Source: an optimization exercise on an open RTL-to-GDS flow (aim: small area, a short achievable clock period and few clock cycles per item). Production flows keep margins and buffers that such runs may drop. Where RTL was checked, it was by simulation tests only, not by an equivalence proof against the original. Not every run is shown, and edits may drop behaviour that the tests do not exercise. Function not checked in runs 2, 3, 10, 16, 17 and 20: the RTL went through the layout flow alone.

**design/flow/run.sh**
```bash
#!/bin/bash
# synth_recipe.tcl (not shown) runs the flow's synth.tcl, then flattens the netlist and writes it again
# the make line also repeats each setting of config.mk as NAME=value (left out here)
make -C /OpenROAD-flow-scripts/flow DESIGN_CONFIG=/design/flow/config.mk WORK_HOME=/design/flow/orfs CLKGATE_MAP_FILE= SYNTH_SCRIPT=/design/flow/synth_recipe.tcl finish
```
**design/flow/config.mk**
```make
export PLATFORM = sky130hd
export DESIGN_NAME = el2_exu_div_ctl
export DESIGN_NICKNAME = el2_exu_div_ctl
export VERILOG_FILES = /design/flow/design.v
export SDC_FILE = /design/flow/constraint.sdc
export NUM_CORES = 4
export LEC_CHECK = 0
export CAP_MARGIN = 20
export CORE_MARGIN = 2
export CORE_UTILIZATION = 30
export PLACE_DENSITY = 0.5
export SLEW_MARGIN = 20
```
**design/flow/design.v**
```verilog
module rvdff #( parameter WIDTH=1, SHORT=0 )
   (
     input logic [WIDTH-1:0] din,
     input logic           clk,
     input logic                   rst_l,
     output logic [WIDTH-1:0] dout
     );
if (SHORT == 1) begin
   assign dout = din;
end
else begin
   always_ff @(posedge clk or negedge rst_l) begin
      if (rst_l == 0)
        dout[WIDTH-1:0] <= 0;
      else
        dout[WIDTH-1:0] <= din[WIDTH-1:0];
   end
end
endmodule
module rvdffs #( parameter WIDTH=1, SHORT=0 )
   (
     input logic [WIDTH-1:0] din,
     input logic             en,
     input logic           clk,
     input logic                   rst_l,
     output logic [WIDTH-1:0] dout
     );
if (SHORT == 1) begin : genblock
   assign dout = din;
end
else begin : genblock
   rvdff #(WIDTH) dffs (.din((en) ? din[WIDTH-1:0] : dout[WIDTH-1:0]), .*);
end
endmodule
module rvdffe #( parameter WIDTH=1, SHORT=0, OVERRIDE=0 )
   (
     input  logic [WIDTH-1:0] din,
     input  logic           en,
     input  logic           clk,
     input  logic           rst_l,
     input  logic             scan_mode,
     output logic [WIDTH-1:0] dout
     );
if (SHORT == 1) begin : genblock
   if (1) begin : genblock
      assign dout = din;
   end
end
else begin : genblock
   if (1) begin: genblock
      rvdffs #(WIDTH) dff ( .* );
   end
end  
endmodule  
module rvtwoscomp #( parameter WIDTH=32 )
   (
     input logic [WIDTH-1:0] din,
     output logic [WIDTH-1:0] dout
     );
   logic [WIDTH-1:1]          dout_temp;    
   genvar                     i;
   for ( i = 1; i < WIDTH; i++ )  begin : flip_after_first_one
      assign dout_temp[i] = (|din[i-1:0]) ? ~din[i] : din[i];
   end : flip_after_first_one
   assign dout[WIDTH-1:0]  = { dout_temp[WIDTH-1:1], din[0] };
endmodule   
module el2_exu_div_ctl
  (
   input logic           clk,                        
   input logic           rst_l,                      
   input logic           valid,                      
   input logic           unsign,                     
   input logic           rem,                        
   input logic  [31:0]   dividend,                   
   input logic  [31:0]   divisor,                    
   input logic           cancel,                     
   output logic          finish_dly,                 
   output logic [31:0]   out                         
  );
   logic [31:0]          out_raw;
   logic                 scan_mode;
   assign scan_mode = 1'b0;
   assign out[31:0] = {32{finish_dly}} & out_raw[31:0];      
        el2_exu_div_new_4bit_fullshortq         i_new_4bit_div_fullshortq       (
            .clk              ( clk                      ),    
            .rst_l            ( rst_l                    ),    
            .scan_mode        ( scan_mode                ),    
            .cancel           ( cancel                   ),    
            .valid_in         ( valid                    ),    
            .signed_in        (~unsign                   ),    
            .rem_in           ( rem                      ),    
            .dividend_in      ( dividend[31:0]           ),    
            .divisor_in       ( divisor[31:0]            ),    
            .valid_out        ( finish_dly               ),    
            .data_out         ( out_raw[31:0]            ));   
endmodule  
module el2_exu_div_new_4bit_fullshortq
  (
   input  logic            clk,                        
   input  logic            rst_l,                      
   input  logic            scan_mode,                  
   input  logic            cancel,                     
   input  logic            valid_in,
   input  logic            signed_in,
   input  logic            rem_in,
   input  logic [31:0]     dividend_in,
   input  logic [31:0]     divisor_in,
   output logic            valid_out,
   output logic [31:0]     data_out
  );
   logic                   valid_ff_in, valid_ff;
   logic                   finish_raw, finish, finish_ff;
   logic                   running_state;
   logic                   misc_enable;
   logic         [2:0]     control_in, control_ff;
   logic                   dividend_sign_ff, divisor_sign_ff, rem_ff;
   logic                   count_enable;
   logic         [6:0]     count_in, count_ff;
   logic                   smallnum_case;
   logic         [3:0]     smallnum;
   logic                   a_enable, a_shift;
   logic        [31:0]     a_in, a_ff;
   logic                   b_enable, b_twos_comp;
   logic        [32:0]     b_in;
   logic        [37:0]     b_ff;
   logic        [31:0]     q_in, q_ff;
   logic                   rq_enable;
   logic                   r_sign_sel;
   logic                   r_restore_sel;
   logic                   r_adder01_sel, r_adder02_sel, r_adder03_sel;
   logic                   r_adder04_sel, r_adder05_sel, r_adder06_sel, r_adder07_sel;
   logic                   r_adder08_sel, r_adder09_sel, r_adder10_sel, r_adder11_sel;
   logic                   r_adder12_sel, r_adder13_sel, r_adder14_sel, r_adder15_sel;
   logic        [32:0]     r_in, r_ff;
   logic                   twos_comp_q_sel, twos_comp_b_sel;
   logic        [31:0]     twos_comp_in, twos_comp_out;
   logic        [15:1]     quotient_raw;
   logic         [3:0]     quotient_new;
   logic        [34:0]     adder01_out;
   logic        [35:0]     adder02_out;
   logic        [36:0]     adder03_out;
   logic        [37:0]     adder04_out;
   logic        [37:0]     adder05_out;
   logic        [37:0]     adder06_out;
   logic        [37:0]     adder07_out;
   logic        [37:0]     adder08_out;
   logic        [37:0]     adder09_out;
   logic        [37:0]     adder10_out;
   logic        [37:0]     adder11_out;
   logic        [37:0]     adder12_out;
   logic        [37:0]     adder13_out;
   logic        [37:0]     adder14_out;
   logic        [37:0]     adder15_out;
   logic        [64:0]     ar_shifted;
   logic         [5:0]     shortq;
   logic         [4:0]     shortq_shift;
   logic         [4:0]     shortq_decode;
   logic         [4:0]     shortq_shift_ff;
   logic                   shortq_enable;
   logic                   shortq_enable_ff;
   logic        [32:0]     shortq_dividend;
   logic                   by_zero_case;
   logic                   by_zero_case_ff;
   rvdffe #(19) i_misc_ff        (.*, .clk(clk), .en(misc_enable),     .din ({valid_ff_in, control_in[2:0], by_zero_case,    shortq_enable,    shortq_shift[4:0],    finish,    count_in[6:0]}),
                                                                       .dout({valid_ff,    control_ff[2:0], by_zero_case_ff, shortq_enable_ff, shortq_shift_ff[4:0], finish_ff, count_ff[6:0]}));  
   rvdffe #(32) i_a_ff           (.*, .clk(clk), .en(a_enable),        .din(a_in[31:0]),           .dout(a_ff[31:0]));
   rvdffe #(33) i_b_ff           (.*, .clk(clk), .en(b_enable),        .din(b_in[32:0]),           .dout(b_ff[32:0]));
   rvdffe #(33) i_r_ff           (.*, .clk(clk), .en(rq_enable),       .din(r_in[32:0]),           .dout(r_ff[32:0]));
   rvdffe #(32) i_q_ff           (.*, .clk(clk), .en(rq_enable),       .din(q_in[31:0]),           .dout(q_ff[31:0]));
   assign valid_ff_in            =  valid_in  & ~cancel;
   assign control_in[2]          = (~valid_in & control_ff[2]) | (valid_in & signed_in  & dividend_in[31]);
   assign control_in[1]          = (~valid_in & control_ff[1]) | (valid_in & signed_in  &  divisor_in[31]);
   assign control_in[0]          = (~valid_in & control_ff[0]) | (valid_in & rem_in);
   assign dividend_sign_ff       =  control_ff[2];
   assign divisor_sign_ff        =  control_ff[1];
   assign rem_ff                 =  control_ff[0];
   assign by_zero_case           =  valid_ff & (b_ff[31:0] == 32'b0);
   assign misc_enable            =  valid_in | valid_ff | cancel | running_state | finish_ff;
   assign running_state          = (| count_ff[6:0]) | shortq_enable_ff;
   assign finish_raw             =   smallnum_case      |
                                     by_zero_case       |
                                    (count_ff[6:0] == 7'd32);
   assign finish                 =  finish_raw & ~cancel;
   assign count_enable           = (valid_ff | running_state) & ~finish & ~finish_ff & ~cancel & ~shortq_enable;
   assign count_in[6:0]          = {7{count_enable}} & (count_ff[6:0] + 7'd4 + {2'b0,shortq_shift_ff[4:0]});
   assign a_enable               =  valid_in | running_state;
   assign a_shift                =  running_state & ~shortq_enable_ff;
   assign ar_shifted[64:0]       = { {33{dividend_sign_ff}} , a_ff[31:0]} << {shortq_shift_ff[4:0]};
   assign a_in[31:0]             = ( {32{~a_shift & ~shortq_enable_ff}} &  dividend_in[31:0] ) |
                                   ( {32{ a_shift                    }} & {a_ff[27:0],4'b0}  ) |
                                   ( {32{            shortq_enable_ff}} &  ar_shifted[31:0]  );
   assign b_enable               =    valid_in | b_twos_comp;
   assign b_twos_comp            =    valid_ff & ~(dividend_sign_ff ^ divisor_sign_ff);
   assign b_in[32:0]             = ( {33{~b_twos_comp}} & { (signed_in & divisor_in[31]),divisor_in[31:0] } ) |
                                   ( {33{ b_twos_comp}} & {~divisor_sign_ff,twos_comp_out[31:0] } );
   assign rq_enable              =  valid_in | valid_ff | running_state;
   assign r_sign_sel             =  valid_ff      &  dividend_sign_ff & ~by_zero_case;
   assign r_restore_sel          =  running_state & (quotient_new[3:0] == 4'd00) & ~shortq_enable_ff;
   assign r_adder01_sel          =  running_state & (quotient_new[3:0] == 4'd01) & ~shortq_enable_ff;
   assign r_adder02_sel          =  running_state & (quotient_new[3:0] == 4'd02) & ~shortq_enable_ff;
   assign r_adder03_sel          =  running_state & (quotient_new[3:0] == 4'd03) & ~shortq_enable_ff;
   assign r_adder04_sel          =  running_state & (quotient_new[3:0] == 4'd04) & ~shortq_enable_ff;
   assign r_adder05_sel          =  running_state & (quotient_new[3:0] == 4'd05) & ~shortq_enable_ff;
   assign r_adder06_sel          =  running_state & (quotient_new[3:0] == 4'd06) & ~shortq_enable_ff;
   assign r_adder07_sel          =  running_state & (quotient_new[3:0] == 4'd07) & ~shortq_enable_ff;
   assign r_adder08_sel          =  running_state & (quotient_new[3:0] == 4'd08) & ~shortq_enable_ff;
   assign r_adder09_sel          =  running_state & (quotient_new[3:0] == 4'd09) & ~shortq_enable_ff;
   assign r_adder10_sel          =  running_state & (quotient_new[3:0] == 4'd10) & ~shortq_enable_ff;
   assign r_adder11_sel          =  running_state & (quotient_new[3:0] == 4'd11) & ~shortq_enable_ff;
   assign r_adder12_sel          =  running_state & (quotient_new[3:0] == 4'd12) & ~shortq_enable_ff;
   assign r_adder13_sel          =  running_state & (quotient_new[3:0] == 4'd13) & ~shortq_enable_ff;
   assign r_adder14_sel          =  running_state & (quotient_new[3:0] == 4'd14) & ~shortq_enable_ff;
   assign r_adder15_sel          =  running_state & (quotient_new[3:0] == 4'd15) & ~shortq_enable_ff;
   assign r_in[32:0]             = ( {33{r_sign_sel      }} & {33{1'b1}}               ) |
                                   ( {33{r_restore_sel   }} & {r_ff[28:0],a_ff[31:28]} ) |
                                   ( {33{r_adder01_sel   }} &  adder01_out[32:0]       ) |
                                   ( {33{r_adder02_sel   }} &  adder02_out[32:0]       ) |
                                   ( {33{r_adder03_sel   }} &  adder03_out[32:0]       ) |
                                   ( {33{r_adder04_sel   }} &  adder04_out[32:0]       ) |
                                   ( {33{r_adder05_sel   }} &  adder05_out[32:0]       ) |
                                   ( {33{r_adder06_sel   }} &  adder06_out[32:0]       ) |
                                   ( {33{r_adder07_sel   }} &  adder07_out[32:0]       ) |
                                   ( {33{r_adder08_sel   }} &  adder08_out[32:0]       ) |
                                   ( {33{r_adder09_sel   }} &  adder09_out[32:0]       ) |
                                   ( {33{r_adder10_sel   }} &  adder10_out[32:0]       ) |
                                   ( {33{r_adder11_sel   }} &  adder11_out[32:0]       ) |
                                   ( {33{r_adder12_sel   }} &  adder12_out[32:0]       ) |
                                   ( {33{r_adder13_sel   }} &  adder13_out[32:0]       ) |
                                   ( {33{r_adder14_sel   }} &  adder14_out[32:0]       ) |
                                   ( {33{r_adder15_sel   }} &  adder15_out[32:0]       ) |
                                   ( {33{shortq_enable_ff}} &  ar_shifted[64:32]       ) |
                                   ( {33{by_zero_case    }} & {1'b0,a_ff[31:0]}        );
   assign q_in[31:0]             = ( {32{~valid_ff     }} & {q_ff[27:0], quotient_new[3:0]} ) |
                                   ( {32{ smallnum_case}} & {28'b0     , smallnum[3:0]}     ) |
                                   ( {32{ by_zero_case }} & {32{1'b1}}                      );
   assign b_ff[37:33]            = {b_ff[32],b_ff[32],b_ff[32],b_ff[32],b_ff[32]};
   assign adder01_out[34:0]      = {         r_ff[30:0],a_ff[31:28]}  +                                                                   b_ff[34:0];
   assign adder02_out[35:0]      = {         r_ff[31:0],a_ff[31:28]}  +                                             {b_ff[34:0],1'b0};
   assign adder03_out[36:0]      = {         r_ff[32:0],a_ff[31:28]}  +                                             {b_ff[35:0],1'b0}  +  b_ff[36:0];
   assign adder04_out[37:0]      = {r_ff[32],r_ff[32:0],a_ff[31:28]}  +                       {b_ff[35:0],2'b0};
   assign adder05_out[37:0]      = {r_ff[32],r_ff[32:0],a_ff[31:28]}  +                       {b_ff[35:0],2'b0}  +                        b_ff[37:0];
   assign adder06_out[37:0]      = {r_ff[32],r_ff[32:0],a_ff[31:28]}  +                       {b_ff[35:0],2'b0}  +  {b_ff[36:0],1'b0};
   assign adder07_out[37:0]      = {r_ff[32],r_ff[32:0],a_ff[31:28]}  +                       {b_ff[35:0],2'b0}  +  {b_ff[36:0],1'b0}  +  b_ff[37:0];
   assign adder08_out[37:0]      = {r_ff[32],r_ff[32:0],a_ff[31:28]}  +  {b_ff[34:0],3'b0};
   assign adder09_out[37:0]      = {r_ff[32],r_ff[32:0],a_ff[31:28]}  +  {b_ff[34:0],3'b0} +                                              b_ff[37:0];
   assign adder10_out[37:0]      = {r_ff[32],r_ff[32:0],a_ff[31:28]}  +  {b_ff[34:0],3'b0} +                        {b_ff[36:0],1'b0};
   assign adder11_out[37:0]      = {r_ff[32],r_ff[32:0],a_ff[31:28]}  +  {b_ff[34:0],3'b0} +                        {b_ff[36:0],1'b0}  +  b_ff[37:0];
   assign adder12_out[37:0]      = {r_ff[32],r_ff[32:0],a_ff[31:28]}  +  {b_ff[34:0],3'b0} +  {b_ff[35:0],2'b0};
   assign adder13_out[37:0]      = {r_ff[32],r_ff[32:0],a_ff[31:28]}  +  {b_ff[34:0],3'b0} +  {b_ff[35:0],2'b0}  +                        b_ff[37:0];
   assign adder14_out[37:0]      = {r_ff[32],r_ff[32:0],a_ff[31:28]}  +  {b_ff[34:0],3'b0} +  {b_ff[35:0],2'b0}  +  {b_ff[36:0],1'b0};
   assign adder15_out[37:0]      = {r_ff[32],r_ff[32:0],a_ff[31:28]}  +  {b_ff[34:0],3'b0} +  {b_ff[35:0],2'b0}  +  {b_ff[36:0],1'b0}  +  b_ff[37:0];
   assign quotient_raw[01]       = (~adder01_out[34] ^ dividend_sign_ff) | ( (a_ff[27:0] == 28'b0) & (adder01_out[34:0] == 35'b0) );
   assign quotient_raw[02]       = (~adder02_out[35] ^ dividend_sign_ff) | ( (a_ff[27:0] == 28'b0) & (adder02_out[35:0] == 36'b0) );
   assign quotient_raw[03]       = (~adder03_out[36] ^ dividend_sign_ff) | ( (a_ff[27:0] == 28'b0) & (adder03_out[36:0] == 37'b0) );
   assign quotient_raw[04]       = (~adder04_out[37] ^ dividend_sign_ff) | ( (a_ff[27:0] == 28'b0) & (adder04_out[37:0] == 38'b0) );
   assign quotient_raw[05]       = (~adder05_out[37] ^ dividend_sign_ff) | ( (a_ff[27:0] == 28'b0) & (adder05_out[37:0] == 38'b0) );
   assign quotient_raw[06]       = (~adder06_out[37] ^ dividend_sign_ff) | ( (a_ff[27:0] == 28'b0) & (adder06_out[37:0] == 38'b0) );
   assign quotient_raw[07]       = (~adder07_out[37] ^ dividend_sign_ff) | ( (a_ff[27:0] == 28'b0) & (adder07_out[37:0] == 38'b0) );
   assign quotient_raw[08]       = (~adder08_out[37] ^ dividend_sign_ff) | ( (a_ff[27:0] == 28'b0) & (adder08_out[37:0] == 38'b0) );
   assign quotient_raw[09]       = (~adder09_out[37] ^ dividend_sign_ff) | ( (a_ff[27:0] == 28'b0) & (adder09_out[37:0] == 38'b0) );
   assign quotient_raw[10]       = (~adder10_out[37] ^ dividend_sign_ff) | ( (a_ff[27:0] == 28'b0) & (adder10_out[37:0] == 38'b0) );
   assign quotient_raw[11]       = (~adder11_out[37] ^ dividend_sign_ff) | ( (a_ff[27:0] == 28'b0) & (adder11_out[37:0] == 38'b0) );
   assign quotient_raw[12]       = (~adder12_out[37] ^ dividend_sign_ff) | ( (a_ff[27:0] == 28'b0) & (adder12_out[37:0] == 38'b0) );
   assign quotient_raw[13]       = (~adder13_out[37] ^ dividend_sign_ff) | ( (a_ff[27:0] == 28'b0) & (adder13_out[37:0] == 38'b0) );
   assign quotient_raw[14]       = (~adder14_out[37] ^ dividend_sign_ff) | ( (a_ff[27:0] == 28'b0) & (adder14_out[37:0] == 38'b0) );
   assign quotient_raw[15]       = (~adder15_out[37] ^ dividend_sign_ff) | ( (a_ff[27:0] == 28'b0) & (adder15_out[37:0] == 38'b0) );
   assign quotient_new[0]        = ( quotient_raw[15:01] == 15'b000_0000_0000_0001 ) |   
                                   ( quotient_raw[15:03] == 13'b000_0000_0000_01   ) |   
                                   ( quotient_raw[15:05] == 11'b000_0000_0001      ) |   
                                   ( quotient_raw[15:07] ==  9'b000_0000_01        ) |   
                                   ( quotient_raw[15:09] ==  7'b000_0001           ) |   
                                   ( quotient_raw[15:11] ==  5'b000_01             ) |   
                                   ( quotient_raw[15:13] ==  3'b001                ) |   
                                   ( quotient_raw[   15] ==  1'b1                  );    
   assign quotient_new[1]        = ( quotient_raw[15:02] == 14'b000_0000_0000_001  ) |   
                                   ( quotient_raw[15:03] == 13'b000_0000_0000_01   ) |   
                                   ( quotient_raw[15:06] == 10'b000_0000_001       ) |   
                                   ( quotient_raw[15:07] ==  9'b000_0000_01        ) |   
                                   ( quotient_raw[15:10] ==  6'b000_001            ) |   
                                   ( quotient_raw[15:11] ==  5'b000_01             ) |   
                                   ( quotient_raw[15:14] ==  2'b01                 ) |   
                                   ( quotient_raw[   15] ==  1'b1                  );    
   assign quotient_new[2]        = ( quotient_raw[15:04] == 12'b000_0000_0000_1    ) |   
                                   ( quotient_raw[15:05] == 11'b000_0000_0001      ) |   
                                   ( quotient_raw[15:06] == 10'b000_0000_001       ) |   
                                   ( quotient_raw[15:07] ==  9'b000_0000_01        ) |   
                                   ( quotient_raw[15:12] ==  4'b000_1              ) |   
                                   ( quotient_raw[15:13] ==  3'b001                ) |   
                                   ( quotient_raw[15:14] ==  2'b01                 ) |   
                                   ( quotient_raw[   15] ==  1'b1                  );    
   assign quotient_new[3]        = ( quotient_raw[15:08] ==  8'b000_0000_1         ) |   
                                   ( quotient_raw[15:09] ==  7'b000_0001           ) |   
                                   ( quotient_raw[15:10] ==  6'b000_001            ) |   
                                   ( quotient_raw[15:11] ==  5'b000_01             ) |   
                                   ( quotient_raw[15:12] ==  4'b000_1              ) |   
                                   ( quotient_raw[15:13] ==  3'b001                ) |   
                                   ( quotient_raw[15:14] ==  2'b01                 ) |   
                                   ( quotient_raw[   15] ==  1'b1                  );    
   assign twos_comp_b_sel        =  valid_ff           & ~(dividend_sign_ff ^ divisor_sign_ff);
   assign twos_comp_q_sel        = ~valid_ff & ~rem_ff &  (dividend_sign_ff ^ divisor_sign_ff) & ~by_zero_case_ff;
   assign twos_comp_in[31:0]     = ( {32{twos_comp_q_sel}} & q_ff[31:0] ) |
                                   ( {32{twos_comp_b_sel}} & b_ff[31:0] );
   rvtwoscomp #(32) i_twos_comp  (.din(twos_comp_in[31:0]), .dout(twos_comp_out[31:0]));
   assign valid_out              =  finish_ff & ~cancel;
   assign data_out[31:0]         = ( {32{~rem_ff & ~twos_comp_q_sel}} & q_ff[31:0]          ) |
                                   ( {32{ rem_ff                   }} & r_ff[31:0]          ) |
                                   ( {32{           twos_comp_q_sel}} & twos_comp_out[31:0] );
   assign smallnum_case          = ( (a_ff[31:4]  == 28'b0) & (b_ff[31:4] == 28'b0) & ~by_zero_case & ~rem_ff & valid_ff & ~cancel) |
                                   ( (a_ff[31:0]  == 32'b0) &                         ~by_zero_case & ~rem_ff & valid_ff & ~cancel);
   assign smallnum[3]            = ( a_ff[3] &                                  ~b_ff[3] & ~b_ff[2] & ~b_ff[1]           );
   assign smallnum[2]            = ( a_ff[3] &                                  ~b_ff[3] & ~b_ff[2] &            ~b_ff[0]) |
                                   (            a_ff[2] &                       ~b_ff[3] & ~b_ff[2] & ~b_ff[1]           ) |
                                   ( a_ff[3] &  a_ff[2] &                       ~b_ff[3] & ~b_ff[2]                      );
   assign smallnum[1]            = (            a_ff[2] &                       ~b_ff[3] & ~b_ff[2] &            ~b_ff[0]) |
                                   (                       a_ff[1] &            ~b_ff[3] & ~b_ff[2] & ~b_ff[1]           ) |
                                   ( a_ff[3] &                                  ~b_ff[3] &            ~b_ff[1] & ~b_ff[0]) |
                                   ( a_ff[3] & ~a_ff[2] &                       ~b_ff[3] & ~b_ff[2] &  b_ff[1] &  b_ff[0]) |
                                   (~a_ff[3] &  a_ff[2] &  a_ff[1] &            ~b_ff[3] & ~b_ff[2]                      ) |
                                   ( a_ff[3] &  a_ff[2] &                       ~b_ff[3] &                       ~b_ff[0]) |
                                   ( a_ff[3] &  a_ff[2] &                       ~b_ff[3] &  b_ff[2] & ~b_ff[1]           ) |
                                   ( a_ff[3] &             a_ff[1] &            ~b_ff[3] &            ~b_ff[1]           ) |
                                   ( a_ff[3] &  a_ff[2] &  a_ff[1] &            ~b_ff[3] &  b_ff[2]                      );
   assign smallnum[0]            = (            a_ff[2] &  a_ff[1] &  a_ff[0] & ~b_ff[3] &            ~b_ff[1]           ) |
                                   ( a_ff[3] & ~a_ff[2] &             a_ff[0] & ~b_ff[3] &             b_ff[1] &  b_ff[0]) |
                                   (            a_ff[2] &                       ~b_ff[3] &            ~b_ff[1] & ~b_ff[0]) |
                                   (                       a_ff[1] &            ~b_ff[3] & ~b_ff[2] &            ~b_ff[0]) |
                                   (                                  a_ff[0] & ~b_ff[3] & ~b_ff[2] & ~b_ff[1]           ) |
                                   (~a_ff[3] &  a_ff[2] & ~a_ff[1] &            ~b_ff[3] & ~b_ff[2] &  b_ff[1] &  b_ff[0]) |
                                   (~a_ff[3] &  a_ff[2] &  a_ff[1] &            ~b_ff[3] &                       ~b_ff[0]) |
                                   ( a_ff[3] &                                             ~b_ff[2] & ~b_ff[1] & ~b_ff[0]) |
                                   ( a_ff[3] & ~a_ff[2] &                       ~b_ff[3] &  b_ff[2] &  b_ff[1]           ) |
                                   (~a_ff[3] &  a_ff[2] &  a_ff[1] &            ~b_ff[3] &  b_ff[2] & ~b_ff[1]           ) |
                                   (~a_ff[3] &  a_ff[2] &             a_ff[0] & ~b_ff[3] &            ~b_ff[1]           ) |
                                   ( a_ff[3] & ~a_ff[2] & ~a_ff[1] &            ~b_ff[3] &  b_ff[2] &             b_ff[0]) |
                                   (           ~a_ff[2] &  a_ff[1] &  a_ff[0] & ~b_ff[3] & ~b_ff[2]                      ) |
                                   ( a_ff[3] &  a_ff[2] &                                             ~b_ff[1] & ~b_ff[0]) |
                                   ( a_ff[3] &             a_ff[1] &                       ~b_ff[2] &            ~b_ff[0]) |
                                   (~a_ff[3] &  a_ff[2] &  a_ff[1] &  a_ff[0] & ~b_ff[3] &  b_ff[2]                      ) |
                                   ( a_ff[3] &  a_ff[2] &                        b_ff[3] & ~b_ff[2]                      ) |
                                   ( a_ff[3] &             a_ff[1] &             b_ff[3] & ~b_ff[2] & ~b_ff[1]           ) |
                                   ( a_ff[3] &                        a_ff[0] &            ~b_ff[2] & ~b_ff[1]           ) |
                                   ( a_ff[3] &            ~a_ff[1] &            ~b_ff[3] &  b_ff[2] &  b_ff[1] &  b_ff[0]) |
                                   ( a_ff[3] &  a_ff[2] &  a_ff[1] &             b_ff[3] &                       ~b_ff[0]) |
                                   ( a_ff[3] &  a_ff[2] &  a_ff[1] &             b_ff[3] &            ~b_ff[1]           ) |
                                   ( a_ff[3] &  a_ff[2] &             a_ff[0] &  b_ff[3] &            ~b_ff[1]           ) |
                                   ( a_ff[3] & ~a_ff[2] &  a_ff[1] &            ~b_ff[3] &             b_ff[1]           ) |
                                   ( a_ff[3] &             a_ff[1] &  a_ff[0] &            ~b_ff[2]                      ) |
                                   ( a_ff[3] &  a_ff[2] &  a_ff[1] &  a_ff[0] &  b_ff[3]                                 );
   assign shortq_dividend[32:0]   = {dividend_sign_ff,a_ff[31:0]};
   logic [5:0]  dw_a_enc;
   logic [5:0]  dw_b_enc;
   logic [6:0]  dw_shortq_raw;
   el2_exu_div_cls i_a_cls  (
       .operand  ( shortq_dividend[32:0]  ),
       .cls      ( dw_a_enc[4:0]          ));
   el2_exu_div_cls i_b_cls  (
       .operand  ( b_ff[32:0]             ),
       .cls      ( dw_b_enc[4:0]          ));
   assign dw_a_enc[5]             =  1'b0;
   assign dw_b_enc[5]             =  1'b0;
   assign dw_shortq_raw[6:0]      =  {1'b0,dw_b_enc[5:0]} - {1'b0,dw_a_enc[5:0]} + 7'd1;
   assign shortq[5:0]             =  dw_shortq_raw[6]  ?  6'd0  :  dw_shortq_raw[5:0];
   assign shortq_enable           =  valid_ff & ~shortq[5] & ~(shortq[4:2] ==  3'b111) & ~cancel;
   assign shortq_decode[4:0]      = ( {5{shortq[4:0] == 5'd31}} & 5'd00) |
                                    ( {5{shortq[4:0] == 5'd30}} & 5'd00) |
                                    ( {5{shortq[4:0] == 5'd29}} & 5'd00) |
                                    ( {5{shortq[4:0] == 5'd28}} & 5'd00) |
                                    ( {5{shortq[4:0] == 5'd27}} & 5'd04) |
                                    ( {5{shortq[4:0] == 5'd26}} & 5'd04) |
                                    ( {5{shortq[4:0] == 5'd25}} & 5'd04) |
                                    ( {5{shortq[4:0] == 5'd24}} & 5'd04) |
                                    ( {5{shortq[4:0] == 5'd23}} & 5'd08) |
                                    ( {5{shortq[4:0] == 5'd22}} & 5'd08) |
                                    ( {5{shortq[4:0] == 5'd21}} & 5'd08) |
                                    ( {5{shortq[4:0] == 5'd20}} & 5'd08) |
                                    ( {5{shortq[4:0] == 5'd19}} & 5'd12) |
                                    ( {5{shortq[4:0] == 5'd18}} & 5'd12) |
                                    ( {5{shortq[4:0] == 5'd17}} & 5'd12) |
                                    ( {5{shortq[4:0] == 5'd16}} & 5'd12) |
                                    ( {5{shortq[4:0] == 5'd15}} & 5'd16) |
                                    ( {5{shortq[4:0] == 5'd14}} & 5'd16) |
                                    ( {5{shortq[4:0] == 5'd13}} & 5'd16) |
                                    ( {5{shortq[4:0] == 5'd12}} & 5'd16) |
                                    ( {5{shortq[4:0] == 5'd11}} & 5'd20) |
                                    ( {5{shortq[4:0] == 5'd10}} & 5'd20) |
                                    ( {5{shortq[4:0] == 5'd09}} & 5'd20) |
                                    ( {5{shortq[4:0] == 5'd08}} & 5'd20) |
                                    ( {5{shortq[4:0] == 5'd07}} & 5'd24) |
                                    ( {5{shortq[4:0] == 5'd06}} & 5'd24) |
                                    ( {5{shortq[4:0] == 5'd05}} & 5'd24) |
                                    ( {5{shortq[4:0] == 5'd04}} & 5'd24) |
                                    ( {5{shortq[4:0] == 5'd03}} & 5'd28) |
                                    ( {5{shortq[4:0] == 5'd02}} & 5'd28) |
                                    ( {5{shortq[4:0] == 5'd01}} & 5'd28) |
                                    ( {5{shortq[4:0] == 5'd00}} & 5'd28);
   assign shortq_shift[4:0]       = ~shortq_enable     ?  5'd0  :  shortq_decode[4:0];
endmodule  
module el2_exu_div_cls
  (
   input  logic [32:0] operand,
   output logic [4:0]  cls                   
   );
   logic [4:0]   cls_zeros;
   logic [4:0]   cls_ones;
assign cls_zeros[4:0]             = ({5{operand[31]    ==  {           1'b1} }} & 5'd00) |
                                    ({5{operand[31:30] ==  {{ 1{1'b0}},1'b1} }} & 5'd01) |
                                    ({5{operand[31:29] ==  {{ 2{1'b0}},1'b1} }} & 5'd02) |
                                    ({5{operand[31:28] ==  {{ 3{1'b0}},1'b1} }} & 5'd03) |
                                    ({5{operand[31:27] ==  {{ 4{1'b0}},1'b1} }} & 5'd04) |
                                    ({5{operand[31:26] ==  {{ 5{1'b0}},1'b1} }} & 5'd05) |
                                    ({5{operand[31:25] ==  {{ 6{1'b0}},1'b1} }} & 5'd06) |
                                    ({5{operand[31:24] ==  {{ 7{1'b0}},1'b1} }} & 5'd07) |
                                    ({5{operand[31:23] ==  {{ 8{1'b0}},1'b1} }} & 5'd08) |
                                    ({5{operand[31:22] ==  {{ 9{1'b0}},1'b1} }} & 5'd09) |
                                    ({5{operand[31:21] ==  {{10{1'b0}},1'b1} }} & 5'd10) |
                                    ({5{operand[31:20] ==  {{11{1'b0}},1'b1} }} & 5'd11) |
                                    ({5{operand[31:19] ==  {{12{1'b0}},1'b1} }} & 5'd12) |
                                    ({5{operand[31:18] ==  {{13{1'b0}},1'b1} }} & 5'd13) |
                                    ({5{operand[31:17] ==  {{14{1'b0}},1'b1} }} & 5'd14) |
                                    ({5{operand[31:16] ==  {{15{1'b0}},1'b1} }} & 5'd15) |
                                    ({5{operand[31:15] ==  {{16{1'b0}},1'b1} }} & 5'd16) |
                                    ({5{operand[31:14] ==  {{17{1'b0}},1'b1} }} & 5'd17) |
                                    ({5{operand[31:13] ==  {{18{1'b0}},1'b1} }} & 5'd18) |
                                    ({5{operand[31:12] ==  {{19{1'b0}},1'b1} }} & 5'd19) |
                                    ({5{operand[31:11] ==  {{20{1'b0}},1'b1} }} & 5'd20) |
                                    ({5{operand[31:10] ==  {{21{1'b0}},1'b1} }} & 5'd21) |
                                    ({5{operand[31:09] ==  {{22{1'b0}},1'b1} }} & 5'd22) |
                                    ({5{operand[31:08] ==  {{23{1'b0}},1'b1} }} & 5'd23) |
                                    ({5{operand[31:07] ==  {{24{1'b0}},1'b1} }} & 5'd24) |
                                    ({5{operand[31:06] ==  {{25{1'b0}},1'b1} }} & 5'd25) |
                                    ({5{operand[31:05] ==  {{26{1'b0}},1'b1} }} & 5'd26) |
                                    ({5{operand[31:04] ==  {{27{1'b0}},1'b1} }} & 5'd27) |
                                    ({5{operand[31:03] ==  {{28{1'b0}},1'b1} }} & 5'd28) |
                                    ({5{operand[31:02] ==  {{29{1'b0}},1'b1} }} & 5'd29) |
                                    ({5{operand[31:01] ==  {{30{1'b0}},1'b1} }} & 5'd30) |
                                    ({5{operand[31:00] ==  {{31{1'b0}},1'b1} }} & 5'd31) |
                                    ({5{operand[31:00] ==  {{32{1'b0}}     } }} & 5'd00);     
assign cls_ones[4:0]              = ({5{operand[31:30] ==  {{ 1{1'b1}},1'b0} }} & 5'd00) |
                                    ({5{operand[31:29] ==  {{ 2{1'b1}},1'b0} }} & 5'd01) |
                                    ({5{operand[31:28] ==  {{ 3{1'b1}},1'b0} }} & 5'd02) |
                                    ({5{operand[31:27] ==  {{ 4{1'b1}},1'b0} }} & 5'd03) |
                                    ({5{operand[31:26] ==  {{ 5{1'b1}},1'b0} }} & 5'd04) |
                                    ({5{operand[31:25] ==  {{ 6{1'b1}},1'b0} }} & 5'd05) |
                                    ({5{operand[31:24] ==  {{ 7{1'b1}},1'b0} }} & 5'd06) |
                                    ({5{operand[31:23] ==  {{ 8{1'b1}},1'b0} }} & 5'd07) |
                                    ({5{operand[31:22] ==  {{ 9{1'b1}},1'b0} }} & 5'd08) |
                                    ({5{operand[31:21] ==  {{10{1'b1}},1'b0} }} & 5'd09) |
                                    ({5{operand[31:20] ==  {{11{1'b1}},1'b0} }} & 5'd10) |
                                    ({5{operand[31:19] ==  {{12{1'b1}},1'b0} }} & 5'd11) |
                                    ({5{operand[31:18] ==  {{13{1'b1}},1'b0} }} & 5'd12) |
                                    ({5{operand[31:17] ==  {{14{1'b1}},1'b0} }} & 5'd13) |
                                    ({5{operand[31:16] ==  {{15{1'b1}},1'b0} }} & 5'd14) |
                                    ({5{operand[31:15] ==  {{16{1'b1}},1'b0} }} & 5'd15) |
                                    ({5{operand[31:14] ==  {{17{1'b1}},1'b0} }} & 5'd16) |
                                    ({5{operand[31:13] ==  {{18{1'b1}},1'b0} }} & 5'd17) |
                                    ({5{operand[31:12] ==  {{19{1'b1}},1'b0} }} & 5'd18) |
                                    ({5{operand[31:11] ==  {{20{1'b1}},1'b0} }} & 5'd19) |
                                    ({5{operand[31:10] ==  {{21{1'b1}},1'b0} }} & 5'd20) |
                                    ({5{operand[31:09] ==  {{22{1'b1}},1'b0} }} & 5'd21) |
                                    ({5{operand[31:08] ==  {{23{1'b1}},1'b0} }} & 5'd22) |
                                    ({5{operand[31:07] ==  {{24{1'b1}},1'b0} }} & 5'd23) |
                                    ({5{operand[31:06] ==  {{25{1'b1}},1'b0} }} & 5'd24) |
                                    ({5{operand[31:05] ==  {{26{1'b1}},1'b0} }} & 5'd25) |
                                    ({5{operand[31:04] ==  {{27{1'b1}},1'b0} }} & 5'd26) |
                                    ({5{operand[31:03] ==  {{28{1'b1}},1'b0} }} & 5'd27) |
                                    ({5{operand[31:02] ==  {{29{1'b1}},1'b0} }} & 5'd28) |
                                    ({5{operand[31:01] ==  {{30{1'b1}},1'b0} }} & 5'd29) |
                                    ({5{operand[31:00] ==  {{31{1'b1}},1'b0} }} & 5'd30) |
                                    ({5{operand[31:00] ==  {{32{1'b1}}     } }} & 5'd31);
assign cls[4:0]                   =  operand[32]  ?  cls_ones[4:0]  :  cls_zeros[4:0];
endmodule  
```
**design/flow/constraint.sdc**
```tcl
create_clock -name core_clock -period 15.0 [get_ports {clk}]
set_input_delay 3.0000 -clock core_clock [delete_from_list [all_inputs] [get_ports {clk}]]
set_output_delay 3.0000 -clock core_clock [all_outputs]
set_load 0.01 [all_outputs]
```
==> notes.md, run 1 <==
Final Non-Filler Cells=around 9800; Worst path slowest cell=xnor2_1; status=complete, no violations; worst hold path type=flop to flop; CP Buf/Inv Count=4; register area share after synthesis=0.0714; hold depth=1; largest family of logic cells by synthesized area=compound AO/OA/AOI/OAI gates; fin crit share=0.971; grt ovf=0; post-synth net total=8129; largest cells by area after synthesis=ha_1 13%, a21oi_1 7.3%, dfrtp_1 7.1%, nand2_1 5.7%, nor2_1 5.1%; multi-input logic area=approximately 0.046 sq mm; clock skew=23.6 ps; Final TNS setup=0 ps; Yosys reg bits=147; Critical Path RT=15450 ps; Crit Path Class=flop to flop; WP data arrival=15010 ps; Tap Cells=2233; cell family with most CP delay=compound AO/OA/AOI/OAI gates; Top Usage Layer GRT=met2; Final Max Tran Viols=0; XOR/XNOR Fraction of Synth Area=0.0701; Max Cap Viol=0; clock network area share=0.0109; Synth Area per Inst=6.88 sq um; share of cells above drive strength 1=0.0793; Post-Place Cells=9753; CP Launch Type=flop; global routing usage on met1=0.532; multi-input combinational cell count=between 6000 and 7000; register area=0.00370 sq mm; Final setup viols=0; Initial Util=0.301; DR vias/cell=6.99; Yosys warning total=3; final worst path period need=14560 ps; H-tree levels=4; # resized after CTS=0; ANT nets after route=0; FILL cells=18703; fraction of area in multi-input gates=0.795; initial antenna violation count=60; R2R setup slack=roughly 440 ps; GR Layer Usage met2=0.611; r2r worst-path depth=41; Seq Cell Count=147; worst hold margin=517 ps; first-pass GRT wire length=525000 um; Post-Synth Simple-Gate Area=0.254; most common cell after layout, fill and taps aside=nand2_1; top sig layer=met5; crit-path max cell delay=950 ps; Max Clk Rate=68.7 MHz; Post-CTS Hold Buffers=0; clk root buf=clkbuf_16; Slew @ Worst Pin=between 1000 and 1500 ps; port bufs=102; asr flop ratio synth=1.00; n_diodes=32; M1 WL=153000 um; vias in the first global route=between 60000 and 70000; CTS buffer count=17; crit-path max FO=21; clk sinks=147; Synth Instances=~7500; wire length on met3=44300 um; Post CTS Setup Buffer Count=0; DPL Wire Length=319000 um; Signal buf overhead=0.0648; Post-Syn Area=0.0515 sq mm; most frequent cells in the layout=776 x nand2_1, 753 x a21oi_1, 687 x nor2_1; WL met2=approximately 160000 um; Synth cell types=116; Layout Nets=8180; mux cell area share after synthesis=0.0288; Synth top area share=0.128; Iteration-0 DRC Markers=9793; leading area contributor after synthesis=ha_1; largest net degree at the start of global routing=75; first-pass iteration count of the detailed router=12; EDFF count, synth=0; clk latency of the worst-skew pair=roughly 540 ps; Critical Path Stages=between 40 and 50; largest class=multi-input combinational cells; inverter count=220; RSZ-0062 raised after global routing=false; CLK BUF=17
Testbench counts for the RTL of run 1, summed over its fixed seeds: cycles 19,892, items 3,200.
-- run 1: worst reg2reg max path: cells and delay by family (launching register included) --
| kind | cells | cell delay [ps] |
|---|---|---|
| compound gates | 18 | 5600 |
| buf+inv | 4 | 980 |
| xor+xnor | 4 | 2140 |
| flops | 1 | 770 |
| fa+ha+maj | 4 | 1870 |
| simple gates | 11 | 3110 |
-- run 1: cells in the mapped netlist (all sizes together) (65+ instances only) --
cell type  instances
a221oi            99
nand4            137
a22oi             81
mux2i            118
and2              87
a31oi            109
xnor2            213
o31ai             65
a211oi           138
dfrtp            147
nand2            778
nor4             111
clkbuf           347
nor3             212
a21o             177
ha               526
nand2b            67
o21ai            518
o211ai           118
xor2             194
nor2             696
nand3            175
inv              218
buf               71
o21a             117
a21oi            756
-- run 1: per-stage QoR --
stage	util	worst slack [ps]
after global placement	0.330	1320
after detailed placement	0.331	1260
after floorplan	-	5180
after global routing	0.335	355
after CTS	0.334	1220
final	0.335	438
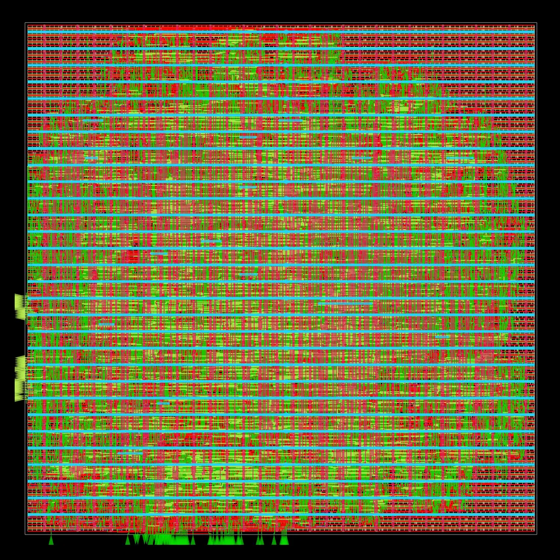
**Above:** run 1 (the whole layout, all layers).
Chip Width: 418 um
final instance area: 0.0574 sq mm
top-level port count: 103
final wirelength: 391000 um
DIE HEIGHT: 418 um

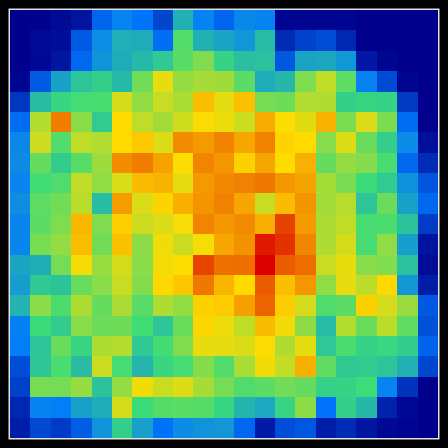
**Above:** run 1 (routed metal per tile).
The die is cut into 21 by 21 equal tiles; dark blue is low, red is high, scaled to the fullest tile. Values are wire area over tile area, all layers added.
The mean over all tiles is 0.40. 57% of the tiles are over half the peak. The emptiest ninth of the die: north-east. The fullest tile reaches 0.80. 7.3% of the tiles are nearly empty.
DR vias: 68660
Routed WL per cell: 39.8 um
Tot GR Track Use: 0.429

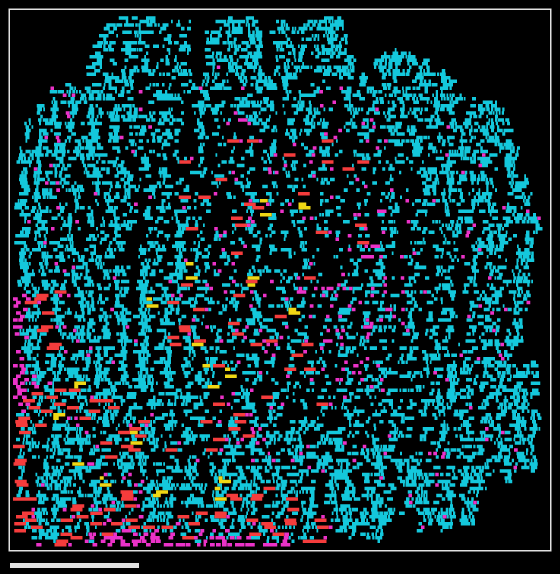
**Above:** run 1 (cell classes on the final placement).
Bar = 100 um.
Key: combinational and other logic = cyan [cells 6924, share of their area 85%]; flops = red [cells 147, share of their area 6.8%]; clock drivers and dummy loads = yellow [cells 32, share of their area 1.2%]; other buffers and delay cells = magenta [cells 450, share of their area 6.8%]
final core utilization: 0.335
sequential share of cell area: 0.0645
num rows: 152
core region area: 0.171 sq mm

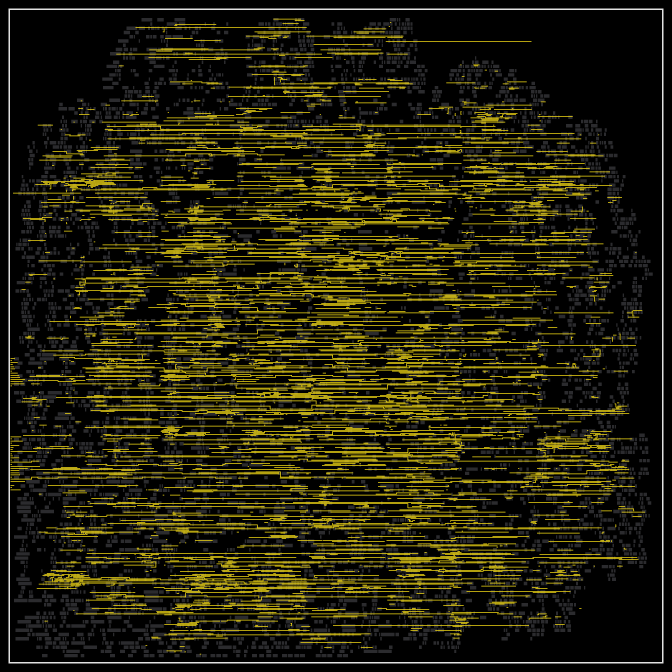
**Above:** run 1 (the metal 3 layer).
Cells faint in the background.
The longest straight run is 254 um. The layer carries 44.3 mm of wire. 1468 nets have wire on it. The layer holds 11% of the routed length.
GR Util met3: 0.132

**Run 1: wires after detailed routing**

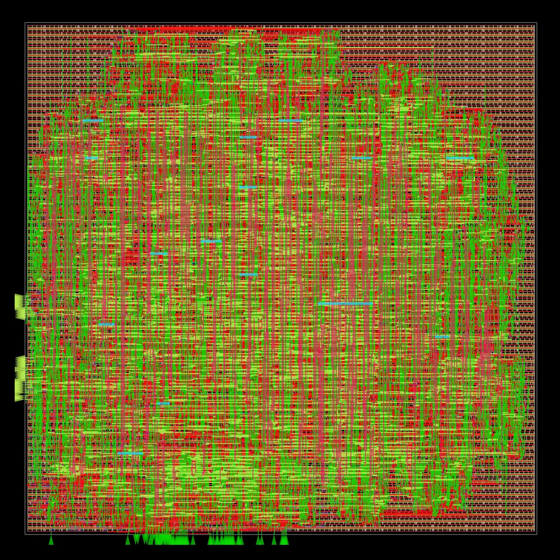

==> run 2: a larger rewrite; changed files in full <==
==> design/flow/design.v <==
module rvdff #( parameter WIDTH=1, SHORT=0 )
   (
     input logic [WIDTH-1:0] din,
     input logic           clk,
     input logic                   rst_l,
     output logic [WIDTH-1:0] dout
     );
if (SHORT == 1) begin
   assign dout = din;
end
else begin
   always_ff @(posedge clk or negedge rst_l) begin
      if (rst_l == 0)
        dout[WIDTH-1:0] <= 0;
      else
        dout[WIDTH-1:0] <= din[WIDTH-1:0];
   end
end
endmodule
module rvdffs #( parameter WIDTH=1, SHORT=0 )
   (
     input logic [WIDTH-1:0] din,
     input logic             en,
     input logic           clk,
     input logic                   rst_l,
     output logic [WIDTH-1:0] dout
     );
if (SHORT == 1) begin : genblock
   assign dout = din;
end
else begin : genblock
   rvdff #(WIDTH) dffs (.din((en) ? din[WIDTH-1:0] : dout[WIDTH-1:0]), .*);
end
endmodule
module rvdffe #( parameter WIDTH=1, SHORT=0, OVERRIDE=0 )
   (
     input  logic [WIDTH-1:0] din,
     input  logic           en,
     input  logic           clk,
     input  logic           rst_l,
     input  logic             scan_mode,
     output logic [WIDTH-1:0] dout
     );
if (SHORT == 1) begin : genblock
   if (1) begin : genblock
      assign dout = din;
   end
end
else begin : genblock
   if (1) begin: genblock
      rvdffs #(WIDTH) dff ( .* );
   end
end  
endmodule  
module rvtwoscomp #( parameter WIDTH=32 )
   (
     input logic [WIDTH-1:0] din,
     output logic [WIDTH-1:0] dout
     );
   logic [WIDTH-1:1]          dout_temp;    
   genvar                     i;
   for ( i = 1; i < WIDTH; i++ )  begin : flip_after_first_one
      assign dout_temp[i] = (|din[i-1:0]) ? ~din[i] : din[i];
   end : flip_after_first_one
   assign dout[WIDTH-1:0]  = { dout_temp[WIDTH-1:1], din[0] };
endmodule   
module el2_exu_div_ctl
  (
   input logic           clk,                        
   input logic           rst_l,                      
   input logic           valid,                      
   input logic           unsign,                     
   input logic           rem,                        
   input logic  [31:0]   dividend,                   
   input logic  [31:0]   divisor,                    
   input logic           cancel,                     
   output logic          finish_dly,                 
   output logic [31:0]   out                         
  );
   function automatic logic [5:0] clz32(input logic [31:0] x);
      logic [31:0] v;
      logic [4:0]  z;
      v = x;
      z[4] = (v[31:16] == 16'b0);  v = z[4] ? {v[15:0], 16'b0} : v;
      z[3] = (v[31:24] ==  8'b0);  v = z[3] ? {v[23:0],  8'b0} : v;
      z[2] = (v[31:28] ==  4'b0);  v = z[2] ? {v[27:0],  4'b0} : v;
      z[1] = (v[31:30] ==  2'b0);  v = z[1] ? {v[29:0],  2'b0} : v;
      z[0] = ~v[31];
      clz32 = (x == 32'b0) ? 6'd32 : {1'b0, z};
   endfunction
   function automatic logic [31:0] cneg32(input logic [31:0] x, input logic n);
      logic [31:0] o;
      integer d, i;
      o = x;
      for (d = 1; d < 32; d = d * 2)
         for (i = 0; i < 32; i = i + 1)
            if ((i / d) % 2 == 1)
               o[i] = o[i] | o[(i / d) * d - 1];
      cneg32 = x ^ ({o[30:0], 1'b0} & {32{n}});
   endfunction
   function automatic logic [32:0] add32(input logic [31:0] a, input logic [31:0] b, input logic ci);
      logic [31:0] g, p, gg, pp;
      logic [32:0] c;
      integer d, i;
      g  = a & b;
      p  = a ^ b;
      gg = g;
      pp = p;
      gg[0] = g[0] | (p[0] & ci);
      for (d = 1; d < 32; d = d * 2)
         for (i = 2 * d - 1; i < 32; i = i + 2 * d) begin
            gg[i] = gg[i] | (pp[i] & gg[i - d]);
            pp[i] = pp[i] & pp[i - d];
         end
      for (d = 8; d >= 1; d = d / 2)
         for (i = 3 * d - 1; i < 32; i = i + 2 * d) begin
            gg[i] = gg[i] | (pp[i] & gg[i - d]);
            pp[i] = pp[i] & pp[i - d];
         end
      c = {gg, ci};
      add32 = {c[32], p ^ c[31:0]};
   endfunction
   logic        a_neg, b_neg;
   logic [5:0]  za, zb;
   logic [6:0]  t;
   logic        dz, quick;
   logic [4:0]  shift;
   logic [33:0] e_init;
   logic        busy_ff, fin_ff;
   logic [3:0]  cnt_ff;
   logic        rem_ff, neg_ff, bneg_ff;
   logic [31:0] r_ff, q_ff;
   logic [32:0] e_ff;                                    
   logic [32:0] s1, s2;
   logic        ge1, ge2;
   logic [31:0] r1, r2;
   assign a_neg  = ~unsign & dividend[31];
   assign b_neg  = ~unsign & divisor[31];
   assign za     = clz32(dividend ^ {32{a_neg}});
   assign zb     = clz32((divisor ^ {32{b_neg}}) | 32'b1);
   assign t      = {1'b0, zb} - {1'b0, za} + {6'b0, a_neg};    
   assign dz     = (divisor == 32'b0);
   assign quick  = dz | t[6];
   assign shift  = {t[4:1], 1'b0};
   assign e_init = ({{2{b_neg}}, divisor} ^ {34{~b_neg}}) << shift | ~({34{1'b1}} << shift) & {34{~b_neg}};
   assign s1     = add32(r_ff, {e_ff[30:0], ~bneg_ff}, ~bneg_ff);
   assign ge1    = e_ff[32] & e_ff[31] & s1[32];
   assign r1     = ge1 ? s1[31:0] : r_ff;
   assign s2     = add32(r1, e_ff[31:0], ~bneg_ff);
   assign ge2    = e_ff[32] & s2[32];
   assign r2     = ge2 ? s2[31:0] : r1;
   always_ff @(posedge clk or negedge rst_l) begin
      if (!rst_l) begin
         busy_ff <= 1'b0;
         fin_ff  <= 1'b0;
      end
      else begin
         busy_ff <= ~cancel & (valid ? ~quick : (busy_ff & (cnt_ff != 4'd0)));
         fin_ff  <= ~cancel & (valid ? quick  : (busy_ff & (cnt_ff == 4'd0)));
      end
   end
   always_ff @(posedge clk) begin
      if (valid) begin
         cnt_ff  <= t[4:1];
         rem_ff  <= rem;
         neg_ff  <= rem ? a_neg : (~unsign & (dividend[31] ^ divisor[31]) & ~dz);
         bneg_ff <= b_neg;
         r_ff    <= cneg32(dividend, a_neg);
         q_ff    <= {32{dz}};
         e_ff    <= e_init[32:0];
      end
      else begin
         cnt_ff  <= cnt_ff - 4'd1;
         r_ff    <= r2;
         q_ff    <= {q_ff[29:0], ge1, ge2};
         e_ff    <= {2'b11, e_ff[32:2]};
      end
   end
   assign finish_dly = fin_ff & ~cancel;
   assign out        = {32{finish_dly}} & cneg32(rem_ff ? r_ff : q_ff, neg_ff);
endmodule  
==> design/flow/config.mk <==
export PLATFORM = sky130hd
export DESIGN_NAME = el2_exu_div_ctl
export DESIGN_NICKNAME = el2_exu_div_ctl
export VERILOG_FILES = /design/flow/design.v
export SDC_FILE = /design/flow/constraint.sdc
export NUM_CORES = 4
export LEC_CHECK = 0
export CAP_MARGIN = 20
export CORE_MARGIN = 2
export CORE_UTILIZATION = 30
export PLACE_DENSITY = 0.5
export SETUP_SLACK_MARGIN = 5
export SLEW_MARGIN = 20
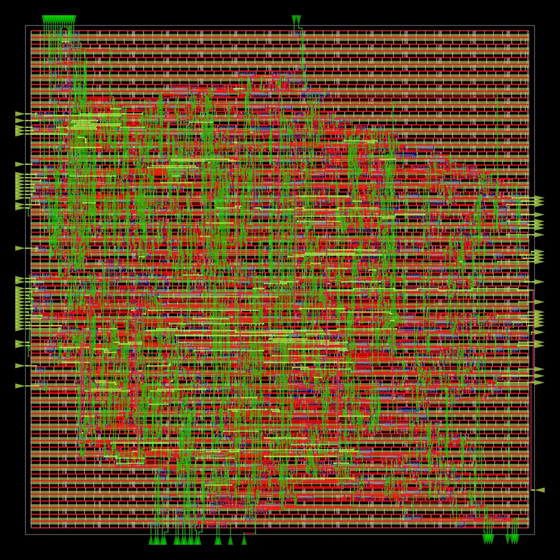
**Above:** run 2 (wires after detailed routing).
Routed WL per cell: 20.2 um
top sig layer: met4

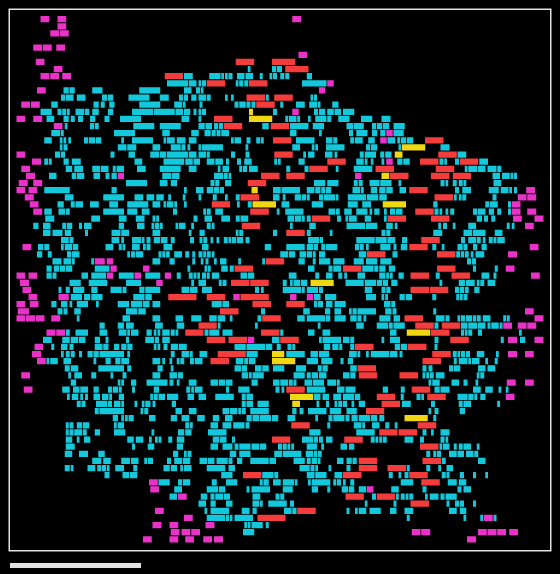
**Above:** run 2 (cell classes on the final placement).
Bar = 50 um.
Key: flops = red [cells 106, share of their area 16%]; combinational and other logic = cyan [cells 1343, share of their area 73%]; other buffers and delay cells = magenta [cells 123, share of their area 8.8%]; clock drivers and dummy loads = yellow [cells 15, share of their area 2.1%]
sequential share of cell area: 0.154
final instance area: 0.0141 sq mm

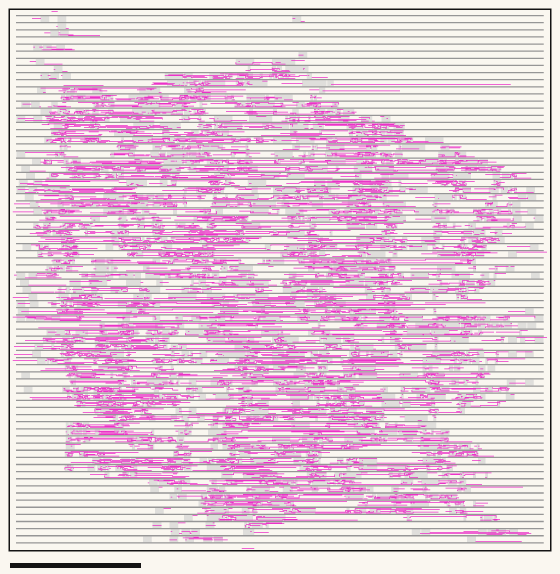
**Above:** run 2 (signal wires on met1).
Bar = 50 um. Supply wires on this layer in gray. Cells faint in the background.
The layer holds 48% of the routed length. The wires run mostly horizontal.
DR vias: 11690
global routing usage on met1: 0.290
final wirelength: 42700 um

==> notes.md, run 2 <==
status=complete, no violations (unchanged); Tot GR Track Use=0.202 (was 0.429); core region area=0.0406 sq mm (was 0.171 sq mm); Largest register FFs=33; top-count cell post-synth=o21ai_0 (was nand2_1); largest net degree at the start of global routing=71 (was 75); WP data arrival=9810 ps (was 15010 ps); WL met2=19100 um (was 156000 um); H-tree levels=3 (was 4); die area=0.0425 sq mm (was 0.175 sq mm); Initial Util=0.302 (was 0.301); hold depth=2 (was 1); clk latency of the worst-skew pair=370 ps (was 540 ps); Post-Syn Area=0.0123 sq mm (was 0.0515 sq mm); Top Usage Layer GRT=met2 (unchanged); register area share after synthesis=0.177 (was 0.0714); leading area contributor after synthesis=dfxtp_1 (was ha_1); Post-synth top cells=122 x o21ai_0, 121 x nand2_1, 110 x xnor2_1, 107 x nor2_1, 104 x inv_1 (was 778 x nand2_1, 754 x a21oi_1, 693 x nor2_1, 526 x ha_1, 497 x o21ai_0); port bufs=102 (unchanged); CP endpoint kind=flop (unchanged); hold_sp=q_ff[3]; Worst Setup SP=unsign; Crit Path Class=input port to flop (was flop to flop); ys flop type=dfxtp_1 (was dfrtp_1); vias in the first global route=10984 (was 62467); Final TNS setup=0 ps (unchanged); R2R setup slack=7050 ps (was 440 ps); DIE HEIGHT=206 um (was 418 um); Synth Area per Inst=7.90 sq um (was 6.88 sq um); synth-to-layout area growth=14.9% (was 11.4%); worst hold path type=flop to flop (unchanged); CTS buffer count=9 (was 17); first-pass GRT wire length=66200 um (was 525000 um); Max Cap Viol=0 (unchanged); R2R Path End=r_ff[26]; Place WS=4310 ps (was 1260 ps); Synth cell types=94 (was 116); clk root buf=clkbuf_16 (unchanged); DR vias/cell=5.52 (was 6.99); crit-path max FO=42 (was 21); DPL Wire Length=33900 um (was 319000 um); final worst slack=5430 ps (was 438 ps); clk buf depth=2 (unchanged); CP Launch Type=input port (was flop); GR Layer Usage met2=0.319 (was 0.611); Slew @ Worst Pin=1010 ps (was 1420 ps); most common cell after layout, fill and taps aside=o21ai_0 (was nand2_1); Worst path slowest cell=mux4_2 (was xnor2_1); n_diodes=0 (was 32); Largest regs=e_ff x33, q_ff x32, r_ff x31; worst hold margin=453 ps (was 517 ps); Hold Fails Final Rpt=0 (unchanged); initial antenna violation count=0 (was 60); # resized after CTS=3 (was 0); CP Cell Sequence=clkdlybuf4s50_1, nand2b_4, inv_6, nor2_1, a41oi_4, o31ai_1, a221oi_4, a22oi_1, o311a_1, a221o_1, a211oi_1, ha_1, nor3b_1, fa_1, xnor2_2, buf_4, mux4_2, xnor2_1, nand2_1, o21ai_0, a2111oi_0, a21oi_1; clk sinks=106 (was 147); crit-path max cell delay=560 ps (was 950 ps); first-pass iteration count of the detailed router=5 (was 12); Yosys warning total=1 (was 3); Reg clk slew, reported paths=70 ps (was 100 ps); wire length on met3=2160 um (was 44300 um); Iteration-0 DRC Markers=693 (was 9793); Max Clk Rate=104 MHz (was 68.7 MHz); Synth Instances=1551 (was 7489); post-synth net total=1729 (was 8129); grt ovf=0 (unchanged); Post CTS Setup Buffer Count=0 (unchanged); num rows=74 (was 152); Biggest register=e_ff; final core utilization=0.347 (was 0.335); multi-input logic area=0.00937 sq mm (was 0.0456 sq mm); RSZ-0062 raised after global routing=false (unchanged); Chip Width=206 um (was 418 um); GR Util met3=0.0235 (was 0.132); Layout Nets=1761 (was 8180); final worst path period need=9570 ps (was 14560 ps); CTS tree=built (unchanged); Setup crit end=e_ff[21]; Final setup viols=0 (unchanged); fin crit share=0.638 (was 0.971); top-level port count=103 (unchanged); FILL cells=4275 (was 18703); ANT nets after route=0 (unchanged); Post-CTS Hold Buffers=0 (unchanged); Post-Place Cells=2104 (was 9753); register area=0.00217 sq mm (was 0.00370 sq mm); gpl congestion=0.917 (was 1.15); Final Non-Filler Cells=2119 (was 9818); drt drc=0 (unchanged); Final Max Tran Viols=0 (unchanged); Yosys reg bits=106 (was 147); share of cells above drive strength 1=0.0744 (was 0.0793); Synth top area share=0.163 (was 0.128); largest cells by area after synthesis=dfxtp_1 16%, xnor2_1 7.9%, ha_1 7.6%, fa_1 5.6%, o21ai_0 5.0% (was ha_1 13%, a21oi_1 7.3%, dfrtp_1 7.1%, nand2_1 5.7%, nor2_1 5.1%); worst r2r src=e_ff[8]; clock skew=11.3 ps (was 23.6 ps); r2r worst-path depth=22 (was 41); asr flop ratio synth=0.0189 (was 1.00); M1 WL=20500 um (was 153000 um); most frequent cells in the layout=122 x o21ai_0, 121 x nand2_1, 107 x nor2_1, 107 x xnor2_1, 104 x inv_1 (was 776 x nand2_1, 753 x a21oi_1, 687 x nor2_1); Hold Path End=q_ff[5]; EDFF count, synth=4 (was 0); Relative slew margins=0.329 (was 0.0444); Critical Path RT=15230 ps (was 15450 ps); Placed Area=0.0137 sq mm (was 0.0566 sq mm)
## run 2: changes by cell type after synthesis, moves of 159 or more
cell,before,now
a21oi_1,754,95
o21ai_0,497,122
nor3_1,206,41
ha_1,526,74
clkbuf_1,346,70
nand2_1,778,121
xor2_1,194,35
nor2_1,693,107
## run 2: kinds of logic (layout without fill, tap and decap cells)
group,after synthesis,after routing,share of synthesized area
AOI/OAI and AO/OA,464,464,0.250
xor gates and xnor gates,145,145,0.104
adders and majority gates,108,108,0.131
buffers and inverters,210,246,0.0683
DFF,106,106,0.177
muxes,88,88,0.0949
and+or+nand+nor,430,430,0.174
## run 2: critical path: cells and delay by family
| kind | cells | cell delay [ps] |
|---|---|---|
| and+or+nand+nor | 4 | 890 |
| AOI/OAI and AO/OA | 10 | 3190 |
| xor gates and xnor gates | 2 | 280 |
| muxes | 1 | 560 |
| buffers and inverters | 3 | 1170 |
| adders and majority gates | 2 | 690 |
## run 2: cell type report
class                   count  area share
inverters                 108      0.0291
repair buffers            123      0.0842
clock inverters             5     0.00275
flip-flops and latches    106       0.154
clock buffers              10      0.0170
well taps                 532      0.0473
multi-input cells        1235       0.665
**Run 2: routed metal per tile**

The die is cut into 21 by 21 equal tiles; dark blue is low, red is high, scaled to the fullest tile. Values are wire area over tile area, all layers added.
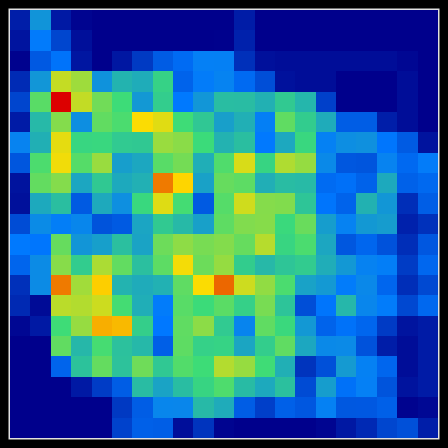

--- run 3 (diff from run 2) ---
--- a/design/flow/config.mk
+++ b/design/flow/config.mk
@@ -6,4 +6,5 @@
 export NUM_CORES = 4
 export LEC_CHECK = 0
+export ABC_AREA = 1
 export CAP_MARGIN = 20
 export CORE_MARGIN = 2
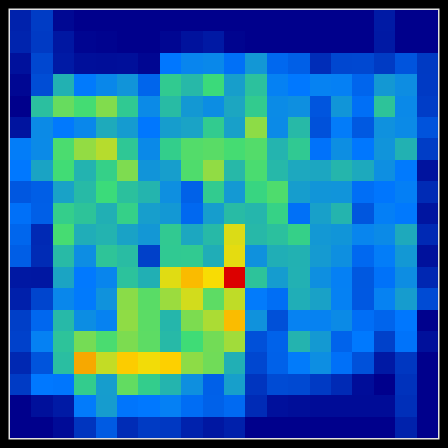
**Above:** run 3 (routed metal per tile).
The die is cut into 20 by 20 equal tiles; dark blue is low, red is high, scaled to the fullest tile. Values are wire area over tile area, all layers added.
The mean over all tiles is 0.16. The densest ninth of the die: center. 13% of the tiles are nearly empty. 13% of the tiles are over half the peak.
DR vias: 12023
final wirelength: 40300 um
Tot GR Track Use: 0.209

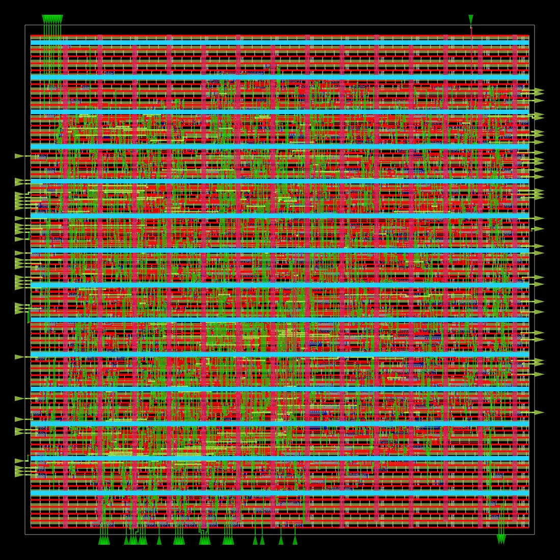
**Above:** run 3 (the whole layout, all layers).
final core utilization: 0.352
Chip Width: 200 um
Final Non-Filler Cells: 2428
final instance area: 0.0133 sq mm

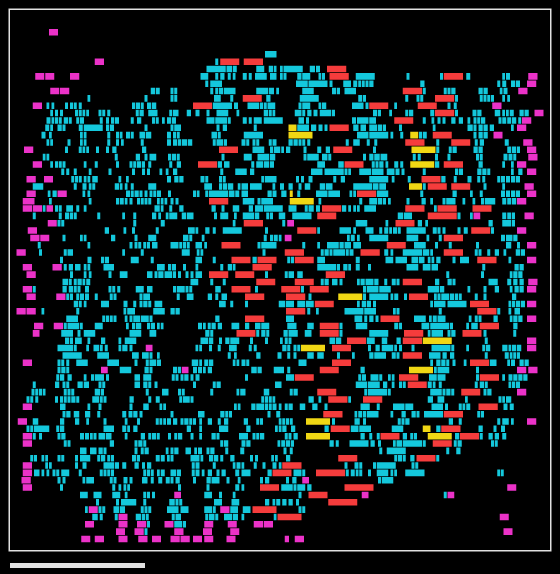
**Above:** run 3 (cell classes on the final placement).
Bar = 50 um.
Key: combinational and other logic = cyan [cells 1681, share of their area 72%]; other buffers and delay cells = magenta [cells 114, share of their area 8.8%]; clock drivers and dummy loads = yellow [cells 16, share of their area 2.6%]; flops = red [cells 106, share of their area 17%]
sequential share of cell area: 0.163
num rows: 71
core region area: 0.0378 sq mm

==> notes.md, run 3 <==
status=complete, no violations (unchanged); mux cell area share after synthesis=0.00706 (was 0.0949); Synth top area share=0.181 (was 0.163); Reg clk slew, reported paths=70 ps (about the same); first-pass iteration count of the detailed router=7 (was 5); Hold Path End=q_ff[13] (was q_ff[5]); EDFF count, synth=4 (unchanged); largest class=multi-input combinational cells (unchanged); Layout Nets=2090 (was 1761); Yosys warning total=1 (unchanged); hold_sp=q_ff[11] (was q_ff[3]); Post-Syn Area=0.0115 sq mm (was 0.0123 sq mm); GR Util met3=0.0225 (was 0.0235); Max Cap Viol=0 (unchanged); clock skew=9.33 ps (was 11.3 ps); Iteration-0 DRC Markers=891 (was 693); Final Max Tran Viols=0 (unchanged); initial antenna violation count=0 (unchanged); crit-path max cell delay=490 ps (was 560 ps); post-synthesis adder-cell area fraction=0.139 (was 0.131); Post CTS Setup Buffer Count=0 (unchanged); synth-to-layout area growth=15.4% (was 14.9%); hold depth=2 (unchanged); top sig layer=met4 (unchanged); multi-input combinational cell count=1437 (was 1235); Signal buf overhead=0.0833 (was 0.0842); H-tree levels=3 (unchanged); grt ovf=0 (unchanged); R2R Path End=r_ff[28] (was r_ff[26]); fin crit share=0.610 (was 0.638); Biggest register=e_ff (unchanged); clk latency of the worst-skew pair=360 ps (was 370 ps); first-pass GRT wire length=64700 um (was 66200 um); Final setup viols=0 (unchanged); die area=0.0400 sq mm (was 0.0425 sq mm); CTS tree=built (unchanged); Tap Cells=511 (was 532); Slew @ Worst Pin=970 ps (was 1010 ps); post-synthesis compound-gate area fraction=0.186 (was 0.250); Crit Path Class=input port to flop (unchanged); Post-CTS Hold Buffers=0 (unchanged); vias in the first global route=11741 (was 10984); final worst path period need=9150 ps (was 9570 ps); top-level port count=103 (unchanged); Synth Area per Inst=6.19 sq um (was 7.90 sq um); Max Clk Rate=109 MHz (was 104 MHz); Relative slew margins=0.352 (was 0.329); WL met2=17800 um (was 19100 um); largest family of logic cells by synthesized area=simple AND/OR/NAND/NOR gates (was compound AO/OA/AOI/OAI gates); largest net degree at the start of global routing=65 (was 71); register area=0.00217 sq mm (unchanged); CP endpoint kind=flop (unchanged); r2r worst-path depth=30 (was 22); Largest register FFs=33 (unchanged); # resized after CTS=1 (was 3); drt drc=0 (unchanged); fraction of area in multi-input gates=0.612 (was 0.665); Initial Util=0.305 (was 0.302); ys flop type=dfxtp_1 (unchanged); gpl congestion=0.931 (was 0.917); cell family with most CP delay=simple AND/OR/NAND/NOR gates (was compound AO/OA/AOI/OAI gates); Post-Synth Simple-Gate Area=0.320 (was 0.174); worst r2r src=bneg_ff (was e_ff[8]); Critical Path RT=15280 ps (was 15230 ps); Post-synth top cells=555 x nand2_1, 239 x inv_1, 192 x o21ai_0, 119 x nor2_1, 108 x nand3_1 (was 122 x o21ai_0, 121 x nand2_1, 110 x xnor2_1, 107 x nor2_1, 104 x inv_1); worst hold path type=flop to flop (unchanged); most frequent cells in the layout=554 x nand2_1, 238 x inv_1, 192 x o21ai_0 (was 122 x o21ai_0, 121 x nand2_1, 107 x nor2_1, 107 x xnor2_1, 104 x inv_1); post-synth net total=2040 (was 1729); GR Layer Usage met2=0.341 (was 0.319); n_diodes=0 (unchanged); Largest regs=e_ff x33, q_ff x32, r_ff x31 (unchanged); WP data arrival=9430 ps (was 9810 ps); port bufs=102 (unchanged); Routed WL per cell=16.6 um (was 20.2 um); clk root buf=clkbuf_16 (unchanged); Final TNS setup=0 ps (unchanged); RSZ-0062 raised after global routing=false (unchanged); global routing usage on met1=0.296 (was 0.290); largest cells by area after synthesis=nand2_1 18%, dfxtp_1 17%, o21ai_0 8.3%, ha_1 8.0%, inv_1 7.8% (was dfxtp_1 16%, xnor2_1 7.9%, ha_1 7.6%, fa_1 5.6%, o21ai_0 5.0%); CP Buf/Inv Count=5 (was 3); CTS buffer count=9 (unchanged); Hold Fails Final Rpt=0 (unchanged); CLK BUF=12 (was 10); clk buf depth=2 (unchanged); top-count cell post-synth=nand2_1 (was o21ai_0); crit-path max FO=33 (was 42)
[run 3: cell count changes after synthesis, sizes merged, moves of 27 or more]
cell,before,now
a21o,42,10
o21ai,127,202
nand3,20,110
nand2,122,559
mux2i,45,7
xnor2,110,28
nor3,42,15
inv,108,242
a22oi,36,1
[run 3: worst max-delay path by stage]
stage	from	endpoint	slack, ps	cells past startpoint
after floorplan	unsign	e_ff[28]	7660	35
after global placement	dividend[31]	e_ff[28]	4710	32
after detailed placement	dividend[31]	e_ff[28]	4480	32
after CTS	dividend[31]	e_ff[28]	5140	32
after global routing	unsign	e_ff[28]	5060	32
final	unsign	e_ff[28]	5850	32
[run 3: metrics by stage]
step	hold slack, ps	util	setup slack (ps)	std cells
2_1_floorplan	422	-	7660	1862
3_3_place_gp	434	0.343	4710	2412
3_5_place_dp	436	0.343	4480	2412
4_1_cts	449	0.352	5140	2428
5_1_grt	462	0.352	5060	2428
6_report	446	0.352	5850	2428
**Run 3: signal wires on met1**

Bar = 50 um. Supply wires on this layer in gray. Cells faint in the background.
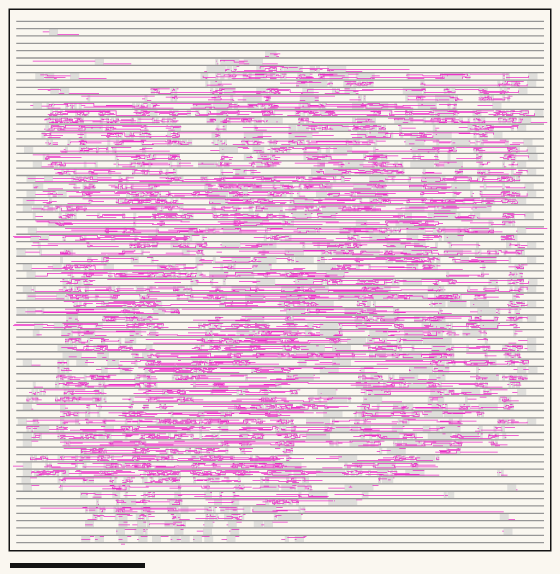

--- run 4 (diff from run 3) ---
--- a/design/flow/design.v
+++ b/design/flow/design.v
@@ -121,15 +121,17 @@
       add32 = {c[32], p ^ c[31:0]};
    endfunction
-   logic        a_neg, b_neg;
+   logic        a_neg, b_neg, a_top, b_top;
+   logic [31:0] wa, wb;
    logic [5:0]  za, zb;
    logic [6:0]  t;
    logic        dz, quick;
-   logic [4:0]  shift;
-   logic [33:0] e_init;
+   logic [32:0] e_init;
    logic        busy_ff, fin_ff;
    logic [3:0]  cnt_ff;
+   logic [1:0]  crs_ff;
    logic        rem_ff, neg_ff, bneg_ff;
    logic [31:0] r_ff, q_ff;
    logic [32:0] e_ff;                                    
+   logic [32:0] e_cur;
    logic [32:0] s1, s2;
    logic        ge1, ge2;
@@ -137,16 +139,36 @@
    assign a_neg  = ~unsign & dividend[31];
    assign b_neg  = ~unsign & divisor[31];
-   assign za     = clz32(dividend ^ {32{a_neg}});
-   assign zb     = clz32((divisor ^ {32{b_neg}}) | 32'b1);
+   assign a_top  =  unsign & dividend[31];
+   assign b_top  =  unsign & divisor[31];
+   assign wa     = {a_top, {31{~a_top}} & (dividend[31:1] ^ dividend[30:0])};
+   assign wb     = {b_top, {30{~b_top}} & (divisor[31:2] ^ divisor[30:1]), 1'b1};
+   assign za     = clz32(wa);                            
+   assign zb     = clz32(wb);                            
    assign t      = {1'b0, zb} - {1'b0, za} + {6'b0, a_neg};    
    assign dz     = (divisor == 32'b0);
    assign quick  = dz | t[6];
-   assign shift  = {t[4:1], 1'b0};
-   assign e_init = ({{2{b_neg}}, divisor} ^ {34{~b_neg}}) << shift | ~({34{1'b1}} << shift) & {34{~b_neg}};
-   assign s1     = add32(r_ff, {e_ff[30:0], ~bneg_ff}, ~bneg_ff);
-   assign ge1    = e_ff[32] & e_ff[31] & s1[32];
+   logic [33:0] b_x;
+   assign b_x    = {{2{b_neg}}, divisor} ^ {34{~b_neg}};
+   always_comb begin
+      case (t[2:1])
+         2'd0: e_init = b_x[32:0];
+         2'd1: e_init = {b_x[30:0], {2{~b_neg}}};
+         2'd2: e_init = {b_x[28:0], {4{~b_neg}}};
+         default: e_init = {b_x[26:0], {6{~b_neg}}};
+      endcase
+   end
+   always_comb begin
+      case (crs_ff)
+         2'd0: e_cur = e_ff;
+         2'd1: e_cur = {e_ff[24:0], {8{~bneg_ff}}};
+         2'd2: e_cur = {e_ff[16:0], {16{~bneg_ff}}};
+         default: e_cur = {e_ff[8:0], {24{~bneg_ff}}};
+      endcase
+   end
+   assign s1     = add32(r_ff, {e_cur[30:0], ~bneg_ff}, ~bneg_ff);
+   assign ge1    = e_cur[32] & e_cur[31] & s1[32];
    assign r1     = ge1 ? s1[31:0] : r_ff;
-   assign s2     = add32(r1, e_ff[31:0], ~bneg_ff);
-   assign ge2    = e_ff[32] & s2[32];
+   assign s2     = add32(r1, e_cur[31:0], ~bneg_ff);
+   assign ge2    = e_cur[32] & s2[32];
    assign r2     = ge2 ? s2[31:0] : r1;
    always_ff @(posedge clk or negedge rst_l) begin
@@ -163,4 +185,5 @@
       if (valid) begin
          cnt_ff  <= t[4:1];
+         crs_ff  <= t[4:3];
          rem_ff  <= rem;
          neg_ff  <= rem ? a_neg : (~unsign & (dividend[31] ^ divisor[31]) & ~dz);
@@ -168,11 +191,12 @@
          r_ff    <= cneg32(dividend, a_neg);
          q_ff    <= {32{dz}};
-         e_ff    <= e_init[32:0];
+         e_ff    <= e_init;
       end
       else begin
          cnt_ff  <= cnt_ff - 4'd1;
+         crs_ff  <= 2'd0;
          r_ff    <= r2;
          q_ff    <= {q_ff[29:0], ge1, ge2};
-         e_ff    <= {2'b11, e_ff[32:2]};
+         e_ff    <= {2'b11, e_cur[32:2]};
       end
    end
==> design/flow/flow/run.sh (new file) <==
#!/bin/bash
set -e
echo "export SETUP_SLACK_MARGIN = 7.5" >> config.mk
echo "export BUFFER_PORTS_ARGS = -buffer_cell sky130_fd_sc_hd__buf_2" >> config.mk
cp config.mk config_used.log
bash standard.sh > standard.log 2>&1
==> design/flow/standard.sh (new file) <==
#!/bin/bash
# synth_recipe.tcl (not shown) runs the flow's synth.tcl, then flattens the netlist and writes it again
# the make line also repeats each setting of config.mk as NAME=value (left out here)
make -C /OpenROAD-flow-scripts/flow DESIGN_CONFIG=/design/flow/config.mk WORK_HOME=/design/flow/orfs CLKGATE_MAP_FILE= SYNTH_SCRIPT=/design/flow/synth_recipe.tcl "${@:-finish}"
--- a/design/flow/config.mk
+++ b/design/flow/config.mk
@@ -11,4 +11,5 @@
 export CORE_UTILIZATION = 30
 export PLACE_DENSITY = 0.5
-export SETUP_SLACK_MARGIN = 5
 export SLEW_MARGIN = 20
+export SETUP_SLACK_MARGIN = 7.5
+export BUFFER_PORTS_ARGS = -buffer_cell sky130_fd_sc_hd__buf_2
removed: design/flow/run.sh
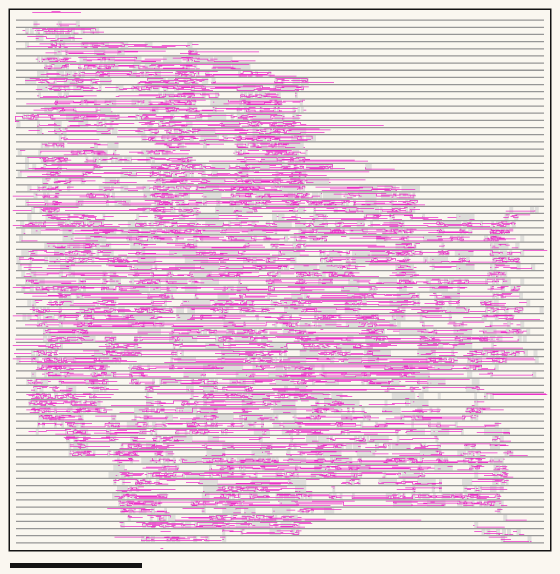
**Above:** run 4 (signal wires on met1).
Bar = 50 um. Supply wires on this layer in gray. Cells faint in the background.
The longest straight run is 110 um. The wires run mostly horizontal. The layer holds 49% of the routed length. 2068 nets have wire on it.
final wirelength: 44300 um
global routing usage on met1: 0.308
DR vias: 12778

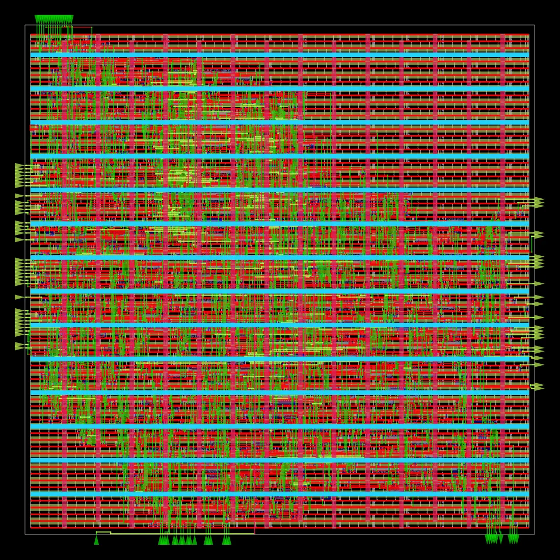
**Above:** run 4 (the whole layout, all layers).
Chip Width: 205 um
num rows: 73

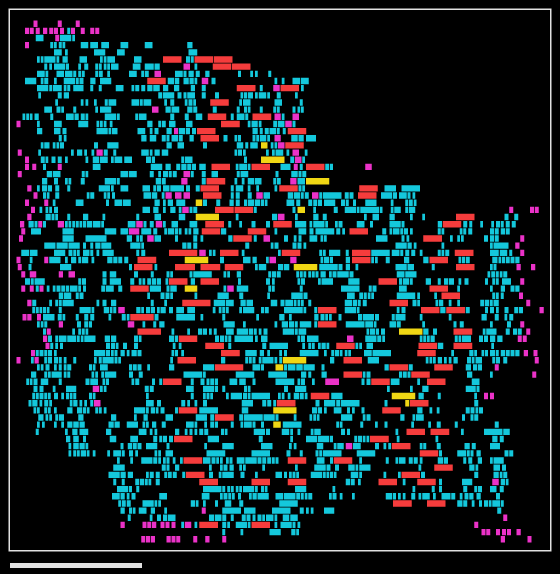
**Above:** run 4 (cell classes on the final placement).
Bar = 50 um.
Key: combinational and other logic = cyan [cells 1718, share of their area 75%]; other buffers and delay cells = magenta [cells 149, share of their area 6.6%]; clock drivers and dummy loads = yellow [cells 16, share of their area 2.2%]; flops = red [cells 108, share of their area 17%]
final core utilization: 0.348
sequential share of cell area: 0.159
final instance area: 0.0139 sq mm
core region area: 0.0398 sq mm

==> notes.md, run 4 <==
top-count cell post-synth=nand2_1 (unchanged); Final Max Tran Viols=0 (unchanged); most frequent cells in the layout=467 x nand2_1, 268 x inv_1, 131 x a21oi_1 (was 554 x nand2_1, 238 x inv_1, 192 x o21ai_0); multi-input combinational cell count=1429 (was 1437); worst r2r src=crs_ff[1] (was bneg_ff); Post-CTS Hold Buffers=0 (unchanged); clk buf depth=2 (unchanged); Synth cell types=62 (was 56); worst hold margin=443 ps (was 446 ps); DPL Wire Length=35300 um (was 32900 um); worst hold path type=flop to flop (unchanged); largest family of logic cells by synthesized area=simple AND/OR/NAND/NOR gates (unchanged); grt ovf=0 (unchanged); clk sinks=108 (was 106); Reg clk slew, reported paths=80 ps (was 70 ps); Largest regs=e_ff x33, q_ff x32, r_ff x32 (was e_ff x33, q_ff x32, r_ff x31); share of cells above drive strength 1=0.135 (was 0.0396); multi-input logic area=0.00871 sq mm (was 0.00815 sq mm); CP endpoint kind=primary output (was flop); CP Launch Type=input port (unchanged); hold depth=1 (was 2); Routed WL per cell=17.6 um (was 16.6 um); wire length on met3=2110 um (was 1750 um); Yosys reg bits=108 (was 106); Final Non-Filler Cells=2516 (was 2428); Hold Fails Final Rpt=0 (unchanged); Synth top area share=0.170 (was 0.181); DR vias/cell=5.08 (was 4.95); Max Clk Rate=137 MHz (was 109 MHz); Post CTS Setup Buffer Count=7 (was 0); first-pass GRT wire length=68200 um (was 64700 um); crit-path max cell delay=270 ps (was 490 ps); CP Cell Sequence=buf_2, inv_1, nand2_2, clkinvlp_4, buf_4, o21ai_0, a21oi_1, buf_2; clk root buf=clkbuf_16 (unchanged); most common cell after layout, fill and taps aside=nand2_1 (unchanged); Seq Cell Count=108 (was 106); largest class=multi-input combinational cells (unchanged); post-synthesis compound-gate area fraction=0.193 (was 0.186); Place WS=6210 ps (was 4480 ps); initial antenna violation count=0 (unchanged); Plain + repair buffers=149 (was 114); Hold Path End=cnt_ff[0] (was q_ff[13]); asr flop ratio synth=0.0185 (was 0.0189); clock network area share=0.0206 (was 0.0244); Initial Util=0.305 (about the same); R2R setup slack=8010 ps (was 8720 ps); Final TNS setup=0 ps (unchanged); GR Util met3=0.0180 (was 0.0225); ANT nets after route=0 (unchanged); Crit Path Class=input port to primary output (was input port to flop); post-synth net total=2100 (was 2040); ys flop type=dfxtp_1 (unchanged); fraction of area in multi-input gates=0.629 (was 0.612); Post-Place Cells=2467 (was 2412); Synth Instances=1893 (was 1862); port bufs=102 (unchanged); status=complete, no violations (unchanged); vias in the first global route=11889 (was 11741); GR Layer Usage met2=0.323 (was 0.341); hold_sp=cnt_ff[0] (was q_ff[11]); n_diodes=0 (unchanged); Largest register FFs=33 (unchanged); largest cells by area after synthesis=dfxtp_1 17%, nand2_1 15%, ha_1 11%, inv_1 8.6%, fa_1 5.6% (was nand2_1 18%, dfxtp_1 17%, o21ai_0 8.3%, ha_1 8.0%, inv_1 7.8%); CP Buf/Inv Count=5 (unchanged); WP data arrival=4310 ps (was 9430 ps); mux cell area share after synthesis=0.00247 (was 0.00706); Tot GR Track Use=0.209 (about the same); inverter count=289 (was 244); post-synthesis adder-cell area fraction=0.162 (was 0.139); Synth Area per Inst=6.41 sq um (was 6.19 sq um); H-tree levels=3 (unchanged); Post-Syn Area=0.0121 sq mm (was 0.0115 sq mm); largest net degree at the start of global routing=69 (was 65); Final setup viols=0 (unchanged); register area share after synthesis=0.181 (was 0.188); Slew @ Worst Pin=924 ps (was 970 ps); Layout Nets=2193 (was 2090); Relative slew margins=0.378 (was 0.352); Tap Cells=525 (was 511); Biggest register=e_ff (unchanged); Post-Synth Simple-Gate Area=0.284 (was 0.320); CTS tree=built (unchanged); Placed Area=0.0131 sq mm (was 0.0130 sq mm); CLK BUF=10 (was 12); Iteration-0 DRC Markers=945 (was 891); leading area contributor after synthesis=dfxtp_1 (was nand2_1); RSZ-0062 raised after global routing=true (was false); # resized after CTS=20 (was 1); top-level port count=103 (unchanged); most used cell, CP=buf_2 (was nand2_1); top sig layer=met4 (unchanged); first-pass iteration count of the detailed router=6 (was 7); Top Usage Layer GRT=met2 (unchanged); synth-to-layout area growth=14.2% (was 15.4%); Critical Path RT=12000 ps (was 15280 ps); clock skew=8.72 ps (was 9.33 ps); die area=0.0421 sq mm (was 0.0400 sq mm); drt drc=0 (unchanged); gpl congestion=0.927 (was 0.931); Signal buf overhead=0.0628 (was 0.0833); r2r worst-path depth=37 (was 30); Max Cap Viol=0 (unchanged); EDFF count, synth=3 (was 4); WL met2=19200 um (was 17800 um); cell family with most CP delay=buffers and inverters (was simple AND/OR/NAND/NOR gates); final worst slack=7690 ps (was 5850 ps); R2R Path End=r_ff[23] (was r_ff[28]); crit-path max FO=19 (was 33); Post-synth top cells=476 x nand2_1, 279 x inv_1, 134 x a21oi_1, 131 x o21ai_0, 108 x nand3_1 (was 555 x nand2_1, 239 x inv_1, 192 x o21ai_0, 119 x nor2_1, 108 x nand3_1); clk latency of the worst-skew pair=370 ps (was 360 ps); FILL cells=4484 (was 4235); Yosys warning total=1 (unchanged)
Testbench counts for the RTL of run 4, summed over its fixed seeds: cycles 16,481, items 3,200.
## run 4: changes by cell type in the layout (fill, tap and decap cells not counted), moves of 14 or more
| cell | before | now |
|---|---|---|
| buf_2 | 1 | 104 |
| clkdlybuf4s50_1 | 100 | 0 |
| nand2_1 | 554 | 467 |
| o21ai_0 | 192 | 125 |
| a21oi_1 | 84 | 131 |
| buf_4 | 12 | 43 |
| xor2_1 | 33 | 64 |
| inv_1 | 238 | 268 |
| ha_1 | 74 | 103 |
| nor2_1 | 118 | 89 |
| o22ai_1 | 9 | 27 |
| o211ai_1 | 25 | 11 |
## run 4: worst max-delay path by stage
stage / from / endpoint / slack (ps) / depth (start not counted)
after detailed placement: divisor[31] / e_ff[2] / 6210 / 29
after global placement: divisor[31] / e_ff[2] / 6350 / 29
after global routing: dividend[18] / e_ff[6] / 7470 / 32
after floorplan: divisor[18] / e_ff[16] / 7880 / 30
after CTS: dividend[19] / e_ff[10] / 7540 / 34
final: cancel / out[6] / 7690 / 8
## run 4: cell families after synthesis
logic type,Yosys count
and+or+nand+nor,797
AOI/OAI and AO/OA,405
buffers and inverters,358
adders and majority gates,137
DFF,108
xor gates and xnor gates,85
muxes,3
**Run 4: the metal 3 layer**

Cells faint in the background.
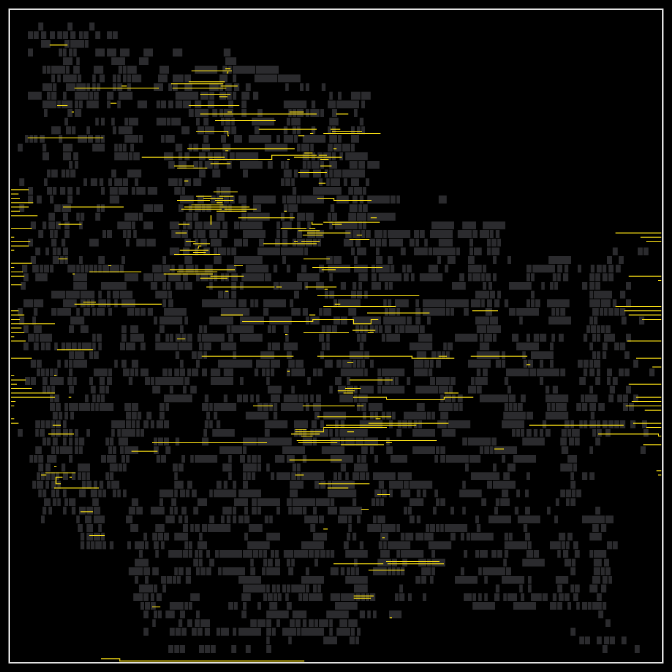

--- run 5 (diff from run 4) ---
--- a/design/flow/config.mk
+++ b/design/flow/config.mk
@@ -9,6 +9,6 @@
 export CAP_MARGIN = 20
 export CORE_MARGIN = 2
-export CORE_UTILIZATION = 30
-export PLACE_DENSITY = 0.5
+export CORE_UTILIZATION = 50
+export PLACE_DENSITY = 0.7
 export SLEW_MARGIN = 20
 export SETUP_SLACK_MARGIN = 7.5
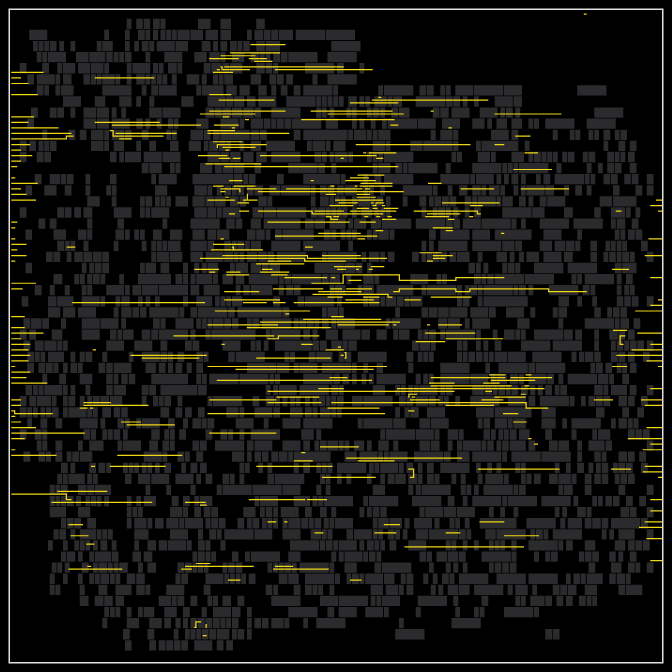
**Above:** run 5 (the metal 3 layer).
Cells faint in the background.
The longest straight run is 47.6 um. The layer carries 2900 um of wire. The layer holds 7.3% of the routed length. 262 nets have wire on it. The wires run mostly horizontal.
final wirelength: 39500 um
DR vias: 13040
GR Util met3: 0.0338

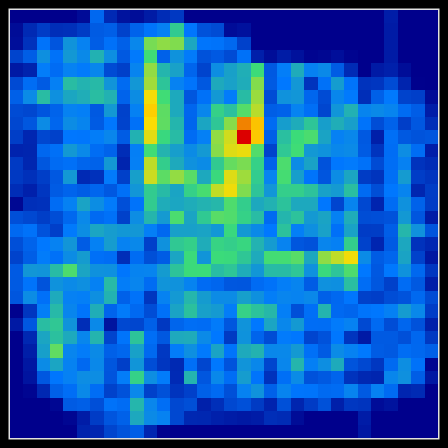
**Above:** run 5 (routed metal per tile).
The die is cut into 32 by 32 equal tiles; dark blue is low, red is high, scaled to the fullest tile. Values are wire area over tile area, all layers added.
The emptiest ninth of the die: north-east. 12% of the tiles are nearly empty. The densest ninth of the die: center. 5.8% of the tiles are over half the peak. The mean over all tiles is 0.26. The fullest tile reaches 1.1.
Routed WL per cell: 17.2 um
Tot GR Track Use: 0.300

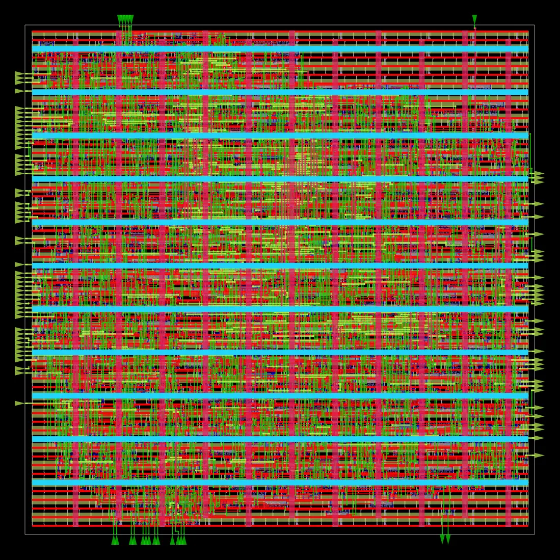
**Above:** run 5 (the whole layout, all layers).
num rows: 57
DIE HEIGHT: 160 um
final core utilization: 0.566
die area: 0.0255 sq mm
final instance area: 0.0136 sq mm

==> notes.md, run 5 <==
Layout Nets=2179 (was 2193); fin crit share=0.491 (was 0.487); clk root buf=clkbuf_16 (unchanged); Post-Synth Simple-Gate Area=0.284 (unchanged); WL met2=17900 um (was 19200 um); Largest regs=e_ff x33, q_ff x32, r_ff x32 (unchanged); Place WS=5930 ps (was 6210 ps); ys flop type=dfxtp_1 (unchanged); Biggest register=e_ff (unchanged); worst hold path type=flop to flop (unchanged); most frequent cells in the layout=466 x nand2_1, 269 x inv_1, 130 x a21oi_1 (was 467 x nand2_1, 268 x inv_1, 131 x a21oi_1); Post-Place Cells=2257 (was 2467); CTS buffer count=9 (unchanged); GR Layer Usage met2=0.493 (was 0.323); Final setup viols=0 (unchanged); initial antenna violation count=0 (unchanged); grt ovf=0 (unchanged); top sig layer=met4 (unchanged); Top Usage Layer GRT=met2 (unchanged); Relative slew margins=0.236 (was 0.378); Crit Path Class=input port to primary output (unchanged); Post-CTS Hold Buffers=0 (unchanged); H-tree levels=3 (unchanged); clk buf depth=2 (unchanged); leading area contributor after synthesis=dfxtp_1 (unchanged); port bufs=102 (unchanged); FILL cells=2419 (was 4484); M1 WL=17300 um (was 21800 um); Worst Setup SP=cancel (unchanged); Max Cap Viol=0 (unchanged); largest family of logic cells by synthesized area=simple AND/OR/NAND/NOR gates (unchanged); worst hold margin=446 ps (was 443 ps); post-synthesis compound-gate area fraction=0.193 (unchanged); Post-Syn Area=0.0121 sq mm (unchanged); Max Clk Rate=136 MHz (was 137 MHz); mux cell area share after synthesis=0.00247 (unchanged); Iteration-0 DRC Markers=1011 (was 945); asr flop ratio synth=0.0185 (unchanged); final worst slack=7640 ps (was 7690 ps); multi-input logic area=0.00878 sq mm (was 0.00871 sq mm); synth-to-layout area growth=12.4% (was 14.2%); share of cells above drive strength 1=0.132 (was 0.135); CTS tree=built (unchanged); hold_sp=q_ff[23] (was cnt_ff[0]); CP Launch Type=input port (unchanged); RSZ-0062 raised after global routing=false (was true); status=complete, no violations (unchanged); post-synth net total=2100 (unchanged); largest net degree at the start of global routing=104 (was 69); Post-synth top cells=476 x nand2_1, 279 x inv_1, 134 x a21oi_1, 131 x o21ai_0, 108 x nand3_1 (unchanged); Synth Instances=1893 (unchanged); top-count cell post-synth=nand2_1 (unchanged); R2R setup slack=8210 ps (was 8010 ps); worst r2r src=crs_ff[0] (was crs_ff[1]); Largest register FFs=33 (unchanged); CP endpoint kind=primary output (unchanged); Chip Width=160 um (was 205 um); global routing usage on met1=0.411 (was 0.308); Synth top area share=0.170 (unchanged); most used cell, CP=buf_2 (unchanged); wire length on met3=2900 um (was 2110 um); Placed Area=0.0128 sq mm (was 0.0131 sq mm); post-synthesis adder-cell area fraction=0.162 (unchanged); Yosys reg bits=108 (unchanged); clk latency of the worst-skew pair=360 ps (was 370 ps); register area share after synthesis=0.181 (unchanged); CP Buf/Inv Count=4 (was 5); DR vias/cell=5.67 (was 5.08); first-pass iteration count of the detailed router=11 (was 6); Synth Area per Inst=6.41 sq um (unchanged); EDFF count, synth=3 (unchanged); crit-path max FO=19 (unchanged); Yosys warning total=1 (unchanged); clock skew=7.47 ps (was 8.72 ps); Critical Path RT=12000 ps (about the same); Reg clk slew, reported paths=70 ps (was 80 ps); ANT nets after route=0 (unchanged); Initial Util=0.503 (was 0.305); Final TNS setup=0 ps (unchanged); Final Non-Filler Cells=2301 (was 2516); register area=0.00220 sq mm (about the same); Final Max Tran Viols=0 (unchanged); crit-path max cell delay=430 ps (was 270 ps)
-- run 5: cell types whose count changed in the layout (fill, tap and decap cells not counted), moves of 2 or more --
cell	delta
buf_4	-15
a211oi_2	+4
inv_4	+2
buf_12	+2
o21ai_0	+2
clkinvlp_4	-2
a211oi_1	-4
nor2_2	-5
nor2_4	+4
-- run 5: final timing paths --
path	end	depth (start not counted)
max	out[10]	7
min	q_ff[25]	2
max reg2reg	r_ff[29]	36
min reg2reg	q_ff[25]	2
max in group asynchronous	busy_ff	1
min in group asynchronous	fin_ff	1
-- run 5: what timing repair did --
action | CTS | global route
endpoints found under the setup margin | 83 | 65
hold endpoints to repair | 0 | 0
gates cloned | 3 | 3
buffers inserted | 10 | 11
pin swaps | 3 | 6
resized for setup | 27 | 59
-- run 5: layout make-up --
type                       count  share of cell area
clock buffer                  10              0.0184
timing repair inverter         4             0.00220
multi-input combinational   1428               0.644
tap                          324              0.0297
sequential                   108               0.162
timing repair buffer         135              0.0578
inverter                     286              0.0807
clock inverter                 6             0.00560
-- run 5: worst min-delay path, stage by stage, from the launching register on --
cell	delay (ps)
dfxtp_1	310
nand2_1	60
nand2_1	40
**Run 5: wires after detailed routing**

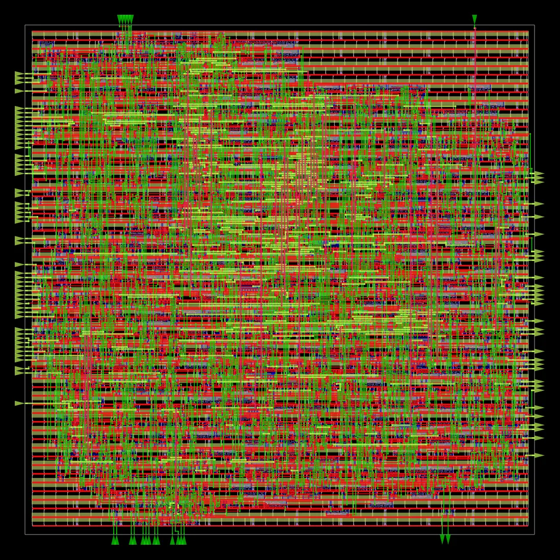

--- run 6 (diff from run 5) ---
==> design/flow/flow/run.sh (replaced) <==
#!/bin/bash
set -e
echo "export SETUP_SLACK_MARGIN = 8.0" >> config.mk
echo "export BUFFER_PORTS_ARGS = -buffer_cell sky130_fd_sc_hd__buf_2" >> config.mk
cp config.mk config_used.log
bash standard.sh > standard.log 2>&1
--- a/design/flow/config.mk
+++ b/design/flow/config.mk
@@ -12,4 +12,4 @@
 export PLACE_DENSITY = 0.7
 export SLEW_MARGIN = 20
-export SETUP_SLACK_MARGIN = 7.5
+export SETUP_SLACK_MARGIN = 8.0
 export BUFFER_PORTS_ARGS = -buffer_cell sky130_fd_sc_hd__buf_2
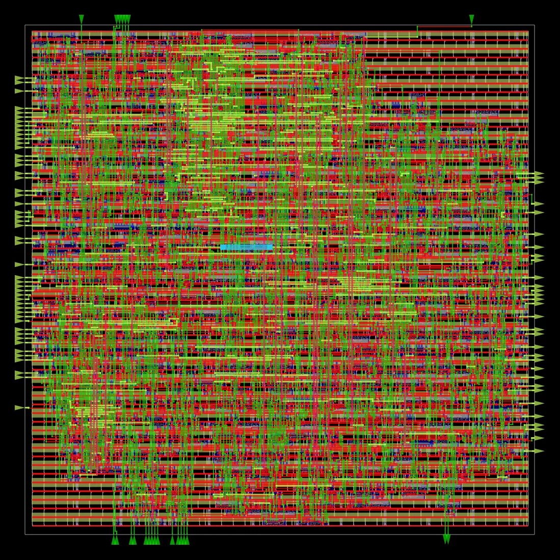
**Above:** run 6 (wires after detailed routing).
top sig layer: met5
M1 WL: 17700 um
final wirelength: 40700 um
WL met2: 18200 um
wire length on met3: 3110 um

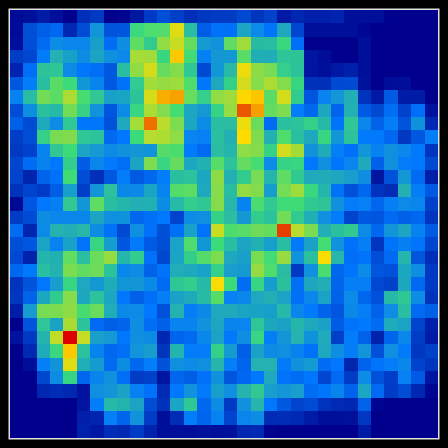
**Above:** run 6 (routed metal per tile).
The die is cut into 32 by 32 equal tiles; dark blue is low, red is high, scaled to the fullest tile. Values are wire area over tile area, all layers added.
The emptiest ninth of the die: north-east. 13% of the tiles are over half the peak. The fullest tile reaches 0.92. The mean over all tiles is 0.27. 8.2% of the tiles are nearly empty.
Tot GR Track Use: 0.304
DR vias: 13141

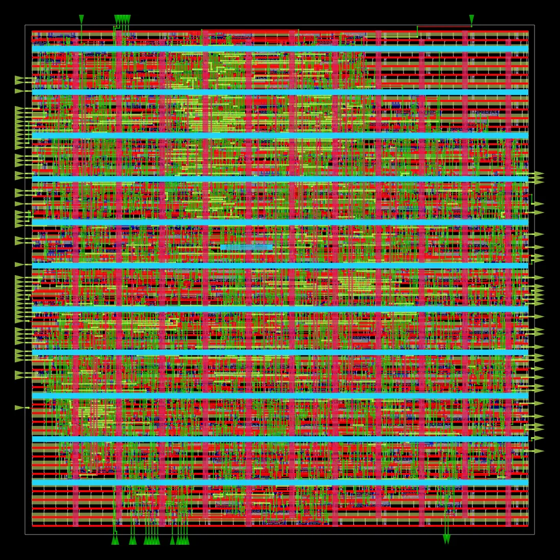
**Above:** run 6 (the whole layout, all layers).
final core utilization: 0.601
final instance area: 0.0145 sq mm
Chip Width: 160 um
Final Non-Filler Cells: 2324

==> notes.md, run 6 <==
multi-input logic area=0.00934 sq mm (was 0.00878 sq mm); Biggest register=e_ff (unchanged); Place WS=6510 ps (was 5930 ps); Post-synth top cells=476 x nand2_1, 279 x inv_1, 134 x a21oi_1, 131 x o21ai_0, 108 x nand3_1 (unchanged); largest cells by area after synthesis=dfxtp_1 17%, nand2_1 15%, ha_1 11%, inv_1 8.6%, fa_1 5.6% (unchanged); vias in the first global route=11950 (was 12000); Routed WL per cell=17.5 um (was 17.2 um); clk root buf=clkbuf_16 (unchanged); RSZ-0062 raised after global routing=false (unchanged); drt drc=0 (unchanged); register area share after synthesis=0.181 (unchanged); crit-path max FO=5 (was 19); Layout Nets=2202 (was 2179); Largest register FFs=33 (unchanged); first-pass GRT wire length=62500 um (was 62100 um); CTS buffer count=9 (unchanged); Post CTS Setup Buffer Count=15 (was 10); clock skew=8.43 ps (was 7.47 ps); leading area contributor after synthesis=dfxtp_1 (unchanged); grt ovf=0 (unchanged); Initial Util=0.503 (unchanged); Max Clk Rate=144 MHz (was 136 MHz); Setup crit end=out[10] (unchanged); port bufs=102 (unchanged); EDFF count, synth=3 (unchanged); first-pass iteration count of the detailed router=6 (was 11); Post-Place Cells=2256 (was 2257); asr flop ratio synth=0.0185 (unchanged); Synth top area share=0.170 (unchanged); largest net degree at the start of global routing=69 (was 104); synth-to-layout area growth=19.4% (was 12.4%); top-count cell post-synth=nand2_1 (unchanged); Yosys reg bits=108 (unchanged); Post-Syn Area=0.0121 sq mm (unchanged); clk sinks=108 (unchanged); final worst slack=8060 ps (was 7640 ps); Relative slew margins=0.212 (was 0.236); Yosys warning total=1 (unchanged); Hold Path End=q_ff[26] (was q_ff[25]); gpl congestion=1.01 (about the same); Iteration-0 DRC Markers=1261 (was 1011); register area=0.00221 sq mm (was 0.00220 sq mm); Final setup viols=0 (unchanged); Hold Fails Final Rpt=0 (unchanged); Largest regs=e_ff x33, q_ff x32, r_ff x32 (unchanged); final worst path period need=6940 ps (was 7360 ps); die area=0.0255 sq mm (unchanged); DPL Wire Length=30900 um (was 31000 um); FILL cells=2370 (was 2419); WP data arrival=3940 ps (was 4360 ps); worst hold path type=flop to flop (unchanged); share of cells above drive strength 1=0.197 (was 0.132); hold_sp=q_ff[24] (was q_ff[23]); clk latency of the worst-skew pair=370 ps (was 360 ps); Slew @ Worst Pin=1170 ps (was 1150 ps); H-tree levels=3 (unchanged); most common cell after layout, fill and taps aside=nand2_1 (unchanged); CTS tree=built (unchanged); hold depth=2 (unchanged); num rows=57 (unchanged); Critical Path RT=12000 ps (about the same); status=complete, no violations (unchanged); n_diodes=0 (unchanged); Reg clk slew, reported paths=80 ps (was 70 ps); worst hold margin=447 ps (was 446 ps); r2r worst-path depth=39 (was 36); Placed Area=0.0128 sq mm (about the same); most frequent cells in the layout=442 x nand2_1, 239 x inv_1, 119 x a21oi_1 (was 466 x nand2_1, 269 x inv_1, 130 x a21oi_1); Worst Setup SP=cancel (unchanged); Max Cap Viol=0 (unchanged); Synth Instances=1893 (unchanged); R2R Path End=r_ff[31] (was r_ff[29]); Post-CTS Hold Buffers=0 (unchanged); clk buf depth=2 (unchanged); Synth cell types=62 (unchanged); Synth Area per Inst=6.41 sq um (unchanged); Crit Path Class=input port to primary output (unchanged); Final Max Tran Viols=0 (unchanged); R2R setup slack=8500 ps (was 8210 ps); fin crit share=0.462 (was 0.491); post-synth net total=2100 (unchanged); core region area=0.0241 sq mm (unchanged); CP endpoint kind=primary output (unchanged); worst r2r src=crs_ff[0] (unchanged); ANT nets after route=0 (unchanged); Final TNS setup=0 ps (unchanged); CP Launch Type=input port (unchanged); initial antenna violation count=1 (was 0); DR vias/cell=5.65 (was 5.67); ys flop type=dfxtp_1 (unchanged)
## run 6: cell counts after synthesis
Identical to the previous run, type by type.
## run 6: critical path: stages
cell	delay, ps
buf_2	130
inv_1	90
nand2_4	100
clkinvlp_4	100
buf_4	130
o21ai_0	80
a21oi_1	160
buf_2	150
## run 6: routing by layer
| metal | up-vias | GRT usage | wire length [um] |
|---|---|---|---|
| li1 | 6434 | - | - |
| met1 | 6028 | 0.425 | 17700 |
| met2 | 587 | 0.479 | 18200 |
| met3 | 90 | 0.0317 | 3110 |
| met4 | 2 | 0.127 | 1690 |
| met5 | - | 0 | 14 |
## run 6: cell families after synthesis
logic type	count (synthesis)	synth area share
AO/OA/AOI/OAI	405	0.193
multiplexers	3	0.00247
XOR/XNOR	85	0.0613
buffers and inverters	358	0.116
flip-flops	108	0.181
AND/OR/NAND/NOR	797	0.284
adder cells (fa/ha/maj)	137	0.162
## run 6: layout make-up
cell class / count / share of cell area
clock inverter: 6 / 0.00432
timing repair buffer: 157 / 0.0746
timing repair inverter: 3 / 0.00155
clock buffer: 10 / 0.0165
multi-input combinational: 1430 / 0.645
inverter: 286 / 0.0781
sequential: 108 / 0.152
tap: 324 / 0.0280
**Run 6: cell classes on the final placement**

Bar = 50 um.
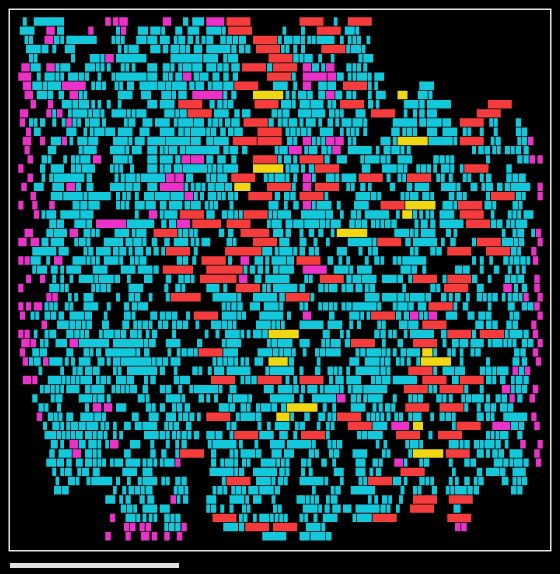

--- run 7 (diff from run 6) ---
--- a/design/flow/design.v
+++ b/design/flow/design.v
@@ -79,13 +79,19 @@
   );
    function automatic logic [5:0] clz32(input logic [31:0] x);
-      logic [31:0] v;
-      logic [4:0]  z;
+      logic [31:0]      v;
+      logic [31:0][4:0] c;
+      integer l, i, n;
       v = x;
-      z[4] = (v[31:16] == 16'b0);  v = z[4] ? {v[15:0], 16'b0} : v;
-      z[3] = (v[31:24] ==  8'b0);  v = z[3] ? {v[23:0],  8'b0} : v;
-      z[2] = (v[31:28] ==  4'b0);  v = z[2] ? {v[27:0],  4'b0} : v;
-      z[1] = (v[31:30] ==  2'b0);  v = z[1] ? {v[29:0],  2'b0} : v;
-      z[0] = ~v[31];
-      clz32 = (x == 32'b0) ? 6'd32 : {1'b0, z};
+      c = '0;
+      n = 32;
+      for (l = 0; l < 5; l = l + 1) begin
+         for (i = 0; i < 16; i = i + 1)
+            if (i < n / 2) begin
+               c[i] = v[2*i+1] ? c[2*i+1] : (c[2*i] | (5'd1 << l));
+               v[i] = v[2*i+1] | v[2*i];
+            end
+         n = n / 2;
+      end
+      clz32 = v[0] ? {1'b0, c[0]} : 6'd32;
    endfunction
    function automatic logic [31:0] cneg32(input logic [31:0] x, input logic n);
--- a/design/flow/config.mk
+++ b/design/flow/config.mk
@@ -9,6 +9,6 @@
 export CAP_MARGIN = 20
 export CORE_MARGIN = 2
-export CORE_UTILIZATION = 50
-export PLACE_DENSITY = 0.7
+export CORE_UTILIZATION = 30
+export PLACE_DENSITY = 0.5
 export SLEW_MARGIN = 20
 export SETUP_SLACK_MARGIN = 8.0
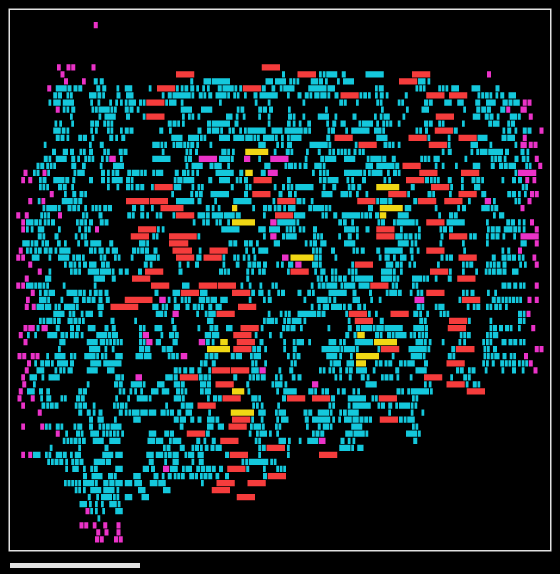
**Above:** run 7 (cell classes on the final placement).
Bar = 50 um.
Key: clock drivers and dummy loads = yellow [cells 16, share of their area 2.2%]; flops = red [cells 108, share of their area 17%]; other buffers and delay cells = magenta [cells 130, share of their area 5.8%]; combinational and other logic = cyan [cells 1830, share of their area 75%]
sequential share of cell area: 0.158
num rows: 74
final core utilization: 0.341
final instance area: 0.0140 sq mm
core region area: 0.0410 sq mm

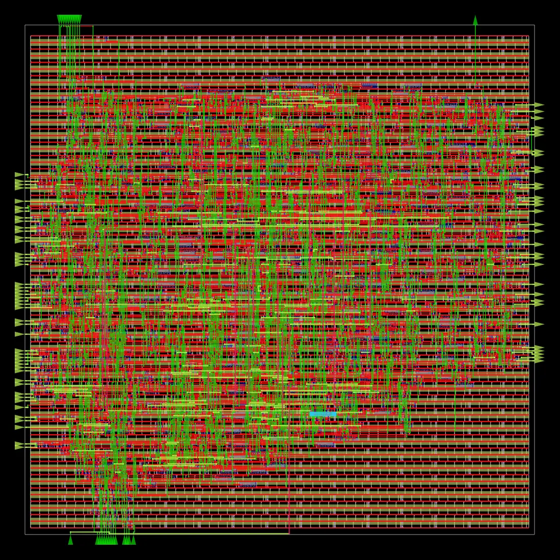
**Above:** run 7 (wires after detailed routing).
M1 WL: 21500 um
wire length on met3: 2440 um
Tot GR Track Use: 0.195

==> notes.md, run 7 <==
EDFF count, synth=3 (unchanged); CP Launch Type=input port (unchanged); CTS buffer count=9 (unchanged); n_diodes=0 (unchanged); Largest register FFs=33 (unchanged); Chip Width=208 um (was 160 um); clock network area share=0.0208 (about the same); Hold Fails Final Rpt=0 (unchanged); ys flop type=dfxtp_1 (unchanged); Synth Area per Inst=6.23 sq um (was 6.41 sq um); Synth top area share=0.164 (was 0.170); Top Usage Layer GRT=met2 (unchanged); DPL Wire Length=34300 um (was 30900 um); R2R setup slack=8450 ps (was 8500 ps); worst hold path type=flop to flop (unchanged); Tap Cells=532 (was 324); r2r worst-path depth=37 (was 39); RSZ-0062 raised after global routing=true (was false); Final setup viols=0 (unchanged); leading area contributor after synthesis=dfxtp_1 (unchanged); Worst Setup SP=cancel (unchanged); R2R Path End=r_ff[31] (unchanged); Final Max Tran Viols=0 (unchanged); Max Clk Rate=144 MHz (about the same); worst r2r src=crs_ff[1] (was crs_ff[0]); GR Util met3=0.0257 (was 0.0317); port bufs=102 (unchanged); post-synth net total=2219 (was 2100); CP endpoint kind=primary output (unchanged); top-level port count=103 (unchanged); crit-path max FO=11 (was 5); Crit Path Class=input port to primary output (unchanged); Seq Cell Count=108 (unchanged); fin crit share=0.463 (was 0.462); Iteration-0 DRC Markers=1055 (was 1261); Signal buf overhead=0.0556 (was 0.0746); grt ovf=0 (unchanged); DIE HEIGHT=208 um (was 160 um); hold depth=1 (was 2); Yosys warning total=1 (unchanged); clock skew=13.1 ps (was 8.43 ps); clk sinks=108 (unchanged); register area share after synthesis=0.176 (was 0.181); Post-Syn Area=0.0125 sq mm (was 0.0121 sq mm); synth-to-layout area growth=11.6% (was 19.4%); ANT nets after route=0 (unchanged); Reg clk slew, reported paths=70 ps (was 80 ps); drt drc=0 (unchanged); H-tree levels=3 (unchanged); inverter count=298 (was 289); DR vias/cell=4.98 (was 5.65); Synth cell types=55 (was 62); die area=0.0434 sq mm (was 0.0255 sq mm); largest net degree at the start of global routing=101 (was 69); first-pass GRT wire length=67200 um (was 62500 um); Post CTS Setup Buffer Count=1 (was 15); first-pass iteration count of the detailed router=5 (was 6); GR Layer Usage met2=0.298 (was 0.479); WP data arrival=3950 ps (was 3940 ps); largest class=multi-input combinational cells (unchanged); gpl congestion=0.887 (was 1.01); Post-synth top cells=549 x nand2_1, 287 x inv_1, 157 x a21oi_1, 147 x nand3_1, 144 x nor2_1 (was 476 x nand2_1, 279 x inv_1, 134 x a21oi_1, 131 x o21ai_0, 108 x nand3_1); Initial Util=0.306 (was 0.503); Post-CTS Hold Buffers=0 (unchanged); clk buf depth=2 (unchanged); top-count cell post-synth=nand2_1 (unchanged); Final TNS setup=0 ps (unchanged); multi-input combinational cell count=1532 (was 1430); WL met2=18300 um (was 18200 um); Hold Path End=cnt_ff[0] (was q_ff[26]); clk root buf=clkbuf_16 (unchanged); Max Cap Viol=0 (unchanged); CTS tree=built (unchanged); Largest regs=e_ff x33, q_ff x32, r_ff x32 (unchanged); asr flop ratio synth=0.0185 (unchanged); status=complete, no violations (unchanged); top sig layer=met5 (unchanged); vias in the first global route=12108 (was 11950); share of cells above drive strength 1=0.108 (was 0.197); # resized after CTS=12 (was 55); fraction of area in multi-input gates=0.635 (was 0.645); Relative slew margins=0.367 (was 0.212); Layout Nets=2286 (was 2202); final worst path period need=6950 ps (was 6940 ps); Biggest register=e_ff (unchanged); hold_sp=cnt_ff[0] (was q_ff[24]); FILL cells=4586 (was 2370); multi-input logic area=0.00889 sq mm (was 0.00934 sq mm); most common cell after layout, fill and taps aside=nand2_1 (unchanged); register area=0.00220 sq mm (was 0.00221 sq mm); Yosys reg bits=108 (unchanged); Slew @ Worst Pin=949 ps (was 1170 ps)
Testbench counts for the RTL of run 7, summed over its fixed seeds: cycles 16,481, items 3,200.
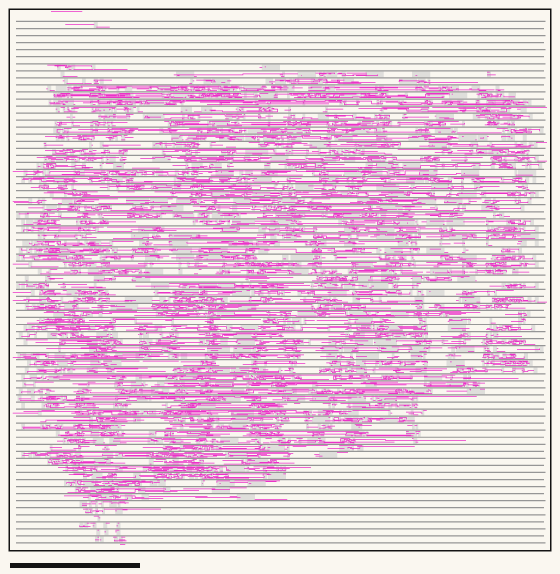
**Above:** run 7 (signal wires on met1).
Bar = 50 um. Supply wires on this layer in gray. Cells faint in the background.
The wires run mostly horizontal. The layer carries 21.5 mm of wire.
global routing usage on met1: 0.284
DR vias: 13038
final wirelength: 43100 um

-- run 7: cell types whose count changed after synthesis, sizes merged, moves of 7 or more --
cell,change
or2,-8
a22oi,+9
o22ai,-15
buf,+21
nor2,+29
clkbuf,-13
inv,+7
nand2,+86
a21oi,+23
nand4,-16
nand3,+38
a32oi,+7
-- run 7: critical path, stage by stage --
cell and delay, ps:
buf_2 150, clkinv_4 110, nand2_8 140, clkinvlp_4 150, buf_12 150, nand2_1 60, nor2_1 40, buf_2 130
-- run 7: cells by family (layout without fill, tap and decap cells) --
family                   Yosys count  after routing  synth area share
XOR/XNOR                          86             86            0.0601
buffers and inverters            372            444             0.121
AND/OR/NAND/NOR                  911            911             0.304
AO/OA/AOI/OAI                    398            398             0.182
adder cells (fa/ha/maj)          137            137             0.157
flip-flops                       108            108             0.176
-- run 7: stage by stage --
stage                      util  area (sq um)  hold slack [ps]  worst slack (ps)  std cells
final                     0.341         14000              444              8050       2616
after CTS                 0.336         13800              448              8010       2601
after detailed placement  0.327         13400              435              7060       2582
after global routing      0.341         14000              460              7960       2616
after floorplan               -         12500              411              8350       2012
after global placement    0.327         13400              433              7340       2582
**Run 7: routed metal per tile**

The die is cut into 21 by 21 equal tiles; dark blue is low, red is high, scaled to the fullest tile. Values are wire area over tile area, all layers added.
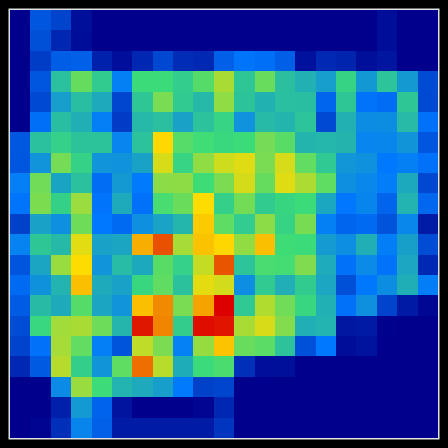

--- run 8 (diff from run 7) ---
==> design/flow/flow/run.sh (replaced) <==
#!/bin/bash
set -e
echo "export SETUP_SLACK_MARGIN = 7.5" >> config.mk
echo "export BUFFER_PORTS_ARGS = -buffer_cell sky130_fd_sc_hd__buf_2" >> config.mk
cp config.mk config_used.log
bash standard.sh > standard.log 2>&1
--- a/design/flow/config.mk
+++ b/design/flow/config.mk
@@ -12,4 +12,5 @@
 export PLACE_DENSITY = 0.5
 export SLEW_MARGIN = 20
-export SETUP_SLACK_MARGIN = 8.0
+export TNS_END_PERCENT = 0
+export SETUP_SLACK_MARGIN = 7.5
 export BUFFER_PORTS_ARGS = -buffer_cell sky130_fd_sc_hd__buf_2
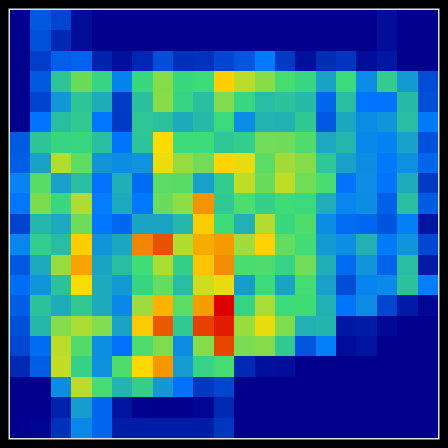
**Above:** run 8 (routed metal per tile).
The die is cut into 21 by 21 equal tiles; dark blue is low, red is high, scaled to the fullest tile. Values are wire area over tile area, all layers added.
The densest ninth of the die: center. The emptiest ninth of the die: south-east. The fullest tile reaches 0.51. 21% of the tiles are nearly empty.
final wirelength: 42500 um
Tot GR Track Use: 0.194
DR vias: 12925
Routed WL per cell: 16.3 um

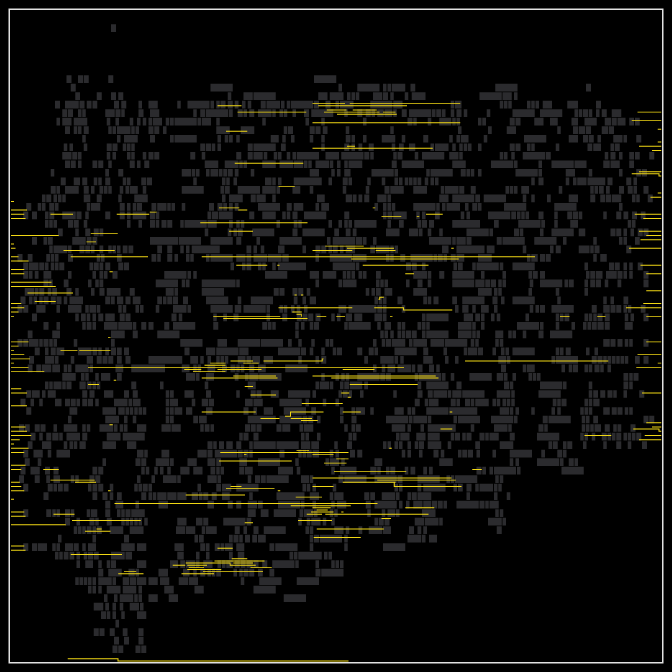
**Above:** run 8 (the metal 3 layer).
Cells faint in the background.
The longest straight run is 106 um. The layer carries 2400 um of wire.
GR Util met3: 0.0257

==> notes.md, run 8 <==
worst hold margin=443 ps (was 444 ps); clk buf depth=2 (unchanged); final core utilization=0.335 (was 0.341); share of cells above drive strength 1=0.0953 (was 0.108); Final setup viols=0 (unchanged); post-synthesis adder-cell area fraction=0.157 (unchanged); fin crit share=0.482 (was 0.463); H-tree levels=3 (unchanged); clk sinks=108 (unchanged); top-level port count=103 (unchanged); DR vias/cell=4.97 (was 4.98); asr flop ratio synth=0.0185 (unchanged); status=complete, no violations (unchanged); Seq Cell Count=108 (unchanged); CLK BUF=10 (unchanged); vias in the first global route=12073 (was 12108); Max Cap Viol=0 (unchanged); clock network area share=0.0211 (was 0.0208); CTS buffer count=9 (unchanged); final instance area=0.0138 sq mm (was 0.0140 sq mm); Plain + repair buffers=119 (was 130); DPL Wire Length=34300 um (unchanged); Post CTS Setup Buffer Count=0 (was 1); Post-CTS Hold Buffers=0 (unchanged); sequential share of cell area=0.160 (was 0.158); fraction of area in multi-input gates=0.642 (was 0.635); mux cell area share after synthesis=0 (unchanged); port bufs=102 (unchanged); Iteration-0 DRC Markers=1015 (was 1055); Final Max Tran Viols=0 (unchanged); GR Layer Usage met2=0.295 (was 0.298); gpl congestion=0.887 (unchanged); CP Launch Type=input port (unchanged); Place WS=7060 ps (unchanged); Final Non-Filler Cells=2600 (was 2616); clk root buf=clkbuf_16 (unchanged); leading area contributor after synthesis=dfxtp_1 (unchanged); Largest register FFs=33 (unchanged); global routing usage on met1=0.284 (about the same); ANT nets after route=0 (unchanged); top sig layer=met5 (unchanged); XOR/XNOR Fraction of Synth Area=0.0601 (unchanged); Synth cell types=55 (unchanged); Critical Path RT=12000 ps (about the same); multi-input logic area=0.00883 sq mm (was 0.00889 sq mm); drt drc=0 (unchanged); inverter count=293 (was 298); worst hold path type=flop to flop (unchanged); Synth top area share=0.164 (unchanged); num rows=74 (unchanged); Tap Cells=532 (unchanged); FILL cells=4607 (was 4586); Post-Place Cells=2582 (unchanged); Post-synth top cells=549 x nand2_1, 287 x inv_1, 157 x a21oi_1, 147 x nand3_1, 144 x nor2_1 (unchanged); Synth Instances=2012 (unchanged); largest net degree at the start of global routing=101 (unchanged); first-pass iteration count of the detailed router=5 (unchanged)
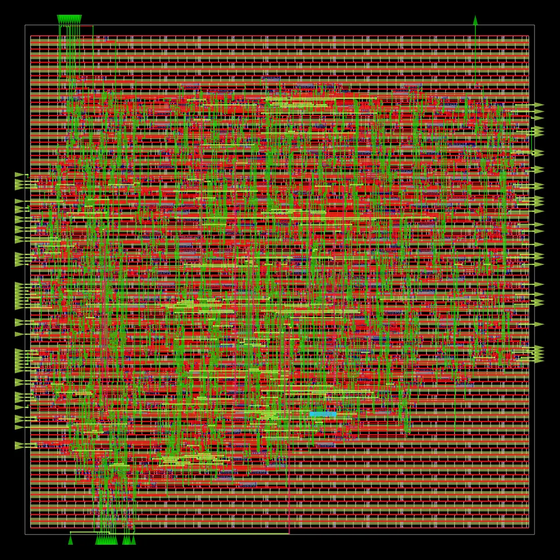
**Above:** run 8 (wires after detailed routing).
WL met2: 17900 um
wire length on met3: 2400 um
M1 WL: 21300 um

-- run 8: path summary, 6_finish.rpt --
check,cells past startpoint,start,to,slack (ps)
setup / recovery,7,cancel,out[6],7760
hold / removal,1,cnt_ff[0],cnt_ff[0],440
setup reg to reg,37,crs_ff[1],r_ff[31],7910
hold reg to reg,1,cnt_ff[0],cnt_ff[0],440
max in group asynchronous,1,rst_l,fin_ff,12480
min in group asynchronous,1,rst_l,busy_ff,2420
-- run 8: timing repair --
action | 4_1_cts | 5_1_grt
setup endpoints to repair | 22 | 86
endpoints found under the hold margin | 0 | 0
gates resized for setup | 2 | 6
pin swaps | 0 | 0
gates cloned | 0 | 1
-- run 8: critical path, stage by stage --
cell and delay, ps:
buf_2 120, inv_1 180, nand2_2 260, clkinvlp_4 280, o21ai_0 120, a21oi_1 120, buf_2 150
**Run 8: cell classes on the final placement**

Bar = 50 um.
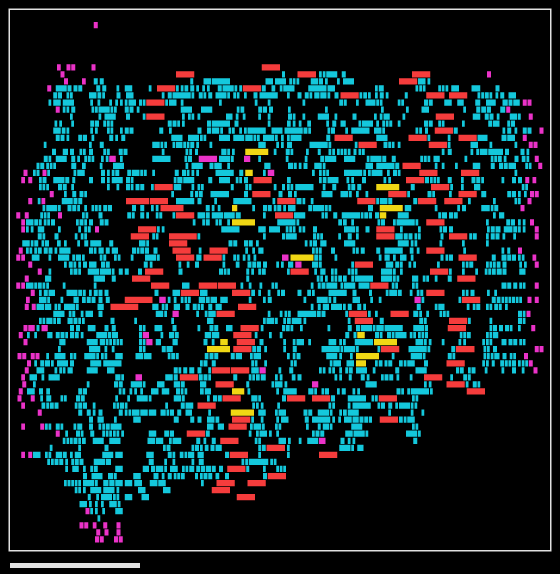

--- run 9 (diff from run 8) ---
--- a/design/flow/config.mk
+++ b/design/flow/config.mk
@@ -12,5 +12,4 @@
 export PLACE_DENSITY = 0.5
 export SLEW_MARGIN = 20
-export TNS_END_PERCENT = 0
 export SETUP_SLACK_MARGIN = 7.5
 export BUFFER_PORTS_ARGS = -buffer_cell sky130_fd_sc_hd__buf_2
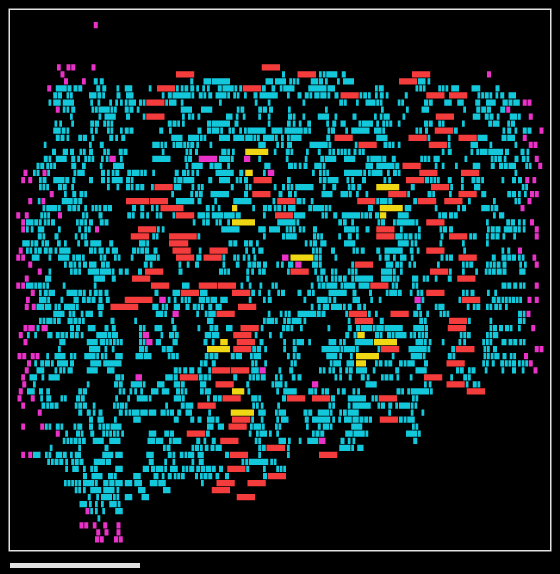
**Above:** run 9 (cell classes on the final placement).
Bar = 50 um.
Key: flops = red [cells 108, share of their area 17%]; combinational and other logic = cyan [cells 1825, share of their area 76%]; other buffers and delay cells = magenta [cells 119, share of their area 5.0%]; clock drivers and dummy loads = yellow [cells 16, share of their area 2.2%]
final core utilization: 0.335
final instance area: 0.0138 sq mm

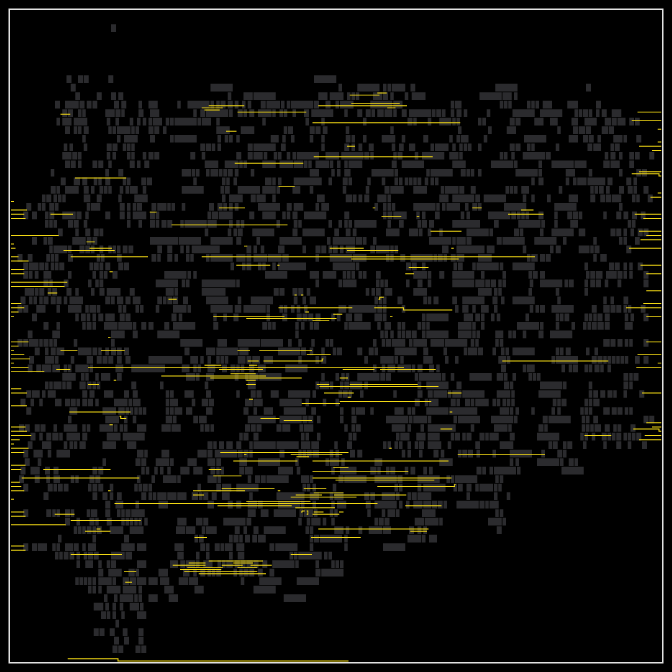
**Above:** run 9 (the metal 3 layer).
Cells faint in the background.
The layer holds 6.0% of the routed length. 188 nets have wire on it.
DR vias: 12874
final wirelength: 42500 um

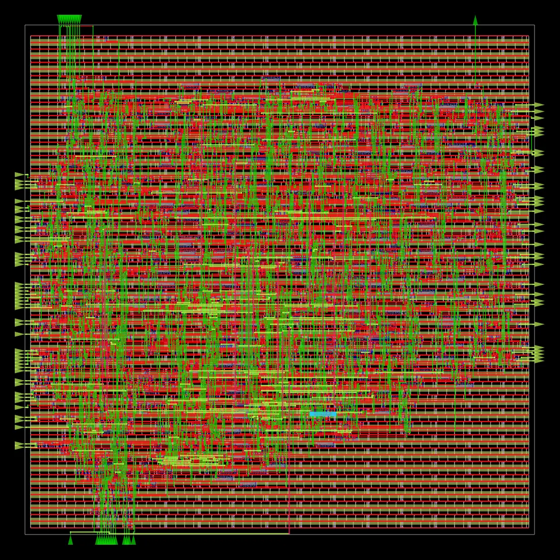
**Above:** run 9 (wires after detailed routing).
wire length on met3: 2540 um
WL met2: 17900 um
Routed WL per cell: 16.4 um
M1 WL: 21300 um

==> notes.md, run 9 <==
status=complete, no violations (unchanged); Largest regs=e_ff x33, q_ff x32, r_ff x32 (unchanged); top-count cell post-synth=nand2_1 (unchanged); CTS buffer count=9 (unchanged); r2r worst-path depth=37 (unchanged); register area share after synthesis=0.176 (unchanged); GR Util met3=0.0257 (unchanged); most used cell, CP=buf_2 (unchanged); clk sinks=108 (unchanged); DPL Wire Length=34300 um (unchanged); Yosys warning total=1 (unchanged); initial antenna violation count=1 (unchanged); most common cell after layout, fill and taps aside=nand2_1 (unchanged); clk buf depth=2 (unchanged); share of cells above drive strength 1=0.0962 (was 0.0953); Largest register FFs=33 (unchanged); synth-to-layout area growth=9.73% (was 9.70%); vias in the first global route=12075 (was 12073); Synth Instances=2012 (unchanged); Max Clk Rate=138 MHz (about the same); WP data arrival=4230 ps (was 4240 ps); Post-Syn Area=0.0125 sq mm (unchanged); worst hold path type=flop to flop (unchanged); post-synthesis compound-gate area fraction=0.182 (unchanged); CP endpoint kind=primary output (unchanged); Post-Synth Simple-Gate Area=0.304 (unchanged); hold_sp=cnt_ff[0] (unchanged); global routing usage on met1=0.284 (unchanged); gpl congestion=0.887 (unchanged); Post CTS Setup Buffer Count=0 (unchanged); mux cell area share after synthesis=0 (unchanged); DIE HEIGHT=208 um (unchanged); post-synthesis adder-cell area fraction=0.157 (unchanged); Final Max Tran Viols=0 (unchanged); drt drc=0 (unchanged); top sig layer=met5 (unchanged); grt ovf=0 (unchanged); Reg clk slew, reported paths=70 ps (about the same); GR Layer Usage met2=0.295 (unchanged); crit-path max cell delay=280 ps (about the same); port bufs=102 (unchanged); Final TNS setup=0 ps (unchanged); Hold Path End=cnt_ff[0] (unchanged); largest family of logic cells by synthesized area=simple AND/OR/NAND/NOR gates (unchanged); R2R setup slack=8000 ps (was 7910 ps); Hold Fails Final Rpt=0 (unchanged); CP Launch Type=input port (unchanged); FILL cells=4606 (was 4607); Iteration-0 DRC Markers=1024 (was 1015); leading area contributor after synthesis=dfxtp_1 (unchanged); Slew @ Worst Pin=948 ps (was 950 ps); first-pass GRT wire length=67000 um (unchanged); Synth cell types=55 (unchanged); die area=0.0434 sq mm (unchanged); Post-CTS Hold Buffers=0 (unchanged); clk latency of the worst-skew pair=370 ps (about the same); largest cells by area after synthesis=dfxtp_1 16%, nand2_1 16%, ha_1 10%, inv_1 8.6%, a21oi_1 6.3% (unchanged); hold depth=1 (unchanged); n_diodes=0 (unchanged); CP Cell Sequence=buf_2, inv_1, nand2_2, clkinvlp_4, o21ai_0, a21oi_1, buf_2 (unchanged); most frequent cells in the layout=546 x nand2_1, 285 x inv_1, 156 x a21oi_1 (was 547 x nand2_1, 285 x inv_1, 156 x a21oi_1); core region area=0.0410 sq mm (unchanged); Top Usage Layer GRT=met2 (unchanged); Chip Width=208 um (unchanged); ys flop type=dfxtp_1 (unchanged); Worst path slowest cell=clkinvlp_4 (unchanged); Biggest register=e_ff (unchanged); asr flop ratio synth=0.0185 (unchanged); Relative slew margins=0.368 (was 0.367); top-level port count=103 (unchanged); Yosys reg bits=108 (unchanged); DR vias/cell=4.95 (was 4.97); RSZ-0062 raised after global routing=true (unchanged); H-tree levels=3 (unchanged); Layout Nets=2270 (unchanged); R2R Path End=r_ff[31] (unchanged); ANT nets after route=0 (unchanged); largest net degree at the start of global routing=101 (unchanged); EDFF count, synth=3 (unchanged); XOR/XNOR Fraction of Synth Area=0.0601 (unchanged); first-pass iteration count of the detailed router=5 (unchanged); Crit Path Class=input port to primary output (unchanged); fin crit share=0.482 (about the same); Max Cap Viol=0 (unchanged); post-synth net total=2219 (unchanged); num rows=74 (unchanged); Final setup viols=0 (unchanged); Post-synth top cells=549 x nand2_1, 287 x inv_1, 157 x a21oi_1, 147 x nand3_1, 144 x nor2_1 (unchanged); crit-path max FO=13 (unchanged); Critical Path RT=12000 ps (about the same); CP Buf/Inv Count=4 (unchanged); Synth top area share=0.164 (unchanged); # resized after CTS=2 (unchanged); Tot GR Track Use=0.194 (unchanged); clk root buf=clkbuf_16 (unchanged); clock skew=11.2 ps (was 11.0 ps); Initial Util=0.306 (unchanged); Synth Area per Inst=6.23 sq um (unchanged); CTS tree=built (unchanged); final worst path period need=7230 ps (was 7240 ps); cell family with most CP delay=buffers and inverters (unchanged); worst r2r src=crs_ff[0] (was crs_ff[1])
## run 9: cell counts after synthesis
No cell type changed its count.
## run 9: through the flow
step                      cell area (sq um)  std cells  hold slack [ps]  setup slack [ps]
after floorplan                       12500       2012              411              8350
after global placement                13400       2582              433              7340
after detailed placement              13400       2582              435              7060
after CTS                             13700       2598              448              7480
after global routing                  13800       2600              460              7430
final                                 13800       2600              443              7770
## run 9: worst max-delay path by stage
stage / start / end / slack (ps) / cells past startpoint
floorplan: cancel / out[12] / 8350 / 6
global placement: unsign / e_ff[29] / 7340 / 22
detailed placement: unsign / e_ff[29] / 7060 / 22
CTS: cancel / out[6] / 7480 / 7
global route: crs_ff[0] / r_ff[31] / 7430 / 37
finish: cancel / out[6] / 7770 / 7
## run 9: area by class of cell
type / instances / area (sq um) / area share
Timing Repair Buffer: 119 / 651 / 0.0473
Clock inverter: 6 / 51.3 / 0.00373
Clock buffer: 10 / 239 / 0.0174
Tap cell: 532 / 666 / 0.0484
Multi-Input combinational cell: 1532 / 8830 / 0.642
Timing Repair inverter: 1 / 7.51 / 0.000546
Sequential cell: 108 / 2200 / 0.160
Inverter: 292 / 1110 / 0.0804
**Run 9: signal wires on met1**

Bar = 50 um. Supply wires on this layer in gray. Cells faint in the background.
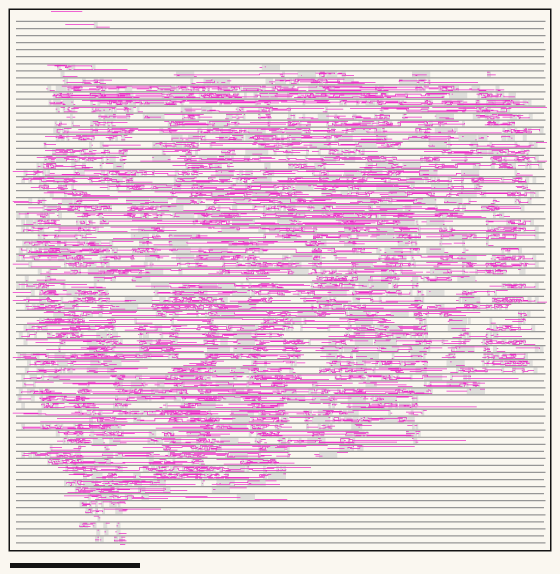

--- run 10 (diff from run 9) ---
--- a/design/flow/design.v
+++ b/design/flow/design.v
@@ -135,5 +135,5 @@
    logic        busy_ff, fin_ff;
    logic [3:0]  cnt_ff;
-   logic [1:0]  crs_ff;
+   logic [3:0]  crs_ff;                                  
    logic        rem_ff, neg_ff, bneg_ff;
    logic [31:0] r_ff, q_ff;
@@ -164,12 +164,8 @@
       endcase
    end
-   always_comb begin
-      case (crs_ff)
-         2'd0: e_cur = e_ff;
-         2'd1: e_cur = {e_ff[24:0], {8{~bneg_ff}}};
-         2'd2: e_cur = {e_ff[16:0], {16{~bneg_ff}}};
-         default: e_cur = {e_ff[8:0], {24{~bneg_ff}}};
-      endcase
-   end
+   assign e_cur  = ({33{crs_ff[0]}} &  e_ff                           ) |
+                   ({33{crs_ff[1]}} & {e_ff[24:0], {8{~bneg_ff}}}  ) |
+                   ({33{crs_ff[2]}} & {e_ff[16:0], {16{~bneg_ff}}} ) |
+                   ({33{crs_ff[3]}} & {e_ff[8:0], {24{~bneg_ff}}}  );
    assign s1     = add32(r_ff, {e_cur[30:0], ~bneg_ff}, ~bneg_ff);
    assign ge1    = e_cur[32] & e_cur[31] & s1[32];
@@ -191,5 +187,5 @@
       if (valid) begin
          cnt_ff  <= t[4:1];
-         crs_ff  <= t[4:3];
+         crs_ff  <= 4'b1 << t[4:3];
          rem_ff  <= rem;
          neg_ff  <= rem ? a_neg : (~unsign & (dividend[31] ^ divisor[31]) & ~dz);
@@ -201,5 +197,5 @@
       else begin
          cnt_ff  <= cnt_ff - 4'd1;
-         crs_ff  <= 2'd0;
+         crs_ff  <= 4'b0001;
          r_ff    <= r2;
          q_ff    <= {q_ff[29:0], ge1, ge2};
@@ -208,4 +204,4 @@
    end
    assign finish_dly = fin_ff & ~cancel;
-   assign out        = {32{finish_dly}} & cneg32(rem_ff ? r_ff : q_ff, neg_ff);
+   assign out        = {32{~cancel}} & ({32{fin_ff}} & cneg32(rem_ff ? r_ff : q_ff, neg_ff));
 endmodule  
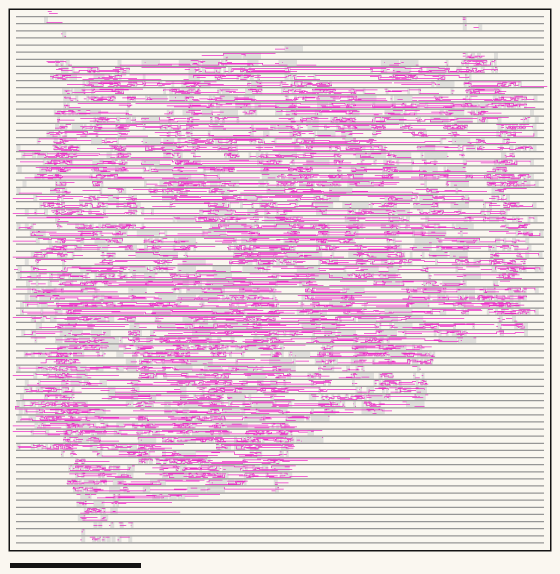
**Above:** run 10 (signal wires on met1).
Bar = 50 um. Supply wires on this layer in gray. Cells faint in the background.
The layer carries 20.8 mm of wire. The longest straight run is 68.5 um. 2071 nets have wire on it.
global routing usage on met1: 0.287
DR vias: 12685
final wirelength: 41900 um

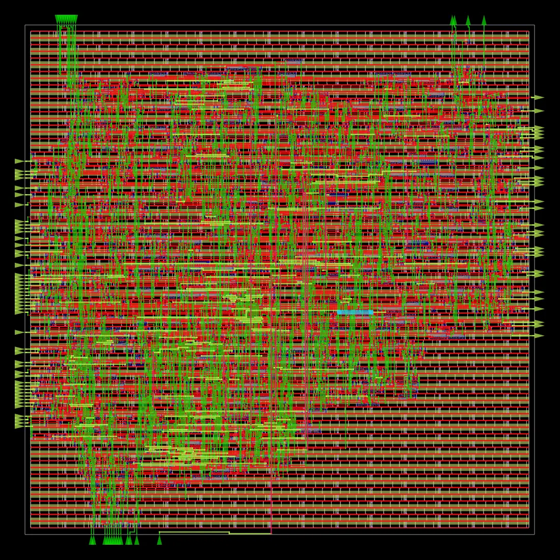
**Above:** run 10 (wires after detailed routing).
wire length on met3: 2470 um
M1 WL: 20800 um

==> notes.md, run 10 <==
WP data arrival=4310 ps (was 4230 ps); asr flop ratio synth=0.0182 (was 0.0185); Initial Util=0.303 (was 0.306); vias in the first global route=11989 (was 12075); CTS buffer count=9 (unchanged); Largest register FFs=33 (unchanged); Post CTS Setup Buffer Count=0 (unchanged); Hold Fails Final Rpt=0 (unchanged); crit-path max cell delay=370 ps (was 280 ps); first-pass GRT wire length=65700 um (was 67000 um); most common cell after layout, fill and taps aside=nand2_1 (unchanged); clk sinks=110 (was 108); Chip Width=207 um (was 208 um); most used cell, CP=buf_2 (unchanged); GR Util met3=0.0242 (was 0.0257); clk buf depth=2 (unchanged); port bufs=102 (unchanged); R2R Path End=r_ff[27] (was r_ff[31]); ys flop type=dfxtp_1 (unchanged); post-synthesis adder-cell area fraction=0.160 (was 0.157); EDFF count, synth=3 (unchanged); fraction of area in multi-input gates=0.633 (was 0.642); R2R setup slack=8220 ps (was 8000 ps); clk root buf=clkbuf_16 (unchanged); synth-to-layout area growth=11.0% (was 9.73%); largest class=multi-input combinational cells (unchanged); Routed WL per cell=16.4 um (about the same); largest cells by area after synthesis=dfxtp_1 17%, nand2_1 13%, ha_1 10%, inv_1 8.7%, a21oi_1 6.5% (was dfxtp_1 16%, nand2_1 16%, ha_1 10%, inv_1 8.6%, a21oi_1 6.3%); Yosys reg bits=110 (was 108); status=complete, no violations (unchanged); Tot GR Track Use=0.197 (was 0.194); num rows=74 (unchanged); ANT nets after route=0 (unchanged); fin crit share=0.487 (was 0.482); Top Usage Layer GRT=met2 (unchanged); CP endpoint kind=primary output (unchanged); initial antenna violation count=1 (unchanged); H-tree levels=3 (unchanged); Iteration-0 DRC Markers=964 (was 1024); worst r2r src=crs_ff[2] (was crs_ff[0]); r2r worst-path depth=35 (was 37); WL met2=17900 um (about the same); share of cells above drive strength 1=0.100 (was 0.0962); Worst path slowest cell=inv_4 (was clkinvlp_4); grt ovf=0 (unchanged); Critical Path RT=12000 ps (about the same); Yosys warning total=1 (unchanged); Post-Synth Simple-Gate Area=0.278 (was 0.304); Post-synth top cells=434 x nand2_1, 286 x inv_1, 193 x nor2_1, 159 x a21oi_1, 138 x nand3_1 (was 549 x nand2_1, 287 x inv_1, 157 x a21oi_1, 147 x nand3_1, 144 x nor2_1); Synth Instances=1948 (was 2012); # resized after CTS=6 (was 2); clock skew=18.3 ps (was 11.2 ps); Biggest register=e_ff (unchanged); top-level port count=103 (unchanged); drt drc=0 (unchanged); Slew @ Worst Pin=997 ps (was 948 ps); RSZ-0062 raised after global routing=false (was true); Post-Syn Area=0.0123 sq mm (was 0.0125 sq mm); Post-CTS Hold Buffers=0 (unchanged); Final setup viols=0 (unchanged); register area share after synthesis=0.182 (was 0.176); worst hold path type=flop to flop (unchanged); DIE HEIGHT=207 um (was 208 um); post-synth net total=2155 (was 2219); Max Cap Viol=0 (unchanged); CTS tree=built (unchanged); top sig layer=met5 (unchanged); register area=0.00224 sq mm (was 0.00220 sq mm); mux cell area share after synthesis=0.000915 (was 0); CLK BUF=9 (was 10); Largest regs=e_ff x33, q_ff x32, r_ff x32 (unchanged); Synth cell types=58 (was 55); Setup crit end=out[8] (was out[6]); clk latency of the worst-skew pair=380 ps (was 370 ps); inverter count=296 (was 293); clock network area share=0.0208 (was 0.0211); crit-path max FO=28 (was 13); DR vias/cell=4.98 (was 4.95); die area=0.0427 sq mm (was 0.0434 sq mm); Layout Nets=2219 (was 2270); Relative slew margins=0.336 (was 0.368); Synth top area share=0.171 (was 0.164); final worst path period need=7310 ps (was 7230 ps); DPL Wire Length=33100 um (was 34300 um); first-pass iteration count of the detailed router=5 (unchanged); largest net degree at the start of global routing=77 (was 101); Signal buf overhead=0.0495 (was 0.0473); Crit Path Class=input port to primary output (unchanged); GR Layer Usage met2=0.308 (was 0.295)
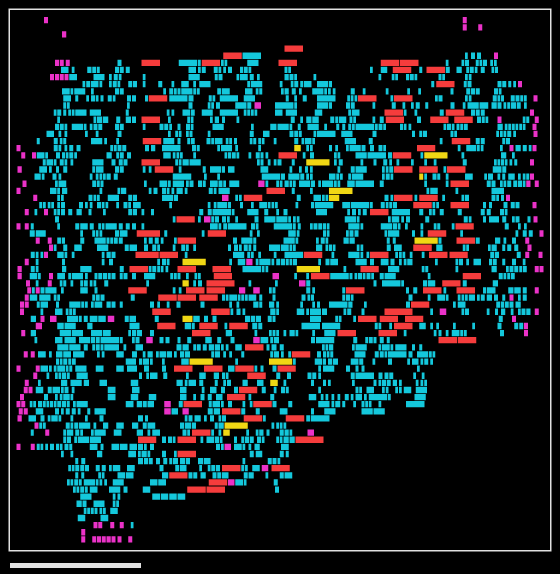
**Above:** run 10 (cell classes on the final placement).
Bar = 50 um.
Key: flops = red [cells 110, share of their area 17%]; other buffers and delay cells = magenta [cells 124, share of their area 5.2%]; clock drivers and dummy loads = yellow [cells 16, share of their area 2.2%]; combinational and other logic = cyan [cells 1767, share of their area 75%]
core region area: 0.0406 sq mm
sequential share of cell area: 0.164
final core utilization: 0.336
final instance area: 0.0137 sq mm

==> run 10: metrics by stage <==
step / worst slack (ps) / instance area [sq um] / cells
2_1_floorplan: 8140 / 12300 / 1948
3_3_place_gp: 7010 / 13300 / 2527
3_5_place_dp: 7030 / 13300 / 2527
4_1_cts: 7520 / 13600 / 2543
5_1_grt: 7510 / 13700 / 2549
6_report: 7690 / 13700 / 2549
==> run 10: worst max-delay path: cells and delay by family <==
family	cells	cell delay, ps
buf+inv	4	720
simple gates	1	310
compound gates	2	280
==> run 10: worst min-delay path by stage <==
stage / from / to / slack, ps / cells after the start
2_1_floorplan: cnt_ff[0] / cnt_ff[0] / 410 / 1
3_3_place_gp: cnt_ff[0] / cnt_ff[0] / 430 / 1
3_5_place_dp: cnt_ff[0] / cnt_ff[0] / 430 / 1
4_1_cts: cnt_ff[0] / cnt_ff[0] / 450 / 1
5_1_grt: cnt_ff[0] / cnt_ff[0] / 490 / 1
6_report: cnt_ff[0] / cnt_ff[0] / 450 / 1
**Run 10: routed metal per tile**

The die is cut into 21 by 21 equal tiles; dark blue is low, red is high, scaled to the fullest tile. Values are wire area over tile area, all layers added.
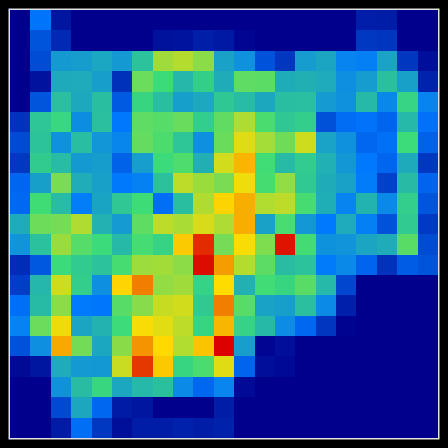

--- run 11 (diff from run 10) ---
--- a/design/flow/design.v
+++ b/design/flow/design.v
@@ -78,5 +78,5 @@
    output logic [31:0]   out                         
   );
-   function automatic logic [5:0] clz32(input logic [31:0] x);
+   function automatic logic [5:0] lzc32(input logic [31:0] x);
       logic [31:0]      v;
       logic [31:0][4:0] c;
@@ -93,5 +93,5 @@
          n = n / 2;
       end
-      clz32 = v[0] ? {1'b0, c[0]} : 6'd32;
+      lzc32 = {v[0], c[0]};
    endfunction
    function automatic logic [31:0] cneg32(input logic [31:0] x, input logic n);
@@ -127,7 +127,7 @@
       add32 = {c[32], p ^ c[31:0]};
    endfunction
-   logic        a_neg, b_neg, a_top, b_top;
-   logic [31:0] wa, wb;
-   logic [5:0]  za, zb;
+   logic        a_neg, b_neg, a_top;
+   logic [31:0] wa;
+   logic [5:0]  za, zb, la, lb;
    logic [6:0]  t;
    logic        dz, quick;
@@ -135,5 +135,5 @@
    logic        busy_ff, fin_ff;
    logic [3:0]  cnt_ff;
-   logic [3:0]  crs_ff;                                  
+   logic [1:0]  crs_ff;
    logic        rem_ff, neg_ff, bneg_ff;
    logic [31:0] r_ff, q_ff;
@@ -146,14 +146,14 @@
    assign b_neg  = ~unsign & divisor[31];
    assign a_top  =  unsign & dividend[31];
-   assign b_top  =  unsign & divisor[31];
-   assign wa     = {a_top, {31{~a_top}} & (dividend[31:1] ^ dividend[30:0])};
-   assign wb     = {b_top, {30{~b_top}} & (divisor[31:2] ^ divisor[30:1]), 1'b1};
-   assign za     = clz32(wa);                            
-   assign zb     = clz32(wb);                            
-   assign t      = {1'b0, zb} - {1'b0, za} + {6'b0, a_neg};    
-   assign dz     = (divisor == 32'b0);
-   assign quick  = dz | t[6];
    logic [33:0] b_x;
    assign b_x    = {{2{b_neg}}, divisor} ^ {34{~b_neg}};
+   assign wa     = {a_top, dividend[31:1] ^ dividend[30:0]};
+   assign la     = lzc32(wa);
+   assign za     = la[5] ? {1'b0, la[4:0]} : 6'd32;                            
+   assign lb     = lzc32(~b_x[31:0]);
+   assign zb     = {1'b0, lb[4:0]};                      
+   assign t      = {1'b0, zb} - {1'b0, za} + {6'b0, a_neg};    
+   assign dz     = ~lb[5] & ~b_neg;
+   assign quick  = dz | t[6];
    always_comb begin
       case (t[2:1])
@@ -164,8 +164,12 @@
       endcase
    end
-   assign e_cur  = ({33{crs_ff[0]}} &  e_ff                           ) |
-                   ({33{crs_ff[1]}} & {e_ff[24:0], {8{~bneg_ff}}}  ) |
-                   ({33{crs_ff[2]}} & {e_ff[16:0], {16{~bneg_ff}}} ) |
-                   ({33{crs_ff[3]}} & {e_ff[8:0], {24{~bneg_ff}}}  );
+   always_comb begin
+      case (crs_ff)
+         2'd0: e_cur = e_ff;
+         2'd1: e_cur = {e_ff[24:0], {8{~bneg_ff}}};
+         2'd2: e_cur = {e_ff[16:0], {16{~bneg_ff}}};
+         default: e_cur = {e_ff[8:0], {24{~bneg_ff}}};
+      endcase
+   end
    assign s1     = add32(r_ff, {e_cur[30:0], ~bneg_ff}, ~bneg_ff);
    assign ge1    = e_cur[32] & e_cur[31] & s1[32];
@@ -187,15 +191,15 @@
       if (valid) begin
          cnt_ff  <= t[4:1];
-         crs_ff  <= 4'b1 << t[4:3];
+         crs_ff  <= t[4:3];
          rem_ff  <= rem;
-         neg_ff  <= rem ? a_neg : (~unsign & (dividend[31] ^ divisor[31]) & ~dz);
+         neg_ff  <= rem ? a_neg : (dz | (~unsign & (dividend[31] ^ divisor[31])));
          bneg_ff <= b_neg;
          r_ff    <= cneg32(dividend, a_neg);
-         q_ff    <= {32{dz}};
+         q_ff    <= {31'b0, dz};                      
          e_ff    <= e_init;
       end
       else begin
          cnt_ff  <= cnt_ff - 4'd1;
-         crs_ff  <= 4'b0001;
+         crs_ff  <= 2'd0;
          r_ff    <= r2;
          q_ff    <= {q_ff[29:0], ge1, ge2};
@@ -204,4 +208,4 @@
    end
    assign finish_dly = fin_ff & ~cancel;
-   assign out        = {32{~cancel}} & ({32{fin_ff}} & cneg32(rem_ff ? r_ff : q_ff, neg_ff));
+   assign out        = {32{finish_dly}} & cneg32(rem_ff ? r_ff : q_ff, neg_ff);
 endmodule  
==> design/flow/flow/run.sh (replaced) <==
#!/bin/bash
set -e
echo "export SETUP_SLACK_MARGIN = 8.5" >> config.mk
echo "export BUFFER_PORTS_ARGS = -buffer_cell sky130_fd_sc_hd__buf_2" >> config.mk
cp config.mk config_used.log
bash standard.sh > standard.log 2>&1
--- a/design/flow/config.mk
+++ b/design/flow/config.mk
@@ -12,4 +12,4 @@
 export PLACE_DENSITY = 0.5
 export SLEW_MARGIN = 20
-export SETUP_SLACK_MARGIN = 7.5
+export SETUP_SLACK_MARGIN = 8.5
 export BUFFER_PORTS_ARGS = -buffer_cell sky130_fd_sc_hd__buf_2
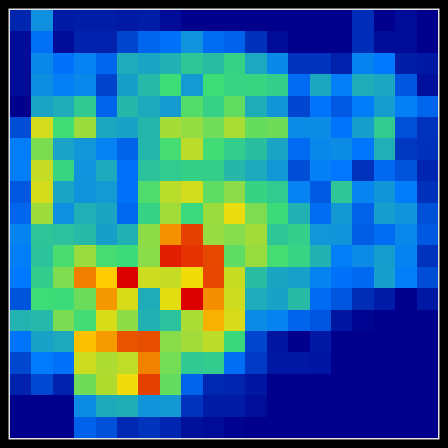
**Above:** run 11 (routed metal per tile).
The die is cut into 20 by 20 equal tiles; dark blue is low, red is high, scaled to the fullest tile. Values are wire area over tile area, all layers added.
21% of the tiles are over half the peak. The fullest tile reaches 0.56. The densest ninth of the die: center. 16% of the tiles are nearly empty. The mean over all tiles is 0.17.
DR vias: 12471
final wirelength: 44200 um
Tot GR Track Use: 0.215

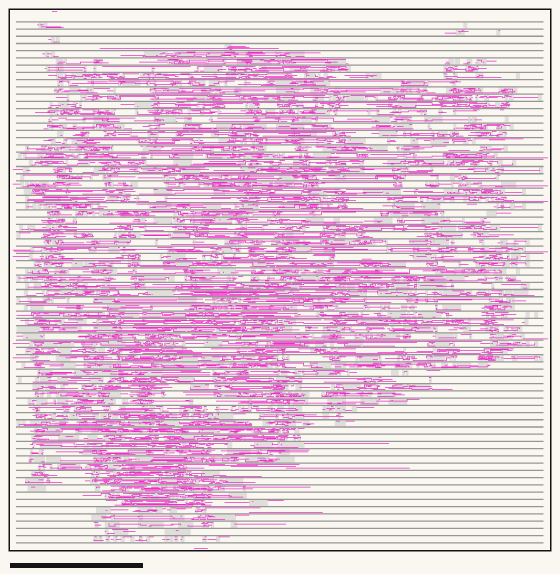
**Above:** run 11 (signal wires on met1).
Bar = 50 um. Supply wires on this layer in gray. Cells faint in the background.
The layer carries 21.8 mm of wire. The wires run mostly horizontal. 2026 nets have wire on it. The longest straight run is 87.9 um. The layer holds 49% of the routed length.
global routing usage on met1: 0.312

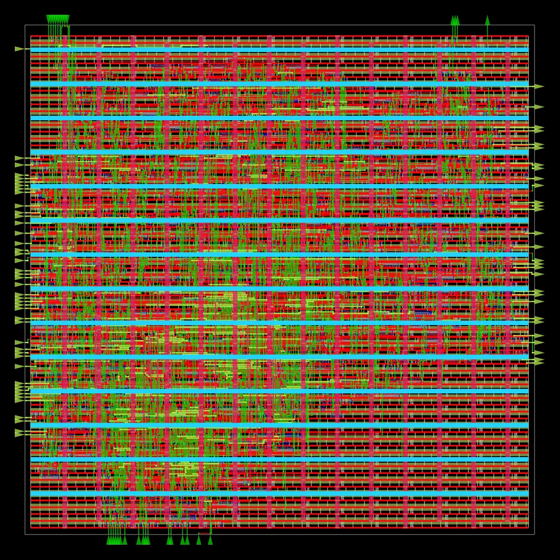
**Above:** run 11 (the whole layout, all layers).
DIE HEIGHT: 203 um
Final Non-Filler Cells: 2484
die area: 0.0412 sq mm
num rows: 72

==> notes.md, run 11 <==
first-pass iteration count of the detailed router=5 (unchanged); Post CTS Setup Buffer Count=11 (was 0); Largest regs=e_ff x33, q_ff x32, r_ff x32 (unchanged); Yosys reg bits=108 (was 110); R2R Path End=r_ff[31] (was r_ff[27]); share of cells above drive strength 1=0.178 (was 0.100); largest cells by area after synthesis=dfxtp_1 17%, nand2_1 14%, ha_1 9.3%, inv_1 8.7%, a21oi_1 6.4% (was dfxtp_1 17%, nand2_1 13%, ha_1 10%, inv_1 8.7%, a21oi_1 6.5%); Reg clk slew, reported paths=90 ps (was 70 ps); port bufs=102 (unchanged); Synth Instances=1857 (was 1948); post-synthesis compound-gate area fraction=0.181 (was 0.192); Slew @ Worst Pin=778 ps (was 997 ps); status=complete, no violations (unchanged); Synth cell types=57 (was 58); Yosys warning total=1 (unchanged); clk sinks=108 (was 110); EDFF count, synth=3 (unchanged); hold_sp=q_ff[3] (was cnt_ff[0]); Post-CTS Hold Buffers=0 (unchanged); Hold Path End=q_ff[5] (was cnt_ff[0]); asr flop ratio synth=0.0185 (was 0.0182); Crit Path Class=input port to primary output (unchanged); Iteration-0 DRC Markers=1031 (was 964); first-pass GRT wire length=68300 um (was 65700 um); FILL cells=4303 (was 4563); Synth Area per Inst=6.40 sq um (was 6.32 sq um); DR vias/cell=5.02 (was 4.98); Layout Nets=2153 (was 2219); Post-Synth Simple-Gate Area=0.291 (was 0.278); initial antenna violation count=0 (was 1); Largest register FFs=33 (unchanged); # resized after CTS=87 (was 6); Post-synth top cells=441 x nand2_1, 274 x inv_1, 154 x nor2_1, 151 x a21oi_1, 140 x nand3_1 (was 434 x nand2_1, 286 x inv_1, 193 x nor2_1, 159 x a21oi_1, 138 x nand3_1); clk buf depth=2 (unchanged); clk latency of the worst-skew pair=390 ps (was 380 ps); final core utilization=0.362 (was 0.336); synth-to-layout area growth=18.3% (was 11.0%); most frequent cells in the layout=427 x nand2_1, 267 x inv_1, 145 x a21oi_1 (was 430 x nand2_1, 282 x inv_1, 191 x nor2_1); R2R setup slack=8910 ps (was 8220 ps); Routed WL per cell=17.8 um (was 16.4 um); ANT nets after route=0 (unchanged); leading area contributor after synthesis=dfxtp_1 (unchanged); post-synthesis adder-cell area fraction=0.150 (was 0.160); top-level port count=103 (unchanged); final worst slack=8250 ps (was 7690 ps); hold depth=2 (was 1); largest family of logic cells by synthesized area=simple AND/OR/NAND/NOR gates (unchanged); largest net degree at the start of global routing=64 (was 77); r2r worst-path depth=36 (was 35); RSZ-0062 raised after global routing=true (was false); grt ovf=0 (unchanged); XOR/XNOR Fraction of Synth Area=0.0688 (was 0.0669); Biggest register=e_ff (unchanged); final worst path period need=6750 ps (was 7310 ps); worst hold margin=409 ps (was 451 ps); post-synth net total=2049 (was 2155); Initial Util=0.306 (was 0.303); Post-Place Cells=2427 (was 2527); CTS tree=built (unchanged); Worst Setup SP=cancel (unchanged); Final Max Tran Viols=0 (unchanged); most common cell after layout, fill and taps aside=nand2_1 (unchanged); core region area=0.0388 sq mm (was 0.0406 sq mm); Max Cap Viol=0 (unchanged); CP Launch Type=input port (unchanged); WP data arrival=3750 ps (was 4310 ps); worst hold path type=flop to flop (unchanged); Worst path slowest cell=buf_2 (was inv_4); Relative slew margins=0.476 (was 0.336); register area share after synthesis=0.185 (was 0.182); crit-path max FO=6 (was 28); final instance area=0.0140 sq mm (was 0.0137 sq mm); Final setup viols=0 (unchanged); Hold Fails Final Rpt=0 (unchanged); fin crit share=0.450 (was 0.487); Chip Width=203 um (was 207 um); DPL Wire Length=33400 um (was 33100 um); n_diodes=0 (unchanged); Placed Area=0.0129 sq mm (was 0.0133 sq mm); Place WS=7230 ps (was 7030 ps); clk root buf=clkbuf_16 (unchanged); CP endpoint kind=primary output (unchanged); Max Clk Rate=148 MHz (was 137 MHz); top-count cell post-synth=nand2_1 (unchanged); Critical Path RT=12000 ps (about the same); ys flop type=dfxtp_1 (unchanged); vias in the first global route=11718 (was 11989); Final TNS setup=0 ps (unchanged); gpl congestion=0.965 (was 0.901); Post-Syn Area=0.0119 sq mm (was 0.0123 sq mm); worst r2r src=crs_ff[1] (was crs_ff[2]); H-tree levels=3 (unchanged)
Testbench counts for the RTL of run 11, summed over its fixed seeds: cycles 16,481, items 3,200.
run 11: worst max-delay path by stage:
| stage | endpoint | slack [ps] | depth (start not counted) |
|---|---|---|---|
| after floorplan | out[16] | 8490 | 6 |
| after global placement | e_ff[3] | 7260 | 20 |
| after detailed placement | e_ff[12] | 7230 | 19 |
| after CTS | out[8] | 8250 | 7 |
| after global routing | out[24] | 8220 | 7 |
| final | out[5] | 8250 | 7 |
run 11: per-layer routing:
layer,global-route usage,part of all wire,vias up
li1,-,-,6220
met5,0,0,-
met3,0.0239,0.060,50
met1,0.312,0.49,5758
met4,0.0633,0.023,0
met2,0.332,0.42,443
run 11: cell type report:
class / instances / area (sq um) / share of cell area
clock buffer: 9 / 225 / 0.0160
multi-input combinational: 1402 / 8800 / 0.626
timing repair inverter: 6 / 52.6 / 0.00374
inverter: 285 / 1110 / 0.0793
tap: 518 / 648 / 0.0461
timing repair buffer: 149 / 893 / 0.0636
sequential: 108 / 2210 / 0.157
clock inverter: 7 / 106 / 0.00757
run 11: critical path, delay by kind of cell:
family | cells | cell delay (ps)
simple gates | 1 | 110
buf+inv | 4 | 430
compound gates | 2 | 180
**Run 11: cell classes on the final placement**

Bar = 50 um.
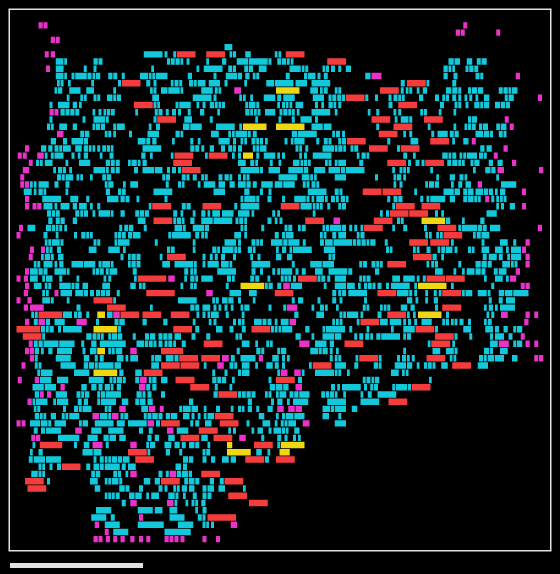

--- run 12 (diff from run 11) ---
==> design/flow/flow/run.sh (replaced) <==
#!/bin/bash
set -e
echo "export SETUP_SLACK_MARGIN = 8.0" >> config.mk
echo "export BUFFER_PORTS_ARGS = -buffer_cell sky130_fd_sc_hd__buf_2" >> config.mk
cp config.mk config_used.log
bash standard.sh > standard.log 2>&1
--- a/design/flow/config.mk
+++ b/design/flow/config.mk
@@ -12,4 +12,4 @@
 export PLACE_DENSITY = 0.5
 export SLEW_MARGIN = 20
-export SETUP_SLACK_MARGIN = 8.5
+export SETUP_SLACK_MARGIN = 8.0
 export BUFFER_PORTS_ARGS = -buffer_cell sky130_fd_sc_hd__buf_2
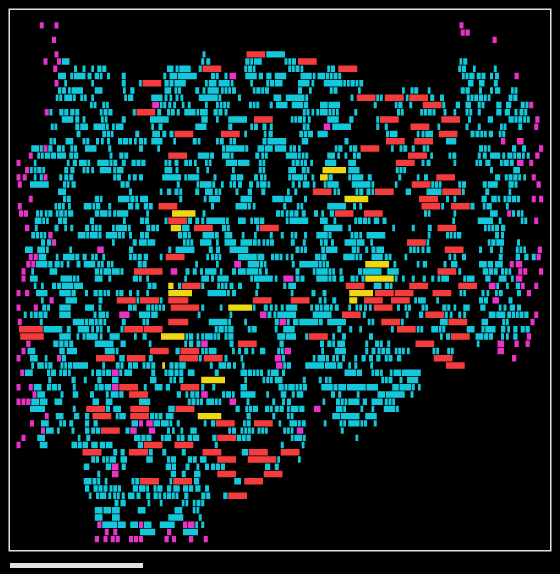
**Above:** run 12 (cell classes on the final placement).
Bar = 50 um.
Key: flops = red [cells 108, share of their area 17%]; combinational and other logic = cyan [cells 1685, share of their area 74%]; other buffers and delay cells = magenta [cells 137, share of their area 6.1%]; clock drivers and dummy loads = yellow [cells 16, share of their area 2.5%]
final core utilization: 0.344
final instance area: 0.0134 sq mm

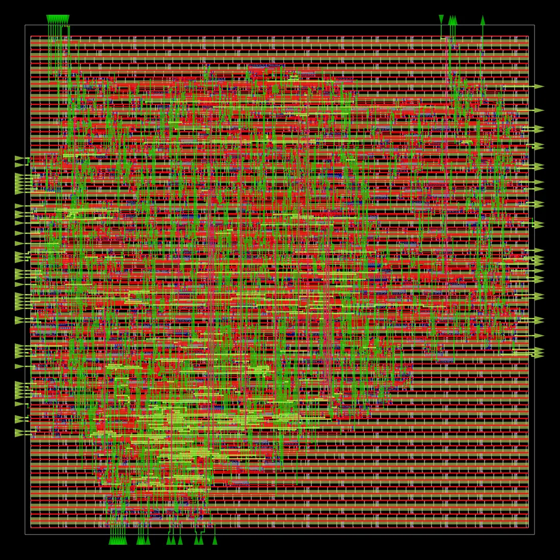
**Above:** run 12 (wires after detailed routing).
top sig layer: met4
final wirelength: 42100 um
M1 WL: 20400 um
DR vias: 12229
Tot GR Track Use: 0.203

==> notes.md, run 12 <==
status=complete, no violations (unchanged); Post-Syn Area=0.0119 sq mm (unchanged); Worst path slowest cell=buf_4 (was buf_2); asr flop ratio synth=0.0185 (unchanged); Post CTS Setup Buffer Count=4 (was 11); share of cells above drive strength 1=0.130 (was 0.178); gpl congestion=0.919 (was 0.965); Slew @ Worst Pin=983 ps (was 778 ps); DR vias/cell=4.96 (was 5.02); CP Cell Sequence=buf_2, inv_2, nand2_8, clkinvlp_4, buf_4, nand2_1, nor2_1, buf_2 (was buf_8, inv_8, nand2_8, inv_12, o21ai_2, a21oi_2, buf_2); Reg clk slew, reported paths=90 ps (about the same); Plain + repair buffers=137 (was 149); Initial Util=0.306 (unchanged); Layout Nets=2133 (was 2153); CTS tree=built (unchanged); register area share after synthesis=0.185 (unchanged); Biggest register=e_ff (unchanged); CTS buffer count=9 (unchanged); Chip Width=203 um (unchanged); largest cells by area after synthesis=dfxtp_1 17%, nand2_1 14%, ha_1 9.3%, inv_1 8.7%, a21oi_1 6.4% (unchanged); core region area=0.0388 sq mm (unchanged); CP endpoint kind=primary output (unchanged); die area=0.0412 sq mm (unchanged); Signal buf overhead=0.0582 (was 0.0636); Placed Area=0.0128 sq mm (was 0.0129 sq mm); n_diodes=0 (unchanged); drt drc=0 (unchanged); Post-CTS Hold Buffers=0 (unchanged); top-count cell post-synth=nand2_1 (unchanged); leading area contributor after synthesis=dfxtp_1 (unchanged); worst hold margin=413 ps (was 409 ps); Largest regs=e_ff x33, q_ff x32, r_ff x32 (unchanged); Synth top area share=0.174 (unchanged); cell family with most CP delay=buffers and inverters (unchanged); Final Max Tran Viols=0 (unchanged); most frequent cells in the layout=438 x nand2_1, 268 x inv_1, 150 x a21oi_1 (was 427 x nand2_1, 267 x inv_1, 145 x a21oi_1); initial antenna violation count=0 (unchanged); grt ovf=0 (unchanged); Hold Fails Final Rpt=0 (unchanged); worst hold path type=flop to flop (unchanged); RSZ-0062 raised after global routing=true (unchanged); Largest register FFs=33 (unchanged); top-level port count=103 (unchanged); Synth cell types=57 (unchanged); Crit Path Class=input port to primary output (unchanged); Relative slew margins=0.336 (was 0.476); clk root buf=clkbuf_16 (unchanged); Yosys reg bits=108 (unchanged); Post-Place Cells=2427 (unchanged); clk buf depth=2 (unchanged); inverter count=288 (was 291); num rows=72 (unchanged); synth-to-layout area growth=12.6% (was 18.3%); ys flop type=dfxtp_1 (unchanged); Yosys warning total=1 (unchanged); fin crit share=0.460 (was 0.450); multi-input combinational cell count=1397 (was 1402); CP Launch Type=input port (unchanged); Seq Cell Count=108 (unchanged); most common cell after layout, fill and taps aside=nand2_1 (unchanged); crit-path max cell delay=160 ps (was 140 ps); sequential share of cell area=0.165 (was 0.157); multi-input logic area=0.00831 sq mm (was 0.00880 sq mm); DPL Wire Length=33000 um (was 33400 um); Synth Area per Inst=6.40 sq um (unchanged); post-synth net total=2049 (unchanged); Place WS=7080 ps (was 7230 ps); # resized after CTS=11 (was 87); CLK BUF=11 (was 9); Post-synth top cells=441 x nand2_1, 274 x inv_1, 154 x nor2_1, 151 x a21oi_1, 140 x nand3_1 (unchanged); EDFF count, synth=3 (unchanged); final worst path period need=6910 ps (was 6750 ps); register area=0.00220 sq mm (was 0.00221 sq mm); crit-path max FO=8 (was 6); most used cell, CP=buf_2; final worst slack=8090 ps (was 8250 ps); Final Non-Filler Cells=2464 (was 2484); clk latency of the worst-skew pair=370 ps (was 390 ps); Iteration-0 DRC Markers=1169 (was 1031); ANT nets after route=0 (unchanged); Synth Instances=1857 (unchanged); clk sinks=108 (unchanged); largest class=multi-input combinational cells (unchanged); Critical Path RT=12000 ps (about the same); port bufs=102 (unchanged); fraction of area in multi-input gates=0.622 (was 0.626); Max Clk Rate=145 MHz (was 148 MHz); CP Buf/Inv Count=5 (was 4); clock skew=20.7 ps (was 13.3 ps); first-pass iteration count of the detailed router=6 (was 5); largest net degree at the start of global routing=83 (was 64); FILL cells=4281 (was 4303); WP data arrival=3910 ps (was 3750 ps); DIE HEIGHT=203 um (unchanged); Final TNS setup=0 ps (unchanged); Final setup viols=0 (unchanged); H-tree levels=3 (unchanged); clock network area share=0.0239 (was 0.0236); Max Cap Viol=0 (unchanged); vias in the first global route=11388 (was 11718); Tap Cells=518 (unchanged); first-pass GRT wire length=64900 um (was 68300 um)
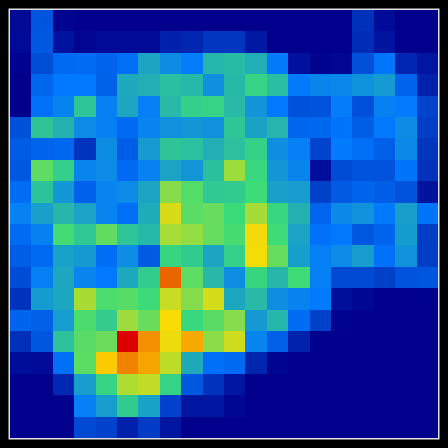
**Above:** run 12 (routed metal per tile).
The die is cut into 20 by 20 equal tiles; dark blue is low, red is high, scaled to the fullest tile. Values are wire area over tile area, all layers added.
The mean over all tiles is 0.17. 23% of the tiles are nearly empty. The emptiest ninth of the die: south-east. The densest ninth of the die: center.
Routed WL per cell: 17.1 um

run 12: cell count changes in the layout (fill, tap and decap cells not counted), sizes merged:
cell      before  now
clkinv         5    4
bufinv         2    1
nand2        470  465
clkbuf         9   11
inv          283  281
clkinvlp       8    7
buf          149  137
run 12: logic make-up after synthesis:
kind of cell,after synthesis,synth area share
compound gates,373,0.181
xor+xnor,89,0.0688
fa+ha+maj,122,0.150
buf+inv,352,0.123
flops,108,0.185
mux,1,0.000948
simple gates,812,0.291
run 12: path summary, 6_finish.rpt:
check                           from       end  slack [ps]  cells after the start
hold reg to reg             q_ff[19]  q_ff[21]         410                      2
setup reg to reg           crs_ff[1]  r_ff[30]        8550                     36
hold / removal              q_ff[19]  q_ff[21]         410                      2
min in group asynchronous      rst_l    fin_ff        2390                      1
setup / recovery              cancel    out[1]        8090                      8
max in group asynchronous      rst_l   busy_ff       12520                      1
run 12: routing by layer:
layer | GRT usage | part of all wire | wire, um | vias to the layer above
met5 | 0 | 0 | 0 | -
met4 | 0.0696 | 0.030 | 1260 | 0
li1 | - | - | - | 6169
met3 | 0.0321 | 0.069 | 2900 | 43
met2 | 0.309 | 0.42 | 17600 | 440
met1 | 0.290 | 0.48 | 20400 | 5577
**Run 12: the metal 3 layer**

Cells faint in the background.
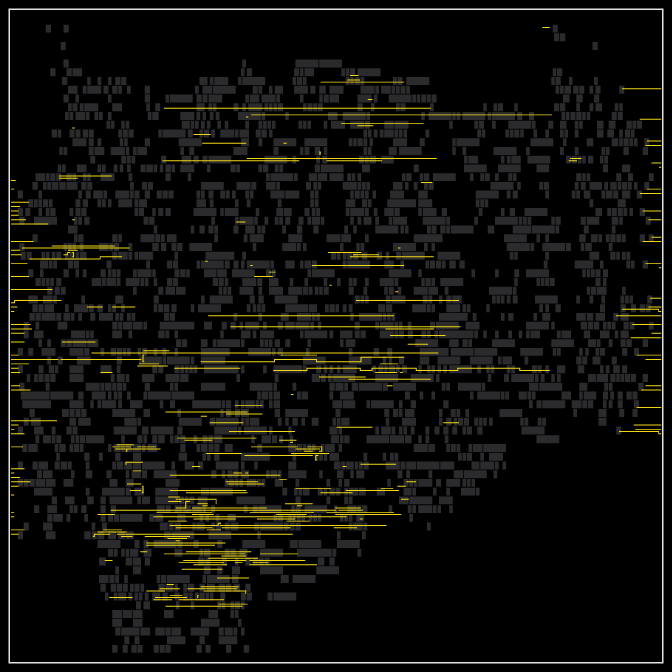

--- run 13 (diff from run 12) ---
==> design/flow/flow/run.sh (replaced) <==
#!/bin/bash
set -e
echo "export SETUP_SLACK_MARGIN = 8.0" >> config.mk
echo "export BUFFER_PORTS_ARGS = -buffer_cell sky130_fd_sc_hd__buf_1" >> config.mk
cp config.mk config_used.log
bash standard.sh > standard.log 2>&1
--- a/design/flow/config.mk
+++ b/design/flow/config.mk
@@ -13,3 +13,3 @@
 export SLEW_MARGIN = 20
 export SETUP_SLACK_MARGIN = 8.0
-export BUFFER_PORTS_ARGS = -buffer_cell sky130_fd_sc_hd__buf_2
+export BUFFER_PORTS_ARGS = -buffer_cell sky130_fd_sc_hd__buf_1
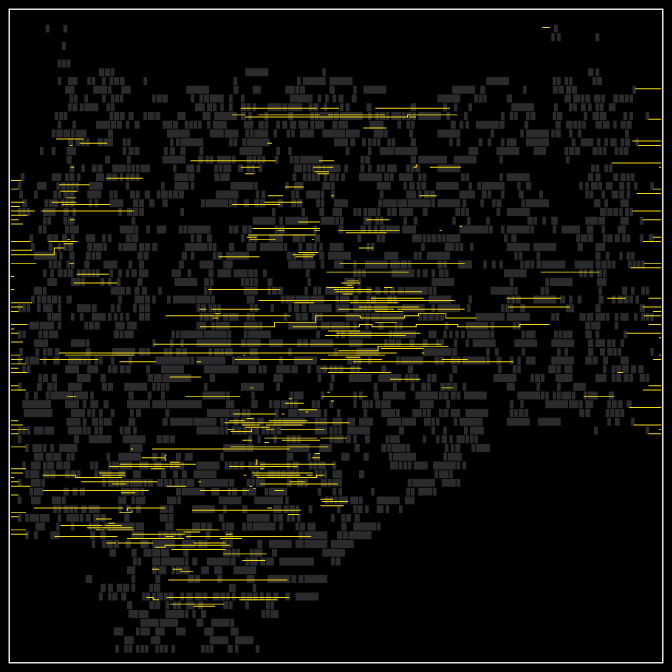
**Above:** run 13 (the metal 3 layer).
Cells faint in the background.
232 nets have wire on it. The longest straight run is 105 um.
DR vias: 12361
GR Util met3: 0.0295
final wirelength: 42200 um

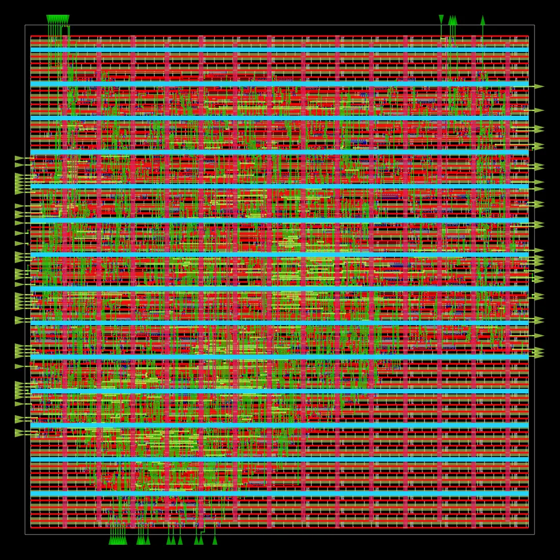
**Above:** run 13 (the whole layout, all layers).
Final Non-Filler Cells: 2457
Chip Width: 203 um
final core utilization: 0.341
final instance area: 0.0133 sq mm

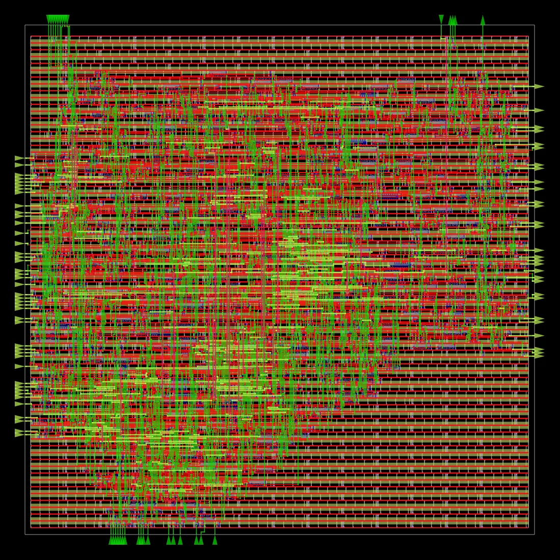
**Above:** run 13 (wires after detailed routing).
M1 WL: 20500 um
Tot GR Track Use: 0.203

==> notes.md, run 13 <==
# resized after CTS=26 (was 11); Routed WL per cell=17.2 um (was 17.1 um); core region area=0.0388 sq mm (unchanged); top-level port count=103 (unchanged); RSZ-0062 raised after global routing=true (unchanged); Hold Fails Final Rpt=0 (unchanged); Synth Instances=1857 (unchanged); asr flop ratio synth=0.0185 (unchanged); vias in the first global route=11379 (was 11388); ANT nets after route=0 (unchanged); Critical Path RT=12000 ps (about the same); R2R setup slack=8480 ps (was 8550 ps); Synth Area per Inst=6.40 sq um (unchanged); DPL Wire Length=33300 um (was 33000 um); register area share after synthesis=0.185 (unchanged); first-pass GRT wire length=65400 um (was 64900 um); Final Max Tran Viols=0 (unchanged); Worst path slowest cell=clkbuf_2 (was buf_4); clock skew=7.86 ps (was 20.7 ps); Worst Setup SP=cancel (unchanged); Post-CTS Hold Buffers=0 (unchanged); CTS tree=built (unchanged); clk sinks=108 (unchanged); Yosys warning total=1 (unchanged); Place WS=6960 ps (was 7080 ps); Yosys reg bits=108 (unchanged); R2R Path End=r_ff[31] (was r_ff[30]); WL met2=17600 um (about the same); die area=0.0412 sq mm (unchanged); Max Clk Rate=144 MHz (was 145 MHz); post-synth net total=2049 (unchanged); Biggest register=e_ff (unchanged); clk root buf=clkbuf_16 (unchanged); H-tree levels=3 (unchanged); Final setup viols=0 (unchanged); Post-synth top cells=441 x nand2_1, 274 x inv_1, 154 x nor2_1, 151 x a21oi_1, 140 x nand3_1 (unchanged); Post-Place Cells=2426 (was 2427); gpl congestion=0.939 (was 0.919); worst hold path type=flop to flop (unchanged); most common cell after layout, fill and taps aside=nand2_1 (unchanged); CP Cell Sequence=buf_1, inv_2, nand2_8, clkinvlp_4, buf_8, o21ai_0, a21oi_1, clkbuf_2 (was buf_2, inv_2, nand2_8, clkinvlp_4, buf_4, nand2_1, nor2_1, buf_2); Post CTS Setup Buffer Count=5 (was 4); drt drc=0 (unchanged); hold depth=2 (unchanged); largest cells by area after synthesis=dfxtp_1 17%, nand2_1 14%, ha_1 9.3%, inv_1 8.7%, a21oi_1 6.4% (unchanged); crit-path max FO=12 (was 8); Initial Util=0.306 (unchanged); EDFF count, synth=3 (unchanged); largest net degree at the start of global routing=85 (was 83); hold_sp=q_ff[15] (was q_ff[19]); crit-path max cell delay=150 ps (was 160 ps); status=complete, no violations (unchanged); first-pass iteration count of the detailed router=6 (unchanged); CTS buffer count=9 (unchanged); n_diodes=0 (unchanged); final worst slack=8060 ps (was 8090 ps); DR vias/cell=5.03 (was 4.96); ys flop type=dfxtp_1 (unchanged); Placed Area=0.0126 sq mm (was 0.0128 sq mm); most frequent cells in the layout=437 x nand2_1, 268 x inv_1, 150 x a21oi_1 (was 438 x nand2_1, 268 x inv_1, 150 x a21oi_1); WP data arrival=3940 ps (was 3910 ps); CP Buf/Inv Count=5 (unchanged); cell family with most CP delay=buffers and inverters (unchanged); grt ovf=0 (unchanged); Hold Path End=q_ff[17] (was q_ff[21]); wire length on met3=3090 um (was 2900 um); clk buf depth=2 (unchanged); top sig layer=met4 (unchanged); global routing usage on met1=0.296 (was 0.290)
## run 13: cells by family (layout without fill, tap and decap cells)
logic type	after synthesis	after routing	synth area share
flip-flops	108	108	0.185
adder cells (fa/ha/maj)	122	122	0.150
XOR/XNOR	89	89	0.0688
multiplexers	1	1	0.000948
AND/OR/NAND/NOR	812	813	0.291
AO/OA/AOI/OAI	373	373	0.181
buffers and inverters	352	433	0.123
## run 13: final cells by class
class | instances | area, sq um | area share
clock buffers | 11 | 243 | 0.0183
multi-input cells | 1398 | 8350 | 0.630
inverters | 285 | 1090 | 0.0821
well taps | 518 | 648 | 0.0489
repair inverters | 3 | 22.5 | 0.00170
flip-flops and latches | 108 | 2200 | 0.166
clock inverters | 5 | 83.8 | 0.00633
repair buffers | 129 | 611 | 0.0461
**Run 13: cell classes on the final placement**

Bar = 50 um.
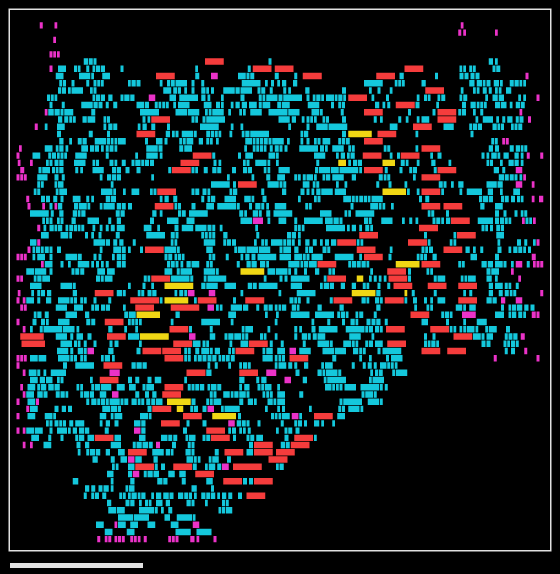

--- run 14 (diff from run 13) ---
--- a/design/flow/config.mk
+++ b/design/flow/config.mk
@@ -6,5 +6,4 @@
 export NUM_CORES = 4
 export LEC_CHECK = 0
-export ABC_AREA = 1
 export CAP_MARGIN = 20
 export CORE_MARGIN = 2
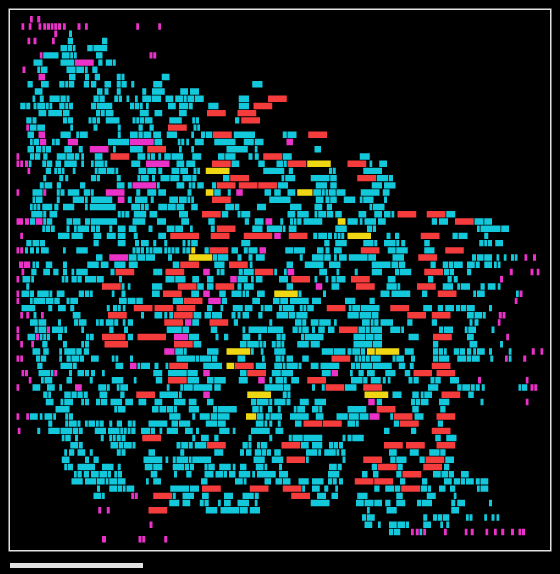
**Above:** run 14 (cell classes on the final placement).
Bar = 50 um.
Key: clock drivers and dummy loads = yellow [cells 16, share of their area 2.3%]; flops = red [cells 108, share of their area 17%]; other buffers and delay cells = magenta [cells 138, share of their area 6.1%]; combinational and other logic = cyan [cells 1314, share of their area 75%]
core region area: 0.0395 sq mm
final instance area: 0.0137 sq mm
num rows: 73

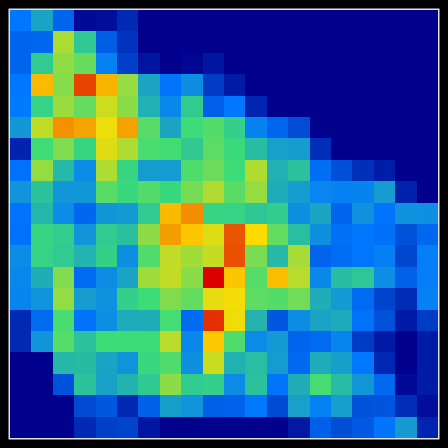
**Above:** run 14 (routed metal per tile).
The die is cut into 20 by 20 equal tiles; dark blue is low, red is high, scaled to the fullest tile. Values are wire area over tile area, all layers added.
The emptiest ninth of the die: north-east. 22% of the tiles are nearly empty. The densest ninth of the die: center. 21% of the tiles are over half the peak. The fullest tile reaches 0.50.
DR vias: 11087
final wirelength: 39500 um
Routed WL per cell: 18.8 um
Tot GR Track Use: 0.188

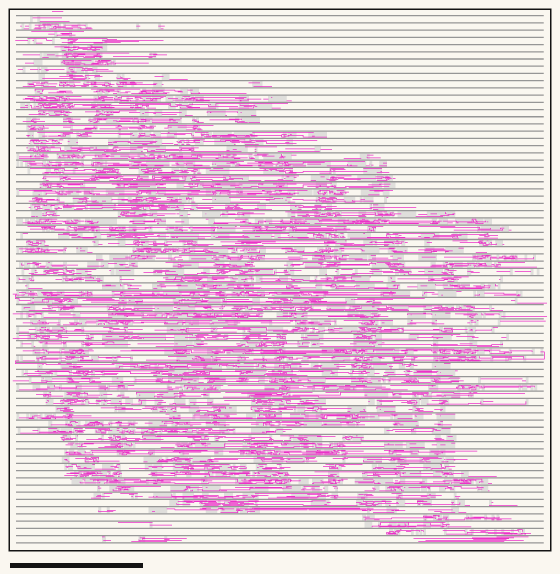
**Above:** run 14 (signal wires on met1).
Bar = 50 um. Supply wires on this layer in gray. Cells faint in the background.
The longest straight run is 108 um. The wires run mostly horizontal.
global routing usage on met1: 0.285

==> notes.md, run 14 <==
DR vias/cell=5.28 (was 5.03); Biggest register=e_ff (unchanged); CP Launch Type=input port (unchanged); synth-to-layout area growth=14.5% (was 11.6%); CP endpoint kind=primary output (unchanged); Relative slew margins=0.275 (was 0.342); DPL Wire Length=31500 um (was 33300 um); Post-Synth Simple-Gate Area=0.175 (was 0.291); Synth top area share=0.173 (was 0.174); Max Cap Viol=0 (unchanged); n_diodes=0 (unchanged); leading area contributor after synthesis=dfxtp_1 (unchanged); post-synth net total=1692 (was 2049); port bufs=102 (unchanged); r2r worst-path depth=25 (was 31); clock skew=12.1 ps (was 7.86 ps); # resized after CTS=37 (was 26); status=complete, no violations (unchanged); CTS buffer count=9 (unchanged); gpl congestion=0.898 (was 0.939); WP data arrival=3910 ps (was 3940 ps); Reg clk slew, reported paths=80 ps (was 70 ps); fin crit share=0.461 (was 0.462); hold depth=1 (was 2); FILL cells=4203 (was 4307); Hold Fails Final Rpt=0 (unchanged); Final Non-Filler Cells=2101 (was 2457); Layout Nets=1763 (was 2126); most used cell, CP=buf_1; register area=0.00220 sq mm (unchanged); die area=0.0414 sq mm (was 0.0412 sq mm); Initial Util=0.302 (was 0.306); final worst path period need=6910 ps (was 6940 ps); largest family of logic cells by synthesized area=compound AO/OA/AOI/OAI gates (was simple AND/OR/NAND/NOR gates); Post-Syn Area=0.0119 sq mm (about the same); vias in the first global route=10148 (was 11379); XOR/XNOR Fraction of Synth Area=0.101 (was 0.0688); CP Cell Sequence=buf_1, nand2b_1, buf_8, nor3b_1, buf_1 (was buf_1, inv_2, nand2_8, clkinvlp_4, buf_8, o21ai_0, a21oi_1, clkbuf_2); Crit Path Class=input port to primary output (unchanged); most common cell after layout, fill and taps aside=nor2_1 (was nand2_1); Synth Area per Inst=7.95 sq um (was 6.40 sq um); first-pass GRT wire length=60400 um (was 65400 um); Post-Place Cells=2070 (was 2426); Post CTS Setup Buffer Count=0 (was 5); RSZ-0062 raised after global routing=true (unchanged); grt ovf=0 (unchanged); top-level port count=103 (unchanged); Slew @ Worst Pin=1090 ps (was 988 ps); post-synthesis compound-gate area fraction=0.204 (was 0.181); register area share after synthesis=0.185 (about the same); ys flop type=dfxtp_1 (unchanged); Critical Path RT=12000 ps (about the same); Final setup viols=0 (unchanged); Largest regs=e_ff x33, q_ff x32, r_ff x32 (unchanged); drt drc=0 (unchanged); Yosys warning total=1 (unchanged); Iteration-0 DRC Markers=816 (was 1164); Synth cell types=73 (was 57); worst r2r src=crs_ff[0] (was crs_ff[1]); H-tree levels=3 (unchanged); top-count cell post-synth=nor2_1 (was nand2_1); Post-CTS Hold Buffers=0 (unchanged); multi-input logic area=0.00925 sq mm (was 0.00835 sq mm); Worst path slowest cell=nor3b_1 (was clkbuf_2); ANT nets after route=0 (unchanged); EDFF count, synth=3 (unchanged); Max Clk Rate=145 MHz (was 144 MHz); final worst slack=8090 ps (was 8060 ps); largest cells by area after synthesis=dfxtp_1 17%, ha_1 9.2%, xnor2_1 8.1%, fa_1 5.7%, mux2i_1 5.7% (was dfxtp_1 17%, nand2_1 14%, ha_1 9.3%, inv_1 8.7%, a21oi_1 6.4%); clk sinks=108 (unchanged); worst hold path type=flop to flop (unchanged); DIE HEIGHT=203 um (about the same); Final TNS setup=0 ps (unchanged); Yosys reg bits=108 (unchanged); clk latency of the worst-skew pair=380 ps (was 370 ps); asr flop ratio synth=0.0185 (unchanged); final core utilization=0.346 (was 0.341); clk root buf=clkbuf_16 (unchanged); Place WS=6910 ps (was 6960 ps); Worst Setup SP=cancel (unchanged); clk buf depth=2 (unchanged); hold_sp=q_ff[22] (was q_ff[15]); Largest register FFs=33 (unchanged); crit-path max cell delay=210 ps (was 150 ps); Synth Instances=1500 (was 1857); largest net degree at the start of global routing=86 (was 85); most frequent cells in the layout=137 x nor2_1, 121 x inv_1, 109 x xnor2_1 (was 437 x nand2_1, 268 x inv_1, 150 x a21oi_1); crit-path max FO=32 (was 12); CTS tree=built (unchanged); first-pass iteration count of the detailed router=5 (was 6); post-synthesis adder-cell area fraction=0.149 (was 0.150); Final Max Tran Viols=0 (unchanged)
run 14: worst paths after layout:
path,to,slack [ps]
worst max-delay path,out[4],8090
worst min-delay path,q_ff[24],470
worst max register to register,r_ff[31],8230
worst min register to register,q_ff[24],470
max in group asynchronous,fin_ff,12440
min in group asynchronous,busy_ff,2410
run 14: stage by stage:
step,hold slack (ps),cell area (sq um)
3_5_place_dp,457,12900
6_report,468,13700
5_1_grt,484,13700
3_3_place_gp,448,12900
4_1_cts,472,13300
2_1_floorplan,434,12000
run 14: final cells by class:
class | instances | area share
Sequential cell | 108 | 0.161
Tap cell | 525 | 0.0481
Timing Repair Buffer | 138 | 0.0577
Clock buffer | 9 | 0.0165
Inverter | 124 | 0.0345
Clock inverter | 7 | 0.00494
Multi-Input combinational cell | 1190 | 0.677
run 14: metal layers:
| layer | wire length (um) | global-route usage |
|---|---|---|
| met1 | 19800 | 0.285 |
| met2 | 17200 | 0.287 |
| met3 | 1780 | 0.0155 |
| met4 | 691 | 0.0448 |
| met5 | 0 | 0 |
run 14: worst max-delay path, delay by kind of cell:
| kind | cells | cell delay, ps |
|---|---|---|
| buffers and inverters | 3 | 490 |
| and+or+nand+nor | 2 | 400 |
**Run 14: wires after detailed routing**

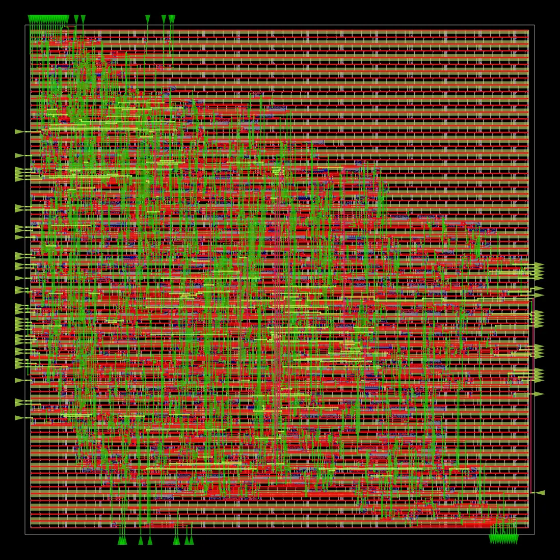

--- run 15 (diff from run 14) ---
--- a/design/flow/config.mk
+++ b/design/flow/config.mk
@@ -6,7 +6,10 @@
 export NUM_CORES = 4
 export LEC_CHECK = 0
+export ABC_AREA = 1
 export CAP_MARGIN = 20
 export CORE_MARGIN = 2
 export CORE_UTILIZATION = 30
+export CTS_BUF_LIST = sky130_fd_sc_hd__clkbuf_8
+export CTS_CLUSTER_SIZE = 30
 export PLACE_DENSITY = 0.5
 export SLEW_MARGIN = 20
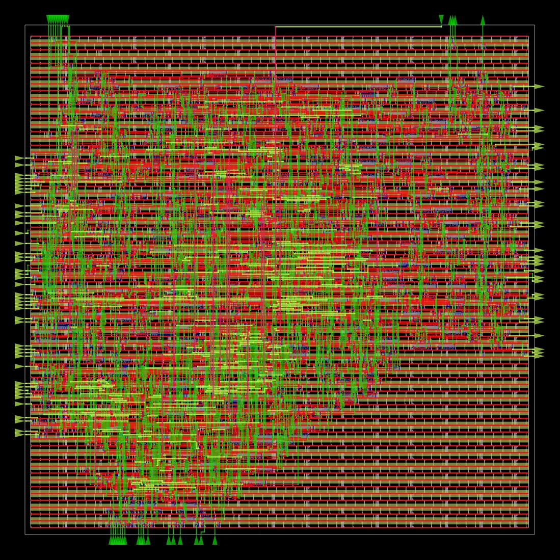
**Above:** run 15 (wires after detailed routing).
final wirelength: 42100 um
Tot GR Track Use: 0.202

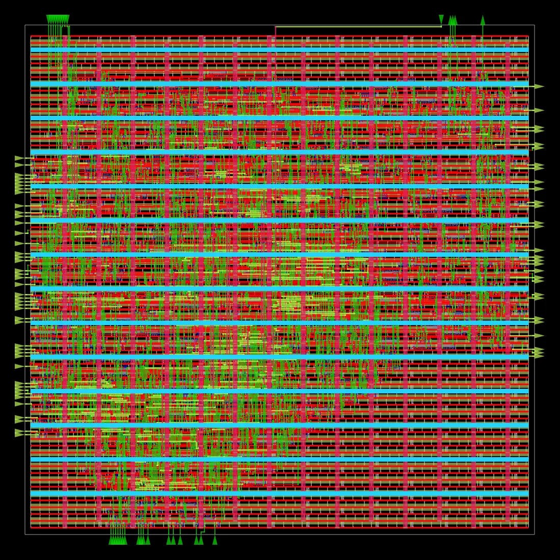
**Above:** run 15 (the whole layout, all layers).
num rows: 72
final core utilization: 0.339
final instance area: 0.0132 sq mm

==> notes.md, run 15 <==
Final Max Tran Viols=0 (unchanged); die area=0.0412 sq mm (was 0.0414 sq mm); Worst path slowest cell=buf_4 (was nor3b_1); fin crit share=0.463 (was 0.461); hold depth=2 (was 1); most frequent cells in the layout=437 x nand2_1, 269 x inv_1, 150 x a21oi_1 (was 137 x nor2_1, 121 x inv_1, 109 x xnor2_1); Worst Setup SP=cancel (unchanged); crit-path max cell delay=170 ps (was 210 ps); ys flop type=dfxtp_1 (unchanged); top-level port count=103 (unchanged); status=complete, no violations (unchanged); register area=0.00220 sq mm (unchanged); CP Cell Sequence=buf_1, inv_2, nand2_8, buf_4, buf_4, nor3_1, buf_1 (was buf_1, nand2b_1, buf_8, nor3b_1, buf_1); Max Cap Viol=0 (unchanged); drt drc=0 (unchanged); hold_sp=q_ff[26] (was q_ff[22]); multi-input logic area=0.00835 sq mm (was 0.00925 sq mm); initial antenna violation count=0 (unchanged); Synth top area share=0.174 (was 0.173); WP data arrival=3940 ps (was 3910 ps); Largest regs=e_ff x33, q_ff x32, r_ff x32 (unchanged); vias in the first global route=11356 (was 10148); Iteration-0 DRC Markers=1089 (was 816); first-pass GRT wire length=65300 um (was 60400 um); Relative slew margins=0.340 (was 0.275); Setup crit end=out[7] (was out[4]); Chip Width=203 um (about the same); register area share after synthesis=0.185 (about the same); final worst path period need=6940 ps (was 6910 ps); Crit Path Class=input port to primary output (unchanged); Post-Syn Area=0.0119 sq mm (about the same); Final TNS setup=0 ps (unchanged); CTS tree=built (unchanged); Largest register FFs=33 (unchanged); Max Clk Rate=144 MHz (was 145 MHz); Routed WL per cell=17.1 um (was 18.8 um); Final Non-Filler Cells=2457 (was 2101); synth-to-layout area growth=10.7% (was 14.5%); Biggest register=e_ff (unchanged); Synth Instances=1857 (was 1500); Synth cell types=57 (was 73); RSZ-0062 raised after global routing=true (unchanged); grt ovf=0 (unchanged); Hold Fails Final Rpt=0 (unchanged); DPL Wire Length=33300 um (was 31500 um); CTS buffer count=9 (unchanged); Yosys warning total=1 (unchanged); clock skew=11.5 ps (was 12.1 ps); Place WS=6960 ps (was 6910 ps); Placed Area=0.0126 sq mm (was 0.0129 sq mm); EDFF count, synth=3 (unchanged); Slew @ Worst Pin=990 ps (was 1090 ps); worst r2r src=crs_ff[1] (was crs_ff[0]); gpl congestion=0.939 (was 0.898); top-count cell post-synth=nand2_1 (was nor2_1); final worst slack=8060 ps (was 8090 ps); Layout Nets=2126 (was 1763); R2R setup slack=8490 ps (was 8230 ps); clk root buf=clkbuf_8 (was clkbuf_16); clk latency of the worst-skew pair=400 ps (was 380 ps); Final setup viols=0 (unchanged); r2r worst-path depth=31 (was 25); crit-path max FO=8 (was 32); clk sinks=108 (unchanged); Post-CTS Hold Buffers=0 (unchanged); DIE HEIGHT=203 um (about the same); DR vias/cell=5.03 (was 5.28); n_diodes=0 (unchanged); core region area=0.0388 sq mm (was 0.0395 sq mm); asr flop ratio synth=0.0185 (unchanged); H-tree levels=3 (unchanged); post-synth net total=2049 (was 1692); most common cell after layout, fill and taps aside=nand2_1 (was nor2_1); Synth Area per Inst=6.40 sq um (was 7.95 sq um); leading area contributor after synthesis=dfxtp_1 (unchanged); port bufs=102 (unchanged); largest cells by area after synthesis=dfxtp_1 17%, nand2_1 14%, ha_1 9.3%, inv_1 8.7%, a21oi_1 6.4% (was dfxtp_1 17%, ha_1 9.2%, xnor2_1 8.1%, fa_1 5.7%, mux2i_1 5.7%); Critical Path RT=12000 ps (about the same); ANT nets after route=0 (unchanged); worst hold margin=426 ps (was 468 ps); FILL cells=4319 (was 4203); Post-synth top cells=441 x nand2_1, 274 x inv_1, 154 x nor2_1, 151 x a21oi_1, 140 x nand3_1 (was 141 x nor2_1, 122 x inv_1, 110 x xnor2_1, 103 x dfxtp_1, 99 x nand2_1); worst hold path type=flop to flop (unchanged); largest net degree at the start of global routing=85 (was 86); Reg clk slew, reported paths=100 ps (was 80 ps); clk buf depth=2 (unchanged); Post-Place Cells=2426 (was 2070); first-pass iteration count of the detailed router=7 (was 5); Initial Util=0.306 (was 0.302); Hold Path End=q_ff[28] (was q_ff[24]); share of cells above drive strength 1=0.0763 (was 0.117)
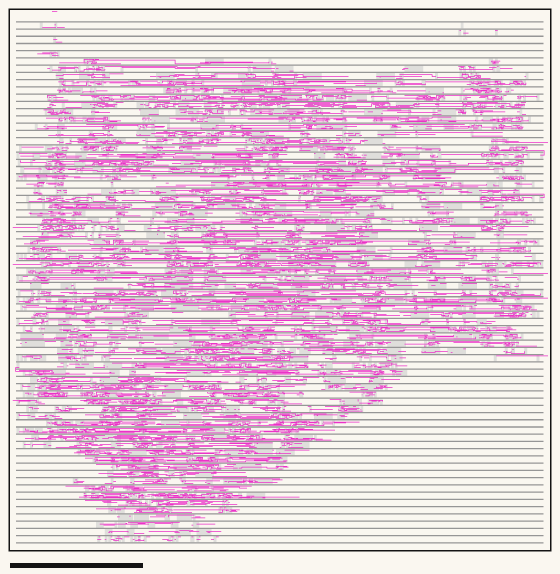
**Above:** run 15 (signal wires on met1).
Bar = 50 um. Supply wires on this layer in gray. Cells faint in the background.
The wires run mostly horizontal. The longest straight run is 91.3 um.
DR vias: 12367
global routing usage on met1: 0.296

## run 15: kinds of logic after synthesis
group,share of synthesized area
simple gates,0.291
compound gates,0.181
buf+inv,0.123
fa+ha+maj,0.150
flops,0.185
xor+xnor,0.0688
mux,0.000948
## run 15: what timing repair did
action                                  in CTS  in global routing
endpoints found under the setup margin      90                 73
resized for setup                           22                 29
pin swaps                                    0                  3
buffers inserted                             3                  8
gates cloned                                 3                  1
## run 15: cell type report
class,instances,area share
clock inverters,6,0.00666
clock buffers,10,0.0105
inverters,285,0.0828
flip-flops and latches,108,0.167
repair buffers,129,0.0465
multi-input cells,1398,0.635
well taps,518,0.0493
repair inverters,3,0.00171
## run 15: metal layers
layer	track usage	part of all wire	routed length, um
met5	0	0	0
met4	0.0574	0.025	1070
met3	0.0302	0.076	3210
met2	0.306	0.42	17600
met1	0.296	0.48	20200
## run 15: critical path, delay by kind of cell
| family | cells | cell delay, ps |
|---|---|---|
| and+or+nand+nor | 2 | 270 |
| buffers and inverters | 5 | 660 |
**Run 15: the metal 3 layer**

Cells faint in the background.
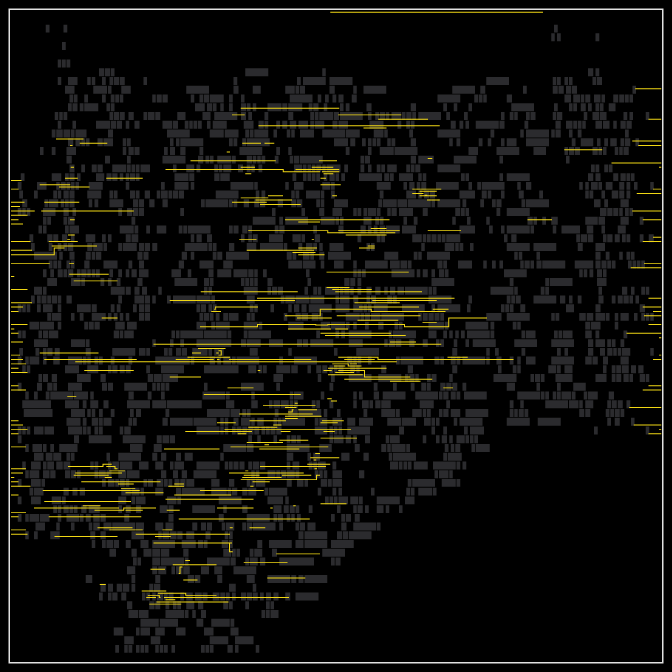

--- run 16 (diff from run 15) ---
--- a/design/flow/design.v
+++ b/design/flow/design.v
@@ -207,5 +207,8 @@
       end
    end
+   logic [31:0] res;
+   assign res        = ({32{fin_ff &  rem_ff}} & r_ff) |
+                       ({32{fin_ff & ~rem_ff}} & q_ff);
    assign finish_dly = fin_ff & ~cancel;
-   assign out        = {32{finish_dly}} & cneg32(rem_ff ? r_ff : q_ff, neg_ff);
+   assign out        = {32{~cancel}} & cneg32(res, fin_ff & neg_ff);
 endmodule  
--- a/design/flow/config.mk
+++ b/design/flow/config.mk
@@ -10,6 +10,4 @@
 export CORE_MARGIN = 2
 export CORE_UTILIZATION = 30
-export CTS_BUF_LIST = sky130_fd_sc_hd__clkbuf_8
-export CTS_CLUSTER_SIZE = 30
 export PLACE_DENSITY = 0.5
 export SLEW_MARGIN = 20
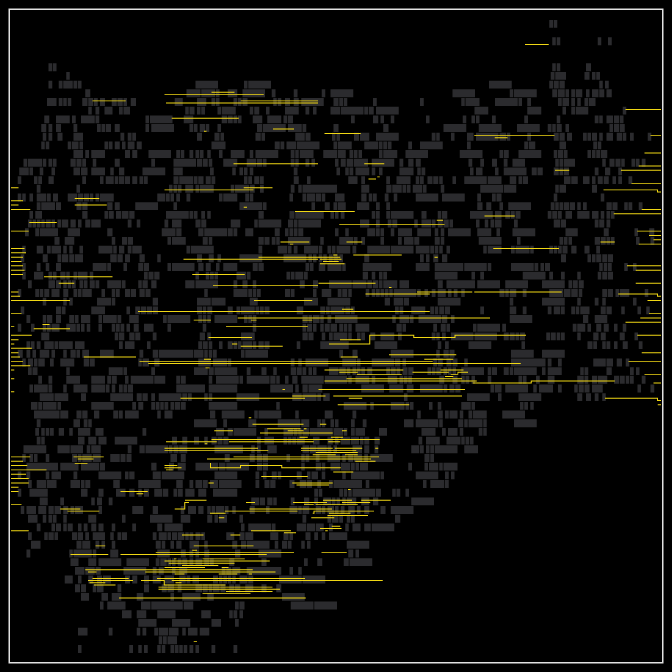
**Above:** run 16 (the metal 3 layer).
Cells faint in the background.
The wires run mostly horizontal. 205 nets have wire on it. The longest straight run is 116 um. The layer carries 3370 um of wire.
final wirelength: 42600 um
DR vias: 12314
GR Util met3: 0.0394

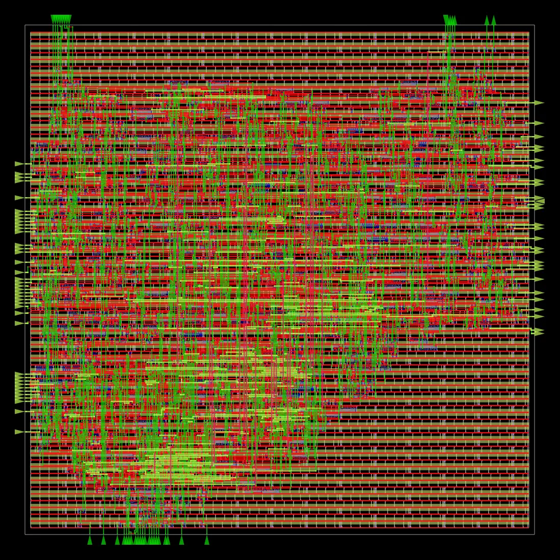
**Above:** run 16 (wires after detailed routing).
M1 WL: 20400 um
Tot GR Track Use: 0.203
WL met2: 17600 um
Routed WL per cell: 17.3 um
wire length on met3: 3370 um

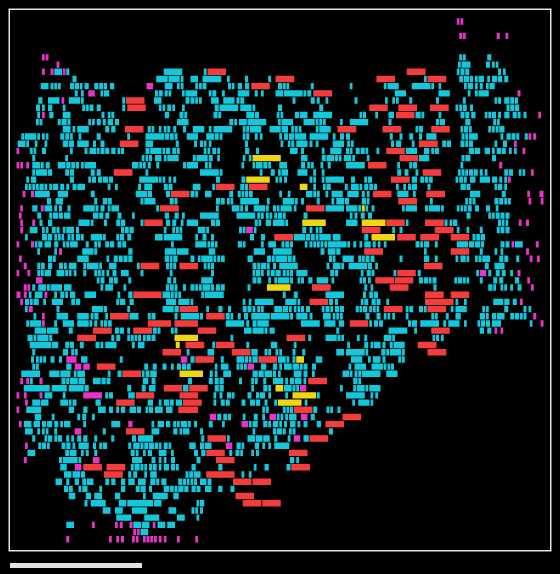
**Above:** run 16 (cell classes on the final placement).
Bar = 50 um.
Key: flops = red [cells 108, share of their area 17%]; combinational and other logic = cyan [cells 1699, share of their area 76%]; clock drivers and dummy loads = yellow [cells 15, share of their area 2.3%]; other buffers and delay cells = magenta [cells 124, share of their area 4.4%]
sequential share of cell area: 0.165
core region area: 0.0396 sq mm

==> notes.md, run 16 <==
status=complete, no violations (unchanged); R2R setup slack=8490 ps (about the same); r2r worst-path depth=33 (was 31); XOR/XNOR Fraction of Synth Area=0.0652 (was 0.0688); CP Launch Type=input port (unchanged); Iteration-0 DRC Markers=1114 (was 1089); hold depth=2 (unchanged); R2R Path End=r_ff[27] (was r_ff[31]); n_diodes=0 (unchanged); asr flop ratio synth=0.0185 (unchanged); DPL Wire Length=33500 um (was 33300 um); Place WS=6370 ps (was 6960 ps); Layout Nets=2134 (was 2126); vias in the first global route=11367 (was 11356); CTS buffer count=9 (unchanged); DIE HEIGHT=204 um (was 203 um); WP data arrival=3890 ps (was 3940 ps); share of cells above drive strength 1=0.0761 (was 0.0763); clk sinks=108 (unchanged); Reg clk slew, reported paths=70 ps (was 100 ps); Worst path slowest cell=buf_2 (was buf_4); hold_sp=q_ff[6] (was q_ff[26]); clk latency of the worst-skew pair=360 ps (was 400 ps); CP Cell Sequence=buf_2, clkinv_4, o21ai_0, a21oi_1, buf_1 (was buf_1, inv_2, nand2_8, buf_4, buf_4, nor3_1, buf_1); Final Non-Filler Cells=2471 (was 2457); Hold Fails Final Rpt=0 (unchanged); RSZ-0062 raised after global routing=true (unchanged); CP endpoint kind=primary output (unchanged); Post CTS Setup Buffer Count=3 (unchanged); Hold Path End=q_ff[8] (was q_ff[28]); largest family of logic cells by synthesized area=simple AND/OR/NAND/NOR gates (unchanged); worst r2r src=crs_ff[0] (was crs_ff[1]); Setup crit end=out[8] (was out[7]); Chip Width=204 um (was 203 um); Max Cap Viol=0 (unchanged); final worst path period need=6890 ps (was 6940 ps); post-synth net total=2066 (was 2049); CTS tree=built (unchanged); post-synthesis compound-gate area fraction=0.190 (was 0.181); Yosys reg bits=108 (unchanged); Synth Instances=1874 (was 1857); FILL cells=4438 (was 4319); synth-to-layout area growth=11.1% (was 10.7%); Final TNS setup=0 ps (unchanged); drt drc=0 (unchanged); worst hold margin=431 ps (was 426 ps); largest cells by area after synthesis=dfxtp_1 17%, nand2_1 14%, ha_1 9.2%, inv_1 8.9%, a21oi_1 6.8% (was dfxtp_1 17%, nand2_1 14%, ha_1 9.3%, inv_1 8.7%, a21oi_1 6.4%); final worst slack=8110 ps (was 8060 ps); register area share after synthesis=0.183 (was 0.185); Crit Path Class=input port to primary output (unchanged); Post-synth top cells=436 x nand2_1, 286 x inv_1, 164 x a21oi_1, 149 x nor2_1, 145 x nand3_1 (was 441 x nand2_1, 274 x inv_1, 154 x nor2_1, 151 x a21oi_1, 140 x nand3_1); clk root buf=clkbuf_16 (was clkbuf_8); clock skew=10.5 ps (was 11.5 ps)
==> run 16: cell count changes after synthesis, sizes merged, moves of 7 or more <==
cell,before,now
nand2,465,454
nand3,143,150
o22ai,22,41
a21oi,153,165
inv,282,296
o21ai,121,104
==> run 16: layer usage <==
| layer | wire [um] | part of all wire | global-route usage |
|---|---|---|---|
| met5 | 0 | 0 | 0 |
| met4 | 1270 | 0.030 | 0.0655 |
| met3 | 3370 | 0.079 | 0.0394 |
| met2 | 17600 | 0.41 | 0.303 |
| met1 | 20400 | 0.48 | 0.290 |
==> run 16: final cells by class <==
class,count,area (sq um),share of cell area
timing repair buffer,124,566,0.0423
timing repair inverter,1,7.51,0.000561
clock buffer,10,229,0.0171
sequential,108,2200,0.165
clock inverter,5,61.3,0.00459
multi-input combinational,1399,8500,0.636
tap,525,657,0.0491
inverter,299,1150,0.0857
**Run 16: routed metal per tile**

The die is cut into 20 by 20 equal tiles; dark blue is low, red is high, scaled to the fullest tile. Values are wire area over tile area, all layers added.
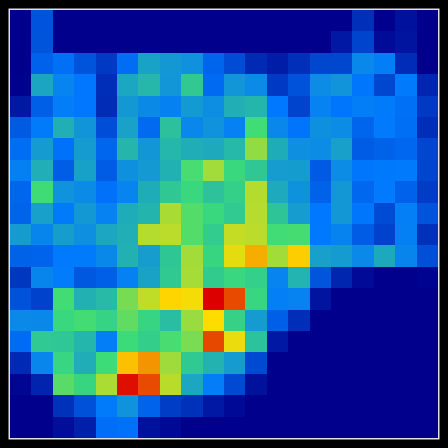

--- run 17 (diff from run 16) ---
--- a/design/flow/design.v
+++ b/design/flow/design.v
@@ -127,13 +127,11 @@
       add32 = {c[32], p ^ c[31:0]};
    endfunction
-   logic        a_neg, b_neg, a_top;
-   logic [31:0] wa;
+   logic        a_neg, b_neg;
+   logic [31:0] a_abs;
    logic [5:0]  za, zb, la, lb;
    logic [6:0]  t;
    logic        dz, quick;
-   logic [32:0] e_init;
    logic        busy_ff, fin_ff;
    logic [3:0]  cnt_ff;
-   logic [1:0]  crs_ff;
    logic        rem_ff, neg_ff, bneg_ff;
    logic [31:0] r_ff, q_ff;
@@ -145,31 +143,15 @@
    assign a_neg  = ~unsign & dividend[31];
    assign b_neg  = ~unsign & divisor[31];
-   assign a_top  =  unsign & dividend[31];
+   assign a_abs  = cneg32(dividend, a_neg);
    logic [33:0] b_x;
    assign b_x    = {{2{b_neg}}, divisor} ^ {34{~b_neg}};
-   assign wa     = {a_top, dividend[31:1] ^ dividend[30:0]};
-   assign la     = lzc32(wa);
-   assign za     = la[5] ? {1'b0, la[4:0]} : 6'd32;                            
+   assign la     = lzc32(a_abs);
+   assign za     = la[5] ? {1'b0, la[4:0]} : 6'd32;        
    assign lb     = lzc32(~b_x[31:0]);
    assign zb     = {1'b0, lb[4:0]};                      
-   assign t      = {1'b0, zb} - {1'b0, za} + {6'b0, a_neg};    
+   assign t      = {1'b0, zb} - {1'b0, za};              
    assign dz     = ~lb[5] & ~b_neg;
    assign quick  = dz | t[6];
-   always_comb begin
-      case (t[2:1])
-         2'd0: e_init = b_x[32:0];
-         2'd1: e_init = {b_x[30:0], {2{~b_neg}}};
-         2'd2: e_init = {b_x[28:0], {4{~b_neg}}};
-         default: e_init = {b_x[26:0], {6{~b_neg}}};
-      endcase
-   end
-   always_comb begin
-      case (crs_ff)
-         2'd0: e_cur = e_ff;
-         2'd1: e_cur = {e_ff[24:0], {8{~bneg_ff}}};
-         2'd2: e_cur = {e_ff[16:0], {16{~bneg_ff}}};
-         default: e_cur = {e_ff[8:0], {24{~bneg_ff}}};
-      endcase
-   end
+   assign e_cur  = (e_ff << {cnt_ff, 1'b0}) | (~({33{1'b1}} << {cnt_ff, 1'b0}) & {33{~bneg_ff}});
    assign s1     = add32(r_ff, {e_cur[30:0], ~bneg_ff}, ~bneg_ff);
    assign ge1    = e_cur[32] & e_cur[31] & s1[32];
@@ -191,24 +173,18 @@
       if (valid) begin
          cnt_ff  <= t[4:1];
-         crs_ff  <= t[4:3];
          rem_ff  <= rem;
          neg_ff  <= rem ? a_neg : (dz | (~unsign & (dividend[31] ^ divisor[31])));
          bneg_ff <= b_neg;
-         r_ff    <= cneg32(dividend, a_neg);
+         r_ff    <= a_abs;
          q_ff    <= {31'b0, dz};                      
-         e_ff    <= e_init;
+         e_ff    <= b_x[32:0];
       end
       else begin
          cnt_ff  <= cnt_ff - 4'd1;
-         crs_ff  <= 2'd0;
          r_ff    <= r2;
          q_ff    <= {q_ff[29:0], ge1, ge2};
-         e_ff    <= {2'b11, e_cur[32:2]};
       end
    end
-   logic [31:0] res;
-   assign res        = ({32{fin_ff &  rem_ff}} & r_ff) |
-                       ({32{fin_ff & ~rem_ff}} & q_ff);
    assign finish_dly = fin_ff & ~cancel;
-   assign out        = {32{~cancel}} & cneg32(res, fin_ff & neg_ff);
+   assign out        = {32{finish_dly}} & cneg32(rem_ff ? r_ff : q_ff, neg_ff);
 endmodule  
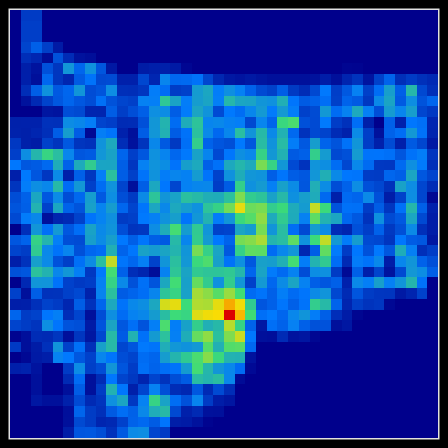
**Above:** run 17 (routed metal per tile).
The die is cut into 40 by 40 equal tiles; dark blue is low, red is high, scaled to the fullest tile. Values are wire area over tile area, all layers added.
The mean over all tiles is 0.15. 3.6% of the tiles are over half the peak. The emptiest ninth of the die: south-east.
DR vias: 11828
final wirelength: 38100 um

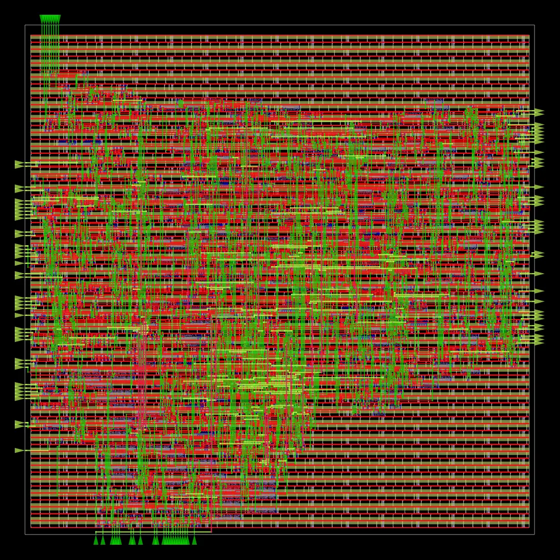
**Above:** run 17 (wires after detailed routing).
WL met2: 16100 um
Tot GR Track Use: 0.190
M1 WL: 19300 um
wire length on met3: 1810 um

==> notes.md, run 17 <==
status=complete, no violations (unchanged); CP endpoint kind=primary output (unchanged); fin crit share=0.463 (was 0.460); cell family with most CP delay=buffers and inverters (unchanged); Max Cap Viol=0 (unchanged); Final Non-Filler Cells=2382 (was 2471); first-pass GRT wire length=59300 um (was 65400 um); leading area contributor after synthesis=nand2_1 (was dfxtp_1); clk root buf=clkbuf_16 (unchanged); top-count cell post-synth=nand2_1 (unchanged); core region area=0.0378 sq mm (was 0.0396 sq mm); grt ovf=0 (unchanged); CP Cell Sequence=buf_2, inv_4, nand2_8, clkinvlp_4, clkbuf_16, o21ai_0, a21oi_1, buf_1 (was buf_2, clkinv_4, o21ai_0, a21oi_1, buf_1); Post-synth top cells=512 x nand2_1, 231 x inv_1, 131 x o21ai_0, 128 x nor2_1, 126 x nand3_1 (was 436 x nand2_1, 286 x inv_1, 164 x a21oi_1, 149 x nor2_1, 145 x nand3_1); Initial Util=0.305 (was 0.303); r2r worst-path depth=32 (was 33); ANT nets after route=0 (unchanged); DR vias/cell=4.97 (was 4.98); Synth cell types=61 (was 57); largest class=multi-input combinational cells (unchanged); sequential share of cell area=0.190 (was 0.165); CTS buffer count=9 (unchanged); Signal buf overhead=0.0572 (was 0.0423); Layout Nets=2038 (was 2134); Top Usage Layer GRT=met2 (unchanged); ys flop type=dfxtp_1 (unchanged); drt drc=0 (unchanged); global routing usage on met1=0.284 (was 0.290); RSZ-0062 raised after global routing=true (unchanged); Seq Cell Count=105 (was 108); num rows=71 (was 73); R2R Path End=r_ff[23] (was r_ff[27]); multi-input combinational cell count=1371 (was 1399); CP Launch Type=input port (unchanged); Final setup viols=0 (unchanged); Crit Path Class=input port to primary output (unchanged); vias in the first global route=10914 (was 11367); worst r2r src=cnt_ff[0] (was crs_ff[0]); GR Layer Usage met2=0.294 (was 0.303); hold depth=2 (unchanged); Place WS=6410 ps (was 6370 ps); register area share after synthesis=0.214 (was 0.183); Yosys warning total=1 (unchanged); clk latency of the worst-skew pair=370 ps (was 360 ps); clk buf depth=2 (unchanged); Synth top area share=0.167 (was 0.171); worst hold margin=421 ps (was 431 ps); gpl congestion=0.965 (was 0.943); largest cells by area after synthesis=nand2_1 17%, dfxtp_1 12%, edfxtp_1 9.1%, inv_1 7.5%, ha_1 7.4% (was dfxtp_1 17%, nand2_1 14%, ha_1 9.2%, inv_1 8.9%, a21oi_1 6.8%); Yosys reg bits=105 (was 108); n_diodes=0 (unchanged); inverter count=242 (was 300); worst hold path type=flop to flop (unchanged); hold_sp=q_ff[28] (was q_ff[6]); final worst slack=8050 ps (was 8110 ps); clk sinks=105 (was 108); Synth Area per Inst=6.47 sq um (was 6.42 sq um); CTS tree=built (unchanged); R2R setup slack=8420 ps (was 8490 ps); most common cell after layout, fill and taps aside=nand2_1 (unchanged); Iteration-0 DRC Markers=952 (was 1114); Chip Width=200 um (was 204 um); Post CTS Setup Buffer Count=8 (was 3); crit-path max FO=7 (was 27); Plain + repair buffers=137 (was 124); share of cells above drive strength 1=0.0898 (was 0.0761); WP data arrival=3950 ps (was 3890 ps); multi-input logic area=0.00794 sq mm (was 0.00850 sq mm); largest net degree at the start of global routing=67 (was 92); fraction of area in multi-input gates=0.609 (was 0.636); Final Max Tran Viols=0 (unchanged); CP Buf/Inv Count=5 (was 3); Critical Path RT=12000 ps (about the same); Final TNS setup=0 ps (unchanged); CLK BUF=10 (unchanged); # resized after CTS=33 (was 22); clock skew=16.8 ps (was 10.5 ps); Largest regs=e_ff x32, q_ff x32, r_ff x32 (was e_ff x33, q_ff x32, r_ff x32); Placed Area=0.0122 sq mm (was 0.0128 sq mm); Post-Syn Area=0.0115 sq mm (was 0.0120 sq mm)
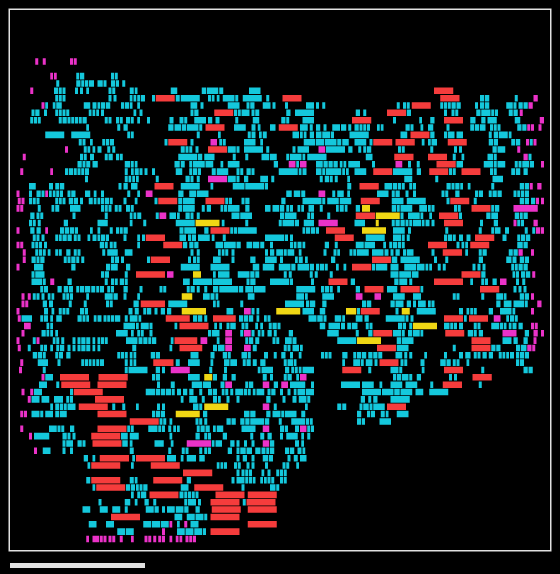
**Above:** run 17 (cell classes on the final placement).
Bar = 50 um.
Key: combinational and other logic = cyan [cells 1613, share of their area 72%]; clock drivers and dummy loads = yellow [cells 16, share of their area 2.3%]; flops = red [cells 105, share of their area 20%]; other buffers and delay cells = magenta [cells 137, share of their area 6.0%]
final instance area: 0.0130 sq mm
final core utilization: 0.345

-- run 17: changes by cell type in the layout (fill, tap and decap cells not counted), moves of 16 or more --
cell      delta
nand3_1     -19
o21ai_0     +37
nand2_1     +78
a22oi_1     -16
dfxtp_1     -38
a21oi_1     -67
edfxtp_1    +32
ha_1        -20
nor2_1      -21
inv_1       -58
xor2_1      -24
-- run 17: worst max-delay path by stage --
stage | startpoint | end | slack, ps | depth (start not counted)
6_report | cancel | out[15] | 8050 | 8
5_1_grt | cnt_ff[0] | r_ff[27] | 7980 | 42
4_1_cts | cnt_ff[3] | r_ff[27] | 8010 | 32
3_5_place_dp | cnt_ff[1] | r_ff[23] | 6410 | 32
3_3_place_gp | cnt_ff[1] | r_ff[27] | 6710 | 32
2_1_floorplan | cancel | out[18] | 8070 | 6
-- run 17: kinds of logic after synthesis --
| group | after synthesis | share of synthesized area |
|---|---|---|
| multiplexers | 5 | 0.00435 |
| adder cells (fa/ha/maj) | 102 | 0.133 |
| buffers and inverters | 306 | 0.111 |
| AND/OR/NAND/NOR | 852 | 0.317 |
| AO/OA/AOI/OAI | 356 | 0.179 |
| flip-flops | 105 | 0.214 |
| XOR/XNOR | 54 | 0.0417 |
**Run 17: the whole layout, all layers**

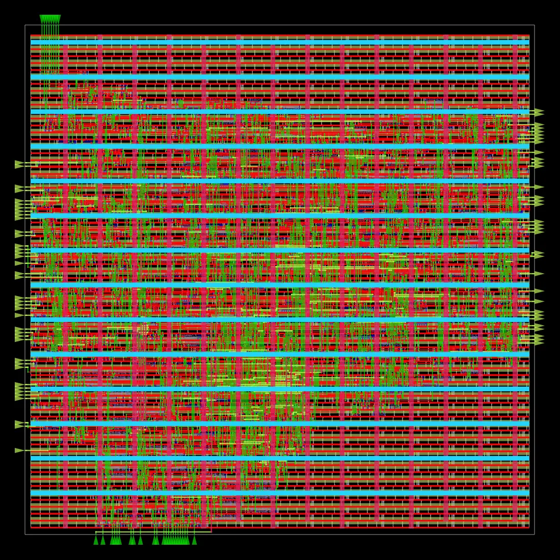

--- run 18 (diff from run 17) ---
--- a/design/flow/design.v
+++ b/design/flow/design.v
@@ -134,4 +134,5 @@
    logic        busy_ff, fin_ff;
    logic [3:0]  cnt_ff;
+   logic [3:0]  sh_ff;                                   
    logic        rem_ff, neg_ff, bneg_ff;
    logic [31:0] r_ff, q_ff;
@@ -153,5 +154,5 @@
    assign dz     = ~lb[5] & ~b_neg;
    assign quick  = dz | t[6];
-   assign e_cur  = (e_ff << {cnt_ff, 1'b0}) | (~({33{1'b1}} << {cnt_ff, 1'b0}) & {33{~bneg_ff}});
+   assign e_cur  = (e_ff << {sh_ff, 1'b0}) | (~({33{1'b1}} << {sh_ff, 1'b0}) & {33{~bneg_ff}});
    assign s1     = add32(r_ff, {e_cur[30:0], ~bneg_ff}, ~bneg_ff);
    assign ge1    = e_cur[32] & e_cur[31] & s1[32];
@@ -173,4 +174,5 @@
       if (valid) begin
          cnt_ff  <= t[4:1];
+         sh_ff   <= t[4:1];
          rem_ff  <= rem;
          neg_ff  <= rem ? a_neg : (dz | (~unsign & (dividend[31] ^ divisor[31])));
@@ -182,6 +184,8 @@
       else begin
          cnt_ff  <= cnt_ff - 4'd1;
+         sh_ff   <= 4'd0;
          r_ff    <= r2;
          q_ff    <= {q_ff[29:0], ge1, ge2};
+         e_ff    <= {2'b11, e_cur[32:2]};
       end
    end
--- a/design/flow/config.mk
+++ b/design/flow/config.mk
@@ -10,4 +10,6 @@
 export CORE_MARGIN = 2
 export CORE_UTILIZATION = 30
+export CTS_BUF_LIST = sky130_fd_sc_hd__clkbuf_8
+export CTS_CLUSTER_SIZE = 20
 export PLACE_DENSITY = 0.5
 export SLEW_MARGIN = 20
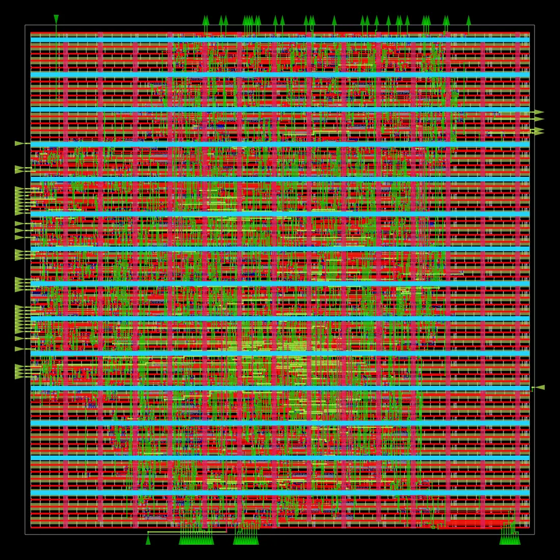
**Above:** run 18 (the whole layout, all layers).
num rows: 71
final wirelength: 40100 um

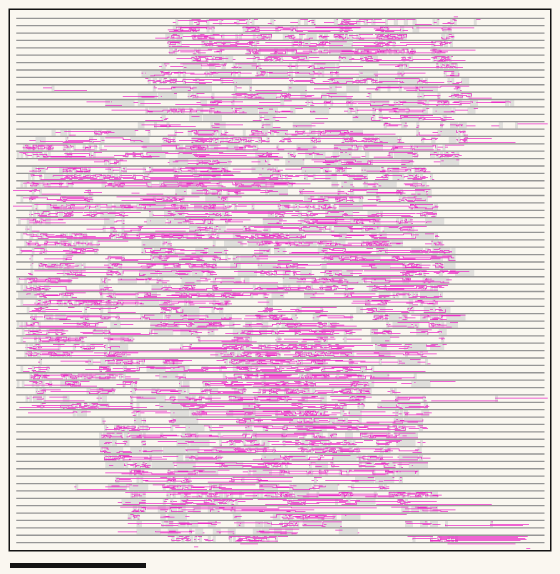
**Above:** run 18 (signal wires on met1).
Bar = 50 um. Supply wires on this layer in gray. Cells faint in the background.
The longest straight run is 53.8 um. The layer holds 46% of the routed length. The layer carries 18400 um of wire. 1946 nets have wire on it. The wires run mostly horizontal.
DR vias: 11876
global routing usage on met1: 0.264

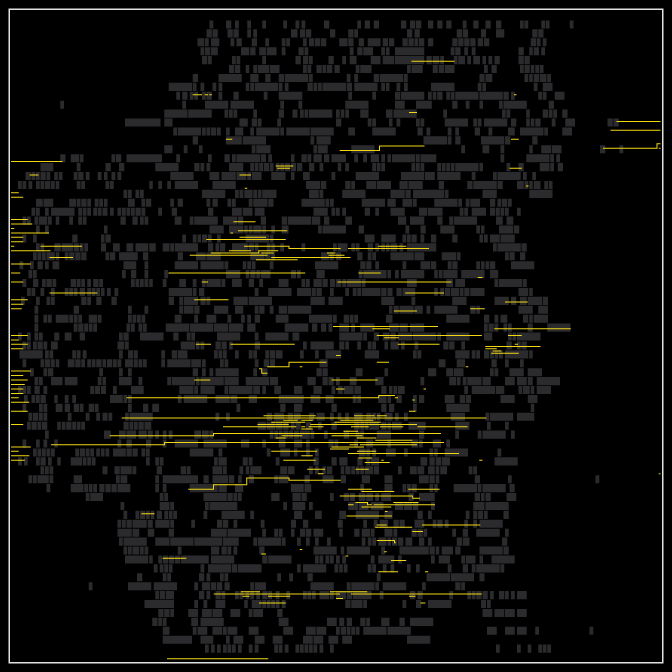
**Above:** run 18 (the metal 3 layer).
Cells faint in the background.
The longest straight run is 111 um. 145 nets have wire on it. The layer carries 1970 um of wire. The wires run mostly horizontal. The layer holds 4.9% of the routed length.
GR Util met3: 0.0258

==> notes.md, run 18 <==
status=complete, no violations (unchanged); Hold Path End=q_ff[29] (was q_ff[30]); ys flop type=dfxtp_1 (unchanged); vias in the first global route=11204 (was 10914); synth-to-layout area growth=14.4% (was 13.1%); # resized after CTS=40 (was 33); RSZ-0062 raised after global routing=true (unchanged); final worst slack=8030 ps (was 8050 ps); Worst path slowest cell=clkinvlp_4 (was buf_1); Largest regs=e_ff x32, q_ff x32, r_ff x32 (unchanged); Critical Path RT=12000 ps (about the same); Post-synth top cells=525 x nand2_1, 203 x inv_1, 155 x o21ai_0, 137 x nor2_1, 113 x nand3_1 (was 512 x nand2_1, 231 x inv_1, 131 x o21ai_0, 128 x nor2_1, 126 x nand3_1); Final setup viols=0 (unchanged); leading area contributor after synthesis=dfxtp_1 (was nand2_1); final instance area=0.0130 sq mm (about the same); Reg clk slew, reported paths=120 ps (was 70 ps); Place WS=6130 ps (was 6410 ps); EDFF count, synth=3 (was 35); Layout Nets=2074 (was 2038); Post-Place Cells=2372 (was 2333); Synth Area per Inst=6.29 sq um (was 6.47 sq um); Critical Path Stages=8 (unchanged); Synth top area share=0.183 (was 0.167); R2R Path End=r_ff[23] (unchanged); largest net degree at the start of global routing=84 (was 67); final core utilization=0.347 (was 0.345); DPL Wire Length=31400 um (was 29800 um); Synth Instances=1811 (was 1780); initial antenna violation count=0 (unchanged); register area=0.00224 sq mm (was 0.00247 sq mm); r2r worst-path depth=37 (was 32); worst hold path type=flop to flop (unchanged); Crit Path Class=input port to primary output (unchanged); Final Non-Filler Cells=2420 (was 2382); Hold Fails Final Rpt=0 (unchanged); hold depth=2 (unchanged); crit-path max FO=5 (was 7); worst r2r src=sh_ff[0] (was cnt_ff[0]); first-pass GRT wire length=61500 um (was 59300 um); Slew @ Worst Pin=878 ps (was 865 ps); top-count cell post-synth=nand2_1 (unchanged); n_diodes=0 (unchanged); post-synth net total=1981 (was 1952); CP endpoint kind=primary output (unchanged); CTS tree=built (unchanged); Synth cell types=56 (was 61); Iteration-0 DRC Markers=821 (was 952); clk buf depth=2 (unchanged); Initial Util=0.303 (was 0.305); Tot GR Track Use=0.202 (was 0.190); fin crit share=0.464 (was 0.463); clk root buf=clkbuf_8 (was clkbuf_16); clk latency of the worst-skew pair=430 ps (was 370 ps); ANT nets after route=0 (unchanged); Post-Syn Area=0.0114 sq mm (was 0.0115 sq mm); die area=0.0396 sq mm (was 0.0400 sq mm); R2R setup slack=8350 ps (was 8420 ps); core region area=0.0376 sq mm (was 0.0378 sq mm); worst hold margin=414 ps (was 421 ps); Yosys warning total=1 (unchanged); top-level port count=103 (unchanged); FILL cells=4133 (was 4158); multi-input logic area=0.00820 sq mm (was 0.00794 sq mm); most frequent cells in the layout=522 x nand2_1, 198 x inv_1, 130 x nor2_1 (was 509 x nand2_1, 225 x inv_1, 126 x nand3_1, 126 x o21ai_0, 123 x nor2_1); clock skew=19.5 ps (was 16.8 ps); largest cells by area after synthesis=dfxtp_1 18%, nand2_1 17%, ha_1 7.2%, o21ai_0 6.8%, inv_1 6.7% (was nand2_1 17%, dfxtp_1 12%, edfxtp_1 9.1%, inv_1 7.5%, ha_1 7.4%); grt ovf=0 (unchanged); hold_sp=q_ff[27] (was q_ff[28]); CP Launch Type=input port (unchanged); Chip Width=199 um (was 200 um); Routed WL per cell=16.6 um (was 16.0 um); most common cell after layout, fill and taps aside=nand2_1 (unchanged); Placed Area=0.0122 sq mm (about the same); asr flop ratio synth=0.0183 (was 0.0190); H-tree levels=3 (unchanged); gpl congestion=0.890 (was 0.965); share of cells above drive strength 1=0.117 (was 0.0898)
Testbench counts for the RTL of run 18, summed over its fixed seeds: cycles 16,266, items 3,200.
## run 18: routing by layer
| metal | GRT usage | share of wire | up-vias |
|---|---|---|---|
| li1 | - | - | 6065 |
| met1 | 0.264 | 0.46 | 5444 |
| met2 | 0.336 | 0.46 | 311 |
| met3 | 0.0258 | 0.049 | 56 |
| met4 | 0.0826 | 0.034 | 0 |
| met5 | 0 | 0 | - |
## run 18: cell type report
cell class                      instances  area share
Tap cell                              511      0.0490
Clock inverter                          7     0.00403
Timing Repair Buffer                  149      0.0697
Clock buffer                            9     0.00950
Multi-Input combinational cell       1412       0.629
Timing Repair inverter                  3     0.00134
Sequential cell                       109       0.172
Inverter                              220      0.0657
## run 18: cells by family after synthesis
| family | synth area share |
|---|---|
| xor+xnor | 0.0514 |
| fa+ha+maj | 0.132 |
| mux | 0.00439 |
| simple gates | 0.339 |
| compound gates | 0.174 |
| flops | 0.195 |
| buf+inv | 0.104 |
## run 18: tightest hold or removal path, cell delays in order (launching register included)
cell	delay [ps]
dfxtp_1	320
inv_1	40
nor2_1	30
**Run 18: wires after detailed routing**

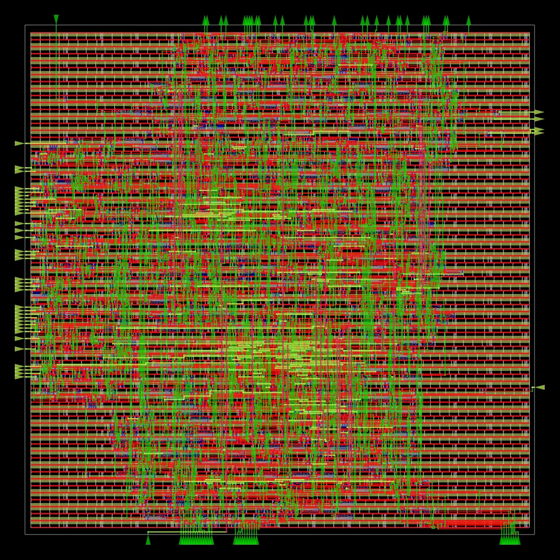

--- run 19 (diff from run 18) ---
--- a/design/flow/config.mk
+++ b/design/flow/config.mk
@@ -10,6 +10,4 @@
 export CORE_MARGIN = 2
 export CORE_UTILIZATION = 30
-export CTS_BUF_LIST = sky130_fd_sc_hd__clkbuf_8
-export CTS_CLUSTER_SIZE = 20
 export PLACE_DENSITY = 0.5
 export SLEW_MARGIN = 20
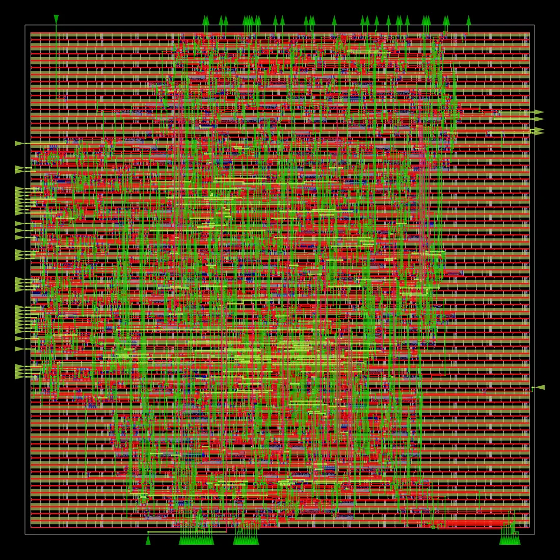
**Above:** run 19 (wires after detailed routing).
DR vias: 11798
wire length on met3: 1970 um
WL met2: 18400 um

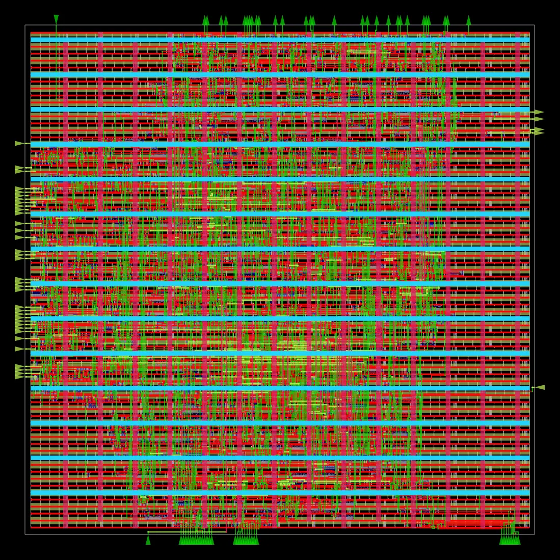
**Above:** run 19 (the whole layout, all layers).
Chip Width: 199 um
Final Non-Filler Cells: 2411
die area: 0.0396 sq mm
final instance area: 0.0130 sq mm

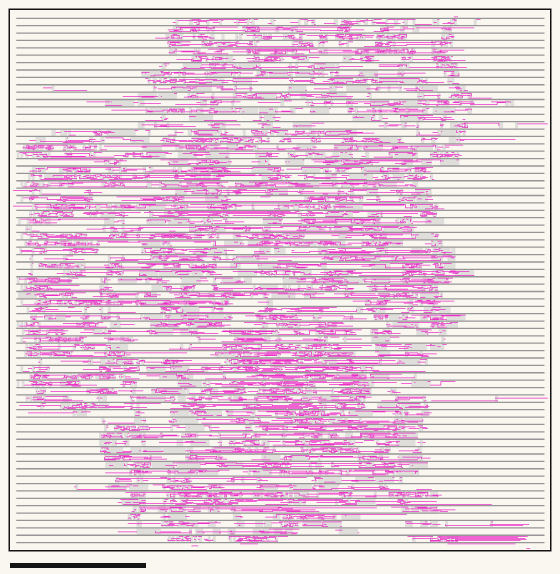
**Above:** run 19 (signal wires on met1).
Bar = 50 um. Supply wires on this layer in gray. Cells faint in the background.
The longest straight run is 66.0 um. The layer carries 18000 um of wire. The layer holds 45% of the routed length. The wires run mostly horizontal. 1943 nets have wire on it.
final wirelength: 39900 um
global routing usage on met1: 0.264

==> notes.md, run 19 <==
Reg clk slew, reported paths=80 ps (was 120 ps); Largest regs=e_ff x32, q_ff x32, r_ff x32 (unchanged); largest cells by area after synthesis=dfxtp_1 18%, nand2_1 17%, ha_1 7.2%, o21ai_0 6.8%, inv_1 6.7% (unchanged); CTS buffer count=9 (unchanged); R2R Path End=r_ff[23] (unchanged); share of cells above drive strength 1=0.107 (was 0.117); asr flop ratio synth=0.0183 (unchanged); Final TNS setup=0 ps (unchanged); DR vias/cell=4.89 (was 4.91); Final setup viols=0 (unchanged); WP data arrival=3940 ps (was 3970 ps); Slew @ Worst Pin=872 ps (was 878 ps); Worst path slowest cell=a21oi_1 (was clkinvlp_4); RSZ-0062 raised after global routing=true (unchanged); post-synthesis compound-gate area fraction=0.174 (unchanged); EDFF count, synth=3 (unchanged); synth-to-layout area growth=14.2% (was 14.4%); Synth Area per Inst=6.29 sq um (unchanged); CP Buf/Inv Count=5 (unchanged); ys flop type=dfxtp_1 (unchanged); largest net degree at the start of global routing=84 (unchanged); Tot GR Track Use=0.202 (about the same); Relative slew margins=0.418 (was 0.415); most common cell after layout, fill and taps aside=nand2_1 (unchanged); CP endpoint kind=primary output (unchanged); Setup crit end=out[26] (was out[17]); leading area contributor after synthesis=dfxtp_1 (unchanged); largest family of logic cells by synthesized area=simple AND/OR/NAND/NOR gates (unchanged); crit-path max cell delay=150 ps (was 190 ps); fin crit share=0.463 (was 0.464); num rows=71 (unchanged); Worst Setup SP=cancel (unchanged); Hold Fails Final Rpt=0 (unchanged); first-pass GRT wire length=61600 um (was 61500 um); post-synthesis adder-cell area fraction=0.132 (unchanged); Post CTS Setup Buffer Count=6 (was 5); Routed WL per cell=16.5 um (was 16.6 um); clk latency of the worst-skew pair=380 ps (was 430 ps); clk sinks=109 (unchanged); clock skew=13.0 ps (was 19.5 ps); status=complete, no violations (unchanged); R2R setup slack=8420 ps (was 8350 ps); final core utilization=0.346 (was 0.347); worst hold path type=flop to flop (unchanged); Layout Nets=2065 (was 2074); Critical Path RT=12000 ps (about the same); port bufs=102 (unchanged); gpl congestion=0.890 (unchanged); ANT nets after route=0 (unchanged); H-tree levels=3 (unchanged); Initial Util=0.303 (unchanged); Synth cell types=56 (unchanged); r2r worst-path depth=38 (was 37); Yosys reg bits=109 (unchanged); Iteration-0 DRC Markers=850 (was 821); most frequent cells in the layout=523 x nand2_1, 197 x inv_1, 144 x o21ai_0 (was 522 x nand2_1, 198 x inv_1, 130 x nor2_1); worst r2r src=sh_ff[0] (unchanged); CP Launch Type=input port (unchanged); vias in the first global route=11206 (was 11204); hold_sp=q_ff[27] (unchanged); Critical Path Stages=8 (unchanged); mux cell area share after synthesis=0.00439 (unchanged); Synth top area share=0.183 (unchanged); Max Clk Rate=144 MHz (about the same); top-level port count=103 (unchanged); Hold Path End=q_ff[29] (unchanged); top-count cell post-synth=nand2_1 (unchanged); CP Cell Sequence=buf_1, inv_2, nand2_8, clkinvlp_4, buf_12, o21ai_0, a21oi_1, buf_2 (was buf_6, inv_4, nand2_8, clkinvlp_4, clkbuf_16, o21ai_0, a21oi_1, buf_2); grt ovf=0 (unchanged); initial antenna violation count=0 (unchanged); register area share after synthesis=0.195 (unchanged); Post-Synth Simple-Gate Area=0.339 (unchanged); Crit Path Class=input port to primary output (unchanged); worst hold margin=416 ps (was 414 ps); crit-path max FO=19 (was 5); clk buf depth=2 (unchanged); Post-Syn Area=0.0114 sq mm (unchanged); drt drc=0 (unchanged); Post-CTS Hold Buffers=0 (unchanged); hold depth=2 (unchanged); Max Cap Viol=0 (unchanged); CTS tree=built (unchanged); final worst slack=8060 ps (was 8030 ps); Synth Instances=1811 (unchanged); cell family with most CP delay=buffers and inverters (unchanged); Yosys warning total=1 (unchanged); Place WS=6130 ps (unchanged); Final Max Tran Viols=0 (unchanged); post-synth net total=1981 (unchanged); n_diodes=0 (unchanged); XOR/XNOR Fraction of Synth Area=0.0514 (unchanged); clk root buf=clkbuf_16 (was clkbuf_8)
run 19: cell counts after synthesis:
No cell type changed its count.
run 19: layout make-up:
| class | count | area (sq um) | area share |
|---|---|---|---|
| Multi-Input combinational cell | 1412 | 8180 | 0.628 |
| Timing Repair inverter | 3 | 20.0 | 0.00154 |
| Clock buffer | 10 | 229 | 0.0176 |
| Tap cell | 511 | 639 | 0.0491 |
| Clock inverter | 6 | 48.8 | 0.00375 |
| Inverter | 220 | 856 | 0.0658 |
| Timing Repair Buffer | 140 | 805 | 0.0618 |
| Sequential cell | 109 | 2240 | 0.172 |
run 19: routing by layer:
| metal | global-route usage | share of wire | up-vias | routed length [um] |
|---|---|---|---|---|
| met2 | 0.336 | 0.46 | 312 | 18400 |
| met1 | 0.264 | 0.45 | 5380 | 18000 |
| li1 | - | - | 6043 | - |
| met4 | 0.0851 | 0.036 | 0 | 1440 |
| met5 | 0 | 0 | - | 0 |
| met3 | 0.0259 | 0.049 | 63 | 1970 |
**Run 19: cell classes on the final placement**

Bar = 50 um.
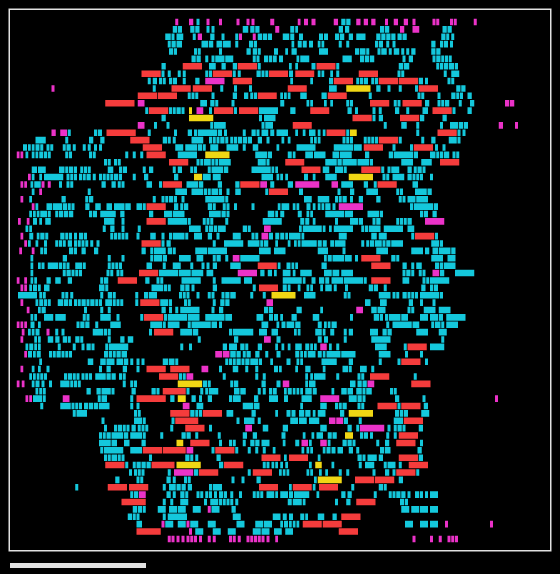

--- run 20 (diff from run 19) ---
--- a/design/flow/design.v
+++ b/design/flow/design.v
@@ -190,5 +190,8 @@
       end
    end
+   logic [31:0] res;
+   assign res        = ({32{fin_ff &  rem_ff}} & r_ff) |
+                       ({32{fin_ff & ~rem_ff}} & q_ff);
    assign finish_dly = fin_ff & ~cancel;
-   assign out        = {32{finish_dly}} & cneg32(rem_ff ? r_ff : q_ff, neg_ff);
+   assign out        = {32{~cancel}} & cneg32(res, fin_ff & neg_ff);
 endmodule  
==> design/flow/flow/run.sh (replaced) <==
#!/bin/bash
set -e
echo "export SETUP_SLACK_MARGIN = 8.25" >> config.mk
echo "export BUFFER_PORTS_ARGS = -buffer_cell sky130_fd_sc_hd__buf_1" >> config.mk
cp config.mk config_used.log
bash standard.sh > standard.log 2>&1
--- a/design/flow/config.mk
+++ b/design/flow/config.mk
@@ -10,6 +10,7 @@
 export CORE_MARGIN = 2
 export CORE_UTILIZATION = 30
+export GPL_ROUTABILITY_DRIVEN = 0
 export PLACE_DENSITY = 0.5
 export SLEW_MARGIN = 20
-export SETUP_SLACK_MARGIN = 8.0
+export SETUP_SLACK_MARGIN = 8.25
 export BUFFER_PORTS_ARGS = -buffer_cell sky130_fd_sc_hd__buf_1
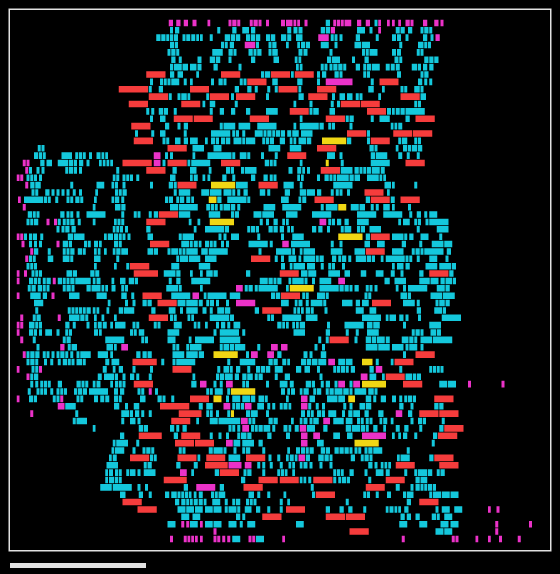
**Above:** run 20 (cell classes on the final placement).
Bar = 50 um.
Key: combinational and other logic = cyan [cells 1633, share of their area 73%]; clock drivers and dummy loads = yellow [cells 16, share of their area 2.2%]; flops = red [cells 109, share of their area 18%]; other buffers and delay cells = magenta [cells 146, share of their area 6.5%]
sequential share of cell area: 0.171
final core utilization: 0.349

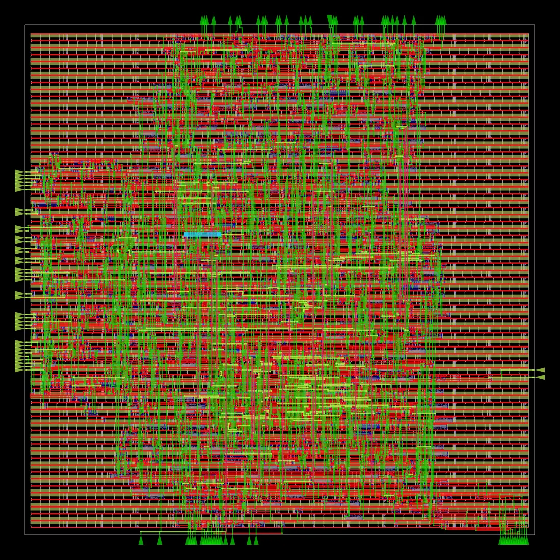
**Above:** run 20 (wires after detailed routing).
WL met2: 18900 um
DR vias: 12081
Tot GR Track Use: 0.204
top sig layer: met5
M1 WL: 18600 um

==> notes.md, run 20 <==
R2R setup slack=8590 ps (was 8420 ps); most frequent cells in the layout=468 x nand2_1, 230 x inv_1, 140 x o21ai_0 (was 523 x nand2_1, 197 x inv_1, 144 x o21ai_0); fin crit share=0.449 (was 0.463); GR Layer Usage met2=0.346 (was 0.336); hold_sp=q_ff[20] (was q_ff[27]); Synth Area per Inst=6.33 sq um (was 6.29 sq um); ANT nets after route=0 (unchanged); initial antenna violation count=2 (was 0); Slew @ Worst Pin=1090 ps (was 872 ps); first-pass GRT wire length=62600 um (was 61600 um); r2r worst-path depth=37 (was 38); largest cells by area after synthesis=dfxtp_1 18%, nand2_1 15%, inv_1 7.8%, ha_1 7.2%, o21ai_0 7.0% (was dfxtp_1 18%, nand2_1 17%, ha_1 7.2%, o21ai_0 6.8%, inv_1 6.7%); die area=0.0397 sq mm (was 0.0396 sq mm); most common cell after layout, fill and taps aside=nand2_1 (unchanged); EDFF count, synth=3 (unchanged); final worst slack=8270 ps (was 8060 ps); first-pass iteration count of the detailed router=5 (unchanged); Synth Instances=1806 (was 1811); Relative slew margins=0.271 (was 0.418); Iteration-0 DRC Markers=1032 (was 850); status=complete, no violations (unchanged); clk root buf=clkbuf_16 (unchanged); Crit Path Class=input port to primary output (unchanged); Routed WL per cell=16.8 um (was 16.5 um); worst hold path type=flop to flop (unchanged); GR Util met3=0.0189 (was 0.0259); clk sinks=109 (unchanged); wire length on met3=1840 um (was 1970 um); post-synthesis adder-cell area fraction=0.132 (about the same); Place WS=6900 ps (was 6130 ps); largest family of logic cells by synthesized area=simple AND/OR/NAND/NOR gates (unchanged); Max Clk Rate=148 MHz (was 144 MHz); clock skew=6.66 ps (was 13.0 ps); synth-to-layout area growth=14.6% (was 14.2%); asr flop ratio synth=0.0183 (unchanged); Initial Util=0.304 (was 0.303); Worst Setup SP=cancel (unchanged); Yosys reg bits=109 (unchanged); Post-Synth Simple-Gate Area=0.324 (was 0.339); clk latency of the worst-skew pair=370 ps (was 380 ps); CP endpoint kind=primary output (unchanged); largest net degree at the start of global routing=67 (was 84); WP data arrival=3730 ps (was 3940 ps); Chip Width=199 um (about the same); DPL Wire Length=31100 um (was 31400 um); RSZ-0062 raised after global routing=true (unchanged); Max Cap Viol=0 (unchanged); Synth top area share=0.182 (was 0.183); Final TNS setup=0 ps (unchanged); num rows=71 (unchanged); mux cell area share after synthesis=0.00350 (was 0.00439); Critical Path RT=12000 ps (about the same); ys flop type=dfxtp_1 (unchanged); CP Launch Type=input port (unchanged); XOR/XNOR Fraction of Synth Area=0.0527 (was 0.0514); leading area contributor after synthesis=dfxtp_1 (unchanged); Layout Nets=2069 (was 2065); Post-synth top cells=471 x nand2_1, 237 x inv_1, 160 x o21ai_0, 139 x nor2_1, 131 x nand3_1 (was 525 x nand2_1, 203 x inv_1, 155 x o21ai_0, 137 x nor2_1, 113 x nand3_1); post-synthesis compound-gate area fraction=0.181 (was 0.174); Post CTS Setup Buffer Count=7 (was 6); hold depth=2 (unchanged); DR vias/cell=5.00 (was 4.89); clk buf depth=2 (unchanged); DIE HEIGHT=199 um (about the same); Yosys warning total=1 (unchanged); top-level port count=103 (unchanged); worst hold margin=418 ps (was 416 ps)
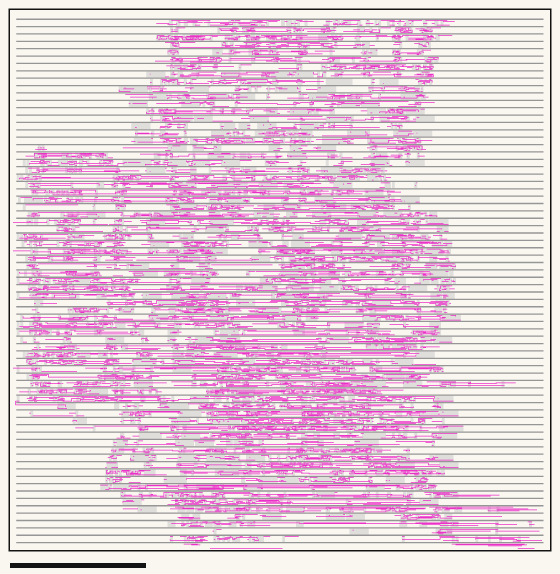
**Above:** run 20 (signal wires on met1).
Bar = 50 um. Supply wires on this layer in gray. Cells faint in the background.
The layer carries 18600 um of wire. The longest straight run is 86.7 um. 1944 nets have wire on it.
global routing usage on met1: 0.271
final wirelength: 40600 um

run 20: cell count changes after synthesis, moves of 8 or more:
cell     before  now
o22ai_1      15   32
a21oi_1      87   95
nand3_1     113  131
nand2_1     525  471
inv_2        15    6
o21ai_1      25   12
inv_1       203  237
run 20: layout make-up:
class | instances | area, sq um
antenna | 1 | 2.50
clock inverter | 6 | 48.8
tap | 511 | 639
sequential | 109 | 2240
timing repair buffer | 146 | 812
inverter | 246 | 952
fill | 4187 | 24500
timing repair inverter | 3 | 20.0
multi-input combinational | 1384 | 8170
clock buffer | 10 | 229
run 20: worst max-delay path, cell delays in order:
cell        delay, ps
buf_16            110
clkinvlp_4         90
buf_6             140
o21ai_1            70
a21oi_1           160
buf_2             160
run 20: stage by stage:
| step | instances |
|---|---|
| 2_1_floorplan | 1806 |
| 5_1_grt | 2415 |
| 3_5_place_dp | 2366 |
| 6_report | 2416 |
| 3_3_place_gp | 2366 |
| 4_1_cts | 2395 |

## port drivers added, routing unchanged
The results above use ideal ports. As a check the final layouts listed here were re-extracted and re-timed, cells and wires unchanged. Step 1 assumes that a clkbuf_16 drives the clock port and a buf_2 every other input. Step 2 also shifts input and output timing later by t, the mid clock arrival at the registers, as if the neighbouring blocks saw the same clock. a / b / c = ideal / step 1 / step 2; a / b = the first two.
run | t (ns) | setup WS [ns] | latest minus earliest clock arrival (ns) | worst slew at a driven data input, ns
run 1 | 0.585 | 0.438 / 0.438 / 0.438 | 0.023 / 0.023 | 0.08
run 2 | 0.410 | 5.426 / 5.454 / 5.044 | 0.011 / 0.012 | 0.08
run 3 | 0.407 | 5.853 / 5.882 / 5.475 | 0.012 / 0.012 | 0.04
run 4 | 0.412 | 7.693 / 7.664 / 7.459 | 0.009 / 0.008 | 0.05
run 5 | 0.406 | 7.642 / 7.619 / 7.449 | 0.008 / 0.008 | 0.04
run 6 | 0.402 | 8.063 / 8.042 / 7.715 | 0.010 / 0.010 | 0.04
run 7 | 0.415 | 8.051 / 8.006 / 7.974 | 0.013 / 0.013 | 0.05
run 8 | 0.413 | 7.763 / 7.727 / 7.514 | 0.012 / 0.012 | 0.05
run 9 | 0.414 | 7.765 / 7.728 / 7.669 | 0.012 / 0.013 | 0.05
run 10 | 0.415 | 7.689 / 7.669 / 7.474 | 0.018 / 0.018 | 0.04
run 11 | 0.441 | 8.253 / 8.211 / 8.168 | 0.013 / 0.014 | 0.05
run 12 | 0.417 | 8.094 / 8.076 / 7.847 | 0.021 / 0.020 | 0.04
run 13 | 0.416 | 8.064 / 8.045 / 7.879 | 0.009 / 0.009 | 0.04
run 14 | 0.423 | 8.087 / 8.060 / 7.721 | 0.013 / 0.012 | 0.04
run 15 | 0.444 | 8.056 / 8.037 / 7.904 | 0.013 / 0.013 | 0.04
run 16 | 0.404 | 8.107 / 8.086 / 7.839 | 0.011 / 0.011 | 0.05
run 17 | 0.409 | 8.050 / 8.023 / 8.023 | 0.017 / 0.016 | 0.04
run 18 | 0.460 | 8.033 / 8.000 / 8.000 | 0.019 / 0.019 | 0.06
run 19 | 0.419 | 8.059 / 8.038 / 8.038 | 0.013 / 0.013 | 0.06
run 20 | 0.419 | 8.266 / 8.196 / 8.169 | 0.006 / 0.006 | 0.10
After both steps every run listed still meets setup and hold. For run 2, which loses most, drivers alone change the setup slack by +0.028 ns; drivers and shift together by -0.382 ns.
